From an optimization exercise on the open Yosys and OpenROAD flow, aimed at small area, a short achievable clock period and few clock cycles per item; shortcuts taken in it are not production practice.
RTL that was checked went through simulation tests only; none was proved equivalent to the original.
Some runs may be left out. An edit can pass the tests and still lose a function that they never use.
No functional check of the RTL was part of runs 11 and 12.

run_1/wires.png
Bar = 50 um. Only two layers are drawn.
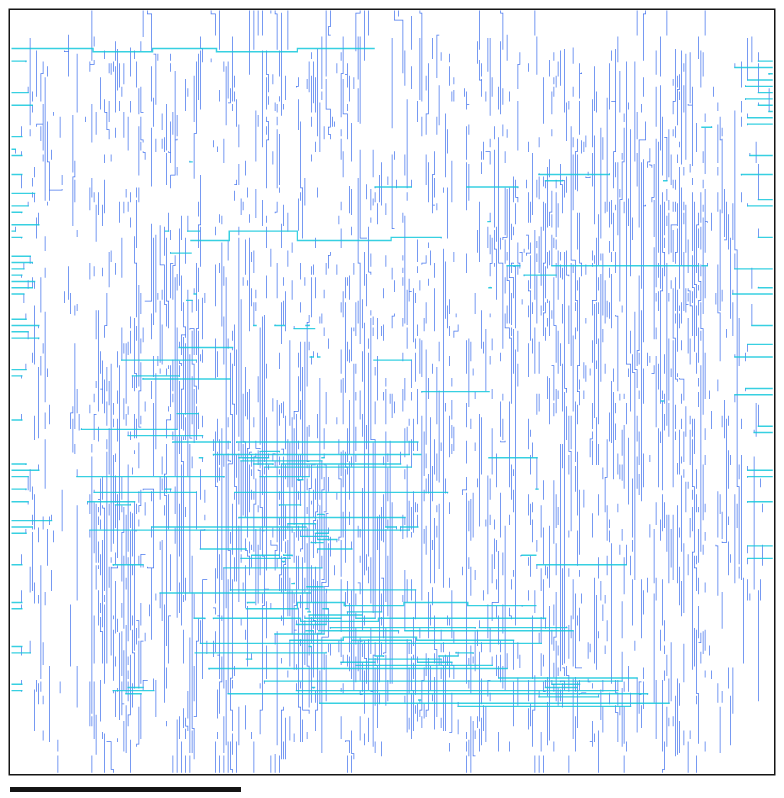
run_1/clock_tree.png
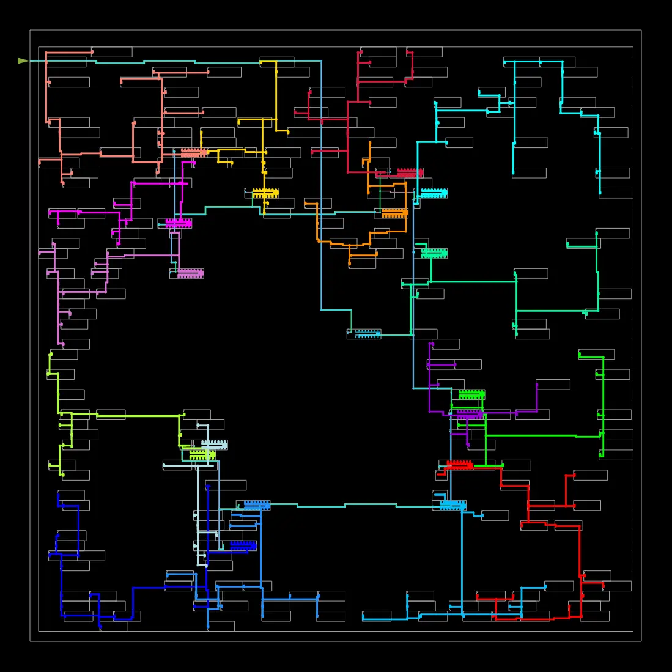
run_1/layer_met2.png
Cells faint in the background.
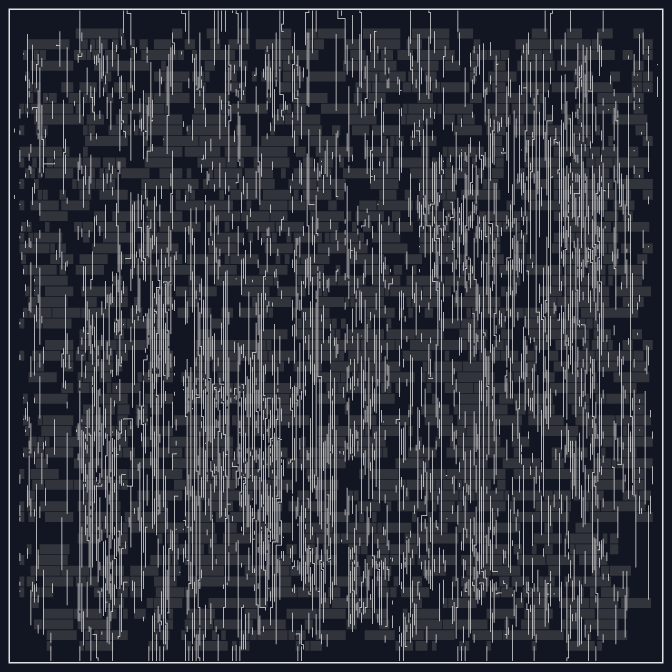
run_1/flops_by_reg.png
Bar = 50 um. Other sequential cells in the stronger grey, the rest of the logic in the fainter grey.
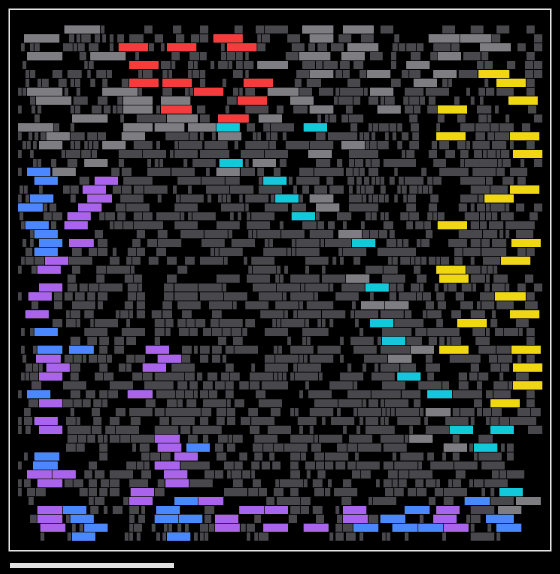
$ cat design/flow/config.mk
export PLATFORM = sky130hd
export DESIGN_NAME = vs4x400_core
export DESIGN_NICKNAME = vs4x400_core
export VERILOG_FILES = /design/flow/design.v
export SDC_FILE = /design/flow/constraint.sdc
export NUM_CORES = 4
export LEC_CHECK = 0
export CAP_MARGIN = 20
export CORE_MARGIN = 2
export CORE_UTILIZATION = 55
export SLEW_MARGIN = 20
$ cat design/flow/constraint.sdc
create_clock -name core_clock -period 16.0 [get_ports {clk}]
set_input_delay 3.2000 -clock core_clock [delete_from_list [all_inputs] [get_ports {clk}]]
set_output_delay 3.2000 -clock core_clock [all_outputs]
set_load 0.01 [all_outputs]
$ cat design/flow/design.v
module vs4x400_core (
    input clk, input reset,
    input start_search,
    input [9:0] vector_count,
    input [7:0] dim_size,
    output reg [11:0] mem_addr,
    input signed [63:0] mem_data,
    output [31:0] max_score,
    output reg [7:0] winner_id,
    output reg busy
);
    reg fetch;             
    reg first;             
    reg [4:0] krem;        
    reg [8:0] vrem;        
    wire last_word = (krem == 5'd1);
    wire last_vec = (vrem == 9'd1);
    always @(posedge clk or posedge reset) begin
        if (reset) begin
            fetch <= 1'b0;
            mem_addr <= 12'd0;
        end else begin
            fetch <= start_search | (fetch & ~(last_word & last_vec));
            mem_addr <= fetch ? mem_addr + 12'd1 : 12'd0;
        end
    end
    always @(posedge clk) begin
        krem <= (~fetch | last_word) ? dim_size[7:3] : krem - 5'd1;
        vrem <= ~fetch ? vector_count[8:0] : (last_word ? vrem - 9'd1 : vrem);
        first <= ~fetch | last_word;
    end
    reg [63:0] d1;
    wire [47:0] enc0;
    reg [47:0] enc1;
    assign enc0[0] = mem_data[8] ^ 1'b0;
    assign enc0[1] = (mem_data[9] & ~mem_data[8] & ~1'b0) | (~mem_data[9] & mem_data[8] & 1'b0);
    assign enc0[2] = mem_data[9];
    assign enc0[3] = mem_data[10] ^ mem_data[9];
    assign enc0[4] = (mem_data[11] & ~mem_data[10] & ~mem_data[9]) | (~mem_data[11] & mem_data[10] & mem_data[9]);
    assign enc0[5] = mem_data[11];
    assign enc0[6] = mem_data[12] ^ mem_data[11];
    assign enc0[7] = (mem_data[13] & ~mem_data[12] & ~mem_data[11]) | (~mem_data[13] & mem_data[12] & mem_data[11]);
    assign enc0[8] = mem_data[13];
    assign enc0[9] = mem_data[14] ^ mem_data[13];
    assign enc0[10] = (mem_data[15] & ~mem_data[14] & ~mem_data[13]) | (~mem_data[15] & mem_data[14] & mem_data[13]);
    assign enc0[11] = mem_data[15];
    assign enc0[12] = mem_data[24] ^ 1'b0;
    assign enc0[13] = (mem_data[25] & ~mem_data[24] & ~1'b0) | (~mem_data[25] & mem_data[24] & 1'b0);
    assign enc0[14] = mem_data[25];
    assign enc0[15] = mem_data[26] ^ mem_data[25];
    assign enc0[16] = (mem_data[27] & ~mem_data[26] & ~mem_data[25]) | (~mem_data[27] & mem_data[26] & mem_data[25]);
    assign enc0[17] = mem_data[27];
    assign enc0[18] = mem_data[28] ^ mem_data[27];
    assign enc0[19] = (mem_data[29] & ~mem_data[28] & ~mem_data[27]) | (~mem_data[29] & mem_data[28] & mem_data[27]);
    assign enc0[20] = mem_data[29];
    assign enc0[21] = mem_data[30] ^ mem_data[29];
    assign enc0[22] = (mem_data[31] & ~mem_data[30] & ~mem_data[29]) | (~mem_data[31] & mem_data[30] & mem_data[29]);
    assign enc0[23] = mem_data[31];
    assign enc0[24] = mem_data[40] ^ 1'b0;
    assign enc0[25] = (mem_data[41] & ~mem_data[40] & ~1'b0) | (~mem_data[41] & mem_data[40] & 1'b0);
    assign enc0[26] = mem_data[41];
    assign enc0[27] = mem_data[42] ^ mem_data[41];
    assign enc0[28] = (mem_data[43] & ~mem_data[42] & ~mem_data[41]) | (~mem_data[43] & mem_data[42] & mem_data[41]);
    assign enc0[29] = mem_data[43];
    assign enc0[30] = mem_data[44] ^ mem_data[43];
    assign enc0[31] = (mem_data[45] & ~mem_data[44] & ~mem_data[43]) | (~mem_data[45] & mem_data[44] & mem_data[43]);
    assign enc0[32] = mem_data[45];
    assign enc0[33] = mem_data[46] ^ mem_data[45];
    assign enc0[34] = (mem_data[47] & ~mem_data[46] & ~mem_data[45]) | (~mem_data[47] & mem_data[46] & mem_data[45]);
    assign enc0[35] = mem_data[47];
    assign enc0[36] = mem_data[56] ^ 1'b0;
    assign enc0[37] = (mem_data[57] & ~mem_data[56] & ~1'b0) | (~mem_data[57] & mem_data[56] & 1'b0);
    assign enc0[38] = mem_data[57];
    assign enc0[39] = mem_data[58] ^ mem_data[57];
    assign enc0[40] = (mem_data[59] & ~mem_data[58] & ~mem_data[57]) | (~mem_data[59] & mem_data[58] & mem_data[57]);
    assign enc0[41] = mem_data[59];
    assign enc0[42] = mem_data[60] ^ mem_data[59];
    assign enc0[43] = (mem_data[61] & ~mem_data[60] & ~mem_data[59]) | (~mem_data[61] & mem_data[60] & mem_data[59]);
    assign enc0[44] = mem_data[61];
    assign enc0[45] = mem_data[62] ^ mem_data[61];
    assign enc0[46] = (mem_data[63] & ~mem_data[62] & ~mem_data[61]) | (~mem_data[63] & mem_data[62] & mem_data[61]);
    assign enc0[47] = mem_data[63];
    reg f1;                
    reg l1;                
    reg e1;                
    reg [21:0] acc_s, acc_c;
    wire [21:0] as_q = f1 ? 22'd0 : acc_s;
    wire [21:0] ac_q = f1 ? 22'd0 : acc_c;
    wire q1;
    wire q2;
    wire q3;
    wire q4;
    wire q5;
    wire q6;
    wire q7;
    wire q8;
    wire q9;
    wire nb10;
    wire q11;
    wire q12;
    wire q13;
    wire q14;
    wire q15;
    wire q16;
    wire q17;
    wire q18;
    wire q19;
    wire nb20;
    wire q21;
    wire q22;
    wire q23;
    wire q24;
    wire q25;
    wire q26;
    wire q27;
    wire q28;
    wire q29;
    wire nb30;
    wire q31;
    wire q32;
    wire q33;
    wire q34;
    wire q35;
    wire q36;
    wire q37;
    wire q38;
    wire q39;
    wire nb40;
    wire q41;
    wire q42;
    wire q43;
    wire q44;
    wire q45;
    wire q46;
    wire q47;
    wire q48;
    wire q49;
    wire nb50;
    wire q51;
    wire q52;
    wire q53;
    wire q54;
    wire q55;
    wire q56;
    wire q57;
    wire q58;
    wire q59;
    wire nb60;
    wire q61;
    wire q62;
    wire q63;
    wire q64;
    wire q65;
    wire q66;
    wire q67;
    wire q68;
    wire q69;
    wire nb70;
    wire q71;
    wire q72;
    wire q73;
    wire q74;
    wire q75;
    wire q76;
    wire q77;
    wire q78;
    wire q79;
    wire nb80;
    wire q81;
    wire q82;
    wire q83;
    wire q84;
    wire q85;
    wire q86;
    wire q87;
    wire q88;
    wire q89;
    wire nb90;
    wire q91;
    wire q92;
    wire q93;
    wire q94;
    wire q95;
    wire q96;
    wire q97;
    wire q98;
    wire q99;
    wire nb100;
    wire q101;
    wire q102;
    wire q103;
    wire q104;
    wire q105;
    wire q106;
    wire q107;
    wire q108;
    wire q109;
    wire nb110;
    wire q111;
    wire q112;
    wire q113;
    wire q114;
    wire q115;
    wire q116;
    wire q117;
    wire q118;
    wire q119;
    wire nb120;
    wire q121;
    wire q122;
    wire q123;
    wire q124;
    wire q125;
    wire q126;
    wire q127;
    wire q128;
    wire q129;
    wire nb130;
    wire q131;
    wire q132;
    wire q133;
    wire q134;
    wire q135;
    wire q136;
    wire q137;
    wire q138;
    wire q139;
    wire nb140;
    wire q141;
    wire q142;
    wire q143;
    wire q144;
    wire q145;
    wire q146;
    wire q147;
    wire q148;
    wire q149;
    wire nb150;
    wire q151;
    wire q152;
    wire q153;
    wire q154;
    wire q155;
    wire q156;
    wire q157;
    wire q158;
    wire q159;
    wire nb160;
    wire s1;
    wire c1;
    wire s2;
    wire c2;
    wire s3;
    wire c3;
    wire s4;
    wire c4;
    wire s5;
    wire c5;
    wire s6;
    wire c6;
    wire s7;
    wire c7;
    wire s8;
    wire c8;
    wire s9;
    wire c9;
    wire s10;
    wire c10;
    wire s11;
    wire c11;
    wire s12;
    wire c12;
    wire s13;
    wire c13;
    wire s14;
    wire c14;
    wire s15;
    wire c15;
    wire s16;
    wire c16;
    wire s17;
    wire c17;
    wire s18;
    wire c18;
    wire s19;
    wire c19;
    wire s20;
    wire c20;
    wire s21;
    wire c21;
    wire s22;
    wire c22;
    wire s23;
    wire c23;
    wire s24;
    wire c24;
    wire s25;
    wire c25;
    wire s26;
    wire c26;
    wire s27;
    wire c27;
    wire s28;
    wire c28;
    wire s29;
    wire c29;
    wire s30;
    wire c30;
    wire s31;
    wire c31;
    wire s32;
    wire c32;
    wire s33;
    wire c33;
    wire s34;
    wire c34;
    wire s35;
    wire c35;
    wire s36;
    wire c36;
    wire s37;
    wire c37;
    wire s38;
    wire c38;
    wire s39;
    wire c39;
    wire s40;
    wire c40;
    wire s41;
    wire c41;
    wire s42;
    wire c42;
    wire s43;
    wire c43;
    wire s44;
    wire c44;
    wire s45;
    wire c45;
    wire s46;
    wire c46;
    wire s47;
    wire c47;
    wire s48;
    wire c48;
    wire s49;
    wire c49;
    wire s50;
    wire c50;
    wire s51;
    wire c51;
    wire s52;
    wire c52;
    wire s53;
    wire c53;
    wire s54;
    wire c54;
    wire s55;
    wire c55;
    wire s56;
    wire c56;
    wire s57;
    wire c57;
    wire s58;
    wire c58;
    wire s59;
    wire c59;
    wire s60;
    wire c60;
    wire s61;
    wire c61;
    wire s62;
    wire c62;
    wire s63;
    wire c63;
    wire s64;
    wire c64;
    wire s65;
    wire c65;
    wire s66;
    wire c66;
    wire s67;
    wire c67;
    wire s68;
    wire c68;
    wire s69;
    wire c69;
    wire s70;
    wire c70;
    wire s71;
    wire c71;
    wire s72;
    wire c72;
    wire s73;
    wire c73;
    wire s74;
    wire c74;
    wire s75;
    wire c75;
    wire s76;
    wire c76;
    wire s77;
    wire c77;
    wire s78;
    wire c78;
    wire s79;
    wire c79;
    wire s80;
    wire c80;
    wire s81;
    wire c81;
    wire s82;
    wire c82;
    wire s83;
    wire c83;
    wire s84;
    wire c84;
    wire s85;
    wire c85;
    wire s86;
    wire c86;
    wire s87;
    wire c87;
    wire s88;
    wire c88;
    wire s89;
    wire c89;
    wire s90;
    wire c90;
    wire s91;
    wire c91;
    wire s92;
    wire c92;
    wire s93;
    wire c93;
    wire s94;
    wire c94;
    wire s95;
    wire c95;
    wire s96;
    wire c96;
    wire s97;
    wire c97;
    wire s98;
    wire c98;
    wire s99;
    wire c99;
    wire s100;
    wire c100;
    wire s101;
    wire c101;
    wire s102;
    wire c102;
    wire s103;
    wire c103;
    wire s104;
    wire c104;
    wire s105;
    wire c105;
    wire s106;
    wire c106;
    wire s107;
    wire c107;
    wire s108;
    wire c108;
    wire s109;
    wire c109;
    wire s110;
    wire c110;
    wire s111;
    wire c111;
    wire s112;
    wire c112;
    wire s113;
    wire c113;
    wire s114;
    wire c114;
    wire s115;
    wire c115;
    wire s116;
    wire c116;
    wire s117;
    wire c117;
    wire s118;
    wire c118;
    wire s119;
    wire c119;
    wire s120;
    wire c120;
    wire s121;
    wire c121;
    wire s122;
    wire c122;
    wire s123;
    wire c123;
    wire s124;
    wire c124;
    wire s125;
    wire c125;
    wire s126;
    wire c126;
    wire s127;
    wire c127;
    wire s128;
    wire c128;
    wire s129;
    wire c129;
    wire s130;
    wire c130;
    wire s131;
    wire c131;
    wire s132;
    wire c132;
    wire s133;
    wire c133;
    wire s134;
    wire c134;
    wire s135;
    wire c135;
    wire s136;
    wire c136;
    wire s137;
    wire c137;
    wire s138;
    wire c138;
    wire s139;
    wire c139;
    wire s140;
    wire c140;
    wire s141;
    wire c141;
    wire s142;
    wire c142;
    wire s143;
    wire c143;
    wire s144;
    wire c144;
    wire s145;
    wire c145;
    wire s146;
    wire c146;
    wire s147;
    wire c147;
    wire s148;
    wire c148;
    wire s149;
    wire c149;
    wire s150;
    wire c150;
    wire s151;
    wire c151;
    wire s152;
    wire c152;
    wire s153;
    wire c153;
    wire s154;
    wire c154;
    wire s155;
    wire c155;
    wire s156;
    wire c156;
    wire s157;
    wire c157;
    wire s158;
    wire c158;
    wire s159;
    wire c159;
    wire s160;
    wire c160;
    wire s161;
    wire c161;
    wire s162;
    wire c162;
    wire s163;
    wire c163;
    wire s164;
    wire c164;
    wire s165;
    wire c165;
    wire s166;
    wire c166;
    wire s167;
    wire c167;
    wire s168;
    wire c168;
    wire s169;
    wire c169;
    wire s170;
    wire c170;
    wire s171;
    wire c171;
    wire s172;
    wire c172;
    wire s173;
    wire c173;
    wire s174;
    wire c174;
    wire s175;
    wire c175;
    wire s176;
    wire c176;
    assign q1 = (enc1[0] & d1[0]) ^ enc1[2];
    assign q2 = ((enc1[0] & d1[1]) | (enc1[1] & d1[0])) ^ enc1[2];
    assign q3 = ((enc1[0] & d1[2]) | (enc1[1] & d1[1])) ^ enc1[2];
    assign q4 = ((enc1[0] & d1[3]) | (enc1[1] & d1[2])) ^ enc1[2];
    assign q5 = ((enc1[0] & d1[4]) | (enc1[1] & d1[3])) ^ enc1[2];
    assign q6 = ((enc1[0] & d1[5]) | (enc1[1] & d1[4])) ^ enc1[2];
    assign q7 = ((enc1[0] & d1[6]) | (enc1[1] & d1[5])) ^ enc1[2];
    assign q8 = ((enc1[0] & d1[7]) | (enc1[1] & d1[6])) ^ enc1[2];
    assign q9 = ((enc1[0] & d1[7]) | (enc1[1] & d1[7])) ^ enc1[2];
    assign nb10 = ~q9;
    assign q11 = (enc1[3] & d1[0]) ^ enc1[5];
    assign q12 = ((enc1[3] & d1[1]) | (enc1[4] & d1[0])) ^ enc1[5];
    assign q13 = ((enc1[3] & d1[2]) | (enc1[4] & d1[1])) ^ enc1[5];
    assign q14 = ((enc1[3] & d1[3]) | (enc1[4] & d1[2])) ^ enc1[5];
    assign q15 = ((enc1[3] & d1[4]) | (enc1[4] & d1[3])) ^ enc1[5];
    assign q16 = ((enc1[3] & d1[5]) | (enc1[4] & d1[4])) ^ enc1[5];
    assign q17 = ((enc1[3] & d1[6]) | (enc1[4] & d1[5])) ^ enc1[5];
    assign q18 = ((enc1[3] & d1[7]) | (enc1[4] & d1[6])) ^ enc1[5];
    assign q19 = ((enc1[3] & d1[7]) | (enc1[4] & d1[7])) ^ enc1[5];
    assign nb20 = ~q19;
    assign q21 = (enc1[6] & d1[0]) ^ enc1[8];
    assign q22 = ((enc1[6] & d1[1]) | (enc1[7] & d1[0])) ^ enc1[8];
    assign q23 = ((enc1[6] & d1[2]) | (enc1[7] & d1[1])) ^ enc1[8];
    assign q24 = ((enc1[6] & d1[3]) | (enc1[7] & d1[2])) ^ enc1[8];
    assign q25 = ((enc1[6] & d1[4]) | (enc1[7] & d1[3])) ^ enc1[8];
    assign q26 = ((enc1[6] & d1[5]) | (enc1[7] & d1[4])) ^ enc1[8];
    assign q27 = ((enc1[6] & d1[6]) | (enc1[7] & d1[5])) ^ enc1[8];
    assign q28 = ((enc1[6] & d1[7]) | (enc1[7] & d1[6])) ^ enc1[8];
    assign q29 = ((enc1[6] & d1[7]) | (enc1[7] & d1[7])) ^ enc1[8];
    assign nb30 = ~q29;
    assign q31 = (enc1[9] & d1[0]) ^ enc1[11];
    assign q32 = ((enc1[9] & d1[1]) | (enc1[10] & d1[0])) ^ enc1[11];
    assign q33 = ((enc1[9] & d1[2]) | (enc1[10] & d1[1])) ^ enc1[11];
    assign q34 = ((enc1[9] & d1[3]) | (enc1[10] & d1[2])) ^ enc1[11];
    assign q35 = ((enc1[9] & d1[4]) | (enc1[10] & d1[3])) ^ enc1[11];
    assign q36 = ((enc1[9] & d1[5]) | (enc1[10] & d1[4])) ^ enc1[11];
    assign q37 = ((enc1[9] & d1[6]) | (enc1[10] & d1[5])) ^ enc1[11];
    assign q38 = ((enc1[9] & d1[7]) | (enc1[10] & d1[6])) ^ enc1[11];
    assign q39 = ((enc1[9] & d1[7]) | (enc1[10] & d1[7])) ^ enc1[11];
    assign nb40 = ~q39;
    assign q41 = (enc1[12] & d1[16]) ^ enc1[14];
    assign q42 = ((enc1[12] & d1[17]) | (enc1[13] & d1[16])) ^ enc1[14];
    assign q43 = ((enc1[12] & d1[18]) | (enc1[13] & d1[17])) ^ enc1[14];
    assign q44 = ((enc1[12] & d1[19]) | (enc1[13] & d1[18])) ^ enc1[14];
    assign q45 = ((enc1[12] & d1[20]) | (enc1[13] & d1[19])) ^ enc1[14];
    assign q46 = ((enc1[12] & d1[21]) | (enc1[13] & d1[20])) ^ enc1[14];
    assign q47 = ((enc1[12] & d1[22]) | (enc1[13] & d1[21])) ^ enc1[14];
    assign q48 = ((enc1[12] & d1[23]) | (enc1[13] & d1[22])) ^ enc1[14];
    assign q49 = ((enc1[12] & d1[23]) | (enc1[13] & d1[23])) ^ enc1[14];
    assign nb50 = ~q49;
    assign q51 = (enc1[15] & d1[16]) ^ enc1[17];
    assign q52 = ((enc1[15] & d1[17]) | (enc1[16] & d1[16])) ^ enc1[17];
    assign q53 = ((enc1[15] & d1[18]) | (enc1[16] & d1[17])) ^ enc1[17];
    assign q54 = ((enc1[15] & d1[19]) | (enc1[16] & d1[18])) ^ enc1[17];
    assign q55 = ((enc1[15] & d1[20]) | (enc1[16] & d1[19])) ^ enc1[17];
    assign q56 = ((enc1[15] & d1[21]) | (enc1[16] & d1[20])) ^ enc1[17];
    assign q57 = ((enc1[15] & d1[22]) | (enc1[16] & d1[21])) ^ enc1[17];
    assign q58 = ((enc1[15] & d1[23]) | (enc1[16] & d1[22])) ^ enc1[17];
    assign q59 = ((enc1[15] & d1[23]) | (enc1[16] & d1[23])) ^ enc1[17];
    assign nb60 = ~q59;
    assign q61 = (enc1[18] & d1[16]) ^ enc1[20];
    assign q62 = ((enc1[18] & d1[17]) | (enc1[19] & d1[16])) ^ enc1[20];
    assign q63 = ((enc1[18] & d1[18]) | (enc1[19] & d1[17])) ^ enc1[20];
    assign q64 = ((enc1[18] & d1[19]) | (enc1[19] & d1[18])) ^ enc1[20];
    assign q65 = ((enc1[18] & d1[20]) | (enc1[19] & d1[19])) ^ enc1[20];
    assign q66 = ((enc1[18] & d1[21]) | (enc1[19] & d1[20])) ^ enc1[20];
    assign q67 = ((enc1[18] & d1[22]) | (enc1[19] & d1[21])) ^ enc1[20];
    assign q68 = ((enc1[18] & d1[23]) | (enc1[19] & d1[22])) ^ enc1[20];
    assign q69 = ((enc1[18] & d1[23]) | (enc1[19] & d1[23])) ^ enc1[20];
    assign nb70 = ~q69;
    assign q71 = (enc1[21] & d1[16]) ^ enc1[23];
    assign q72 = ((enc1[21] & d1[17]) | (enc1[22] & d1[16])) ^ enc1[23];
    assign q73 = ((enc1[21] & d1[18]) | (enc1[22] & d1[17])) ^ enc1[23];
    assign q74 = ((enc1[21] & d1[19]) | (enc1[22] & d1[18])) ^ enc1[23];
    assign q75 = ((enc1[21] & d1[20]) | (enc1[22] & d1[19])) ^ enc1[23];
    assign q76 = ((enc1[21] & d1[21]) | (enc1[22] & d1[20])) ^ enc1[23];
    assign q77 = ((enc1[21] & d1[22]) | (enc1[22] & d1[21])) ^ enc1[23];
    assign q78 = ((enc1[21] & d1[23]) | (enc1[22] & d1[22])) ^ enc1[23];
    assign q79 = ((enc1[21] & d1[23]) | (enc1[22] & d1[23])) ^ enc1[23];
    assign nb80 = ~q79;
    assign q81 = (enc1[24] & d1[32]) ^ enc1[26];
    assign q82 = ((enc1[24] & d1[33]) | (enc1[25] & d1[32])) ^ enc1[26];
    assign q83 = ((enc1[24] & d1[34]) | (enc1[25] & d1[33])) ^ enc1[26];
    assign q84 = ((enc1[24] & d1[35]) | (enc1[25] & d1[34])) ^ enc1[26];
    assign q85 = ((enc1[24] & d1[36]) | (enc1[25] & d1[35])) ^ enc1[26];
    assign q86 = ((enc1[24] & d1[37]) | (enc1[25] & d1[36])) ^ enc1[26];
    assign q87 = ((enc1[24] & d1[38]) | (enc1[25] & d1[37])) ^ enc1[26];
    assign q88 = ((enc1[24] & d1[39]) | (enc1[25] & d1[38])) ^ enc1[26];
    assign q89 = ((enc1[24] & d1[39]) | (enc1[25] & d1[39])) ^ enc1[26];
    assign nb90 = ~q89;
    assign q91 = (enc1[27] & d1[32]) ^ enc1[29];
    assign q92 = ((enc1[27] & d1[33]) | (enc1[28] & d1[32])) ^ enc1[29];
    assign q93 = ((enc1[27] & d1[34]) | (enc1[28] & d1[33])) ^ enc1[29];
    assign q94 = ((enc1[27] & d1[35]) | (enc1[28] & d1[34])) ^ enc1[29];
    assign q95 = ((enc1[27] & d1[36]) | (enc1[28] & d1[35])) ^ enc1[29];
    assign q96 = ((enc1[27] & d1[37]) | (enc1[28] & d1[36])) ^ enc1[29];
    assign q97 = ((enc1[27] & d1[38]) | (enc1[28] & d1[37])) ^ enc1[29];
    assign q98 = ((enc1[27] & d1[39]) | (enc1[28] & d1[38])) ^ enc1[29];
    assign q99 = ((enc1[27] & d1[39]) | (enc1[28] & d1[39])) ^ enc1[29];
    assign nb100 = ~q99;
    assign q101 = (enc1[30] & d1[32]) ^ enc1[32];
    assign q102 = ((enc1[30] & d1[33]) | (enc1[31] & d1[32])) ^ enc1[32];
    assign q103 = ((enc1[30] & d1[34]) | (enc1[31] & d1[33])) ^ enc1[32];
    assign q104 = ((enc1[30] & d1[35]) | (enc1[31] & d1[34])) ^ enc1[32];
    assign q105 = ((enc1[30] & d1[36]) | (enc1[31] & d1[35])) ^ enc1[32];
    assign q106 = ((enc1[30] & d1[37]) | (enc1[31] & d1[36])) ^ enc1[32];
    assign q107 = ((enc1[30] & d1[38]) | (enc1[31] & d1[37])) ^ enc1[32];
    assign q108 = ((enc1[30] & d1[39]) | (enc1[31] & d1[38])) ^ enc1[32];
    assign q109 = ((enc1[30] & d1[39]) | (enc1[31] & d1[39])) ^ enc1[32];
    assign nb110 = ~q109;
    assign q111 = (enc1[33] & d1[32]) ^ enc1[35];
    assign q112 = ((enc1[33] & d1[33]) | (enc1[34] & d1[32])) ^ enc1[35];
    assign q113 = ((enc1[33] & d1[34]) | (enc1[34] & d1[33])) ^ enc1[35];
    assign q114 = ((enc1[33] & d1[35]) | (enc1[34] & d1[34])) ^ enc1[35];
    assign q115 = ((enc1[33] & d1[36]) | (enc1[34] & d1[35])) ^ enc1[35];
    assign q116 = ((enc1[33] & d1[37]) | (enc1[34] & d1[36])) ^ enc1[35];
    assign q117 = ((enc1[33] & d1[38]) | (enc1[34] & d1[37])) ^ enc1[35];
    assign q118 = ((enc1[33] & d1[39]) | (enc1[34] & d1[38])) ^ enc1[35];
    assign q119 = ((enc1[33] & d1[39]) | (enc1[34] & d1[39])) ^ enc1[35];
    assign nb120 = ~q119;
    assign q121 = (enc1[36] & d1[48]) ^ enc1[38];
    assign q122 = ((enc1[36] & d1[49]) | (enc1[37] & d1[48])) ^ enc1[38];
    assign q123 = ((enc1[36] & d1[50]) | (enc1[37] & d1[49])) ^ enc1[38];
    assign q124 = ((enc1[36] & d1[51]) | (enc1[37] & d1[50])) ^ enc1[38];
    assign q125 = ((enc1[36] & d1[52]) | (enc1[37] & d1[51])) ^ enc1[38];
    assign q126 = ((enc1[36] & d1[53]) | (enc1[37] & d1[52])) ^ enc1[38];
    assign q127 = ((enc1[36] & d1[54]) | (enc1[37] & d1[53])) ^ enc1[38];
    assign q128 = ((enc1[36] & d1[55]) | (enc1[37] & d1[54])) ^ enc1[38];
    assign q129 = ((enc1[36] & d1[55]) | (enc1[37] & d1[55])) ^ enc1[38];
    assign nb130 = ~q129;
    assign q131 = (enc1[39] & d1[48]) ^ enc1[41];
    assign q132 = ((enc1[39] & d1[49]) | (enc1[40] & d1[48])) ^ enc1[41];
    assign q133 = ((enc1[39] & d1[50]) | (enc1[40] & d1[49])) ^ enc1[41];
    assign q134 = ((enc1[39] & d1[51]) | (enc1[40] & d1[50])) ^ enc1[41];
    assign q135 = ((enc1[39] & d1[52]) | (enc1[40] & d1[51])) ^ enc1[41];
    assign q136 = ((enc1[39] & d1[53]) | (enc1[40] & d1[52])) ^ enc1[41];
    assign q137 = ((enc1[39] & d1[54]) | (enc1[40] & d1[53])) ^ enc1[41];
    assign q138 = ((enc1[39] & d1[55]) | (enc1[40] & d1[54])) ^ enc1[41];
    assign q139 = ((enc1[39] & d1[55]) | (enc1[40] & d1[55])) ^ enc1[41];
    assign nb140 = ~q139;
    assign q141 = (enc1[42] & d1[48]) ^ enc1[44];
    assign q142 = ((enc1[42] & d1[49]) | (enc1[43] & d1[48])) ^ enc1[44];
    assign q143 = ((enc1[42] & d1[50]) | (enc1[43] & d1[49])) ^ enc1[44];
    assign q144 = ((enc1[42] & d1[51]) | (enc1[43] & d1[50])) ^ enc1[44];
    assign q145 = ((enc1[42] & d1[52]) | (enc1[43] & d1[51])) ^ enc1[44];
    assign q146 = ((enc1[42] & d1[53]) | (enc1[43] & d1[52])) ^ enc1[44];
    assign q147 = ((enc1[42] & d1[54]) | (enc1[43] & d1[53])) ^ enc1[44];
    assign q148 = ((enc1[42] & d1[55]) | (enc1[43] & d1[54])) ^ enc1[44];
    assign q149 = ((enc1[42] & d1[55]) | (enc1[43] & d1[55])) ^ enc1[44];
    assign nb150 = ~q149;
    assign q151 = (enc1[45] & d1[48]) ^ enc1[47];
    assign q152 = ((enc1[45] & d1[49]) | (enc1[46] & d1[48])) ^ enc1[47];
    assign q153 = ((enc1[45] & d1[50]) | (enc1[46] & d1[49])) ^ enc1[47];
    assign q154 = ((enc1[45] & d1[51]) | (enc1[46] & d1[50])) ^ enc1[47];
    assign q155 = ((enc1[45] & d1[52]) | (enc1[46] & d1[51])) ^ enc1[47];
    assign q156 = ((enc1[45] & d1[53]) | (enc1[46] & d1[52])) ^ enc1[47];
    assign q157 = ((enc1[45] & d1[54]) | (enc1[46] & d1[53])) ^ enc1[47];
    assign q158 = ((enc1[45] & d1[55]) | (enc1[46] & d1[54])) ^ enc1[47];
    assign q159 = ((enc1[45] & d1[55]) | (enc1[46] & d1[55])) ^ enc1[47];
    assign nb160 = ~q159;
    assign s1 = enc1[2] ^ enc1[14] ^ enc1[26];
    assign c1 = (enc1[2] & enc1[14]) | (enc1[26] & (enc1[2] ^ enc1[14]));
    assign s2 = enc1[38] ^ as_q[0] ^ ac_q[0];
    assign c2 = (enc1[38] & as_q[0]) | (ac_q[0] & (enc1[38] ^ as_q[0]));
    assign s3 = q1 ^ q41 ^ q81;
    assign c3 = (q1 & q41) | (q81 & (q1 ^ q41));
    assign s4 = q121 ^ s1 ^ s2;
    assign c4 = (q121 & s1) | (s2 & (q121 ^ s1));
    assign s5 = as_q[1] ^ ac_q[1] ^ q2;
    assign c5 = (as_q[1] & ac_q[1]) | (q2 & (as_q[1] ^ ac_q[1]));
    assign s6 = q42 ^ q82 ^ q122;
    assign c6 = (q42 & q82) | (q122 & (q42 ^ q82));
    assign s7 = c1 ^ c2 ^ c3;
    assign c7 = (c1 & c2) | (c3 & (c1 ^ c2));
    assign s8 = c4 ^ s5 ^ s6;
    assign c8 = (c4 & s5) | (s6 & (c4 ^ s5));
    assign s9 = enc1[5] ^ enc1[17] ^ enc1[29];
    assign c9 = (enc1[5] & enc1[17]) | (enc1[29] & (enc1[5] ^ enc1[17]));
    assign s10 = enc1[41] ^ as_q[2] ^ ac_q[2];
    assign c10 = (enc1[41] & as_q[2]) | (ac_q[2] & (enc1[41] ^ as_q[2]));
    assign s11 = q3 ^ q11 ^ q43;
    assign c11 = (q3 & q11) | (q43 & (q3 ^ q11));
    assign s12 = q51 ^ q83 ^ q91;
    assign c12 = (q51 & q83) | (q91 & (q51 ^ q83));
    assign s13 = q123 ^ q131 ^ s9;
    assign c13 = (q123 & q131) | (s9 & (q123 ^ q131));
    assign s14 = s10 ^ c5 ^ c6;
    assign c14 = (s10 & c5) | (c6 & (s10 ^ c5));
    assign s15 = s11 ^ s12 ^ s13;
    assign c15 = (s11 & s12) | (s13 & (s11 ^ s12));
    assign s16 = c7 ^ c8 ^ s14;
    assign c16 = (c7 & c8) | (s14 & (c7 ^ c8));
    assign s17 = as_q[3] ^ ac_q[3] ^ q4;
    assign c17 = (as_q[3] & ac_q[3]) | (q4 & (as_q[3] ^ ac_q[3]));
    assign s18 = q12 ^ q44 ^ q52;
    assign c18 = (q12 & q44) | (q52 & (q12 ^ q44));
    assign s19 = q84 ^ q92 ^ q124;
    assign c19 = (q84 & q92) | (q124 & (q84 ^ q92));
    assign s20 = q132 ^ c9 ^ c10;
    assign c20 = (q132 & c9) | (c10 & (q132 ^ c9));
    assign s21 = c11 ^ c12 ^ c13;
    assign c21 = (c11 & c12) | (c13 & (c11 ^ c12));
    assign s22 = s17 ^ s18 ^ s19;
    assign c22 = (s17 & s18) | (s19 & (s17 ^ s18));
    assign s23 = s20 ^ c14 ^ c15;
    assign c23 = (s20 & c14) | (c15 & (s20 ^ c14));
    assign s24 = s21 ^ s22 ^ c16;
    assign c24 = (s21 & s22) | (c16 & (s21 ^ s22));
    assign s25 = enc1[8] ^ enc1[20] ^ enc1[32];
    assign c25 = (enc1[8] & enc1[20]) | (enc1[32] & (enc1[8] ^ enc1[20]));
    assign s26 = enc1[44] ^ as_q[4] ^ ac_q[4];
    assign c26 = (enc1[44] & as_q[4]) | (ac_q[4] & (enc1[44] ^ as_q[4]));
    assign s27 = q5 ^ q13 ^ q21;
    assign c27 = (q5 & q13) | (q21 & (q5 ^ q13));
    assign s28 = q45 ^ q53 ^ q61;
    assign c28 = (q45 & q53) | (q61 & (q45 ^ q53));
    assign s29 = q85 ^ q93 ^ q101;
    assign c29 = (q85 & q93) | (q101 & (q85 ^ q93));
    assign s30 = q125 ^ q133 ^ q141;
    assign c30 = (q125 & q133) | (q141 & (q125 ^ q133));
    assign s31 = s25 ^ s26 ^ c17;
    assign c31 = (s25 & s26) | (c17 & (s25 ^ s26));
    assign s32 = c18 ^ c19 ^ c20;
    assign c32 = (c18 & c19) | (c20 & (c18 ^ c19));
    assign s33 = s27 ^ s28 ^ s29;
    assign c33 = (s27 & s28) | (s29 & (s27 ^ s28));
    assign s34 = s30 ^ c21 ^ c22;
    assign c34 = (s30 & c21) | (c22 & (s30 ^ c21));
    assign s35 = s31 ^ s32 ^ s33;
    assign c35 = (s31 & s32) | (s33 & (s31 ^ s32));
    assign s36 = c23 ^ s34 ^ s35;
    assign c36 = (c23 & s34) | (s35 & (c23 ^ s34));
    assign s37 = as_q[5] ^ ac_q[5] ^ q6;
    assign c37 = (as_q[5] & ac_q[5]) | (q6 & (as_q[5] ^ ac_q[5]));
    assign s38 = q14 ^ q22 ^ q46;
    assign c38 = (q14 & q22) | (q46 & (q14 ^ q22));
    assign s39 = q54 ^ q62 ^ q86;
    assign c39 = (q54 & q62) | (q86 & (q54 ^ q62));
    assign s40 = q94 ^ q102 ^ q126;
    assign c40 = (q94 & q102) | (q126 & (q94 ^ q102));
    assign s41 = q134 ^ q142 ^ c25;
    assign c41 = (q134 & q142) | (c25 & (q134 ^ q142));
    assign s42 = c26 ^ c27 ^ c28;
    assign c42 = (c26 & c27) | (c28 & (c26 ^ c27));
    assign s43 = c29 ^ c30 ^ s37;
    assign c43 = (c29 & c30) | (s37 & (c29 ^ c30));
    assign s44 = s38 ^ s39 ^ s40;
    assign c44 = (s38 & s39) | (s40 & (s38 ^ s39));
    assign s45 = s41 ^ c31 ^ c32;
    assign c45 = (s41 & c31) | (c32 & (s41 ^ c31));
    assign s46 = c33 ^ s42 ^ s43;
    assign c46 = (c33 & s42) | (s43 & (c33 ^ s42));
    assign s47 = s44 ^ c34 ^ c35;
    assign c47 = (s44 & c34) | (c35 & (s44 ^ c34));
    assign s48 = s45 ^ s46 ^ c36;
    assign c48 = (s45 & s46) | (c36 & (s45 ^ s46));
    assign s49 = enc1[11] ^ enc1[23] ^ enc1[35];
    assign c49 = (enc1[11] & enc1[23]) | (enc1[35] & (enc1[11] ^ enc1[23]));
    assign s50 = enc1[47] ^ as_q[6] ^ ac_q[6];
    assign c50 = (enc1[47] & as_q[6]) | (ac_q[6] & (enc1[47] ^ as_q[6]));
    assign s51 = q7 ^ q15 ^ q23;
    assign c51 = (q7 & q15) | (q23 & (q7 ^ q15));
    assign s52 = q31 ^ q47 ^ q55;
    assign c52 = (q31 & q47) | (q55 & (q31 ^ q47));
    assign s53 = q63 ^ q71 ^ q87;
    assign c53 = (q63 & q71) | (q87 & (q63 ^ q71));
    assign s54 = q95 ^ q103 ^ q111;
    assign c54 = (q95 & q103) | (q111 & (q95 ^ q103));
    assign s55 = q127 ^ q135 ^ q143;
    assign c55 = (q127 & q135) | (q143 & (q127 ^ q135));
    assign s56 = q151 ^ s49 ^ s50;
    assign c56 = (q151 & s49) | (s50 & (q151 ^ s49));
    assign s57 = c37 ^ c38 ^ c39;
    assign c57 = (c37 & c38) | (c39 & (c37 ^ c38));
    assign s58 = c40 ^ c41 ^ s51;
    assign c58 = (c40 & c41) | (s51 & (c40 ^ c41));
    assign s59 = s52 ^ s53 ^ s54;
    assign c59 = (s52 & s53) | (s54 & (s52 ^ s53));
    assign s60 = s55 ^ s56 ^ c42;
    assign c60 = (s55 & s56) | (c42 & (s55 ^ s56));
    assign s61 = c43 ^ c44 ^ s57;
    assign c61 = (c43 & c44) | (s57 & (c43 ^ c44));
    assign s62 = s58 ^ s59 ^ c45;
    assign c62 = (s58 & s59) | (c45 & (s58 ^ s59));
    assign s63 = c46 ^ s60 ^ s61;
    assign c63 = (c46 & s60) | (s61 & (c46 ^ s60));
    assign s64 = c47 ^ s62 ^ s63;
    assign c64 = (c47 & s62) | (s63 & (c47 ^ s62));
    assign s65 = as_q[7] ^ ac_q[7] ^ q8;
    assign c65 = (as_q[7] & ac_q[7]) | (q8 & (as_q[7] ^ ac_q[7]));
    assign s66 = q16 ^ q24 ^ q32;
    assign c66 = (q16 & q24) | (q32 & (q16 ^ q24));
    assign s67 = q48 ^ q56 ^ q64;
    assign c67 = (q48 & q56) | (q64 & (q48 ^ q56));
    assign s68 = q72 ^ q88 ^ q96;
    assign c68 = (q72 & q88) | (q96 & (q72 ^ q88));
    assign s69 = q104 ^ q112 ^ q128;
    assign c69 = (q104 & q112) | (q128 & (q104 ^ q112));
    assign s70 = q136 ^ q144 ^ q152;
    assign c70 = (q136 & q144) | (q152 & (q136 ^ q144));
    assign s71 = c49 ^ c50 ^ c51;
    assign c71 = (c49 & c50) | (c51 & (c49 ^ c50));
    assign s72 = c52 ^ c53 ^ c54;
    assign c72 = (c52 & c53) | (c54 & (c52 ^ c53));
    assign s73 = c55 ^ c56 ^ s65;
    assign c73 = (c55 & c56) | (s65 & (c55 ^ c56));
    assign s74 = s66 ^ s67 ^ s68;
    assign c74 = (s66 & s67) | (s68 & (s66 ^ s67));
    assign s75 = s69 ^ s70 ^ c57;
    assign c75 = (s69 & s70) | (c57 & (s69 ^ s70));
    assign s76 = c58 ^ c59 ^ s71;
    assign c76 = (c58 & c59) | (s71 & (c58 ^ c59));
    assign s77 = s72 ^ s73 ^ s74;
    assign c77 = (s72 & s73) | (s74 & (s72 ^ s73));
    assign s78 = c60 ^ c61 ^ s75;
    assign c78 = (c60 & c61) | (s75 & (c60 ^ c61));
    assign s79 = s76 ^ s77 ^ c62;
    assign c79 = (s76 & s77) | (c62 & (s76 ^ s77));
    assign s80 = c63 ^ s78 ^ c64;
    assign c80 = (c63 & s78) | (c64 & (c63 ^ s78));
    assign s81 = as_q[8] ^ ac_q[8] ^ nb10;
    assign c81 = (as_q[8] & ac_q[8]) | (nb10 & (as_q[8] ^ ac_q[8]));
    assign s82 = q17 ^ q25 ^ q33;
    assign c82 = (q17 & q25) | (q33 & (q17 ^ q25));
    assign s83 = nb50 ^ q57 ^ q65;
    assign c83 = (nb50 & q57) | (q65 & (nb50 ^ q57));
    assign s84 = q73 ^ nb90 ^ q97;
    assign c84 = (q73 & nb90) | (q97 & (q73 ^ nb90));
    assign s85 = q105 ^ q113 ^ nb130;
    assign c85 = (q105 & q113) | (nb130 & (q105 ^ q113));
    assign s86 = q137 ^ q145 ^ q153;
    assign c86 = (q137 & q145) | (q153 & (q137 ^ q145));
    assign s87 = c65 ^ c66 ^ c67;
    assign c87 = (c65 & c66) | (c67 & (c65 ^ c66));
    assign s88 = c68 ^ c69 ^ c70;
    assign c88 = (c68 & c69) | (c70 & (c68 ^ c69));
    assign s89 = s81 ^ s82 ^ s83;
    assign c89 = (s81 & s82) | (s83 & (s81 ^ s82));
    assign s90 = s84 ^ s85 ^ s86;
    assign c90 = (s84 & s85) | (s86 & (s84 ^ s85));
    assign s91 = c71 ^ c72 ^ c73;
    assign c91 = (c71 & c72) | (c73 & (c71 ^ c72));
    assign s92 = c74 ^ s87 ^ s88;
    assign c92 = (c74 & s87) | (s88 & (c74 ^ s87));
    assign s93 = s89 ^ s90 ^ c75;
    assign c93 = (s89 & s90) | (c75 & (s89 ^ s90));
    assign s94 = c76 ^ c77 ^ s91;
    assign c94 = (c76 & c77) | (s91 & (c76 ^ c77));
    assign s95 = s92 ^ c78 ^ s93;
    assign c95 = (s92 & c78) | (s93 & (s92 ^ c78));
    assign s96 = s94 ^ c79 ^ s95;
    assign c96 = (s94 & c79) | (s95 & (s94 ^ c79));
    assign s97 = as_q[9] ^ ac_q[9] ^ q18;
    assign c97 = (as_q[9] & ac_q[9]) | (q18 & (as_q[9] ^ ac_q[9]));
    assign s98 = q26 ^ q34 ^ q58;
    assign c98 = (q26 & q34) | (q58 & (q26 ^ q34));
    assign s99 = q66 ^ q74 ^ q98;
    assign c99 = (q66 & q74) | (q98 & (q66 ^ q74));
    assign s100 = q106 ^ q114 ^ q138;
    assign c100 = (q106 & q114) | (q138 & (q106 ^ q114));
    assign s101 = q146 ^ q154 ^ c81;
    assign c101 = (q146 & q154) | (c81 & (q146 ^ q154));
    assign s102 = c82 ^ c83 ^ c84;
    assign c102 = (c82 & c83) | (c84 & (c82 ^ c83));
    assign s103 = c85 ^ c86 ^ s97;
    assign c103 = (c85 & c86) | (s97 & (c85 ^ c86));
    assign s104 = s98 ^ s99 ^ s100;
    assign c104 = (s98 & s99) | (s100 & (s98 ^ s99));
    assign s105 = c87 ^ c88 ^ c89;
    assign c105 = (c87 & c88) | (c89 & (c87 ^ c88));
    assign s106 = c90 ^ s101 ^ s102;
    assign c106 = (c90 & s101) | (s102 & (c90 ^ s101));
    assign s107 = s103 ^ s104 ^ c91;
    assign c107 = (s103 & s104) | (c91 & (s103 ^ s104));
    assign s108 = c92 ^ s105 ^ s106;
    assign c108 = (c92 & s105) | (s106 & (c92 ^ s105));
    assign s109 = c93 ^ c94 ^ s107;
    assign c109 = (c93 & c94) | (s107 & (c93 ^ c94));
    assign s110 = s108 ^ c95 ^ s109;
    assign c110 = (s108 & c95) | (s109 & (s108 ^ c95));
    assign s111 = 1'b1 ^ as_q[10] ^ ac_q[10];
    assign c111 = (1'b1 & as_q[10]) | (ac_q[10] & (1'b1 ^ as_q[10]));
    assign s112 = nb20 ^ q27 ^ q35;
    assign c112 = (nb20 & q27) | (q35 & (nb20 ^ q27));
    assign s113 = nb60 ^ q67 ^ q75;
    assign c113 = (nb60 & q67) | (q75 & (nb60 ^ q67));
    assign s114 = nb100 ^ q107 ^ q115;
    assign c114 = (nb100 & q107) | (q115 & (nb100 ^ q107));
    assign s115 = nb140 ^ q147 ^ q155;
    assign c115 = (nb140 & q147) | (q155 & (nb140 ^ q147));
    assign s116 = s111 ^ c97 ^ c98;
    assign c116 = (s111 & c97) | (c98 & (s111 ^ c97));
    assign s117 = c99 ^ c100 ^ s112;
    assign c117 = (c99 & c100) | (s112 & (c99 ^ c100));
    assign s118 = s113 ^ s114 ^ s115;
    assign c118 = (s113 & s114) | (s115 & (s113 ^ s114));
    assign s119 = c101 ^ c102 ^ c103;
    assign c119 = (c101 & c102) | (c103 & (c101 ^ c102));
    assign s120 = c104 ^ s116 ^ s117;
    assign c120 = (c104 & s116) | (s117 & (c104 ^ s116));
    assign s121 = s118 ^ c105 ^ c106;
    assign c121 = (s118 & c105) | (c106 & (s118 ^ c105));
    assign s122 = s119 ^ s120 ^ c107;
    assign c122 = (s119 & s120) | (c107 & (s119 ^ s120));
    assign s123 = c108 ^ s121 ^ c109;
    assign c123 = (c108 & s121) | (c109 & (c108 ^ s121));
    assign s124 = s122 ^ c110 ^ s123;
    assign c124 = (s122 & c110) | (s123 & (s122 ^ c110));
    assign s125 = 1'b1 ^ as_q[11] ^ ac_q[11];
    assign c125 = (1'b1 & as_q[11]) | (ac_q[11] & (1'b1 ^ as_q[11]));
    assign s126 = q28 ^ q36 ^ q68;
    assign c126 = (q28 & q36) | (q68 & (q28 ^ q36));
    assign s127 = q76 ^ q108 ^ q116;
    assign c127 = (q76 & q108) | (q116 & (q76 ^ q108));
    assign s128 = q148 ^ q156 ^ c111;
    assign c128 = (q148 & q156) | (c111 & (q148 ^ q156));
    assign s129 = s125 ^ c112 ^ c113;
    assign c129 = (s125 & c112) | (c113 & (s125 ^ c112));
    assign s130 = c114 ^ c115 ^ s126;
    assign c130 = (c114 & c115) | (s126 & (c114 ^ c115));
    assign s131 = s127 ^ s128 ^ c116;
    assign c131 = (s127 & s128) | (c116 & (s127 ^ s128));
    assign s132 = c117 ^ c118 ^ s129;
    assign c132 = (c117 & c118) | (s129 & (c117 ^ c118));
    assign s133 = s130 ^ c119 ^ c120;
    assign c133 = (s130 & c119) | (c120 & (s130 ^ c119));
    assign s134 = s131 ^ s132 ^ c121;
    assign c134 = (s131 & s132) | (c121 & (s131 ^ s132));
    assign s135 = s133 ^ c122 ^ s134;
    assign c135 = (s133 & c122) | (s134 & (s133 ^ c122));
    assign s136 = c123 ^ s135;
    assign c136 = c123 & s135;
    assign s137 = as_q[12] ^ ac_q[12] ^ nb30;
    assign c137 = (as_q[12] & ac_q[12]) | (nb30 & (as_q[12] ^ ac_q[12]));
    assign s138 = q37 ^ nb70 ^ q77;
    assign c138 = (q37 & nb70) | (q77 & (q37 ^ nb70));
    assign s139 = nb110 ^ q117 ^ nb150;
    assign c139 = (nb110 & q117) | (nb150 & (nb110 ^ q117));
    assign s140 = q157 ^ c125 ^ c126;
    assign c140 = (q157 & c125) | (c126 & (q157 ^ c125));
    assign s141 = c127 ^ c128 ^ s137;
    assign c141 = (c127 & c128) | (s137 & (c127 ^ c128));
    assign s142 = s138 ^ s139 ^ c129;
    assign c142 = (s138 & s139) | (c129 & (s138 ^ s139));
    assign s143 = c130 ^ s140 ^ s141;
    assign c143 = (c130 & s140) | (s141 & (c130 ^ s140));
    assign s144 = c131 ^ c132 ^ s142;
    assign c144 = (c131 & c132) | (s142 & (c131 ^ c132));
    assign s145 = s143 ^ c133 ^ s144;
    assign c145 = (s143 & c133) | (s144 & (s143 ^ c133));
    assign s146 = c134 ^ s145 ^ c135;
    assign c146 = (c134 & s145) | (c135 & (c134 ^ s145));
    assign s147 = 1'b1 ^ as_q[13] ^ ac_q[13];
    assign c147 = (1'b1 & as_q[13]) | (ac_q[13] & (1'b1 ^ as_q[13]));
    assign s148 = q38 ^ q78 ^ q118;
    assign c148 = (q38 & q78) | (q118 & (q38 ^ q78));
    assign s149 = q158 ^ s147 ^ c137;
    assign c149 = (q158 & s147) | (c137 & (q158 ^ s147));
    assign s150 = c138 ^ c139 ^ s148;
    assign c150 = (c138 & c139) | (s148 & (c138 ^ c139));
    assign s151 = c140 ^ c141 ^ s149;
    assign c151 = (c140 & c141) | (s149 & (c140 ^ c141));
    assign s152 = s150 ^ c142 ^ c143;
    assign c152 = (s150 & c142) | (c143 & (s150 ^ c142));
    assign s153 = s151 ^ c144 ^ s152;
    assign c153 = (s151 & c144) | (s152 & (s151 ^ c144));
    assign s154 = c145 ^ s153;
    assign c154 = c145 & s153;
    assign s155 = as_q[14] ^ ac_q[14] ^ nb40;
    assign c155 = (as_q[14] & ac_q[14]) | (nb40 & (as_q[14] ^ ac_q[14]));
    assign s156 = nb80 ^ nb120 ^ nb160;
    assign c156 = (nb80 & nb120) | (nb160 & (nb80 ^ nb120));
    assign s157 = c147 ^ c148 ^ s155;
    assign c157 = (c147 & c148) | (s155 & (c147 ^ c148));
    assign s158 = s156 ^ c149 ^ c150;
    assign c158 = (s156 & c149) | (c150 & (s156 ^ c149));
    assign s159 = s157 ^ c151 ^ s158;
    assign c159 = (s157 & c151) | (s158 & (s157 ^ c151));
    assign s160 = c152 ^ s159 ^ c153;
    assign c160 = (c152 & s159) | (c153 & (c152 ^ s159));
    assign s161 = 1'b1 ^ as_q[15] ^ ac_q[15];
    assign c161 = (1'b1 & as_q[15]) | (ac_q[15] & (1'b1 ^ as_q[15]));
    assign s162 = s161 ^ c155 ^ c156;
    assign c162 = (s161 & c155) | (c156 & (s161 ^ c155));
    assign s163 = c157 ^ s162 ^ c158;
    assign c163 = (c157 & s162) | (c158 & (c157 ^ s162));
    assign s164 = c159 ^ s163 ^ c160;
    assign c164 = (c159 & s163) | (c160 & (c159 ^ s163));
    assign s165 = as_q[16] ^ ac_q[16] ^ c161;
    assign c165 = (as_q[16] & ac_q[16]) | (c161 & (as_q[16] ^ ac_q[16]));
    assign s166 = s165 ^ c162 ^ c163;
    assign c166 = (s165 & c162) | (c163 & (s165 ^ c162));
    assign s167 = 1'b1 ^ as_q[17] ^ ac_q[17];
    assign c167 = (1'b1 & as_q[17]) | (ac_q[17] & (1'b1 ^ as_q[17]));
    assign s168 = s167 ^ c165 ^ c166;
    assign c168 = (s167 & c165) | (c166 & (s167 ^ c165));
    assign s169 = 1'b1 ^ as_q[18] ^ ac_q[18];
    assign c169 = (1'b1 & as_q[18]) | (ac_q[18] & (1'b1 ^ as_q[18]));
    assign s170 = c167 ^ s169 ^ c168;
    assign c170 = (c167 & s169) | (c168 & (c167 ^ s169));
    assign s171 = 1'b1 ^ as_q[19] ^ ac_q[19];
    assign c171 = (1'b1 & as_q[19]) | (ac_q[19] & (1'b1 ^ as_q[19]));
    assign s172 = c169 ^ s171;
    assign c172 = c169 & s171;
    assign s173 = 1'b1 ^ as_q[20] ^ ac_q[20];
    assign c173 = (1'b1 & as_q[20]) | (ac_q[20] & (1'b1 ^ as_q[20]));
    assign s174 = c171 ^ s173 ^ c172;
    assign c174 = (c171 & s173) | (c172 & (c171 ^ s173));
    assign s175 = 1'b1 ^ as_q[21] ^ ac_q[21];
    assign c175 = (1'b1 & as_q[21]) | (ac_q[21] & (1'b1 ^ as_q[21]));
    assign s176 = c173 ^ s175 ^ c174;
    assign c176 = (c173 & s175) | (c174 & (c173 ^ s175));
    wire [21:0] acc_s_d = {s176, s174, s172, s170, s168, s166, s164, c154, s154, c136, c124, s124, c96, c80, s79, c48, s47, c24, s23, s15, s7, s3};
    wire [21:0] acc_c_d = {1'b0, 1'b0, c170, 1'b0, 1'b0, c164, 1'b0, s160, c146, s146, s136, 1'b0, s110, s96, s80, s64, s48, s36, s24, s16, s8, s4};
    always @(posedge clk or posedge reset) begin
        if (reset) begin
            l1 <= 1'b0;
            e1 <= 1'b0;
        end else begin
            l1 <= fetch & last_word;
            e1 <= fetch & last_word & last_vec;
        end
    end
    always @(posedge clk) begin
        d1 <= mem_data;
        enc1 <= enc0;
        f1 <= first;
        acc_s <= acc_s_d;
        acc_c <= acc_c_d;
    end
    reg d2;                
    reg e2;                
    reg firstv;            
    reg [7:0] vid;         
    reg [21:0] best;
    reg best31;
    wire signed [21:0] score = acc_s + acc_c;
    wire take = d2 & (firstv | (score > $signed(best)));
    always @(posedge clk or posedge reset) begin
        if (reset) begin
            d2 <= 1'b0;
            e2 <= 1'b0;
            busy <= 1'b0;
            best <= 22'd1;
            best31 <= 1'b1;
            winner_id <= 8'hFF;
        end else begin
            d2 <= l1;
            e2 <= e1;
            busy <= start_search | (busy & ~e2);
            if (take) begin
                best <= score;
                best31 <= score[21];
                winner_id <= vid;
            end
        end
    end
    always @(posedge clk) begin
        firstv <= ~busy | (firstv & ~d2);
        vid <= ~busy ? 8'd0 : vid + {7'd0, d2};
    end
    assign max_score = {best31, {9{best[21]}}, best};
endmodule
$ cat design/flow/flow/run.sh
#!/bin/bash
# The standard layout (standard synthesis unchanged), with two changes to how the layout is
# made: every port still gets a buffer, but outputs get buf_4 and inputs buf_1 instead of the
# delay buffer buffer_ports picks by default (flow/ports.tcl); and the resizer's repair aims for setup slack
# below the clock period. Each tool's output is in orfs/logs; make's output in standard.log.
set -euo pipefail
here=$(pwd)
bash standard.sh \
  PRE_GLOBAL_PLACE_TCL="$here/flow/ports.tcl" \
  SETUP_SLACK_MARGIN=11.7 \
  finish > standard.log 2>&1
$ cat design/flow/flow/ports.tcl
# Sourced before global placement (PRE_GLOBAL_PLACE_TCL). global_place.tcl then calls
# buffer_ports; this wraps it so that every port still gets a buffer, but inputs get buf_1 and
# outputs buf_4 instead of the delay buffer buffer_ports picks by default.
rename buffer_ports my_std_buffer_ports
proc buffer_ports {args} {
  my_std_buffer_ports -inputs -buffer_cell sky130_fd_sc_hd__buf_1
  my_std_buffer_ports -outputs -buffer_cell sky130_fd_sc_hd__buf_4
}
$ cat design/flow/standard.sh
#!/bin/bash
# synth_recipe.tcl (not shown) runs the flow's synth.tcl, then flattens the netlist and writes it again
# the make line also repeats each setting of config.mk as NAME=value (left out here)
make -C /OpenROAD-flow-scripts/flow DESIGN_CONFIG=/design/flow/config.mk WORK_HOME=/design/flow/orfs CLKGATE_MAP_FILE= SYNTH_SCRIPT=/design/flow/synth_recipe.tcl "${@:-finish}"
==> summary.txt, run 1 <==
Compound-Gate Fraction of Synth Area roughly an eighth; worst reg2reg path endpoint best[14]; largest family of logic cells by synthesized area adder cells; CTS resizes 37; worst-skew pair later-pin latency 440 ps; Die Wd 165 um; Top reg by flops enc1; die area approximately 27000 sq um; Vias/cell 5.36; Tapcell Cnt 330; FF+latch area 4250 sq um; dpl ws 10990 ps; Gate Count Post-Synth 1409; cell depth of the worst setup path 1; Core Region about 25000 sq um; Hold-fix buffers, CTS 0; Most Crowded Layer GR met2; multiplexer share of the synthesized area under 10%; Worst-path clk slew 80 ps; CTS sink count ~190; most common cell after layout, fill and taps aside inv_1; number of I/O pins 138; Cells after DPL 1782; Seq cells post-synth around 190; outcome timing/DRC/antenna clean; Clock Skews between 15 and 20 ps; Startpoint Class flip-flop; inverters 200; Crit. End Element output pin; Post-CTS Setup Bufs 9; Placer Congestion 0.941; top cell type by total area after synthesis fa_1; post-synthesis async set-or-reset flop share 25.5%; Synth Cell Area 14300 sq um; worst r2r src acc_c[4]; number of flip-flops in the largest register 48; Post-synth EDFFs 9; Final clock-cell share 3.77%; Final ANT Viol Nets 0; WS Path Type reg2out; initial DRC count 611; Largest regs enc1 (48), d1 (32); post-synthesis sequential area ratio approximately 30%; area of the multi-input gates 9200 sq um; cell area after layout ~16000 sq um; DR WL met3 ~2300 um; CP max-delay cell dfstp_2; num rows 58; Setup crit start winner_id[1]; Max Used Layer met4; count of final hold-check violations 0; count of cell types in the netlist a little over 60; buffer share of cell area ~6.3%; clock buffers 17; Die Ht 165 um; met1 usage in global routing 36.1%; Simple-Gate Fraction of Synth Area 8.51%; Final TNS setup 0 ps; Final period util 26.8%; Worst path top cell family by delay flip-flops; routed wl met2 15100 um; Non-clk bufs roughly 160; final setup violation count 0; Max Freq 0.233 GHz; ordered list of cells on the worst path buf_6; most frequent cells after synthesis inv_1 (191), fa_1 (164), dfxtp_1 (134), xnor2_1 (125), a22oi_1 (113); M1 wire length around 15000 um; Synth Area in Adders a little over a quarter; DRC errors left 0; max_cap viols 0; Layout area overhead 13.9%; Starting Density 56.3%; xor and xnor area share after synthesis between 10% and 20%; placed cell area 15000 sq um; Hold WS 352 ps; fin. max-slew vios 0; hold path startpoint first; reg2reg path depth 16; PortBufs roughly 130; Synth Area per Inst 10.1 sq um; multi-input combinational area share 56.6%; minimum clock period 4290 ps; top cell category multi-input gates; share of layout cells above drive strength 1 between 10% and 20%; first-pass GRT wire length 52700 um; CTS tree yes; crit path buf inv count 1; Worst setup endpoint winner_id[1]; initial antenna violation count 0; worst path required time 12800 ps; top cells by area, synth fa_1 (23%), dfxtp_1 (19%), xnor2_1 (7.7%); register-to-register setup slack 11770 ps; placed wire-length estimate approximately 27000 um; yosys warns 1; final setup margin 11710 ps; post-synth top area share around 23%; sequential cell area share 26.1%; count leader, synth inv_1; gr ovfl total 0; vias in the first global route 9782; Synth Flop Type dfxtp_1; DR pass1 iterations 6; Multi-input comb cells 926; Slew headroom 46.1%; Max Root-Sink Buffers 2; CP arrival approximately 1100 ps; Synth Net Count 1709; Layout Nets 1794; hold crit path type reg2reg; largest net degree at the start of global routing 32; RSZ-0062 raised after global routing true
Testbench counts for the RTL of run 1, summed over its fixed seeds: cycles 76,099, words 75,811.
Notes on wires.png above:
[blue] metal 2 | wire length: 15100 um
[cyan] metal 3 | wire length: 2330 um
vias post-DR: 9839
DRT Wirelength: 33500 um
Overall Global Routing Usage: 25.8%
wire per inst: 18.2 um

Notes on clock_tree.png above:
Root Driver: clkbuf_16
TritonCTS buffer count: 17
H-tree depth: 4

Notes on layer_met2.png above:
wire length on this layer: 15100 um
nets with wire on the layer: 1483
share of all routed wire: 45%
main direction: vertical
longest straight run: 73.1 um
GR Util met2: 40.2%

Notes on flops_by_reg.png above:
[purple] `enc1` | placed flops: 48
[blue] `d1` | placed flops: 32
[yellow] `best` | placed flops: 22
[cyan] `acc_c` | placed flops: 16
[red] `mem_addr` | placed flops: 12
Util after Layout: 64.2%

==> run 2: changes to the inputs <==
--- a/design/flow/config.mk
+++ b/design/flow/config.mk
@@ -9,3 +9,5 @@
 export CORE_MARGIN = 2
 export CORE_UTILIZATION = 55
+export CTS_CLUSTER_DIAMETER = 150
+export CTS_CLUSTER_SIZE = 50
 export SLEW_MARGIN = 20
run_2/placement_by_type.png
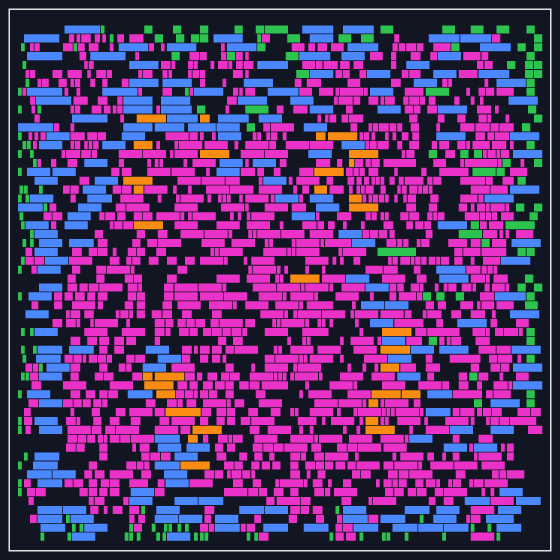
[green] remaining buffers and delay cells | cells: 157
[magenta] combinational and other logic | cells: 1126
[orange] clock drivers and dummy loads | cells: 32
[blue] sequential cells | cells: 192
num rows: 58
cell area after layout: 16300 sq um
Core Region: 25300 sq um
sequential cell area share: 26.1%

==> run 2 against run 1 <==
Effect of this change:
- worst setup slack stayed put
- cell area stayed put
- sequential cell count is the same
==> summary.txt, run 2 <==
GR Util met2 40.2% (unchanged); Max Root-Sink Buffers 2 (unchanged); Max Freq 0.233 GHz (unchanged); placed wire-length estimate 26600 um (unchanged); multiplexer share of the synthesized area 1.88% (unchanged); count leader, synth inv_1; top cell type by total area after synthesis fa_1; area of the multi-input gates 9200 sq um (unchanged); Startpoint Class flip-flop; CTS resizes 37 (unchanged); Die Ht 165 um (unchanged); placed cell area 15000 sq um (unchanged); CTS tree yes; Layout Nets 1794 (unchanged); worst reg2reg path endpoint best[14]; cell depth of the worst setup path 1 (unchanged); initial DRC count 611 (unchanged); Most Crowded Layer GR met2; crit path buf inv count 1 (unchanged); Synth Flop Type dfxtp_1; worst-skew pair later-pin latency 440 ps (about the same); number of flip-flops in the largest register 48 (unchanged); Layout area overhead 13.9% (unchanged); first-pass GRT wire length 52700 um (unchanged); Final ANT Viol Nets 0 (unchanged); max_cap viols 0 (unchanged); vias post-DR 9839 (unchanged); minimum clock period 4290 ps (unchanged); Root Driver clkbuf_16; worst path required time 12800 ps (about the same); Final period util 26.8% (unchanged); initial antenna violation count 0 (unchanged); Util after Layout 64.2% (unchanged); yosys warns 1 (unchanged); final setup margin 11710 ps (unchanged); FF+latch area 4250 sq um (unchanged); DRC errors left 0 (unchanged); buffer share of cell area 6.28% (unchanged); top cells by area, synth fa_1 (23%), dfxtp_1 (19%), xnor2_1 (7.7%); most common cell after layout, fill and taps aside inv_1; M1 wire length 15100 um (unchanged); CTS sink count 192 (unchanged); Non-clk bufs 157 (unchanged); count of final hold-check violations 0 (unchanged); most frequent cells after synthesis inv_1 (191), fa_1 (164), dfxtp_1 (134), xnor2_1 (125), a22oi_1 (113); hold path startpoint first; routed wl met2 15100 um (unchanged); reg2reg path depth 16 (unchanged); Slew headroom 46.1% (unchanged); DR WL met3 2330 um (unchanged); Tapcell Cnt 330 (unchanged); Synth Net Count 1709 (unchanged); Top reg by flops enc1; Vias/cell 5.36 (unchanged); outcome timing/DRC/antenna clean; xor and xnor area share after synthesis 11.8% (unchanged); post-synthesis sequential area ratio 29.4% (unchanged); DRT Wirelength 33500 um (unchanged); TritonCTS buffer count 17 (unchanged); Cells after DPL 1782 (unchanged); Setup crit start winner_id[1]; Simple-Gate Fraction of Synth Area 8.51% (unchanged); Post-synth EDFFs 9 (unchanged); met1 usage in global routing 36.1% (unchanged); top cell category multi-input gates; Compound-Gate Fraction of Synth Area 12.9% (unchanged); Gate Count Post-Synth 1409 (unchanged); Hold-fix buffers, CTS 0 (unchanged); DR pass1 iterations 6 (unchanged); Hold WS 352 ps (unchanged); worst r2r src acc_c[4]; Worst-path clk slew 80 ps (about the same); largest family of logic cells by synthesized area adder cells; Post-CTS Setup Bufs 9 (unchanged); gr ovfl total 0 (unchanged); hold crit path type reg2reg; RSZ-0062 raised after global routing true; Final clock-cell share 3.77% (unchanged); CP max-delay cell dfstp_2; WS Path Type reg2out; Seq cells post-synth 192 (unchanged); H-tree depth 4 (unchanged); Die Wd 165 um (unchanged); multi-input combinational area share 56.6% (unchanged); PortBufs 133 (unchanged); Worst path top cell family by delay flip-flops; count of cell types in the netlist 61 (unchanged); Crit. End Element output pin; largest net degree at the start of global routing 32 (unchanged); post-synth top area share 23.0% (unchanged); wire per inst 18.2 um (unchanged); inverters 200 (unchanged); ordered list of cells on the worst path buf_6; Multi-input comb cells 926 (unchanged); clock buffers 17 (unchanged); Placer Congestion 0.941 (unchanged); share of layout cells above drive strength 1 15.9% (unchanged); Largest regs enc1 (48), d1 (32); Starting Density 56.3% (unchanged); Overall Global Routing Usage 25.8% (unchanged); Synth Area per Inst 10.1 sq um (unchanged)
run_2/chip.png
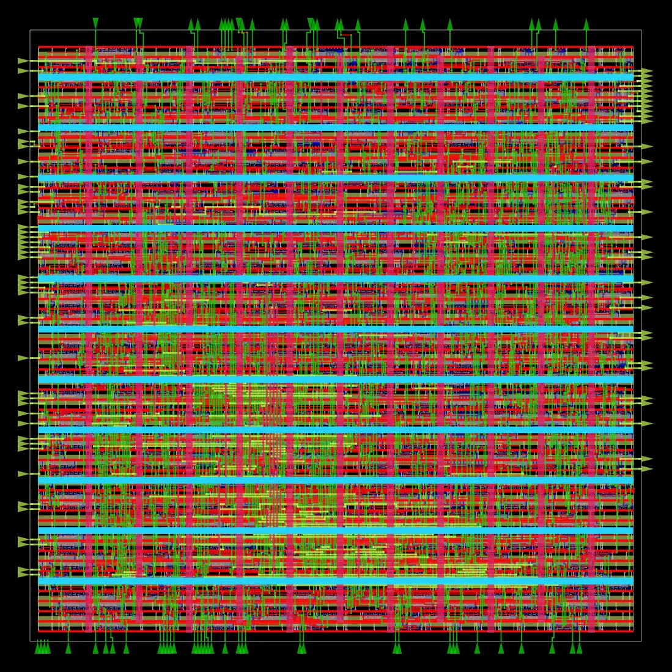
die area: 27200 sq um
number of I/O pins: 138

==> run 3: changes to the inputs <==
--- a/design/flow/config.mk
+++ b/design/flow/config.mk
@@ -8,6 +8,4 @@
 export CAP_MARGIN = 20
 export CORE_MARGIN = 2
-export CORE_UTILIZATION = 55
-export CTS_CLUSTER_DIAMETER = 150
-export CTS_CLUSTER_SIZE = 50
+export CORE_UTILIZATION = 40
 export SLEW_MARGIN = 20
run_3/flops_by_reg.png
Bar = 50 um. Other sequential cells in the stronger grey, the rest of the logic in the fainter grey.
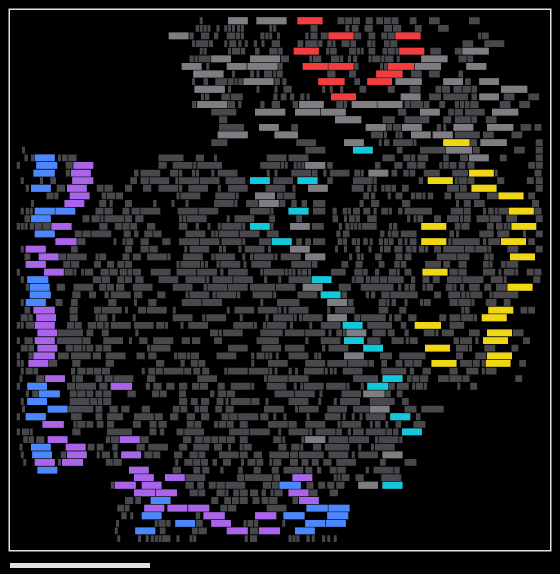
[red] `mem_addr` | placed flops: 12 | where: top middle
[yellow] `best` | placed flops: 22 | where: right middle
[cyan] `acc_c` | placed flops: 16
[blue] `d1` | placed flops: 32
[purple] `enc1` | placed flops: 48

==> run 3 against run 2 <==
Effect of this change:
- clock skew decreased by 2.0 ps
- critical path depth unchanged
- critical path type unchanged
- largest cell class unchanged
- utilization shrank 18 points
==> summary.txt, run 3 <==
outcome timing/DRC/antenna clean; initial antenna violation count 0 (unchanged); Post-synth EDFFs 9 (unchanged); met1 usage in global routing 26.6% (-9.5 points); buffer share of cell area 6.42% (+0.13 points); crit path buf inv count 1 (unchanged); top cells by area, synth fa_1 (23%), dfxtp_1 (19%), xnor2_1 (7.7%); Synth Net Count 1709 (unchanged); TritonCTS buffer count 17 (unchanged); Placer Congestion 0.934 (-0.68%); Final period util 26.9% (+0.13 points); H-tree depth 4 (unchanged); DRC errors left 0 (unchanged); most common cell after layout, fill and taps aside inv_1; share of layout cells above drive strength 1 15.9% (about the same); CTS resizes 40 (+8.1%); DR WL met3 1670 um (-28%); Startpoint Class flip-flop; count of cell types in the netlist 61 (unchanged); Post-CTS Setup Bufs 8 (-1); largest family of logic cells by synthesized area adder cells; worst reg2reg path endpoint acc_s[15]; Root Driver clkbuf_16; placed wire-length estimate 27100 um (+2.2%); reg2reg path depth 10 (-6); multiplexer share of the synthesized area 1.88% (unchanged); post-synthesis async set-or-reset flop share about a quarter; Starting Density 40.4% (-16 points); Top reg by flops enc1; routed wl met2 15900 um (+5.6%); Slew headroom 55.5% (+9.4 points); Max Freq 0.232 GHz (-0.46%); Layout area overhead 15.0%; Hold WS 325 ps (-26.6 ps); number of flip-flops in the largest register 48 (unchanged); sequential cell area share 25.8% (-0.32 points); Hold-fix buffers, CTS 0 (unchanged); Most Crowded Layer GR met2; worst path required time 12800 ps (about the same); top cell type by total area after synthesis fa_1; Tapcell Cnt 461 (+40%); ordered list of cells on the worst path buf_4; Overall Global Routing Usage 19.1% (-6.7 points); worst-skew pair later-pin latency 460 ps (+20 ps); DRT Wirelength 34100 um (+1.8%); Non-clk bufs 163 (+3.8%); hold path startpoint first; count of final hold-check violations 0 (unchanged); register-to-register setup slack 11800 ps; CTS sink count 192 (unchanged); GR Util met2 30.9% (-9.3 points); yosys warns 1 (unchanged); number of I/O pins 138 (unchanged); post-synth top area share 23.0% (unchanged); Util after Layout 46.5% (-18 points); cell depth of the worst setup path 1 (unchanged); largest net degree at the start of global routing 50 (+56%); Vias/cell 5.03 (-6.1%); hold crit path type reg2reg; Largest regs enc1 (48), d1 (32); Final clock-cell share 3.61% (-0.15 points); initial DRC count 641 (+4.9%); area of the multi-input gates 9200 sq um (about the same); PortBufs 133 (unchanged); CP max-delay cell dfrtp_2; Compound-Gate Fraction of Synth Area 12.9% (unchanged); Worst-path clk slew 80 ps (about the same); vias post-DR 9924 (+0.86%); WS Path Type reg2out; worst r2r src enc1[9]; Final ANT Viol Nets 0 (unchanged); FF+latch area 4240 sq um (-0.24%); Cells after DPL 1912 (+7.3%); CTS tree yes; minimum clock period 4310 ps (+20.0 ps); placed cell area 15200 sq um (+0.96%); Synth Flop Type dfxtp_1; Layout Nets 1800 (+0.33%); Simple-Gate Fraction of Synth Area 8.51% (unchanged); max_cap viols 0 (unchanged); Seq cells post-synth 192 (unchanged); most frequent cells after synthesis inv_1 (191), fa_1 (164), dfxtp_1 (134), xnor2_1 (125), a22oi_1 (113); top cell category multi-input gates; count leader, synth inv_1; post-synthesis sequential area ratio 29.4% (unchanged); Crit. End Element output pin; DR pass1 iterations 5 (-1); RSZ-0062 raised after global routing true; first-pass GRT wire length 53800 um (+2.0%); M1 wire length 15900 um (+5.1%); multi-input combinational area share 56.0% (-0.60 points); gr ovfl total 0 (unchanged); Max Root-Sink Buffers 2 (unchanged); Core Region 35300 sq um (+39%); Multi-input comb cells 926 (unchanged); clock buffers 17 (unchanged); wire per inst 17.3 um (-5.2%)
run_3/chip.png
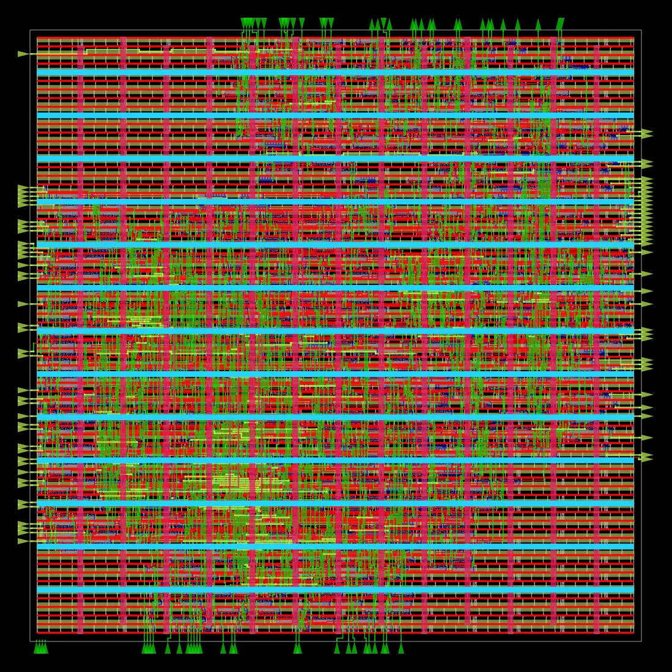
cell area after layout: 16400 sq um
fin cells: 1974
die area: 37200 sq um
Die Ht: 193 um
Die Wd: 193 um

run_3/placement_by_type.png
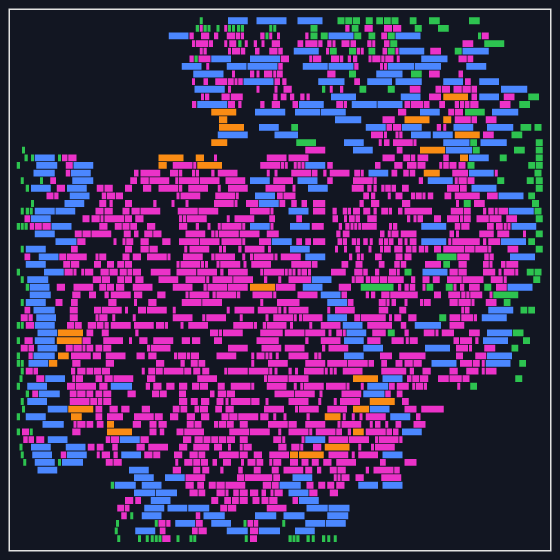

==> run 4: changes to the inputs <==
--- a/design/flow/design.v
+++ b/design/flow/design.v
@@ -13,7 +13,6 @@
     reg first;             
     reg [4:0] krem;        
-    reg [8:0] vrem;        
     wire last_word = (krem == 5'd1);
-    wire last_vec = (vrem == 9'd1);
+    wire done;             
     always @(posedge clk or posedge reset) begin
         if (reset) begin
@@ -21,5 +20,5 @@
             mem_addr <= 12'd0;
         end else begin
-            fetch <= start_search | (fetch & ~(last_word & last_vec));
+            fetch <= start_search | (fetch & ~done);
             mem_addr <= fetch ? mem_addr + 12'd1 : 12'd0;
         end
@@ -27,5 +26,4 @@
     always @(posedge clk) begin
         krem <= (~fetch | last_word) ? dim_size[7:3] : krem - 5'd1;
-        vrem <= ~fetch ? vector_count[8:0] : (last_word ? vrem - 9'd1 : vrem);
         first <= ~fetch | last_word;
     end
@@ -83,5 +81,4 @@
     reg f1;                
     reg l1;                
-    reg e1;                
     reg [21:0] acc_s, acc_c;
     wire [21:0] as_q = f1 ? 22'd0 : acc_s;
@@ -1114,11 +1111,8 @@
     wire [21:0] acc_c_d = {1'b0, 1'b0, c170, 1'b0, 1'b0, c164, 1'b0, s160, c146, s146, s136, 1'b0, s110, s96, s80, s64, s48, s36, s24, s16, s8, s4};
     always @(posedge clk or posedge reset) begin
-        if (reset) begin
+        if (reset)
             l1 <= 1'b0;
-            e1 <= 1'b0;
-        end else begin
-            l1 <= fetch & last_word;
-            e1 <= fetch & last_word & last_vec;
-        end
+        else
+            l1 <= fetch & last_word & ~done;
     end
     always @(posedge clk) begin
@@ -1130,15 +1124,14 @@
     end
     reg d2;                
-    reg e2;                
-    reg firstv;            
     reg [7:0] vid;         
     reg [21:0] best;
     reg best31;
+    wire [8:0] vid_next = {1'b0, vid} + 9'd1;
+    assign done = d2 & (vid_next == vector_count[8:0]);
     wire signed [21:0] score = acc_s + acc_c;
-    wire take = d2 & (firstv | (score > $signed(best)));
+    wire take = d2 & ((vid == 8'd0) | (score > $signed(best)));
     always @(posedge clk or posedge reset) begin
         if (reset) begin
             d2 <= 1'b0;
-            e2 <= 1'b0;
             busy <= 1'b0;
             best <= 22'd1;
@@ -1146,7 +1139,6 @@
             winner_id <= 8'hFF;
         end else begin
-            d2 <= l1;
-            e2 <= e1;
-            busy <= start_search | (busy & ~e2);
+            d2 <= l1 & ~done;
+            busy <= start_search | (busy & ~done);
             if (take) begin
                 best <= score;
@@ -1157,6 +1149,5 @@
     end
     always @(posedge clk) begin
-        firstv <= ~busy | (firstv & ~d2);
-        vid <= ~busy ? 8'd0 : vid + {7'd0, d2};
+        vid <= ~busy ? 8'd0 : (d2 ? vid_next[7:0] : vid);
     end
     assign max_score = {best31, {9{best[21]}}, best};
--- a/design/flow/config.mk
+++ b/design/flow/config.mk
@@ -6,6 +6,6 @@
 export NUM_CORES = 4
 export LEC_CHECK = 0
-export CAP_MARGIN = 20
+export CAP_MARGIN = 5
 export CORE_MARGIN = 2
-export CORE_UTILIZATION = 40
-export SLEW_MARGIN = 20
+export CORE_UTILIZATION = 55
+export SLEW_MARGIN = 5
run_4/placement_by_type.png
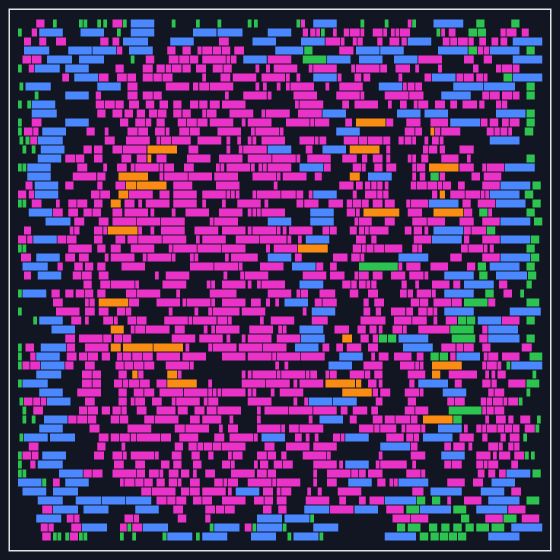
[green] remaining buffers and delay cells | cells: 150
[magenta] combinational and other logic | cells: 1083
[orange] clock drivers and dummy loads | cells: 32
[blue] sequential cells | cells: 180

==> run 4 against run 3 <==
Effect of this change:
- maximum frequency is 0.61% higher
- area after synthesis is 2.3% lower
- via count is 6.8% lower
- register-to-register slack hardly changed
==> summary.txt, run 4 <==
top cell category multi-input gates; cell area after layout 15600 sq um (-4.9%); Starting Density 55.7% (+15 points); share of layout cells above drive strength 1 15.0% (-0.85 points); TritonCTS buffer count 17 (unchanged); Die Wd 163 um (-15%); Crit. End Element output pin; crit path buf inv count 1 (unchanged); Simple-Gate Fraction of Synth Area 8.49% (-0.014 points); worst path required time 12800 ps (about the same); initial DRC count 708 (+10%); Die Ht 163 um (-15%); placed wire-length estimate 25900 um (-4.6%); worst r2r src enc1[30]; GR Util met2 42.7% (+12 points); Final ANT Viol Nets 0 (unchanged); Top reg by flops enc1; CTS tree yes; Final period util 26.7% (-0.16 points); Hold-fix buffers, CTS 0 (unchanged); Cells after DPL 1728 (-9.6%); post-synthesis sequential area ratio 27.6% (-1.7 points); sequential cell area share 25.0% (-0.80 points); buffer share of cell area 6.12% (-0.29 points); reg2reg path depth 10 (unchanged); H-tree depth 4 (unchanged); number of I/O pins 138 (unchanged); Placer Congestion 0.960 (+2.7%); most common cell after layout, fill and taps aside inv_1; first-pass GRT wire length 50900 um (-5.4%); post-synth top area share 23.6% (+0.55 points); Layout area overhead 12.0%; yosys warns 1 (unchanged); area of the multi-input gates 9040 sq um (-1.7%); fin cells 1775 (-10%); post-synthesis async set-or-reset flop share 26.1% (+0.59 points); Root Driver clkbuf_16; Core Region 25000 sq um (-29%); Post-CTS Setup Bufs 7 (-1); met1 usage in global routing 32.5% (+5.9 points); largest net degree at the start of global routing 48 (-4.0%); Final clock-cell share 3.58% (-0.038 points); outcome timing/DRC/antenna clean; Hold WS 311 ps (-14.7 ps); CTS sink count 180 (-6.3%); number of flip-flops in the largest register 48 (unchanged); minimum clock period 4280 ps (-26.2 ps); count of final hold-check violations 0 (unchanged); max_cap viols 0 (unchanged); Synth Net Count 1658 (-3.0%); Largest regs enc1 (48), d1 (32); count leader, synth inv_1; RSZ-0062 raised after global routing true; Max Root-Sink Buffers 2 (unchanged); Worst path top cell family by delay flip-flops; wire per inst 18.2 um (+5.5%); cell depth of the worst setup path 1 (unchanged); multi-input combinational area share 57.9% (+1.9 points); num rows 58; die area 26600 sq um (-28%); Seq cells post-synth 180 (-6.3%); Antenna diodes 0; count of cell types in the netlist 63 (+3.3%); Compound-Gate Fraction of Synth Area 11.2% (-1.7 points); DR WL met3 1520 um (-9.0%); ordered list of cells on the worst path buf_4; top cells by area, synth fa_1 (24%), dfxtp_1 (19%), xnor2_1 (8.5%); register-to-register setup slack 11790 ps (about the same); Synth Flop Type dfxtp_1; CP max-delay cell dfrtp_2; top cell type by total area after synthesis fa_1; PortBufs 133 (unchanged); most frequent cells after synthesis inv_1 (187), fa_1 (164), xnor2_1 (136), dfxtp_1 (133), a22oi_1 (112); DRC errors left 0 (unchanged); Most Crowded Layer GR met2; Slew headroom 34.1% (-21 points); Multi-input comb cells 887 (-4.2%); gr ovfl total 0 (unchanged); placed cell area 14600 sq um (-3.4%); Tapcell Cnt 330 (-28%); DR pass1 iterations 6 (+1); hold path startpoint first; worst-skew pair later-pin latency 450 ps (about the same); Startpoint Class flip-flop; routed wl met2 15700 um (-1.6%); WS Path Type reg2out; M1 wire length 14000 um (-12%); clock buffers 19 (+2); initial antenna violation count 0 (unchanged); worst reg2reg path endpoint acc_s[10]; Max Freq 0.234 GHz (+0.61%); multiplexer share of the synthesized area 3.49% (+1.6 points); Non-clk bufs 150 (-8.0%); Vias/cell 5.21 (+3.7%); DRT Wirelength 32300 um (-5.1%); Worst-path clk slew 80 ps (about the same); Post-synth EDFFs 0 (-9)
Testbench counts for the RTL of run 4, summed over its fixed seeds: cycles 76,099, words 75,811.
run_4/flops_by_reg.png
Bar = 50 um. Other sequential cells in the stronger grey, the rest of the logic in the fainter grey.
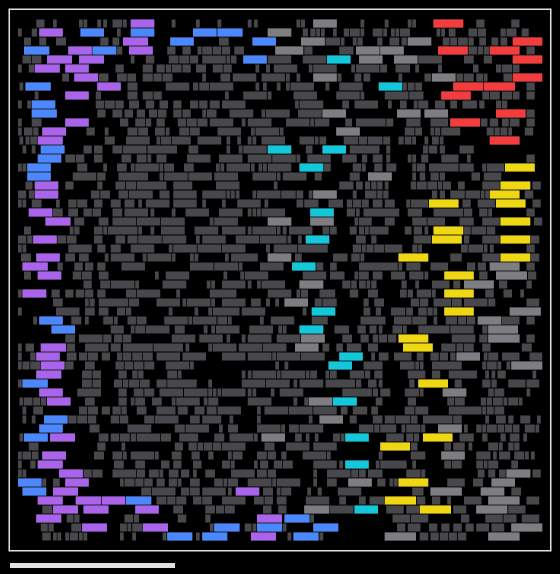
[purple] `enc1` | placed flops: 48 | where: a column on the left
[blue] `d1` | placed flops: 32
[red] `mem_addr` | placed flops: 12 | where: top right
[cyan] `acc_c` | placed flops: 16
[yellow] `best` | placed flops: 22
not coloured: 50
FF+latch area: 3900 sq um
Util after Layout: 62.3%

run_4/clock_tree.png
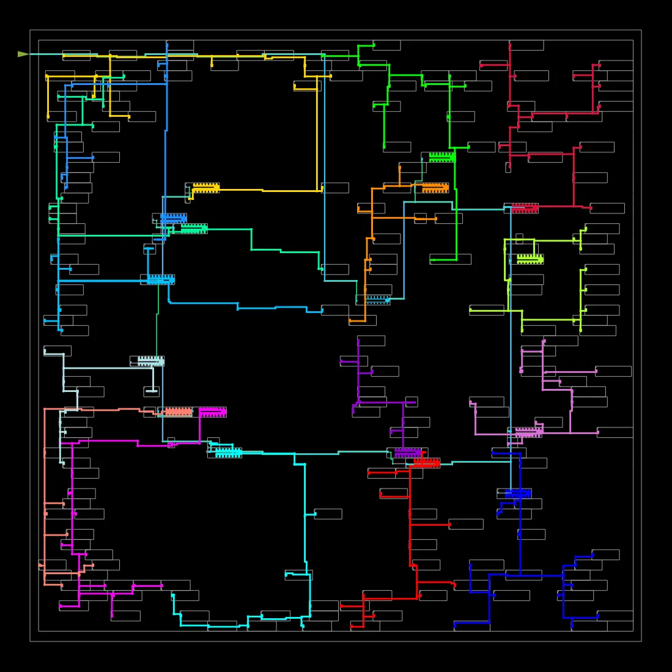

==> run 5: changes to the inputs <==
--- a/design/flow/config.mk
+++ b/design/flow/config.mk
@@ -6,6 +6,6 @@
 export NUM_CORES = 4
 export LEC_CHECK = 0
-export CAP_MARGIN = 5
+export CAP_MARGIN = 20
 export CORE_MARGIN = 2
 export CORE_UTILIZATION = 55
-export SLEW_MARGIN = 5
+export SLEW_MARGIN = 20
run_5/clock_tree.png
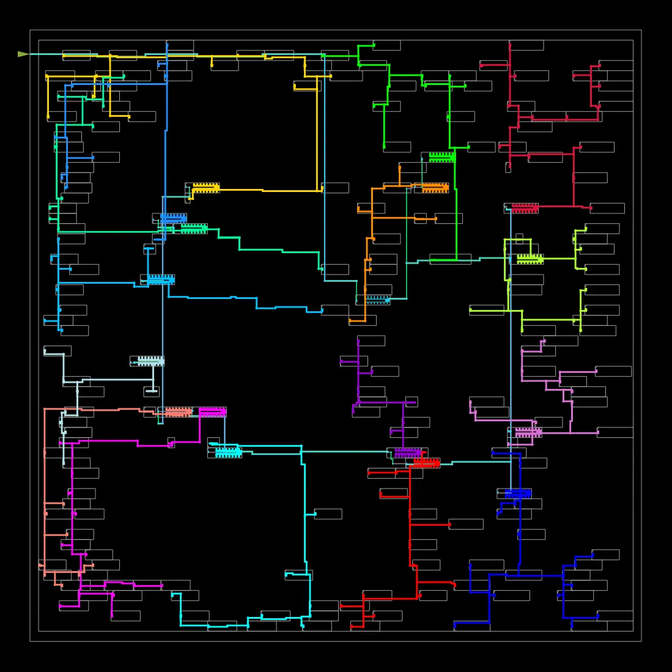
seq_cells: 180
CTS sink count: 180

run_5/chip.png
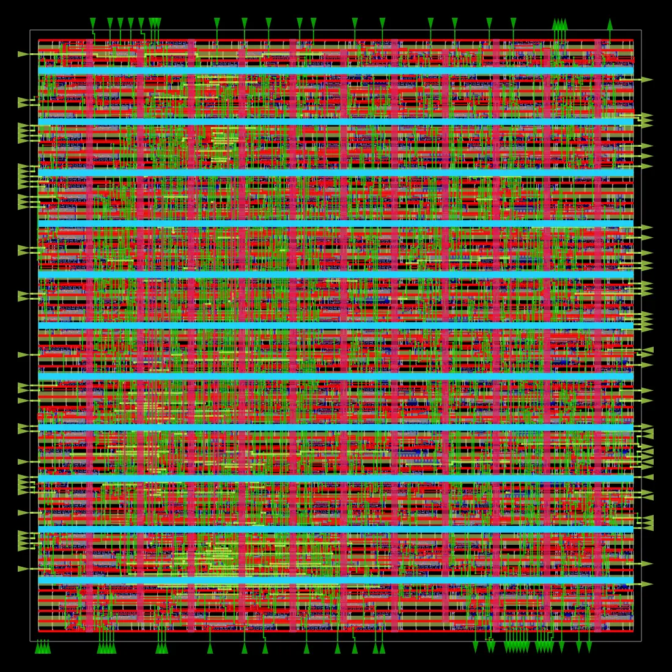
DRT Wirelength: 32400 um
die area: 26600 sq um

==> run 5 against run 4 <==
Effect of this change:
- still clean on timing, DRC and antenna
- worst setup slack gained 0.80 ps
- maximum frequency about the same
- largest cell class unchanged
==> summary.txt, run 5 <==
Compound-Gate Fraction of Synth Area 11.2% (unchanged); max_cap viols 0 (unchanged); Most Crowded Layer GR met2; wire per inst 18.2 um (+0.17%); first-pass GRT wire length 50900 um (unchanged); Core Region 25000 sq um (unchanged); Crit. End Element output pin; top cells by area, synth fa_1 (24%), dfxtp_1 (19%), xnor2_1 (8.5%); Final ANT Viol Nets 0 (unchanged); worst reg2reg path endpoint acc_s[10]; WS Path Type reg2out; cell depth of the worst setup path 1 (unchanged); number of flip-flops in the largest register 48 (unchanged); Simple-Gate Fraction of Synth Area 8.49% (unchanged); DRC errors left 0 (unchanged); Worst path top cell family by delay flip-flops; count leader, synth inv_1; number of I/O pins 138 (unchanged); Synth Net Count 1658 (unchanged); initial DRC count 687 (-3.0%); top cell category multi-input gates; FF+latch area 3900 sq um (unchanged); CP max-delay cell dfrtp_2; largest net degree at the start of global routing 48 (unchanged); fin cells 1775 (unchanged); placed wire-length estimate 25900 um (unchanged); top cell type by total area after synthesis fa_1; area of the multi-input gates 9040 sq um (unchanged); count of final hold-check violations 0 (unchanged); CTS tree yes; reg2reg path depth 10 (unchanged); Antenna diodes 0 (unchanged); post-synthesis async set-or-reset flop share 26.1% (unchanged); yosys warns 1 (unchanged); most frequent cells after synthesis inv_1 (187), fa_1 (164), xnor2_1 (136), dfxtp_1 (133), a22oi_1 (112); Layout area overhead 12.0% (about the same); Startpoint Class flip-flop; Seq cells post-synth 180 (unchanged); outcome timing/DRC/antenna clean; count of cell types in the netlist 63 (unchanged); ordered list of cells on the worst path buf_4; Multi-input comb cells 887 (unchanged); sequential cell area share 25.0% (about the same); Hold WS 309 ps (-1.40 ps); Synth Flop Type dfxtp_1; Cells after DPL 1728 (unchanged); Max Freq 0.234 GHz (about the same); multiplexer share of the synthesized area 3.49% (unchanged); Max Root-Sink Buffers 2 (unchanged); Placer Congestion 0.960 (unchanged); GR Util met2 42.7% (unchanged); Slew headroom 43.3% (+9.2 points); share of layout cells above drive strength 1 15.0% (unchanged); minimum clock period 4280 ps (-0.800 ps); DR WL met3 1500 um (-1.1%); Final period util 26.7% (about the same); worst r2r src enc1[31]; Post-CTS Setup Bufs 7 (unchanged); multi-input combinational area share 57.9% (about the same); gr ovfl total 0 (unchanged); post-synth top area share 23.6% (unchanged); Top reg by flops enc1; Die Ht 163 um (unchanged); H-tree depth 4 (unchanged); Worst-path clk slew 80 ps (about the same); Largest regs enc1 (48), d1 (32); routed wl met2 15700 um (about the same); clock buffers 19 (unchanged); initial antenna violation count 0 (unchanged); DR pass1 iterations 5 (-1); hold path startpoint first; buffer share of cell area 6.12% (about the same)
run_5/flops_by_reg.png
Bar = 50 um. Other sequential cells in the stronger grey, the rest of the logic in the fainter grey.
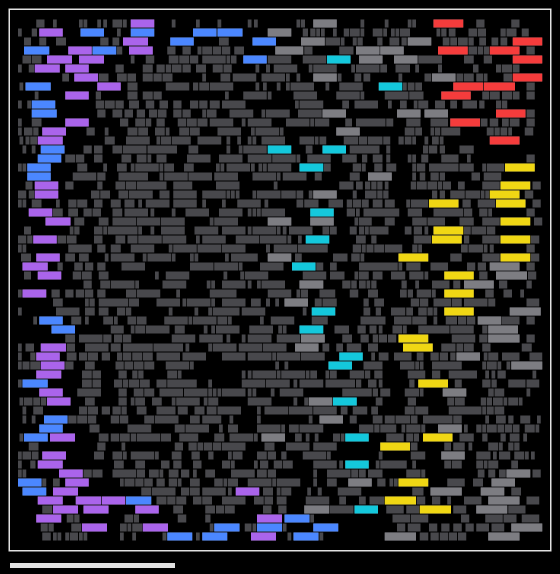

==> run 6: changes to the inputs <==
==> design/flow/flow/run.sh (replaced) <==
#!/bin/bash
# The standard layout (standard synthesis unchanged), with two changes to how the layout is
# made: every port still gets a buffer, but outputs get buf_2 and inputs buf_1 instead of the
# delay buffer buffer_ports picks by default (flow/ports.tcl); and the resizer's repair aims for setup slack
# below the clock period. Each tool's output is in orfs/logs; make's output in standard.log.
set -euo pipefail
here=$(pwd)
bash standard.sh \
  PRE_GLOBAL_PLACE_TCL="$here/flow/ports.tcl" \
  SETUP_SLACK_MARGIN=11.7 \
  finish > standard.log 2>&1
==> design/flow/flow/ports.tcl (replaced) <==
# Sourced before global placement (PRE_GLOBAL_PLACE_TCL). global_place.tcl then calls
# buffer_ports; this wraps it so that every port still gets a buffer, but inputs get buf_1 and
# outputs buf_2 instead of the delay buffer buffer_ports picks by default.
rename buffer_ports my_std_buffer_ports
proc buffer_ports {args} {
  my_std_buffer_ports -inputs -buffer_cell sky130_fd_sc_hd__buf_1
  my_std_buffer_ports -outputs -buffer_cell sky130_fd_sc_hd__buf_2
}
run_6/flops_by_reg.png
Bar = 50 um. Other sequential cells in the stronger grey, the rest of the logic in the fainter grey.
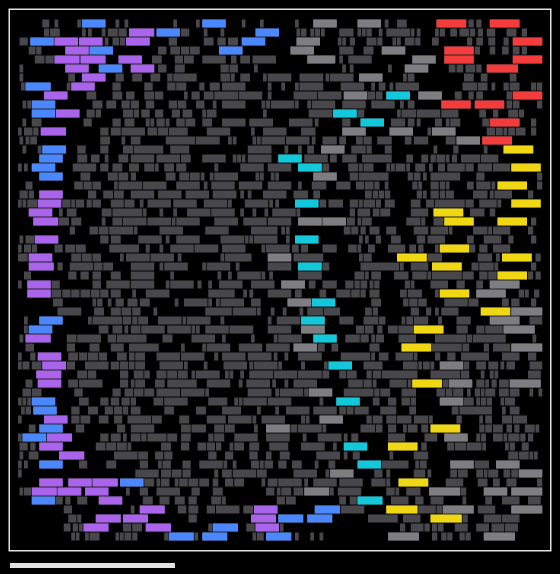
[cyan] `acc_c` | placed flops: 16
[blue] `d1` | placed flops: 32
[yellow] `best` | placed flops: 22
[purple] `enc1` | placed flops: 48 | where: a column on the left
[red] `mem_addr` | placed flops: 12 | where: top right
not coloured: 50

==> run 6 against run 5 <==
Effect of this change:
- still clean on timing, DRC and antenna
- worst setup slack got worse by 8.8 ps
- non-clock buffer count increased by 2
- first-iteration DRC count increased by 0.44%
- routed wire length increased by 0.34%
- hold slack improved by 17 ps
- critical path type unchanged
==> summary.txt, run 6 <==
multi-input combinational area share 58.3% (+0.35 points); cell depth of the worst setup path 1 (unchanged); Synth Flop Type dfxtp_1; DR WL met3 1440 um (-4.2%); top cell type by total area after synthesis fa_1; Max Freq 0.233 GHz (-0.21%); FF+latch area 3890 sq um (-0.22%); DR pass1 iterations 5 (unchanged); DRT Wirelength 32500 um (+0.34%); Post-CTS Setup Bufs 6 (-1); Synth Net Count 1658 (unchanged); Most Crowded Layer GR met2; Top reg by flops enc1; Max Root-Sink Buffers 2 (unchanged); Core Region 25000 sq um (unchanged); CTS sink count 180 (unchanged); Hold WS 326 ps (+16.8 ps); count of cell types in the netlist 63 (unchanged); RSZ-0062 raised after global routing true; initial antenna violation count 0 (unchanged); number of I/O pins 138 (unchanged); worst r2r src f1; CTS tree yes; Layout area overhead 11.6%; Startpoint Class flip-flop; Antenna diodes 0 (unchanged); multiplexer share of the synthesized area 3.49% (unchanged); first-pass GRT wire length 51400 um (+1.1%); die area 26600 sq um (unchanged); wire per inst 18.3 um (+0.22%); worst reg2reg path endpoint acc_s[10]; most frequent cells after synthesis inv_1 (187), fa_1 (164), xnor2_1 (136), dfxtp_1 (133), a22oi_1 (112); post-synth top area share 23.6% (unchanged); clock buffers 18 (-1); buffer share of cell area 5.64% (-0.48 points); area of the multi-input gates 9060 sq um (+0.25%); Worst-path clk slew 80 ps (about the same); CP max-delay cell dfstp_2; count of final hold-check violations 0 (unchanged); outcome timing/DRC/antenna clean; Slew headroom 45.1% (+1.8 points); sequential cell area share 25.0% (+0.034 points); reg2reg path depth 11 (+1); minimum clock period 4290 ps (+8.80 ps); fin cells 1777 (+0.11%); Final ANT Viol Nets 0 (unchanged); count leader, synth inv_1; WS Path Type reg2out; Overall Global Routing Usage between 20% and 30%; placed wire-length estimate 25800 um (-0.31%); gr ovfl total 0 (unchanged); Largest regs enc1 (48), d1 (32); Multi-input comb cells 887 (unchanged); max_cap viols 0 (unchanged); initial DRC count 690 (+0.44%); ordered list of cells on the worst path buf_6; Crit. End Element output pin; seq_cells 180 (unchanged); H-tree depth 4 (unchanged); Seq cells post-synth 180 (unchanged); Worst path top cell family by delay flip-flops; share of layout cells above drive strength 1 15.2% (+0.19 points); Die Ht 163 um (unchanged); hold path startpoint first; Placer Congestion 0.941 (-1.9%); largest net degree at the start of global routing 48 (unchanged)
run_6/clock_tree.png
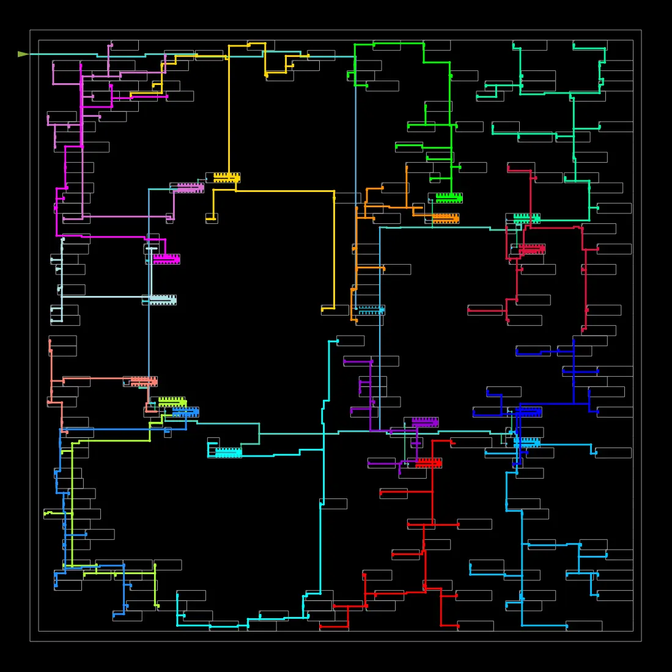

run_6/wires.png
Bar = 50 um. Only two layers are drawn.
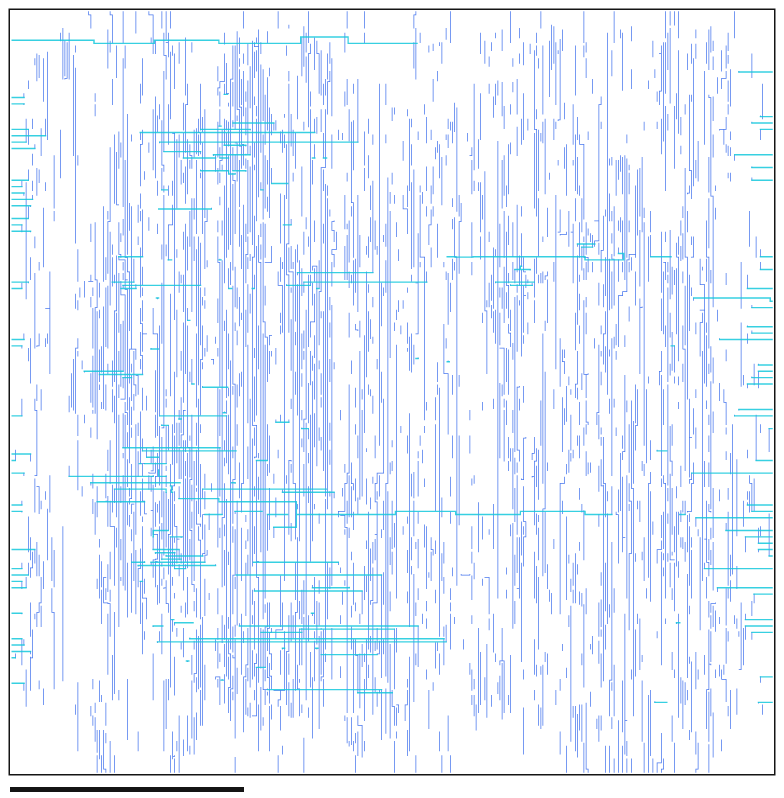

==> run 7: changes to the inputs <==
--- a/design/flow/design.v
+++ b/design/flow/design.v
@@ -770,6 +770,6 @@
     assign s7 = c1 ^ c2 ^ c3;
     assign c7 = (c1 & c2) | (c3 & (c1 ^ c2));
-    assign s8 = c4 ^ s5 ^ s6;
-    assign c8 = (c4 & s5) | (s6 & (c4 ^ s5));
+    assign s8 = s5 ^ s6 ^ c4;
+    assign c8 = (s5 & s6) | (c4 & (s5 ^ s6));
     assign s9 = enc1[5] ^ enc1[17] ^ enc1[29];
     assign c9 = (enc1[5] & enc1[17]) | (enc1[29] & (enc1[5] ^ enc1[17]));
@@ -786,6 +786,6 @@
     assign s15 = s11 ^ s12 ^ s13;
     assign c15 = (s11 & s12) | (s13 & (s11 ^ s12));
-    assign s16 = c7 ^ c8 ^ s14;
-    assign c16 = (c7 & c8) | (s14 & (c7 ^ c8));
+    assign s16 = c7 ^ s14 ^ s15;
+    assign c16 = (c7 & s14) | (s15 & (c7 ^ s14));
     assign s17 = as_q[3] ^ ac_q[3] ^ q4;
     assign c17 = (as_q[3] & ac_q[3]) | (q4 & (as_q[3] ^ ac_q[3]));
@@ -818,10 +818,10 @@
     assign s31 = s25 ^ s26 ^ c17;
     assign c31 = (s25 & s26) | (c17 & (s25 ^ s26));
-    assign s32 = c18 ^ c19 ^ c20;
-    assign c32 = (c18 & c19) | (c20 & (c18 ^ c19));
-    assign s33 = s27 ^ s28 ^ s29;
-    assign c33 = (s27 & s28) | (s29 & (s27 ^ s28));
-    assign s34 = s30 ^ c21 ^ c22;
-    assign c34 = (s30 & c21) | (c22 & (s30 ^ c21));
+    assign s32 = c18 ^ c19 ^ s27;
+    assign c32 = (c18 & c19) | (s27 & (c18 ^ c19));
+    assign s33 = s28 ^ s29 ^ s30;
+    assign c33 = (s28 & s29) | (s30 & (s28 ^ s29));
+    assign s34 = c20 ^ c21 ^ c22;
+    assign c34 = (c20 & c21) | (c22 & (c20 ^ c21));
     assign s35 = s31 ^ s32 ^ s33;
     assign c35 = (s31 & s32) | (s33 & (s31 ^ s32));
@@ -900,10 +900,10 @@
     assign s72 = c52 ^ c53 ^ c54;
     assign c72 = (c52 & c53) | (c54 & (c52 ^ c53));
-    assign s73 = c55 ^ c56 ^ s65;
-    assign c73 = (c55 & c56) | (s65 & (c55 ^ c56));
-    assign s74 = s66 ^ s67 ^ s68;
-    assign c74 = (s66 & s67) | (s68 & (s66 ^ s67));
-    assign s75 = s69 ^ s70 ^ c57;
-    assign c75 = (s69 & s70) | (c57 & (s69 ^ s70));
+    assign s73 = c55 ^ s65 ^ s66;
+    assign c73 = (c55 & s65) | (s66 & (c55 ^ s65));
+    assign s74 = s67 ^ s68 ^ s69;
+    assign c74 = (s67 & s68) | (s69 & (s67 ^ s68));
+    assign s75 = s70 ^ c56 ^ c57;
+    assign c75 = (s70 & c56) | (c57 & (s70 ^ c56));
     assign s76 = c58 ^ c59 ^ s71;
     assign c76 = (c58 & c59) | (s71 & (c58 ^ c59));
@@ -1036,8 +1036,8 @@
     assign s140 = q157 ^ c125 ^ c126;
     assign c140 = (q157 & c125) | (c126 & (q157 ^ c125));
-    assign s141 = c127 ^ c128 ^ s137;
-    assign c141 = (c127 & c128) | (s137 & (c127 ^ c128));
-    assign s142 = s138 ^ s139 ^ c129;
-    assign c142 = (s138 & s139) | (c129 & (s138 ^ s139));
+    assign s141 = c127 ^ s137 ^ s138;
+    assign c141 = (c127 & s137) | (s138 & (c127 ^ s137));
+    assign s142 = s139 ^ c128 ^ c129;
+    assign c142 = (s139 & c128) | (c129 & (s139 ^ c128));
     assign s143 = c130 ^ s140 ^ s141;
     assign c143 = (c130 & s140) | (s141 & (c130 ^ s140));
@@ -1108,5 +1108,5 @@
     assign s176 = c173 ^ s175 ^ c174;
     assign c176 = (c173 & s175) | (c174 & (c173 ^ s175));
-    wire [21:0] acc_s_d = {s176, s174, s172, s170, s168, s166, s164, c154, s154, c136, c124, s124, c96, c80, s79, c48, s47, c24, s23, s15, s7, s3};
+    wire [21:0] acc_s_d = {s176, s174, s172, s170, s168, s166, s164, c154, s154, c136, c124, s124, c96, c80, s79, c48, s47, c24, s23, c8, s7, s3};
     wire [21:0] acc_c_d = {1'b0, 1'b0, c170, 1'b0, 1'b0, c164, 1'b0, s160, c146, s146, s136, 1'b0, s110, s96, s80, s64, s48, s36, s24, s16, s8, s4};
     always @(posedge clk or posedge reset) begin
==> design/flow/flow/run.sh (replaced) <==
#!/bin/bash
# The standard layout, with three changes to how the layout is made:
# - synthesis skips the quick generic abc pass inside yosys's synth (SYNTH_ARGS=-noabc), so that
#   extract_fa sees the full-adder tree as the RTL writes it; the registers are the same, and the
#   final abc mapping runs as usual;
# - every port still gets a buffer, but outputs get buf_4 and inputs buf_1 instead of the delay
#   buffer buffer_ports picks by default (flow/ports.tcl);
# - the resizer's repair aims for setup slack below the clock period. Each tool's output is in orfs/logs; make's output in standard.log.
set -euo pipefail
here=$(pwd)
bash standard.sh \
  PRE_GLOBAL_PLACE_TCL="$here/flow/ports.tcl" \
  SETUP_SLACK_MARGIN=11.7 \
  SYNTH_ARGS=-noabc \
  finish > standard.log 2>&1
==> design/flow/flow/ports.tcl (replaced) <==
# Sourced before global placement (PRE_GLOBAL_PLACE_TCL). global_place.tcl then calls
# buffer_ports; this wraps it so that every port still gets a buffer, but inputs get buf_1 and
# outputs buf_4 instead of the delay buffer buffer_ports picks by default.
rename buffer_ports my_std_buffer_ports
proc buffer_ports {args} {
  my_std_buffer_ports -inputs -buffer_cell sky130_fd_sc_hd__buf_1
  my_std_buffer_ports -outputs -buffer_cell sky130_fd_sc_hd__buf_4
}
--- a/design/flow/config.mk
+++ b/design/flow/config.mk
@@ -9,3 +9,4 @@
 export CORE_MARGIN = 2
 export CORE_UTILIZATION = 55
+export CTS_BUF_LIST = sky130_fd_sc_hd__clkbuf_8
 export SLEW_MARGIN = 20
run_7/wires.png
Bar = 50 um. Only two layers are drawn.
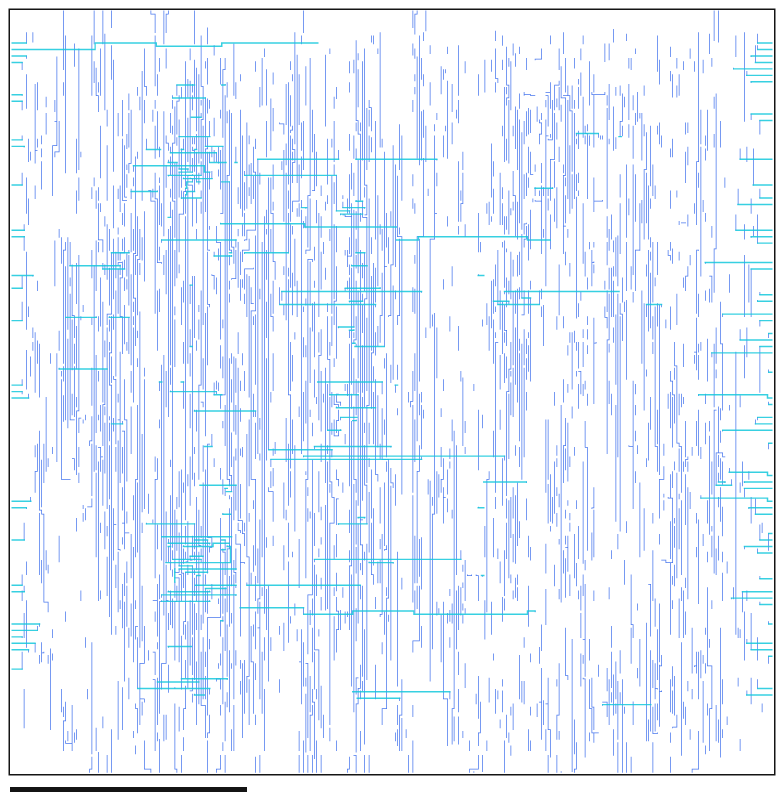
[blue] metal 2 | wire length: 15500 um
[cyan] metal 3 | wire length: 1390 um
Overall Global Routing Usage: 25.2%
vias post-DR: 9250

==> run 7 against run 6 <==
Effect of this change:
- critical endpoint is now max_score[0]
- largest cell class unchanged
- critical path type unchanged
- still clean
- sequential share of layout area rose by 0.98 points
- cell count fell by 5.4%
- utilization increased by 1.1 points
- synthesized cell count shrank 7.3%
- clock skew is 3.1 ps lower
==> summary.txt, run 7 <==
outcome timing/DRC/antenna clean; largest net degree at the start of global routing 48 (unchanged); Slew headroom 46.5% (+1.4 points); Max Freq 0.231 GHz (-1.1%); CTS resizes 101; CTS sink count 180 (unchanged); Non-clk bufs 170; Tapcell Cnt 324; max_cap viols 0 (unchanged); Synth Area in Adders 28.8%; buffer share of cell area 6.88% (+1.2 points); Final period util 27.1%; worst-skew pair later-pin latency 480 ps; count of final hold-check violations 0 (unchanged); Crit. End Element output pin; count of cell types in the netlist 59 (-6.3%); CP Max Fanout 2; Fill cells 2035; most frequent cells after synthesis fa_1 (164), xnor2_1 (156), dfxtp_1 (133), a22oi_1 (113), clkbuf_1 (90); max incr delay on CP 560 ps; largest family of logic cells by synthesized area adder cells; yosys warns 1; H-tree depth 4 (unchanged); vias in the first global route 9322; num rows 57; Layout area overhead 13.1%; register-to-register setup slack about 12000 ps; Final ANT Viol Nets 0 (unchanged); top cell category multi-input gates; Worst path top cell family by delay flip-flops; count leader, synth fa_1; Hold Path Cell Cnt 0; hold path startpoint first; Simple-Gate Fraction of Synth Area 8.92%; minimum clock period 4340 ps (+49.5 ps); Post-synth EDFFs 0; initial DRC count 468 (-32%); final setup margin 11660 ps; dpl ws 10870 ps; die area 25900 sq um (-2.7%); TritonCTS buffer count 17; sequential cell area share 26.0% (+0.98 points); CP arrival 1140 ps; Startpoint Class flip-flop; clock buffers 17 (-1); Util after Layout between 60 and 70%; cell depth of the worst setup path 1 (unchanged); crit path buf inv count 1; FF+latch area 3990 sq um (+2.5%); ordered list of cells on the worst path buf_6; routed wl met2 15500 um; commonest non-fill, non-tap cells in the layout fa_1 (154), xnor2_1 (150), a22oi_1 (104); multi-input combinational area share 59.9% (+1.7 points); Root Driver clkbuf_8; Synth Net Count 1560 (-5.9%); CTS tree yes; worst reg2reg path endpoint acc_s[15]; post-synth top area share 24.2% (+0.67 points); Antenna diodes 0 (unchanged); DR WL met3 1390 um (-3.8%); Die Ht 161 um (-1.4%); Worst-path clk slew 120 ps (+40 ps); number of I/O pins 138 (unchanged); Largest regs enc1 (48), d1 (32); Placer Congestion 0.972 (+3.3%); reg2reg path depth 9 (-2); initial antenna violation count 0 (unchanged); most common cell after layout, fill and taps aside fa_1; inverters 70; DR pass1 iterations 5 (unchanged); wire per inst 18.7 um (+2.4%); first-pass GRT wire length 50300 um (-2.2%); fin. max-slew vios 0; Die Wd 161 um; worst r2r src enc1[6]; Clock Skews 17.5 ps; Layout Nets 1643; final setup violation count 0; share of layout cells above drive strength 1 21.2% (+6.0 points); Core Region 24200 sq um (-3.1%); Synth Flop Type dfxtp_1; Hold WS 341 ps (+14.7 ps); xor and xnor area share after synthesis 13.1%; seq_cells 180 (unchanged); fin cells 1681 (-5.4%); Setup crit start best[0]; Post-CTS Setup Bufs 16 (+10); Max Root-Sink Buffers 2 (unchanged); Multi-input comb cells 905 (+2.0%); Most Crowded Layer GR met2; area of the multi-input gates 9190 sq um (+1.4%); CP max-delay cell dfstp_2; worst path required time roughly 13000 ps; multiplexer share of the synthesized area 3.52% (+0.025 points); gr ovfl total 0 (unchanged); RSZ-0062 raised after global routing true; top cells by area, synth fa_1 (24%), dfxtp_1 (20%), xnor2_1 (10%); Top reg by flops enc1; Final TNS setup 0 ps; Seq cells post-synth 180 (unchanged); met3 usage 3.49%; WS Path Type reg2out; top cell type by total area after synthesis fa_1; placed wire-length estimate 25100 um (-2.8%)
Testbench counts for the RTL of run 7, summed over its fixed seeds: cycles 76,099, words 75,811.
run_7/layer_met2.png
Cells faint in the background.
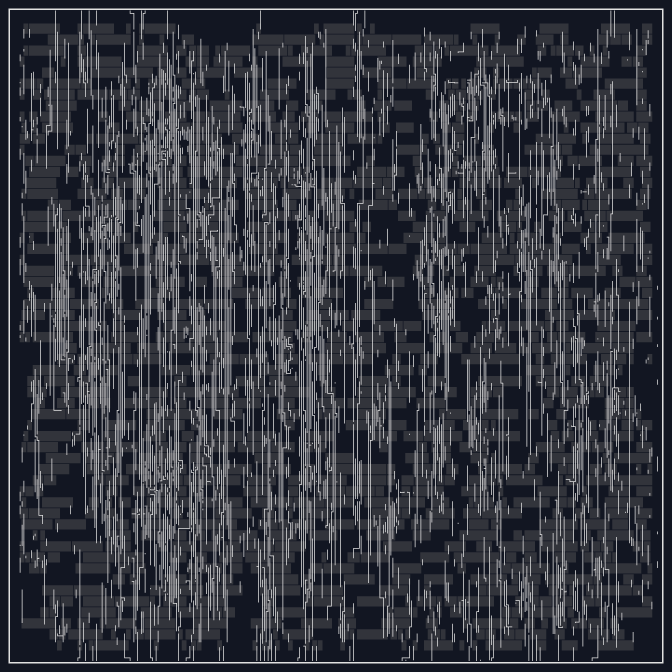
share of all routed wire: 49%
main direction: vertical
nets with wire on the layer: 1406
wire length on this layer: 15500 um
longest straight run: 83.6 um
GR Util met2: 43.0%
DRT Wirelength: 31500 um

run_7/flops_by_reg.png
Bar = 50 um. Other sequential cells in the stronger grey, the rest of the logic in the fainter grey.
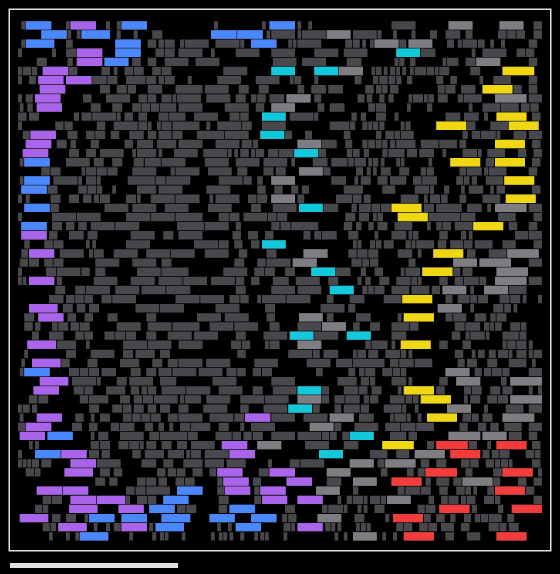

==> run 8: changes to the inputs <==
--- a/design/flow/config.mk
+++ b/design/flow/config.mk
@@ -9,4 +9,3 @@
 export CORE_MARGIN = 2
 export CORE_UTILIZATION = 55
-export CTS_BUF_LIST = sky130_fd_sc_hd__clkbuf_8
 export SLEW_MARGIN = 20
run_8/flops_by_reg.png
Bar = 50 um. Other sequential cells in the stronger grey, the rest of the logic in the fainter grey.
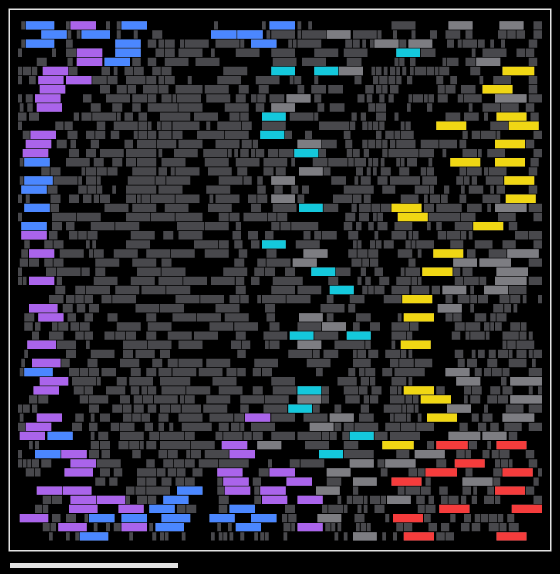
[purple] `enc1` | placed flops: 48
[blue] `d1` | placed flops: 32
[yellow] `best` | placed flops: 22
[cyan] `acc_c` | placed flops: 16
[red] `mem_addr` | placed flops: 12 | where: bottom right
not coloured: 50
FF+latch area: 4000 sq um

run_8/layer_met2.png
Cells faint in the background.
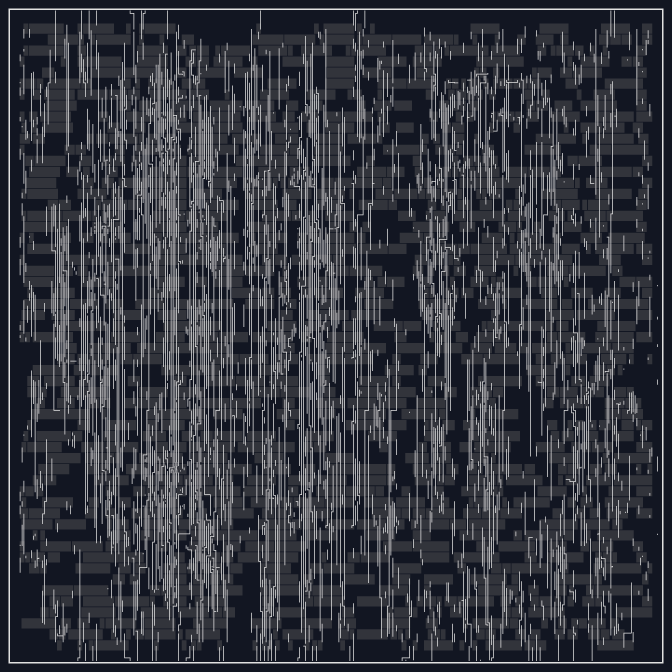
wire length on this layer: 15500 um
nets with wire on the layer: 1378
main direction: vertical
longest straight run: 83.6 um
share of all routed wire: 49%

==> run 8 against run 7 <==
Effect of this change:
- die area stayed put
- critical path depth stayed put
- routed wire length is 0.25% higher
- still clean on timing, DRC and antenna
- highest routed layer unchanged
- area after synthesis stayed put
- first-iteration DRC count is 8.3% higher
- hold slack worse by 8.7 ps
==> summary.txt, run 8 <==
Post-synth EDFFs 0 (unchanged); crit path buf inv count 1 (unchanged); Synth Net Count 1560 (unchanged); Die Ht 161 um (unchanged); yosys warns 1 (unchanged); buffer share of cell area 5.47% (-1.4 points); DR WL met3 1330 um (-3.8%); Multi-input comb cells 905 (unchanged); final setup violation count 0 (unchanged); CP arrival 1090 ps (-50 ps); Final ANT Viol Nets 0 (unchanged); minimum clock period 4290 ps (-52.0 ps); wire per inst 19.1 um (+1.8%); Most Crowded Layer GR met2; commonest non-fill, non-tap cells in the layout fa_1 (157), xnor2_1 (151), a22oi_1 (106); hold path startpoint first; met3 usage 3.78% (+0.28 points); num rows 57 (unchanged); CTS resizes 99 (-2.0%); area of the multi-input gates 9160 sq um (-0.33%); TritonCTS buffer count 17 (unchanged); initial DRC count 507 (+8.3%); count of cell types in the netlist 59 (unchanged); multi-input combinational area share 59.9% (about the same); Core Region 24200 sq um (unchanged); reg2reg path depth 9 (unchanged); outcome timing/DRC/antenna clean; xor and xnor area share after synthesis 13.1% (unchanged); cell depth of the worst setup path 1 (unchanged); Max Root-Sink Buffers 2 (unchanged); Overall Global Routing Usage 25.3% (+0.078 points); Slew headroom 46.5% (about the same); Placer Congestion 0.972 (unchanged); Root Driver clkbuf_16; CTS sink count 180 (unchanged); Antenna diodes 0 (unchanged); count of final hold-check violations 0 (unchanged); Clock Skews 15.3 ps (-2.24 ps); RSZ-0062 raised after global routing true; worst r2r src enc1[9]; fin cells 1656 (-1.5%); die area 25900 sq um (unchanged); WS Path Type reg2out; Util after Layout 63.1% (-0.19 points); Layout Nets 1618 (-1.5%); CP Max Fanout 2 (unchanged); register-to-register setup slack 11780 ps (-20 ps); Top reg by flops enc1; Synth Area in Adders 28.8% (unchanged); CP max-delay cell dfstp_2; largest net degree at the start of global routing 48 (unchanged); Tapcell Cnt 324 (unchanged); Max Freq 0.233 GHz (+1.2%); CTS tree yes; Simple-Gate Fraction of Synth Area 8.92% (unchanged); GR Util met2 43.4% (+0.39 points); first-pass GRT wire length 50400 um (+0.25%); Hold Path Cell Cnt 0 (unchanged); initial antenna violation count 0 (unchanged); gr ovfl total 0 (unchanged); Worst-path clk slew 90 ps (-30 ps); largest family of logic cells by synthesized area adder cells; most frequent cells after synthesis fa_1 (164), xnor2_1 (156), dfxtp_1 (133), a22oi_1 (113), clkbuf_1 (90); H-tree depth 4 (unchanged); seq_cells 180 (unchanged); Hold WS 332 ps (-8.65 ps); routed wl met2 15500 um (+0.12%); Synth Flop Type dfxtp_1; inverters 70 (unchanged)
run_8/clock_tree.png
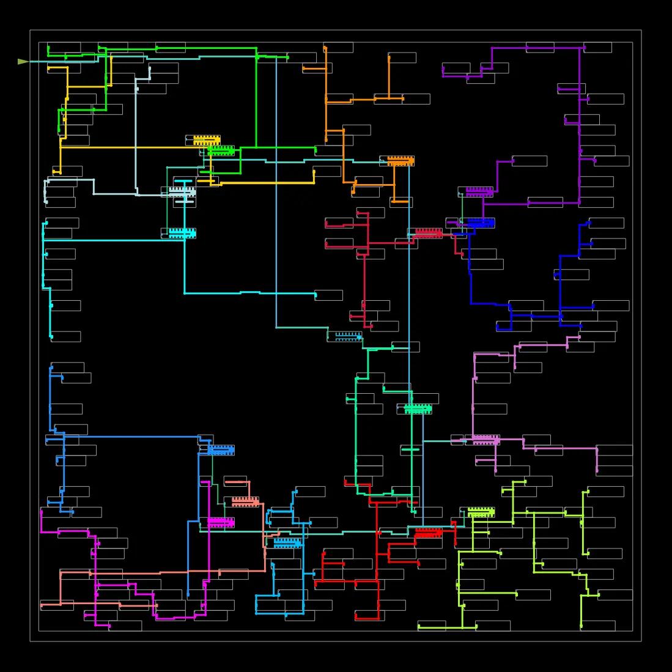

==> run 9: changes to the inputs <==
--- a/design/flow/config.mk
+++ b/design/flow/config.mk
@@ -8,4 +8,4 @@
 export CAP_MARGIN = 20
 export CORE_MARGIN = 2
-export CORE_UTILIZATION = 55
+export CORE_UTILIZATION = 65
 export SLEW_MARGIN = 20
run_9/clock_tree.png
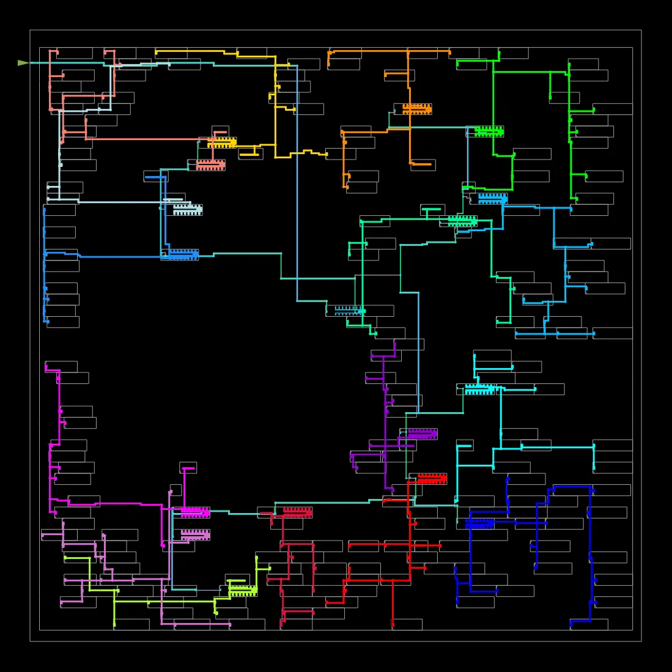

==> run 9 against run 8 <==
Effect of this change:
- global-route usage rose by 4.0 points
- largest cell class unchanged
- still clean on timing, DRC and antenna
- routed wire length fell by 3.0%
- clock skew barely moved
==> summary.txt, run 9 <==
outcome timing/DRC/antenna clean; GR Util met2 49.3% (+5.9 points); Root Driver clkbuf_16; TritonCTS buffer count 17 (unchanged); Crit. End Element output pin; WS Path Type reg2out; Gate Count Post-Synth 1261; fin cells 1602 (-3.3%); minimum clock period 4300 ps (+12.8 ps); Layout Nets 1618 (unchanged); Worst setup endpoint max_score[28]; Top reg by flops enc1; Hold Path Cell Cnt 0 (unchanged); CP max-delay cell dfrtp_2; Max Root-Sink Buffers 2 (unchanged); Clock Skews 14.9 ps (-0.416 ps); Starting Density 66.6%; Hold WS 333 ps (+0.398 ps); CTS sink count 180 (unchanged); Worst path top cell family by delay flip-flops; most frequent cells after synthesis fa_1 (164), xnor2_1 (156), dfxtp_1 (133), a22oi_1 (113), clkbuf_1 (90); Synth Cell Area approximately 14000 sq um; CP Max Fanout 11 (+9); sequential cell area share 26.3%; Post-synth EDFFs 0 (unchanged); final setup violation count 0 (unchanged); Antenna diodes 0 (unchanged); largest family of logic cells by synthesized area adder cells; Final period util ~27%; count leader, synth fa_1; Final ANT Viol Nets 0 (unchanged); met1 usage in global routing 38.3%; num rows 52 (-8.8%); register-to-register setup slack 11790 ps (about the same); Vias/cell 5.83; Max Freq 0.233 GHz (-0.30%); met3 usage 5.09% (+1.3 points); Seq cells post-synth 180; CTS tree yes; die area 22000 sq um (-15%); xor and xnor area share after synthesis 13.1% (unchanged); inverters 70 (unchanged); crit path buf inv count 1 (unchanged); Synth Flop Type dfxtp_1; post-synth top area share 24.2%; routed wl met2 15000 um (-2.9%); Tapcell Cnt 270 (-17%); cell depth of the worst setup path 1 (unchanged); Non-clk bufs around 150; Overall Global Routing Usage 29.3% (+4.0 points); fin. max-slew vios 0; wire per inst 19.1 um (+0.28%); Worst-path clk slew 80 ps (about the same); count of final hold-check violations 0 (unchanged); largest net degree at the start of global routing 48 (unchanged); initial antenna violation count 0 (unchanged); M1 wire length 12800 um; Synth Net Count 1560 (unchanged); worst-skew pair later-pin latency 450 ps; reg2reg path depth 9 (unchanged); Placer Congestion 0.943 (-3.0%); H-tree depth 4 (unchanged); multiplexer share of the synthesized area roughly 3.5%; count of cell types in the netlist 59 (unchanged); DR WL met3 1640 um (+23%); worst r2r src enc1[0]; placed cell area between 10000 and 15000 sq um; Die Ht 148 um (-7.8%); Cells after DPL 1560; commonest non-fill, non-tap cells in the layout fa_1 (158), xnor2_1 (151), a22oi_1 (105); FF+latch area 4010 sq um (+0.22%); Multi-input comb cells 905 (unchanged); top cell type by total area after synthesis fa_1; Most Crowded Layer GR met2; RSZ-0062 raised after global routing true; multi-input combinational area share 60.1% (+0.23 points); yosys warns 1 (unchanged); Hold-fix buffers, CTS 0; Core Region 20400 sq um (-16%); initial DRC count 606 (+20%); first-pass GRT wire length 50100 um (-0.64%); hold path startpoint first; area of the multi-input gates 9170 sq um (about the same); worst-margin pin slew 956 ps; gr ovfl total 0 (unchanged); Slew headroom 36.2% (-10 points); PortBufs 133; Synth Area in Adders 28.8% (unchanged); most common cell after layout, fill and taps aside fa_1; seq_cells 180 (unchanged); buffer share of cell area 5.60% (+0.12 points); Simple-Gate Fraction of Synth Area 8.92% (unchanged); CP arrival 1100 ps (about the same); CTS resizes 78 (-21%); cell area after layout ~15000 sq um
run_9/flops_by_reg.png
Bar = 50 um. Other sequential cells in the stronger grey, the rest of the logic in the fainter grey.
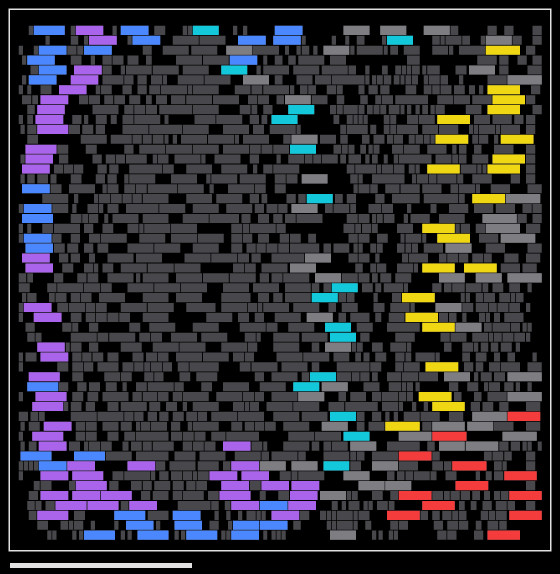
[yellow] `best` | placed flops: 22
[red] `mem_addr` | placed flops: 12 | where: bottom right
[purple] `enc1` | placed flops: 48
[blue] `d1` | placed flops: 32
[cyan] `acc_c` | placed flops: 16
not coloured: 50
Util after Layout: 74.9%

run_9/wires.png
Bar = 50 um. Only two layers are drawn.
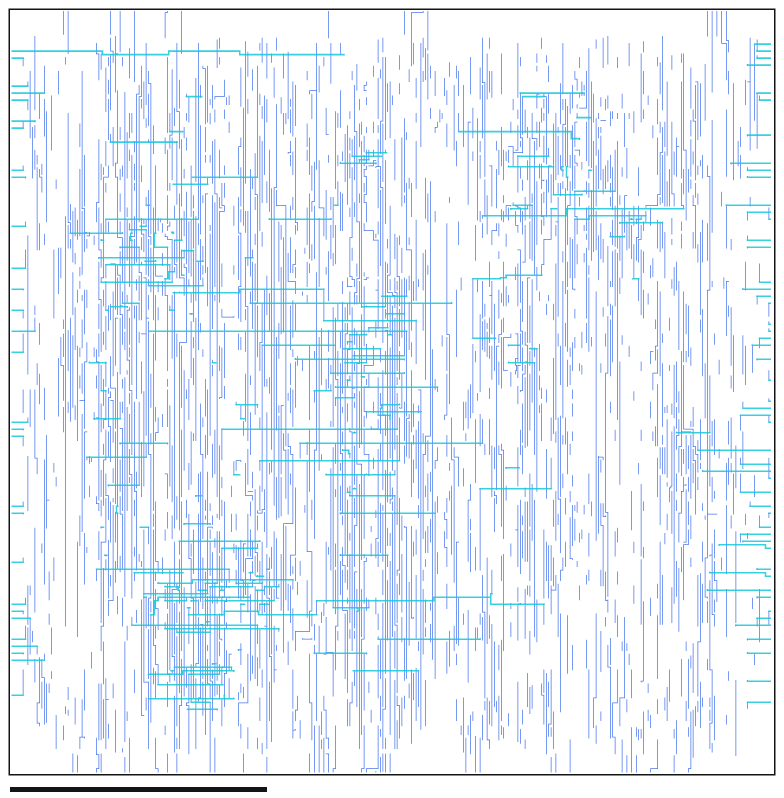

==> run 10: changes to the inputs <==
--- a/design/flow/flow/run.sh
+++ b/design/flow/flow/run.sh
@@ -11,5 +11,5 @@
 bash standard.sh \
   PRE_GLOBAL_PLACE_TCL="$here/flow/ports.tcl" \
-  SETUP_SLACK_MARGIN=11.7 \
+  SETUP_SLACK_MARGIN=11.8 \
   SYNTH_ARGS=-noabc \
   finish > standard.log 2>&1
--- a/design/flow/config.mk
+++ b/design/flow/config.mk
@@ -8,4 +8,4 @@
 export CAP_MARGIN = 20
 export CORE_MARGIN = 2
-export CORE_UTILIZATION = 65
+export CORE_UTILIZATION = 55
 export SLEW_MARGIN = 20
run_10/wires.png
Bar = 50 um. Only two layers are drawn.
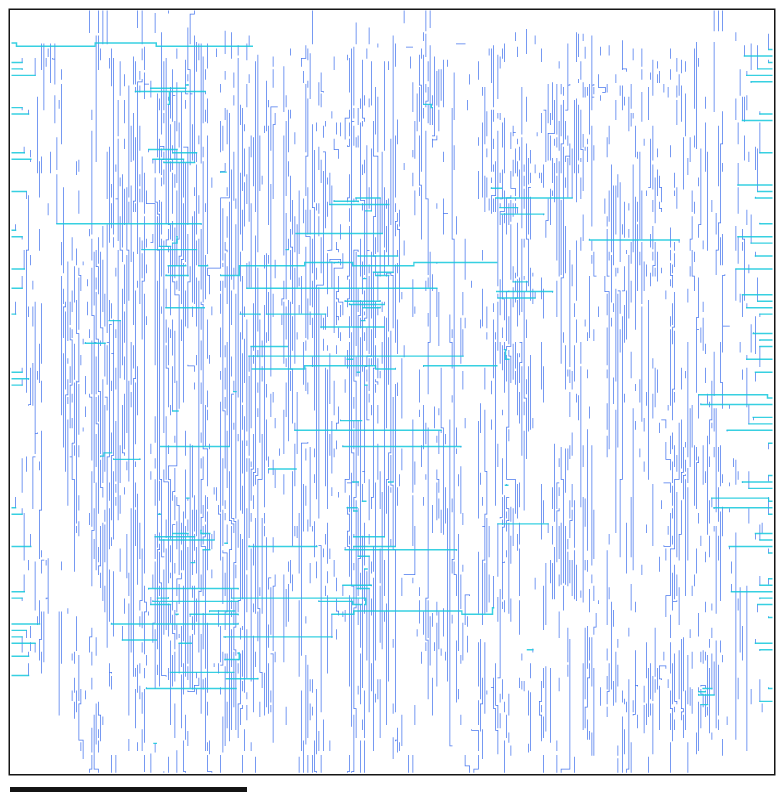
[cyan] metal 3 | wire length: 1320 um
[blue] metal 2 | wire length: 16400 um
Overall Global Routing Usage: 25.9%
DRT Wirelength: 32300 um
vias post-DR: 9436

==> run 10 against run 9 <==
Effect of this change:
- hold slack got worse by 0.61 ps
- non-clock buffer count rose by 52
- utilization decreased by 8.7 points
- count of clock-buffer cells in the layout unchanged
- synthesized cell count stayed put
- critical path depth unchanged
- first-iteration DRC count fell by 12%
- register-to-register slack better by 90 ps
- largest cell class unchanged
- highest routed layer unchanged
==> summary.txt, run 10 <==
area of the multi-input gates 9330 sq um (+1.8%); final setup violation count 0 (unchanged); CTS resizes 134 (+72%); count of final hold-check violations 0 (unchanged); initial DRC count 533 (-12%); post-synth top area share 24.2% (unchanged); commonest non-fill, non-tap cells in the layout xnor2_1 (150), fa_1 (137), a22oi_1 (95); most frequent cells after synthesis fa_1 (164), xnor2_1 (156), dfxtp_1 (133), a22oi_1 (113), clkbuf_1 (90); hold path startpoint first; Gate Count Post-Synth 1261 (unchanged); most common cell after layout, fill and taps aside xnor2_1; cell depth of the worst setup path 1 (unchanged); Cells after DPL 1614 (+3.5%); worst-margin pin slew 572 ps (-384 ps); Synth Net Count 1560 (unchanged); Synth Flop Type dfxtp_1; first-pass GRT wire length 52200 um (+4.1%); register-to-register setup slack 11880 ps (+90 ps); routed wl met2 16400 um (+9.2%); Post-synth EDFFs 0 (unchanged); Util after Layout 66.1% (-8.7 points); Synth Area in Adders 28.8% (unchanged); Multi-input comb cells 905 (unchanged); worst r2r src enc1[9]; buffer share of cell area 8.51% (+2.9 points); Worst setup endpoint winner_id[6]; largest net degree at the start of global routing 48 (unchanged); Placer Congestion 0.927 (-1.7%); TritonCTS buffer count 17 (unchanged); yosys warns 1 (unchanged); Synth Cell Area 13600 sq um (unchanged); outcome timing/DRC/antenna clean; Starting Density 55.9% (-11 points); crit path buf inv count 1 (unchanged); CP arrival 1090 ps (about the same); WS Path Type reg2out; Max Root-Sink Buffers 2 (unchanged); Top reg by flops enc1; Clock Skews 14.8 ps (-0.0856 ps); top cell type by total area after synthesis fa_1; FF+latch area 4040 sq um (+0.62%); Hold WS 332 ps (-0.610 ps); Crit. End Element output pin; placed cell area 14200 sq um (+0.50%); Vias/cell 5.52 (-5.2%); Root Driver clkbuf_16; Max Freq 0.233 GHz (+0.28%); inverters 70 (unchanged); M1 wire length 13800 um (+7.9%); CTS tree yes; largest family of logic cells by synthesized area adder cells; Hold-fix buffers, CTS 0 (unchanged); reg2reg path depth 9 (unchanged); seq_cells 180 (unchanged); Simple-Gate Fraction of Synth Area 8.92% (unchanged); wire per inst 18.9 um (-1.1%); CTS sink count 180 (unchanged); GR Util met2 45.3% (-4.0 points); Tapcell Cnt 324 (+20%); met1 usage in global routing 34.1% (-4.2 points); DR WL met3 1320 um (-20%); Hold Path Cell Cnt 0 (unchanged); Final ANT Viol Nets 0 (unchanged); multiplexer share of the synthesized area 3.52% (unchanged); sequential cell area share 25.2% (-1.1 points); minimum clock period 4290 ps (-11.9 ps); cell area after layout 16000 sq um (+5.2%); CP Max Fanout 2 (-9); gr ovfl total 0 (unchanged); Seq cells post-synth 180 (unchanged); fin. max-slew vios 0 (unchanged); initial antenna violation count 0 (unchanged); Worst path top cell family by delay flip-flops; H-tree depth 4 (unchanged)
run_10/clock_tree.png
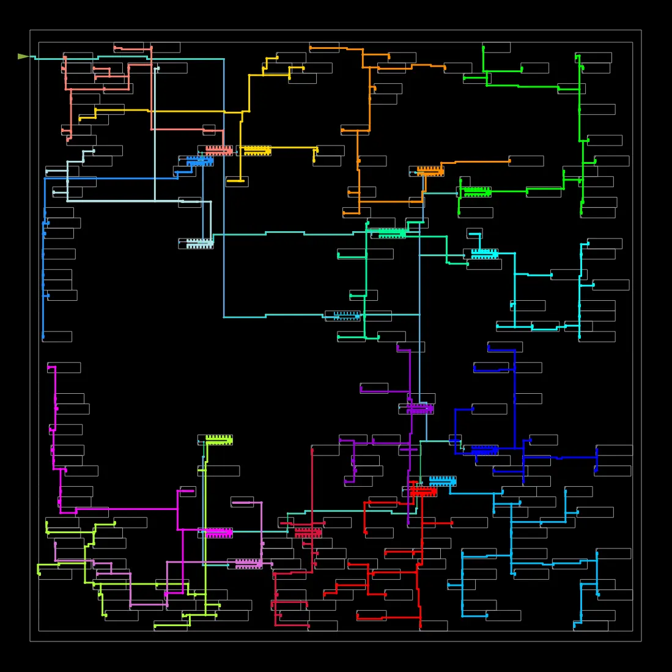

run_10/flops_by_reg.png
Bar = 50 um. Other sequential cells in the stronger grey, the rest of the logic in the fainter grey.
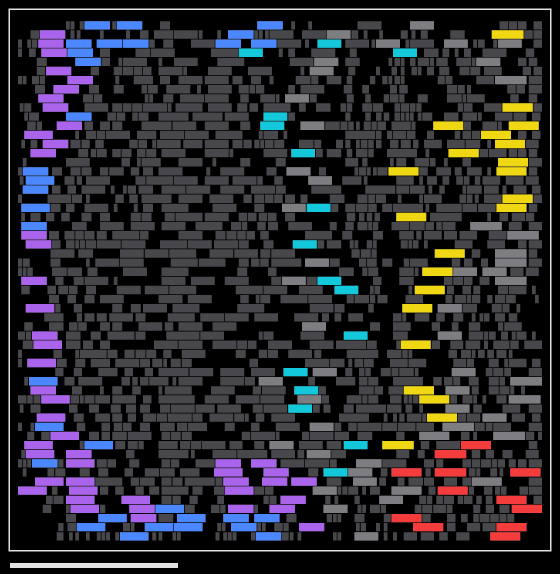

==> run 11: changes to the inputs <==
--- a/design/flow/design.v
+++ b/design/flow/design.v
@@ -758,14 +758,14 @@
     assign s1 = enc1[2] ^ enc1[14] ^ enc1[26];
     assign c1 = (enc1[2] & enc1[14]) | (enc1[26] & (enc1[2] ^ enc1[14]));
-    assign s2 = enc1[38] ^ as_q[0] ^ ac_q[0];
-    assign c2 = (enc1[38] & as_q[0]) | (ac_q[0] & (enc1[38] ^ as_q[0]));
-    assign s3 = q1 ^ q41 ^ q81;
-    assign c3 = (q1 & q41) | (q81 & (q1 ^ q41));
-    assign s4 = q121 ^ s1 ^ s2;
-    assign c4 = (q121 & s1) | (s2 & (q121 ^ s1));
-    assign s5 = as_q[1] ^ ac_q[1] ^ q2;
-    assign c5 = (as_q[1] & ac_q[1]) | (q2 & (as_q[1] ^ ac_q[1]));
-    assign s6 = q42 ^ q82 ^ q122;
-    assign c6 = (q42 & q82) | (q122 & (q42 ^ q82));
+    assign s2 = enc1[38] ^ q1 ^ q41;
+    assign c2 = (enc1[38] & q1) | (q41 & (enc1[38] ^ q1));
+    assign s3 = q81 ^ q121 ^ as_q[0];
+    assign c3 = (q81 & q121) | (as_q[0] & (q81 ^ q121));
+    assign s4 = ac_q[0] ^ s1 ^ s2;
+    assign c4 = (ac_q[0] & s1) | (s2 & (ac_q[0] ^ s1));
+    assign s5 = q2 ^ q42 ^ q82;
+    assign c5 = (q2 & q42) | (q82 & (q2 ^ q42));
+    assign s6 = q122 ^ as_q[1] ^ ac_q[1];
+    assign c6 = (q122 & as_q[1]) | (ac_q[1] & (q122 ^ as_q[1]));
     assign s7 = c1 ^ c2 ^ c3;
     assign c7 = (c1 & c2) | (c3 & (c1 ^ c2));
@@ -774,50 +774,50 @@
     assign s9 = enc1[5] ^ enc1[17] ^ enc1[29];
     assign c9 = (enc1[5] & enc1[17]) | (enc1[29] & (enc1[5] ^ enc1[17]));
-    assign s10 = enc1[41] ^ as_q[2] ^ ac_q[2];
-    assign c10 = (enc1[41] & as_q[2]) | (ac_q[2] & (enc1[41] ^ as_q[2]));
-    assign s11 = q3 ^ q11 ^ q43;
-    assign c11 = (q3 & q11) | (q43 & (q3 ^ q11));
-    assign s12 = q51 ^ q83 ^ q91;
-    assign c12 = (q51 & q83) | (q91 & (q51 ^ q83));
-    assign s13 = q123 ^ q131 ^ s9;
-    assign c13 = (q123 & q131) | (s9 & (q123 ^ q131));
-    assign s14 = s10 ^ c5 ^ c6;
-    assign c14 = (s10 & c5) | (c6 & (s10 ^ c5));
+    assign s10 = enc1[41] ^ q3 ^ q11;
+    assign c10 = (enc1[41] & q3) | (q11 & (enc1[41] ^ q3));
+    assign s11 = q43 ^ q51 ^ q83;
+    assign c11 = (q43 & q51) | (q83 & (q43 ^ q51));
+    assign s12 = q91 ^ q123 ^ q131;
+    assign c12 = (q91 & q123) | (q131 & (q91 ^ q123));
+    assign s13 = as_q[2] ^ ac_q[2] ^ s9;
+    assign c13 = (as_q[2] & ac_q[2]) | (s9 & (as_q[2] ^ ac_q[2]));
+    assign s14 = c5 ^ c6 ^ s10;
+    assign c14 = (c5 & c6) | (s10 & (c5 ^ c6));
     assign s15 = s11 ^ s12 ^ s13;
     assign c15 = (s11 & s12) | (s13 & (s11 ^ s12));
     assign s16 = c7 ^ s14 ^ s15;
     assign c16 = (c7 & s14) | (s15 & (c7 ^ s14));
-    assign s17 = as_q[3] ^ ac_q[3] ^ q4;
-    assign c17 = (as_q[3] & ac_q[3]) | (q4 & (as_q[3] ^ ac_q[3]));
-    assign s18 = q12 ^ q44 ^ q52;
-    assign c18 = (q12 & q44) | (q52 & (q12 ^ q44));
-    assign s19 = q84 ^ q92 ^ q124;
-    assign c19 = (q84 & q92) | (q124 & (q84 ^ q92));
-    assign s20 = q132 ^ c9 ^ c10;
-    assign c20 = (q132 & c9) | (c10 & (q132 ^ c9));
+    assign s17 = q4 ^ q12 ^ q44;
+    assign c17 = (q4 & q12) | (q44 & (q4 ^ q12));
+    assign s18 = q52 ^ q84 ^ q92;
+    assign c18 = (q52 & q84) | (q92 & (q52 ^ q84));
+    assign s19 = q124 ^ q132 ^ as_q[3];
+    assign c19 = (q124 & q132) | (as_q[3] & (q124 ^ q132));
+    assign s20 = ac_q[3] ^ c9 ^ c10;
+    assign c20 = (ac_q[3] & c9) | (c10 & (ac_q[3] ^ c9));
     assign s21 = c11 ^ c12 ^ c13;
     assign c21 = (c11 & c12) | (c13 & (c11 ^ c12));
     assign s22 = s17 ^ s18 ^ s19;
     assign c22 = (s17 & s18) | (s19 & (s17 ^ s18));
-    assign s23 = s20 ^ c14 ^ c15;
-    assign c23 = (s20 & c14) | (c15 & (s20 ^ c14));
+    assign s23 = c14 ^ c15 ^ s20;
+    assign c23 = (c14 & c15) | (s20 & (c14 ^ c15));
     assign s24 = s21 ^ s22 ^ c16;
     assign c24 = (s21 & s22) | (c16 & (s21 ^ s22));
     assign s25 = enc1[8] ^ enc1[20] ^ enc1[32];
     assign c25 = (enc1[8] & enc1[20]) | (enc1[32] & (enc1[8] ^ enc1[20]));
-    assign s26 = enc1[44] ^ as_q[4] ^ ac_q[4];
-    assign c26 = (enc1[44] & as_q[4]) | (ac_q[4] & (enc1[44] ^ as_q[4]));
-    assign s27 = q5 ^ q13 ^ q21;
-    assign c27 = (q5 & q13) | (q21 & (q5 ^ q13));
-    assign s28 = q45 ^ q53 ^ q61;
-    assign c28 = (q45 & q53) | (q61 & (q45 ^ q53));
-    assign s29 = q85 ^ q93 ^ q101;
-    assign c29 = (q85 & q93) | (q101 & (q85 ^ q93));
-    assign s30 = q125 ^ q133 ^ q141;
-    assign c30 = (q125 & q133) | (q141 & (q125 ^ q133));
-    assign s31 = s25 ^ s26 ^ c17;
-    assign c31 = (s25 & s26) | (c17 & (s25 ^ s26));
-    assign s32 = c18 ^ c19 ^ s27;
-    assign c32 = (c18 & c19) | (s27 & (c18 ^ c19));
+    assign s26 = enc1[44] ^ q5 ^ q13;
+    assign c26 = (enc1[44] & q5) | (q13 & (enc1[44] ^ q5));
+    assign s27 = q21 ^ q45 ^ q53;
+    assign c27 = (q21 & q45) | (q53 & (q21 ^ q45));
+    assign s28 = q61 ^ q85 ^ q93;
+    assign c28 = (q61 & q85) | (q93 & (q61 ^ q85));
+    assign s29 = q101 ^ q125 ^ q133;
+    assign c29 = (q101 & q125) | (q133 & (q101 ^ q125));
+    assign s30 = q141 ^ as_q[4] ^ ac_q[4];
+    assign c30 = (q141 & as_q[4]) | (ac_q[4] & (q141 ^ as_q[4]));
+    assign s31 = s25 ^ c17 ^ c18;
+    assign c31 = (s25 & c17) | (c18 & (s25 ^ c17));
+    assign s32 = c19 ^ s26 ^ s27;
+    assign c32 = (c19 & s26) | (s27 & (c19 ^ s26));
     assign s33 = s28 ^ s29 ^ s30;
     assign c33 = (s28 & s29) | (s30 & (s28 ^ s29));
@@ -828,14 +828,14 @@
     assign s36 = c23 ^ s34 ^ s35;
     assign c36 = (c23 & s34) | (s35 & (c23 ^ s34));
-    assign s37 = as_q[5] ^ ac_q[5] ^ q6;
-    assign c37 = (as_q[5] & ac_q[5]) | (q6 & (as_q[5] ^ ac_q[5]));
-    assign s38 = q14 ^ q22 ^ q46;
-    assign c38 = (q14 & q22) | (q46 & (q14 ^ q22));
-    assign s39 = q54 ^ q62 ^ q86;
-    assign c39 = (q54 & q62) | (q86 & (q54 ^ q62));
-    assign s40 = q94 ^ q102 ^ q126;
-    assign c40 = (q94 & q102) | (q126 & (q94 ^ q102));
-    assign s41 = q134 ^ q142 ^ c25;
-    assign c41 = (q134 & q142) | (c25 & (q134 ^ q142));
+    assign s37 = q6 ^ q14 ^ q22;
+    assign c37 = (q6 & q14) | (q22 & (q6 ^ q14));
+    assign s38 = q46 ^ q54 ^ q62;
+    assign c38 = (q46 & q54) | (q62 & (q46 ^ q54));
+    assign s39 = q86 ^ q94 ^ q102;
+    assign c39 = (q86 & q94) | (q102 & (q86 ^ q94));
+    assign s40 = q126 ^ q134 ^ q142;
+    assign c40 = (q126 & q134) | (q142 & (q126 ^ q134));
+    assign s41 = as_q[5] ^ ac_q[5] ^ c25;
+    assign c41 = (as_q[5] & ac_q[5]) | (c25 & (as_q[5] ^ ac_q[5]));
     assign s42 = c26 ^ c27 ^ c28;
     assign c42 = (c26 & c27) | (c28 & (c26 ^ c27));
@@ -854,28 +854,28 @@
     assign s49 = enc1[11] ^ enc1[23] ^ enc1[35];
     assign c49 = (enc1[11] & enc1[23]) | (enc1[35] & (enc1[11] ^ enc1[23]));
-    assign s50 = enc1[47] ^ as_q[6] ^ ac_q[6];
-    assign c50 = (enc1[47] & as_q[6]) | (ac_q[6] & (enc1[47] ^ as_q[6]));
-    assign s51 = q7 ^ q15 ^ q23;
-    assign c51 = (q7 & q15) | (q23 & (q7 ^ q15));
-    assign s52 = q31 ^ q47 ^ q55;
-    assign c52 = (q31 & q47) | (q55 & (q31 ^ q47));
-    assign s53 = q63 ^ q71 ^ q87;
-    assign c53 = (q63 & q71) | (q87 & (q63 ^ q71));
-    assign s54 = q95 ^ q103 ^ q111;
-    assign c54 = (q95 & q103) | (q111 & (q95 ^ q103));
-    assign s55 = q127 ^ q135 ^ q143;
-    assign c55 = (q127 & q135) | (q143 & (q127 ^ q135));
-    assign s56 = q151 ^ s49 ^ s50;
-    assign c56 = (q151 & s49) | (s50 & (q151 ^ s49));
-    assign s57 = c37 ^ c38 ^ c39;
-    assign c57 = (c37 & c38) | (c39 & (c37 ^ c38));
-    assign s58 = c40 ^ c41 ^ s51;
-    assign c58 = (c40 & c41) | (s51 & (c40 ^ c41));
+    assign s50 = enc1[47] ^ q7 ^ q15;
+    assign c50 = (enc1[47] & q7) | (q15 & (enc1[47] ^ q7));
+    assign s51 = q23 ^ q31 ^ q47;
+    assign c51 = (q23 & q31) | (q47 & (q23 ^ q31));
+    assign s52 = q55 ^ q63 ^ q71;
+    assign c52 = (q55 & q63) | (q71 & (q55 ^ q63));
+    assign s53 = q87 ^ q95 ^ q103;
+    assign c53 = (q87 & q95) | (q103 & (q87 ^ q95));
+    assign s54 = q111 ^ q127 ^ q135;
+    assign c54 = (q111 & q127) | (q135 & (q111 ^ q127));
+    assign s55 = q143 ^ q151 ^ as_q[6];
+    assign c55 = (q143 & q151) | (as_q[6] & (q143 ^ q151));
+    assign s56 = ac_q[6] ^ s49 ^ c37;
+    assign c56 = (ac_q[6] & s49) | (c37 & (ac_q[6] ^ s49));
+    assign s57 = c38 ^ c39 ^ c40;
+    assign c57 = (c38 & c39) | (c40 & (c38 ^ c39));
+    assign s58 = c41 ^ s50 ^ s51;
+    assign c58 = (c41 & s50) | (s51 & (c41 ^ s50));
     assign s59 = s52 ^ s53 ^ s54;
     assign c59 = (s52 & s53) | (s54 & (s52 ^ s53));
-    assign s60 = s55 ^ s56 ^ c42;
-    assign c60 = (s55 & s56) | (c42 & (s55 ^ s56));
-    assign s61 = c43 ^ c44 ^ s57;
-    assign c61 = (c43 & c44) | (s57 & (c43 ^ c44));
+    assign s60 = s55 ^ c42 ^ c43;
+    assign c60 = (s55 & c42) | (c43 & (s55 ^ c42));
+    assign s61 = c44 ^ s56 ^ s57;
+    assign c61 = (c44 & s56) | (s57 & (c44 ^ s56));
     assign s62 = s58 ^ s59 ^ c45;
     assign c62 = (s58 & s59) | (c45 & (s58 ^ s59));
@@ -884,16 +884,16 @@
     assign s64 = c47 ^ s62 ^ s63;
     assign c64 = (c47 & s62) | (s63 & (c47 ^ s62));
-    assign s65 = as_q[7] ^ ac_q[7] ^ q8;
-    assign c65 = (as_q[7] & ac_q[7]) | (q8 & (as_q[7] ^ ac_q[7]));
-    assign s66 = q16 ^ q24 ^ q32;
-    assign c66 = (q16 & q24) | (q32 & (q16 ^ q24));
-    assign s67 = q48 ^ q56 ^ q64;
-    assign c67 = (q48 & q56) | (q64 & (q48 ^ q56));
-    assign s68 = q72 ^ q88 ^ q96;
-    assign c68 = (q72 & q88) | (q96 & (q72 ^ q88));
-    assign s69 = q104 ^ q112 ^ q128;
-    assign c69 = (q104 & q112) | (q128 & (q104 ^ q112));
-    assign s70 = q136 ^ q144 ^ q152;
-    assign c70 = (q136 & q144) | (q152 & (q136 ^ q144));
+    assign s65 = q8 ^ q16 ^ q24;
+    assign c65 = (q8 & q16) | (q24 & (q8 ^ q16));
+    assign s66 = q32 ^ q48 ^ q56;
+    assign c66 = (q32 & q48) | (q56 & (q32 ^ q48));
+    assign s67 = q64 ^ q72 ^ q88;
+    assign c67 = (q64 & q72) | (q88 & (q64 ^ q72));
+    assign s68 = q96 ^ q104 ^ q112;
+    assign c68 = (q96 & q104) | (q112 & (q96 ^ q104));
+    assign s69 = q128 ^ q136 ^ q144;
+    assign c69 = (q128 & q136) | (q144 & (q128 ^ q136));
+    assign s70 = q152 ^ as_q[7] ^ ac_q[7];
+    assign c70 = (q152 & as_q[7]) | (ac_q[7] & (q152 ^ as_q[7]));
     assign s71 = c49 ^ c50 ^ c51;
     assign c71 = (c49 & c50) | (c51 & (c49 ^ c50));
@@ -916,16 +916,16 @@
     assign s80 = c63 ^ s78 ^ c64;
     assign c80 = (c63 & s78) | (c64 & (c63 ^ s78));
-    assign s81 = as_q[8] ^ ac_q[8] ^ nb10;
-    assign c81 = (as_q[8] & ac_q[8]) | (nb10 & (as_q[8] ^ ac_q[8]));
-    assign s82 = q17 ^ q25 ^ q33;
-    assign c82 = (q17 & q25) | (q33 & (q17 ^ q25));
-    assign s83 = nb50 ^ q57 ^ q65;
-    assign c83 = (nb50 & q57) | (q65 & (nb50 ^ q57));
-    assign s84 = q73 ^ nb90 ^ q97;
-    assign c84 = (q73 & nb90) | (q97 & (q73 ^ nb90));
-    assign s85 = q105 ^ q113 ^ nb130;
-    assign c85 = (q105 & q113) | (nb130 & (q105 ^ q113));
-    assign s86 = q137 ^ q145 ^ q153;
-    assign c86 = (q137 & q145) | (q153 & (q137 ^ q145));
+    assign s81 = nb10 ^ q17 ^ q25;
+    assign c81 = (nb10 & q17) | (q25 & (nb10 ^ q17));
+    assign s82 = q33 ^ nb50 ^ q57;
+    assign c82 = (q33 & nb50) | (q57 & (q33 ^ nb50));
+    assign s83 = q65 ^ q73 ^ nb90;
+    assign c83 = (q65 & q73) | (nb90 & (q65 ^ q73));
+    assign s84 = q97 ^ q105 ^ q113;
+    assign c84 = (q97 & q105) | (q113 & (q97 ^ q105));
+    assign s85 = nb130 ^ q137 ^ q145;
+    assign c85 = (nb130 & q137) | (q145 & (nb130 ^ q137));
+    assign s86 = q153 ^ as_q[8] ^ ac_q[8];
+    assign c86 = (q153 & as_q[8]) | (ac_q[8] & (q153 ^ as_q[8]));
     assign s87 = c65 ^ c66 ^ c67;
     assign c87 = (c65 & c66) | (c67 & (c65 ^ c66));
@@ -948,14 +948,14 @@
     assign s96 = s94 ^ c79 ^ s95;
     assign c96 = (s94 & c79) | (s95 & (s94 ^ c79));
-    assign s97 = as_q[9] ^ ac_q[9] ^ q18;
-    assign c97 = (as_q[9] & ac_q[9]) | (q18 & (as_q[9] ^ ac_q[9]));
-    assign s98 = q26 ^ q34 ^ q58;
-    assign c98 = (q26 & q34) | (q58 & (q26 ^ q34));
-    assign s99 = q66 ^ q74 ^ q98;
-    assign c99 = (q66 & q74) | (q98 & (q66 ^ q74));
-    assign s100 = q106 ^ q114 ^ q138;
-    assign c100 = (q106 & q114) | (q138 & (q106 ^ q114));
-    assign s101 = q146 ^ q154 ^ c81;
-    assign c101 = (q146 & q154) | (c81 & (q146 ^ q154));
+    assign s97 = q18 ^ q26 ^ q34;
+    assign c97 = (q18 & q26) | (q34 & (q18 ^ q26));
+    assign s98 = q58 ^ q66 ^ q74;
+    assign c98 = (q58 & q66) | (q74 & (q58 ^ q66));
+    assign s99 = q98 ^ q106 ^ q114;
+    assign c99 = (q98 & q106) | (q114 & (q98 ^ q106));
+    assign s100 = q138 ^ q146 ^ q154;
+    assign c100 = (q138 & q146) | (q154 & (q138 ^ q146));
+    assign s101 = as_q[9] ^ ac_q[9] ^ c81;
+    assign c101 = (as_q[9] & ac_q[9]) | (c81 & (as_q[9] ^ ac_q[9]));
     assign s102 = c82 ^ c83 ^ c84;
     assign c102 = (c82 & c83) | (c84 & (c82 ^ c83));
@@ -976,18 +976,18 @@
     assign s110 = s108 ^ c95 ^ s109;
     assign c110 = (s108 & c95) | (s109 & (s108 ^ c95));
-    assign s111 = 1'b1 ^ as_q[10] ^ ac_q[10];
-    assign c111 = (1'b1 & as_q[10]) | (ac_q[10] & (1'b1 ^ as_q[10]));
-    assign s112 = nb20 ^ q27 ^ q35;
-    assign c112 = (nb20 & q27) | (q35 & (nb20 ^ q27));
-    assign s113 = nb60 ^ q67 ^ q75;
-    assign c113 = (nb60 & q67) | (q75 & (nb60 ^ q67));
-    assign s114 = nb100 ^ q107 ^ q115;
-    assign c114 = (nb100 & q107) | (q115 & (nb100 ^ q107));
-    assign s115 = nb140 ^ q147 ^ q155;
-    assign c115 = (nb140 & q147) | (q155 & (nb140 ^ q147));
-    assign s116 = s111 ^ c97 ^ c98;
-    assign c116 = (s111 & c97) | (c98 & (s111 ^ c97));
-    assign s117 = c99 ^ c100 ^ s112;
-    assign c117 = (c99 & c100) | (s112 & (c99 ^ c100));
+    assign s111 = 1'b1 ^ nb20 ^ q27;
+    assign c111 = (1'b1 & nb20) | (q27 & (1'b1 ^ nb20));
+    assign s112 = q35 ^ nb60 ^ q67;
+    assign c112 = (q35 & nb60) | (q67 & (q35 ^ nb60));
+    assign s113 = q75 ^ nb100 ^ q107;
+    assign c113 = (q75 & nb100) | (q107 & (q75 ^ nb100));
+    assign s114 = q115 ^ nb140 ^ q147;
+    assign c114 = (q115 & nb140) | (q147 & (q115 ^ nb140));
+    assign s115 = q155 ^ as_q[10] ^ ac_q[10];
+    assign c115 = (q155 & as_q[10]) | (ac_q[10] & (q155 ^ as_q[10]));
+    assign s116 = c97 ^ c98 ^ c99;
+    assign c116 = (c97 & c98) | (c99 & (c97 ^ c98));
+    assign s117 = c100 ^ s111 ^ s112;
+    assign c117 = (c100 & s111) | (s112 & (c100 ^ s111));
     assign s118 = s113 ^ s114 ^ s115;
     assign c118 = (s113 & s114) | (s115 & (s113 ^ s114));
@@ -1004,20 +1004,20 @@
     assign s124 = s122 ^ c110 ^ s123;
     assign c124 = (s122 & c110) | (s123 & (s122 ^ c110));
-    assign s125 = 1'b1 ^ as_q[11] ^ ac_q[11];
-    assign c125 = (1'b1 & as_q[11]) | (ac_q[11] & (1'b1 ^ as_q[11]));
-    assign s126 = q28 ^ q36 ^ q68;
-    assign c126 = (q28 & q36) | (q68 & (q28 ^ q36));
-    assign s127 = q76 ^ q108 ^ q116;
-    assign c127 = (q76 & q108) | (q116 & (q76 ^ q108));
-    assign s128 = q148 ^ q156 ^ c111;
-    assign c128 = (q148 & q156) | (c111 & (q148 ^ q156));
-    assign s129 = s125 ^ c112 ^ c113;
-    assign c129 = (s125 & c112) | (c113 & (s125 ^ c112));
-    assign s130 = c114 ^ c115 ^ s126;
-    assign c130 = (c114 & c115) | (s126 & (c114 ^ c115));
-    assign s131 = s127 ^ s128 ^ c116;
-    assign c131 = (s127 & s128) | (c116 & (s127 ^ s128));
-    assign s132 = c117 ^ c118 ^ s129;
-    assign c132 = (c117 & c118) | (s129 & (c117 ^ c118));
+    assign s125 = 1'b1 ^ q28 ^ q36;
+    assign c125 = (1'b1 & q28) | (q36 & (1'b1 ^ q28));
+    assign s126 = q68 ^ q76 ^ q108;
+    assign c126 = (q68 & q76) | (q108 & (q68 ^ q76));
+    assign s127 = q116 ^ q148 ^ q156;
+    assign c127 = (q116 & q148) | (q156 & (q116 ^ q148));
+    assign s128 = as_q[11] ^ ac_q[11] ^ c111;
+    assign c128 = (as_q[11] & ac_q[11]) | (c111 & (as_q[11] ^ ac_q[11]));
+    assign s129 = c112 ^ c113 ^ c114;
+    assign c129 = (c112 & c113) | (c114 & (c112 ^ c113));
+    assign s130 = c115 ^ s125 ^ s126;
+    assign c130 = (c115 & s125) | (s126 & (c115 ^ s125));
+    assign s131 = s127 ^ c116 ^ c117;
+    assign c131 = (s127 & c116) | (c117 & (s127 ^ c116));
+    assign s132 = c118 ^ s128 ^ s129;
+    assign c132 = (c118 & s128) | (s129 & (c118 ^ s128));
     assign s133 = s130 ^ c119 ^ c120;
     assign c133 = (s130 & c119) | (c120 & (s130 ^ c119));
@@ -1028,12 +1028,12 @@
     assign s136 = c123 ^ s135;
     assign c136 = c123 & s135;
-    assign s137 = as_q[12] ^ ac_q[12] ^ nb30;
-    assign c137 = (as_q[12] & ac_q[12]) | (nb30 & (as_q[12] ^ ac_q[12]));
-    assign s138 = q37 ^ nb70 ^ q77;
-    assign c138 = (q37 & nb70) | (q77 & (q37 ^ nb70));
-    assign s139 = nb110 ^ q117 ^ nb150;
-    assign c139 = (nb110 & q117) | (nb150 & (nb110 ^ q117));
-    assign s140 = q157 ^ c125 ^ c126;
-    assign c140 = (q157 & c125) | (c126 & (q157 ^ c125));
+    assign s137 = nb30 ^ q37 ^ nb70;
+    assign c137 = (nb30 & q37) | (nb70 & (nb30 ^ q37));
+    assign s138 = q77 ^ nb110 ^ q117;
+    assign c138 = (q77 & nb110) | (q117 & (q77 ^ nb110));
+    assign s139 = nb150 ^ q157 ^ as_q[12];
+    assign c139 = (nb150 & q157) | (as_q[12] & (nb150 ^ q157));
+    assign s140 = ac_q[12] ^ c125 ^ c126;
+    assign c140 = (ac_q[12] & c125) | (c126 & (ac_q[12] ^ c125));
     assign s141 = c127 ^ s137 ^ s138;
     assign c141 = (c127 & s137) | (s138 & (c127 ^ s137));
@@ -1048,12 +1048,12 @@
     assign s146 = c134 ^ s145 ^ c135;
     assign c146 = (c134 & s145) | (c135 & (c134 ^ s145));
-    assign s147 = 1'b1 ^ as_q[13] ^ ac_q[13];
-    assign c147 = (1'b1 & as_q[13]) | (ac_q[13] & (1'b1 ^ as_q[13]));
-    assign s148 = q38 ^ q78 ^ q118;
-    assign c148 = (q38 & q78) | (q118 & (q38 ^ q78));
-    assign s149 = q158 ^ s147 ^ c137;
-    assign c149 = (q158 & s147) | (c137 & (q158 ^ s147));
-    assign s150 = c138 ^ c139 ^ s148;
-    assign c150 = (c138 & c139) | (s148 & (c138 ^ c139));
+    assign s147 = 1'b1 ^ q38 ^ q78;
+    assign c147 = (1'b1 & q38) | (q78 & (1'b1 ^ q38));
+    assign s148 = q118 ^ q158 ^ as_q[13];
+    assign c148 = (q118 & q158) | (as_q[13] & (q118 ^ q158));
+    assign s149 = ac_q[13] ^ c137 ^ c138;
+    assign c149 = (ac_q[13] & c137) | (c138 & (ac_q[13] ^ c137));
+    assign s150 = c139 ^ s147 ^ s148;
+    assign c150 = (c139 & s147) | (s148 & (c139 ^ s147));
     assign s151 = c140 ^ c141 ^ s149;
     assign c151 = (c140 & c141) | (s149 & (c140 ^ c141));
@@ -1064,8 +1064,8 @@
     assign s154 = c145 ^ s153;
     assign c154 = c145 & s153;
-    assign s155 = as_q[14] ^ ac_q[14] ^ nb40;
-    assign c155 = (as_q[14] & ac_q[14]) | (nb40 & (as_q[14] ^ ac_q[14]));
-    assign s156 = nb80 ^ nb120 ^ nb160;
-    assign c156 = (nb80 & nb120) | (nb160 & (nb80 ^ nb120));
+    assign s155 = nb40 ^ nb80 ^ nb120;
+    assign c155 = (nb40 & nb80) | (nb120 & (nb40 ^ nb80));
+    assign s156 = nb160 ^ as_q[14] ^ ac_q[14];
+    assign c156 = (nb160 & as_q[14]) | (ac_q[14] & (nb160 ^ as_q[14]));
     assign s157 = c147 ^ c148 ^ s155;
     assign c157 = (c147 & c148) | (s155 & (c147 ^ c148));
@@ -1078,6 +1078,6 @@
     assign s161 = 1'b1 ^ as_q[15] ^ ac_q[15];
     assign c161 = (1'b1 & as_q[15]) | (ac_q[15] & (1'b1 ^ as_q[15]));
-    assign s162 = s161 ^ c155 ^ c156;
-    assign c162 = (s161 & c155) | (c156 & (s161 ^ c155));
+    assign s162 = c155 ^ c156 ^ s161;
+    assign c162 = (c155 & c156) | (s161 & (c155 ^ c156));
     assign s163 = c157 ^ s162 ^ c158;
     assign c163 = (c157 & s162) | (c158 & (c157 ^ s162));
@@ -1086,6 +1086,6 @@
     assign s165 = as_q[16] ^ ac_q[16] ^ c161;
     assign c165 = (as_q[16] & ac_q[16]) | (c161 & (as_q[16] ^ ac_q[16]));
-    assign s166 = s165 ^ c162 ^ c163;
-    assign c166 = (s165 & c162) | (c163 & (s165 ^ c162));
+    assign s166 = c162 ^ s165 ^ c163;
+    assign c166 = (c162 & s165) | (c163 & (c162 ^ s165));
     assign s167 = 1'b1 ^ as_q[17] ^ ac_q[17];
     assign c167 = (1'b1 & as_q[17]) | (ac_q[17] & (1'b1 ^ as_q[17]));
--- a/design/flow/flow/run.sh
+++ b/design/flow/flow/run.sh
@@ -11,5 +11,5 @@
 bash standard.sh \
   PRE_GLOBAL_PLACE_TCL="$here/flow/ports.tcl" \
-  SETUP_SLACK_MARGIN=11.8 \
+  SETUP_SLACK_MARGIN=11.7 \
   SYNTH_ARGS=-noabc \
   finish > standard.log 2>&1
run_11/flops_by_reg.png
Bar = 50 um. Other sequential cells in the stronger grey, the rest of the logic in the fainter grey.
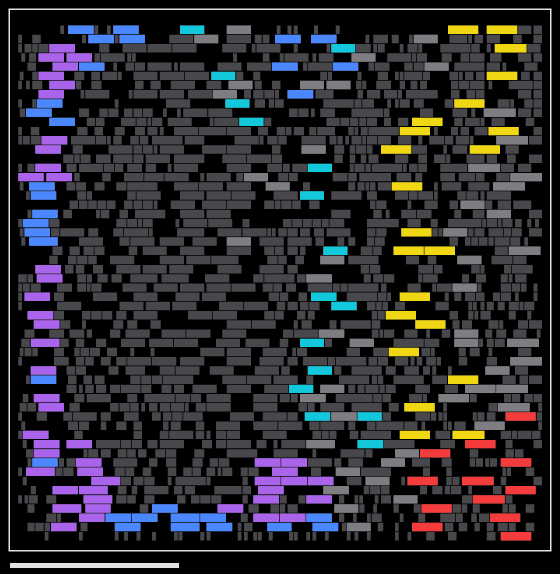
[yellow] `best` | placed flops: 22
[blue] `d1` | placed flops: 32
[cyan] `acc_c` | placed flops: 16
[red] `mem_addr` | placed flops: 12 | where: bottom right
[purple] `enc1` | placed flops: 48
not coloured: 50

run_11/clock_tree.png
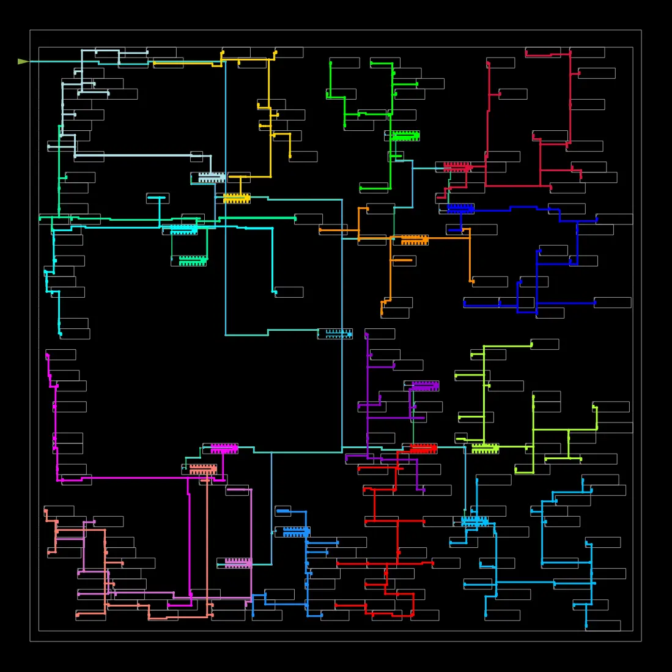

==> run 11 against run 10 <==
Effect of this change:
- highest routed layer unchanged
- sequential share of layout area increased by 0.68 points
- critical path depth increased by 1
- register-to-register slack got worse by 210 ps
- hold slack improved by 1.3 ps
- clock skew decreased by 0.68 ps
==> summary.txt, run 11 <==
Synth Net Count 1529 (-2.0%); area of the multi-input gates 9130 sq um (-2.1%); multiplexer share of the synthesized area 2.67% (-0.85 points); Vias/cell 5.53 (about the same); Startpoint Class flip-flop; inverters 80 (+14%); count of final hold-check violations 0 (unchanged); num rows 56; crit path buf inv count 2 (+1); DRT Wirelength 30800 um (-4.4%); worst reg2reg path endpoint best[14]; top cell type by total area after synthesis fa_1; Tapcell Cnt 319 (-1.5%); CP arrival 1160 ps (+70 ps); Max Used Layer met4; post-synth top area share 24.5% (+0.31 points); max incr delay on CP 430 ps; xor and xnor area share after synthesis 13.2%; Crit. End Element output pin; GR Util met2 41.5% (-3.8 points); hold endpoint f1; die area 25500 sq um; Max Freq 0.229 GHz (-1.7%); max_cap viols 0; yosys warns 1 (unchanged); initial antenna violation count 0 (unchanged); DRC errors left 0; most common cell after layout, fill and taps aside fa_1; number of flip-flops in the largest register between 40 and 50; Antenna diodes 0; fin cells 1640; commonest non-fill, non-tap cells in the layout fa_1 (156), xnor2_1 (150), a22oi_1 (104); cell depth of the worst setup path 2 (+1); count leader, synth fa_1; met1 usage in global routing 33.0% (-1.1 points); CP Max Fanout 4 (+2); Slew headroom 44.8%; Seq cells post-synth 180 (unchanged); gr ovfl total 0 (unchanged); sequential cell area share 25.8% (+0.68 points); Synth Cell Area 13300 sq um (-1.8%); Worst path top cell family by delay flip-flops; worst path required time around 13000 ps; Multi-input comb cells 872 (-3.6%); fin. max-slew vios 0 (unchanged); Layout Nets 1608; Starting Density 56.3% (+0.45 points); worst r2r src acc_s[0]; Most Crowded Layer GR met2; top cells by area, synth fa_1 (25%), dfxtp_1 (20%), xnor2_1 (10%); PortBufs 133; Hold WS 333 ps (+1.35 ps); M1 wire length 13600 um (-1.9%); WS Path Type reg2out; cell area after layout 15500 sq um (-3.6%); cell mode on critical path buf_4; reg2reg path depth 17 (+8); Die Ht between 150 and 200 um; DR pass1 iterations 6; first-pass GRT wire length 49700 um (-4.8%); most frequent cells after synthesis fa_1 (163), xnor2_1 (152), dfxtp_1 (133), a22oi_1 (112), clkbuf_1 (86); CP max-delay cell dfrtp_2; Worst setup endpoint max_score[21]; Die Wd 160 um; Synth Area in Adders 29.4% (+0.58 points); multi-input combinational area share between 50 and 60%; Gate Count Post-Synth 1229 (-2.5%); TritonCTS buffer count 17 (unchanged); Max Root-Sink Buffers 2 (unchanged); minimum clock period 4360 ps (+73.7 ps); count of cell types in the netlist 58; Util after Layout 65.4% (-0.69 points); vias post-DR 9068 (-3.9%); placed wire-length estimate 24000 um; Largest regs enc1 (48), d1 (32); Compound-Gate Fraction of Synth Area 12.0%; Root Driver clkbuf_16; Placer Congestion 0.922 (-0.56%); clock buffers 17; hold crit path type reg2reg; Synth Flop Type dfxtp_1; FF+latch area 3990 sq um (-1.1%); largest net degree at the start of global routing 48 (unchanged); routed wl met2 14800 um (-9.9%); share of layout cells above drive strength 1 22.6%; number of I/O pins 138; RSZ-0062 raised after global routing true; vias in the first global route 9305; buffer share of cell area 6.46% (-2.1 points); top cell category multi-input gates; Setup crit start best[21]; wire per inst 18.8 um (-0.48%); Cells after DPL 1583 (-1.9%); met3 usage between 3 and 4%; ordered list of cells on the worst path buf_4 > buf_4; CTS tree yes; worst-margin pin slew 827 ps (+254 ps); dpl ws around 11000 ps; CTS resizes 78 (-42%); placed cell area 14000 sq um (-1.7%); outcome timing/DRC/antenna clean; Worst-path clk slew 80 ps; Simple-Gate Fraction of Synth Area 8.45% (-0.46 points); H-tree depth 4 (unchanged); Post-synth EDFFs 0 (unchanged); Clock Skews 14.1 ps (-0.676 ps); Synth Area per Inst 10.8 sq um; Hold Path Cell Cnt 0 (unchanged); final setup violation count 0 (unchanged); register-to-register setup slack 11670 ps (-210 ps); Final TNS setup 0 ps; Top reg by flops enc1; Final period util a little over a quarter; Non-clk bufs 157; post-synthesis async set-or-reset flop share 26.1%; post-synthesis sequential area ratio between 20 and 30%; initial DRC count 527 (-1.1%); worst-skew pair later-pin latency 450 ps; Fill cells 1893; largest family of logic cells by synthesized area adder cells; Hold-fix buffers, CTS 0 (unchanged); Core Region approximately 24000 sq um; final setup margin 11640 ps; Post-CTS Setup Bufs 14; hold path startpoint first; CTS sink count 180 (unchanged); Overall Global Routing Usage 25.0% (-0.85 points); Final ANT Viol Nets 0 (unchanged); DR WL met3 1400 um (+6.2%); Final clock-cell share 4.07%; Layout area overhead 16.1%; seq_cells 180 (unchanged)
run_11/wires.png
Bar = 50 um. Only two layers are drawn.
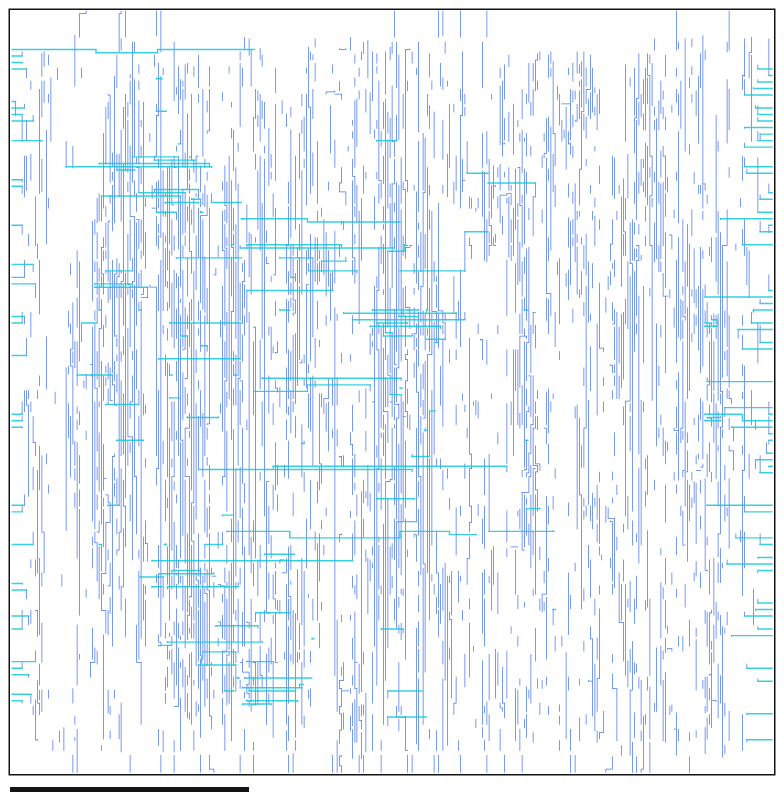

--- run 12 (changed files replaced; the others as in run 11) ---
removed: design/flow/flow/run.sh
removed: design/flow/flow/ports.tcl
removed: design/flow/standard.sh
==> design/flow/design.v <==
module vs4x400_core (
    input clk, input reset,
    input start_search,
    input [9:0] vector_count, 
    input [7:0] dim_size,
    output reg [11:0] mem_addr,
    input signed [63:0] mem_data,
    output reg signed [31:0] max_score,
    output reg [7:0] winner_id,
    output reg busy
);
    reg signed [31:0] acc [0:7];
    reg [7:0] current_vec_id;
    reg [7:0] dim_cnt;
    integer i;
    localparam IDLE = 1'b0, RUN = 1'b1;
    reg state;
    wire signed [31:0] current_total_score = 
        (acc[0] + acc[1]) + (acc[2] + acc[3]) + 
        (acc[4] + acc[5]) + (acc[6] + acc[7]);
    wire signed [31:0] word_score =
        ($signed(mem_data[7:0])   * $signed(mem_data[15:8])) +
        ($signed(mem_data[23:16]) * $signed(mem_data[31:24])) +
        ($signed(mem_data[39:32]) * $signed(mem_data[47:40])) +
        ($signed(mem_data[55:48]) * $signed(mem_data[63:56]));
    wire signed [31:0] final_score = current_total_score + word_score;
    wire is_last_dim = (dim_cnt >= (dim_size >> 3) - 1);
    wire is_last_vec = (current_vec_id >= vector_count - 1);
    always @(posedge clk or posedge reset) begin
        if (reset) begin
            state <= IDLE; busy <= 0; max_score <= -32'sh7FFFFFFF;
            winner_id <= 8'hFF; mem_addr <= 0;
            current_vec_id <= 0; dim_cnt <= 0;
            for (i = 0; i < 8; i = i + 1) acc[i] <= 0;
        end else begin
            case (state)
                IDLE: begin
                    busy <= 0;
                    if (start_search) begin
                        state <= RUN; busy <= 1;
                        current_vec_id <= 0; dim_cnt <= 0; mem_addr <= 0;
                        max_score <= -32'sh7FFFFFFF;
                        for (i = 0; i < 8; i = i + 1) acc[i] <= 0;
                    end
                end
                RUN: begin
                    acc[0] <= acc[0] + ($signed(mem_data[7:0])   * $signed(mem_data[15:8]));
                    acc[1] <= acc[1] + ($signed(mem_data[23:16]) * $signed(mem_data[31:24]));
                    acc[2] <= acc[2] + ($signed(mem_data[39:32]) * $signed(mem_data[47:40]));
                    acc[3] <= acc[3] + ($signed(mem_data[55:48]) * $signed(mem_data[63:56]));
                    if (is_last_dim) begin
                        if (final_score > max_score) begin
                            max_score <= final_score;
                            winner_id <= current_vec_id;
                        end
                        if (is_last_vec) begin
                            state <= IDLE;
                        end else begin
                            current_vec_id <= current_vec_id + 1;
                            dim_cnt <= 0;
                            mem_addr <= mem_addr + 1;
                            for (i = 0; i < 8; i = i + 1) acc[i] <= 0;
                        end
                    end else begin
                        dim_cnt <= dim_cnt + 1;
                        mem_addr <= mem_addr + 1;
                    end
                end
            endcase
        end
    end
endmodule
==> design/flow/run.sh <==
#!/bin/bash
# synth_recipe.tcl (not shown) runs the flow's synth.tcl, then flattens the netlist and writes it again
# the make line also repeats each setting of config.mk as NAME=value (left out here)
make -C /OpenROAD-flow-scripts/flow DESIGN_CONFIG=/design/flow/config.mk WORK_HOME=/design/flow/orfs CLKGATE_MAP_FILE= SYNTH_SCRIPT=/design/flow/synth_recipe.tcl finish
==> design/flow/config.mk <==
export PLATFORM = sky130hd
export DESIGN_NAME = vs4x400_core
export DESIGN_NICKNAME = vs4x400_core
export VERILOG_FILES = /design/flow/design.v
export SDC_FILE = /design/flow/constraint.sdc
export NUM_CORES = 4
export LEC_CHECK = 0
export CAP_MARGIN = 20
export CORE_MARGIN = 2
export CORE_UTILIZATION = 40
export SLEW_MARGIN = 20
run_12/wires.png
Bar = 100 um. Only two layers are drawn.
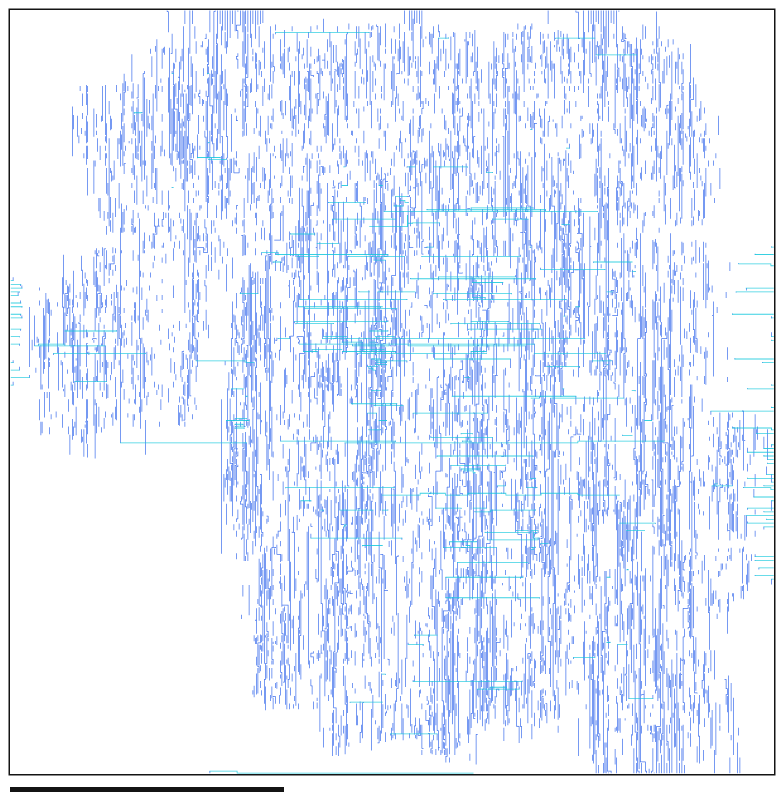
[cyan] metal 3 | wire length: 2970 um
[blue] metal 2 | wire length: 33.5 mm
vias post-DR: 23900
wire per inst: 15.7 um
Overall Global Routing Usage: 19.2%

run_12/chip.png
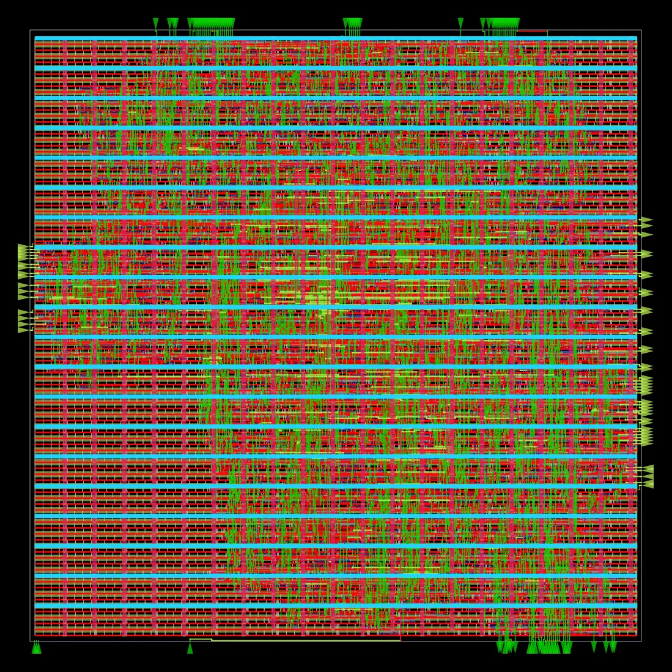
fin cells: 4710
Die Ht: 279 um
DRT Wirelength: 73700 um
cell area after layout: 35300 sq um

==> run 12 against run 11 <==
Effect of this change:
- count of clock-buffer cells in the layout rose by 7
- first-iteration DRC count rose by 130%
- sequential cell count rose by 18
- maximum frequency fell by 72%
- non-clock buffer count rose by 228
- critical path depth rose by 57
- register-to-register slack got worse by 2900 ps
- largest cell class unchanged
==> summary.txt, run 12 <==
Util after Layout 47.3% (-18 points); Non-clk bufs 385 (+150%); count leader, synth inv_1; Synth Area in Adders 37.4% (+8.0 points); PortBufs 134 (+0.75%); routed wl met2 33500 um (+130%); H-tree depth 4 (unchanged); Post-synth EDFFs 0 (unchanged); Clock Skews 13.0 ps (-1.17 ps); multiplexer share of the synthesized area 1.77% (-0.90 points); Compound-Gate Fraction of Synth Area 14.9% (+2.9 points); CP max-delay cell fa_1; register-to-register setup slack 8720 ps (-2950 ps); Core Region 74600 sq um (+220%); DR pass1 iterations 5 (-1); final setup margin 531 ps (-11110 ps); max_cap viols 0 (unchanged); Cells after DPL 4672 (+200%); final setup violation count 0 (unchanged); yosys warns 2 (+1); Max Root-Sink Buffers 2 (unchanged); max incr delay on CP 550 ps (+120 ps); num rows 100 (+79%); post-synthesis async set-or-reset flop share 100% (+74 points); Hold Path Cell Cnt 2 (+2); Final period util 96.7% (+69 points); Seq cells post-synth 198 (+10%); number of I/O pins 138 (unchanged); minimum clock period 15470 ps (+11110 ps); Hold WS 497 ps (+164 ps); count of cell types in the netlist 89 (+53%); number of flip-flops in the largest register 128 (+170%); die area 77600 sq um (+200%); CTS resizes 0 (-100%); xor and xnor area share after synthesis 7.00% (-6.2 points); worst path required time 16360 ps (+3560 ps); Simple-Gate Fraction of Synth Area 13.7% (+5.3 points); outcome timing/DRC/antenna clean; buffer share of cell area 9.39% (+2.9 points); Placer Congestion 0.911 (-1.2%); Synth Area per Inst 8.94 sq um (-17%); worst reg2reg path endpoint max_score[17]; Vias/cell 5.08 (-8.2%); Root Driver clkbuf_16; Synth Net Count 4148 (+170%); post-synth top area share 23.2% (-1.3 points); Top reg by flops acc; area of the multi-input gates 22800 sq um (+150%); met3 usage 1.96% (-1.7 points); Gate Count Post-Synth 3371 (+170%); hold crit path type reg2reg; Slew headroom 25.7% (-19 points); Worst path top cell family by delay adder cells; placed cell area 34400 sq um (+150%); largest net degree at the start of global routing 98 (+100%); met1 usage in global routing 28.1% (-4.9 points); DRC errors left 0 (unchanged); Multi-input comb cells 2486 (+190%); TritonCTS buffer count 17 (unchanged); CTS sink count 198 (+10%); hold path startpoint busy; Tapcell Cnt 969 (+200%); placed wire-length estimate 61200 um (+150%); Fill cells 7214 (+280%); Max Freq 0.0646 GHz (-72%); Final clock-cell share 1.58% (-2.5 points); Crit. End Element flip-flop; sequential cell area share 14.1% (-12 points); post-synthesis sequential area ratio 16.5% (-12 points); share of layout cells above drive strength 1 11.1% (-11 points); gr ovfl total 0 (unchanged); CP Max Fanout 7 (+3); first-pass GRT wire length 121000 um (+140%); initial DRC count 1206 (+130%); crit path buf inv count 15 (+13); worst-margin pin slew 1110 ps (+288 ps); worst-skew pair later-pin latency 470 ps (+20 ps); Final TNS setup 0 ps (unchanged); CP arrival 15830 ps (+14670 ps); Setup crit start mem_data[9]

==> layout pictures side by side <==
Placement by cell class.
(a)
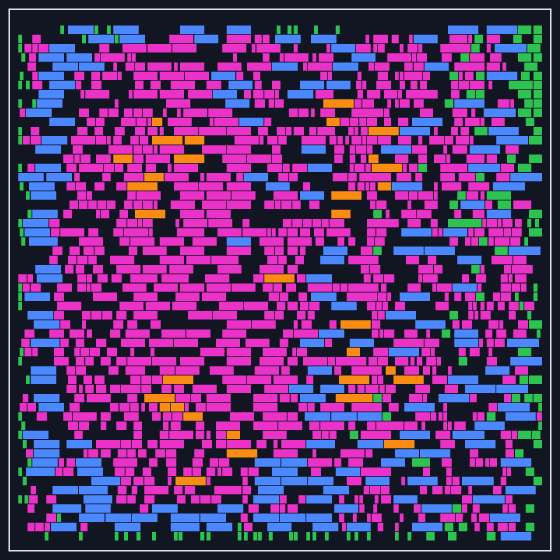
(b)
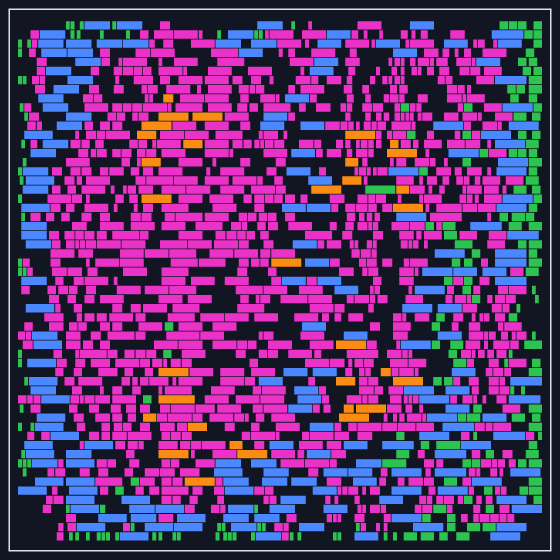
(c)
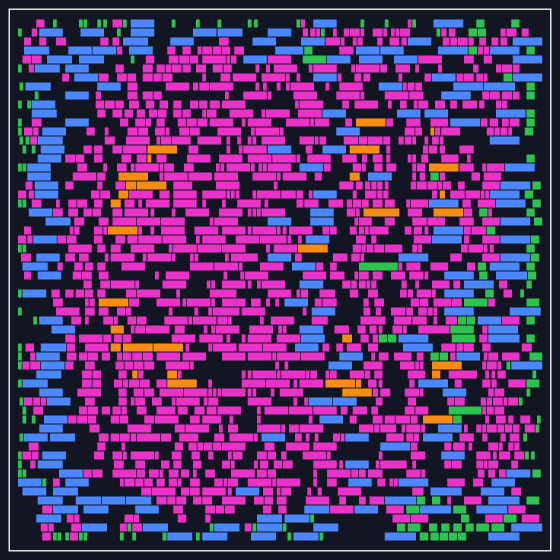
(d)
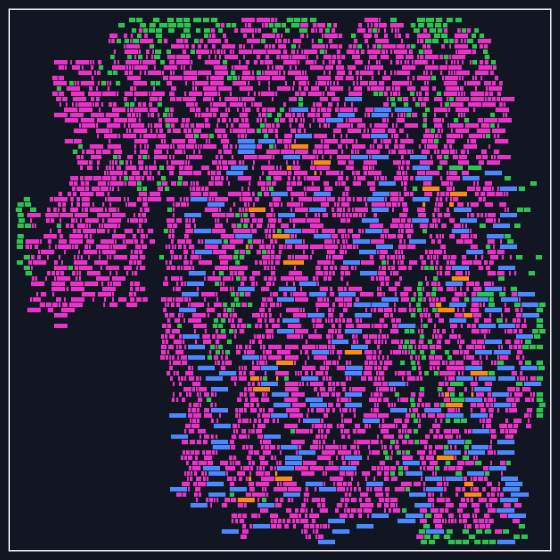
(e)
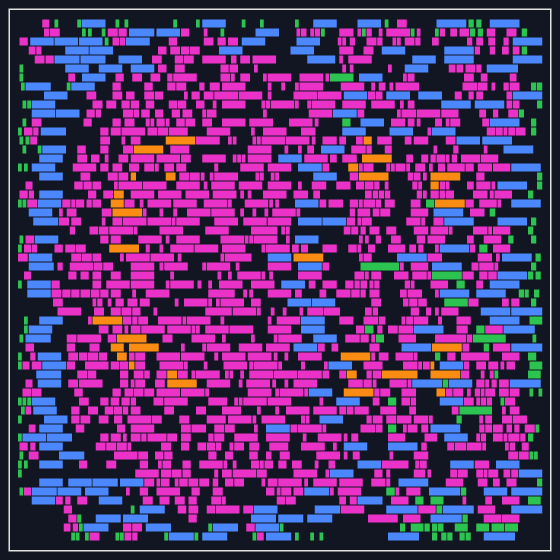
(b) -> run 10
(a) -> run 11
(d) -> run 12
(c) -> run 5
(e) -> run 6
The one with the lowest utilization is (d).


==> layout pictures side by side <==
Metal layers overlaid.
Bar = 50 um. Only two layers are drawn.
picture 1
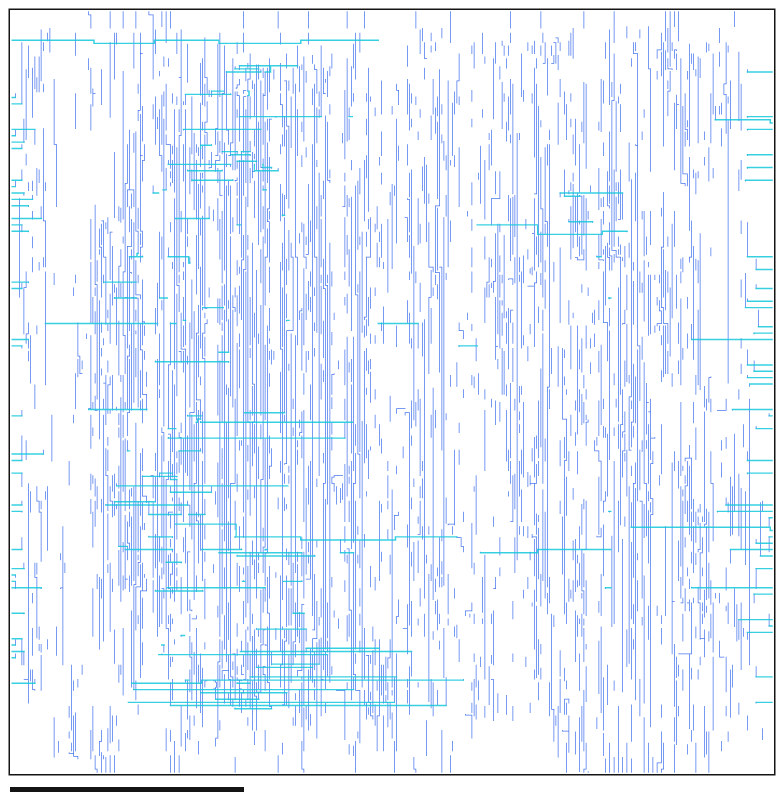
picture 2
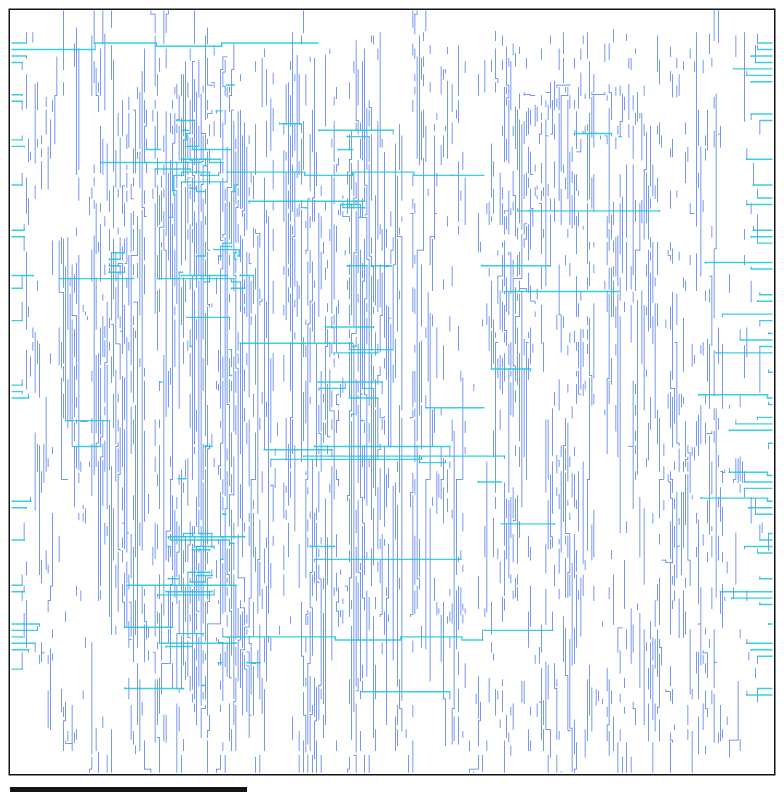
picture 3
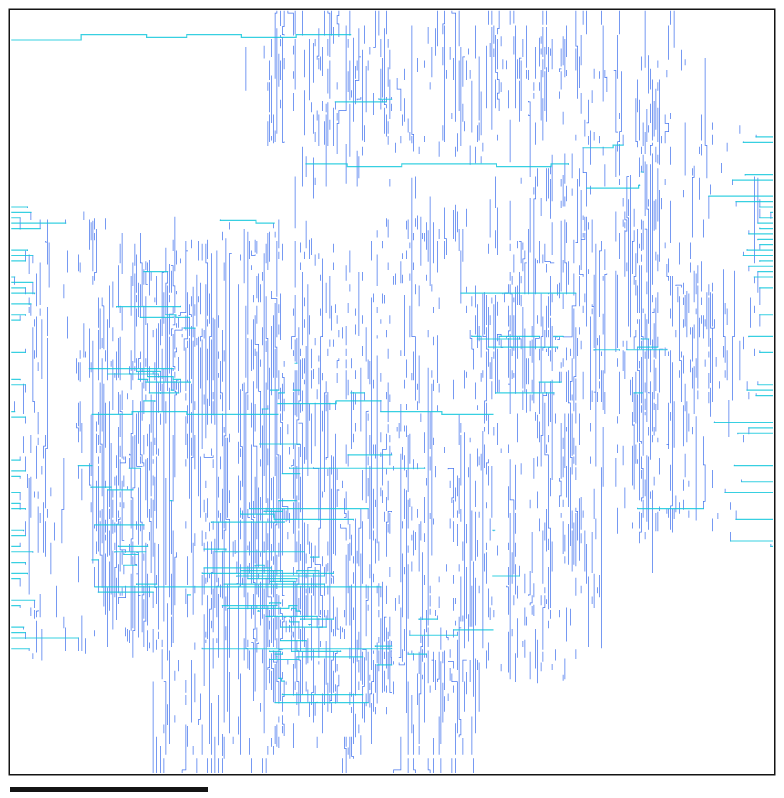
| picture | from |
|---|---|
| picture 3 | run 3 |
| picture 2 | run 8 |
| picture 1 | run 4 |

Key to picture 3:
[blue] metal 2 | wire length: 15900 um
[cyan] metal 3 | wire length: 1670 um

-- static timing again, ports no longer ideal --
No port has a modelled driver above. Below, the same layouts with a new extraction and two added sets of constraints. Step 1 sets driving cells, clkbuf_16 on the clock port and buf_2 on the other inputs (assumed; they add their load-dependent delay and slew). Step 2 times the ports against the registers' clock, not the clock port: input delays grow and output delays shrink by t, the midpoint of the rising clock arrivals with the driver on. a / b / c = no drivers / after step 1 / after step 2; a / b = the first two.
run	shift t [ns]	setup WS [ns]	worst register clock-pin slew, ns	worst slew at a driven data input, ns	pins driven straight from the clock port
run 1	0.482	11.714 / 11.666 / 11.768	0.08 / 0.08	0.04	1
run 2	0.482	11.714 / 11.666 / 11.768	0.08 / 0.08	0.04	1
run 3	0.502	11.694 / 11.641 / 11.796	0.08 / 0.08	0.04	1
run 4	0.487	11.720 / 11.672 / 11.310	0.08 / 0.08	0.04	1
run 5	0.486	11.721 / 11.673 / 11.311	0.08 / 0.08	0.04	1
run 6	0.483	11.712 / 11.661 / 11.429	0.08 / 0.08	0.04	1
run 7	0.520	11.663 / 11.617 / 11.360	0.12 / 0.12	0.04	1
run 8	0.486	11.715 / 11.665 / 11.345	0.09 / 0.09	0.04	1
run 9	0.492	11.702 / 11.655 / 11.355	0.08 / 0.08	0.04	1
run 10	0.491	11.714 / 11.663 / 11.337	0.08 / 0.08	0.05	1
run 11	0.487	11.640 / 11.592 / 11.500	0.08 / 0.08	0.03	1
run 12	0.520	0.531 / 0.561 / 0.042	0.08 / 0.08	0.06	1
After both steps every run listed still meets setup and hold. For run 12, which loses most, drivers alone change the setup slack by +0.030 ns; drivers and shift together by -0.489 ns.
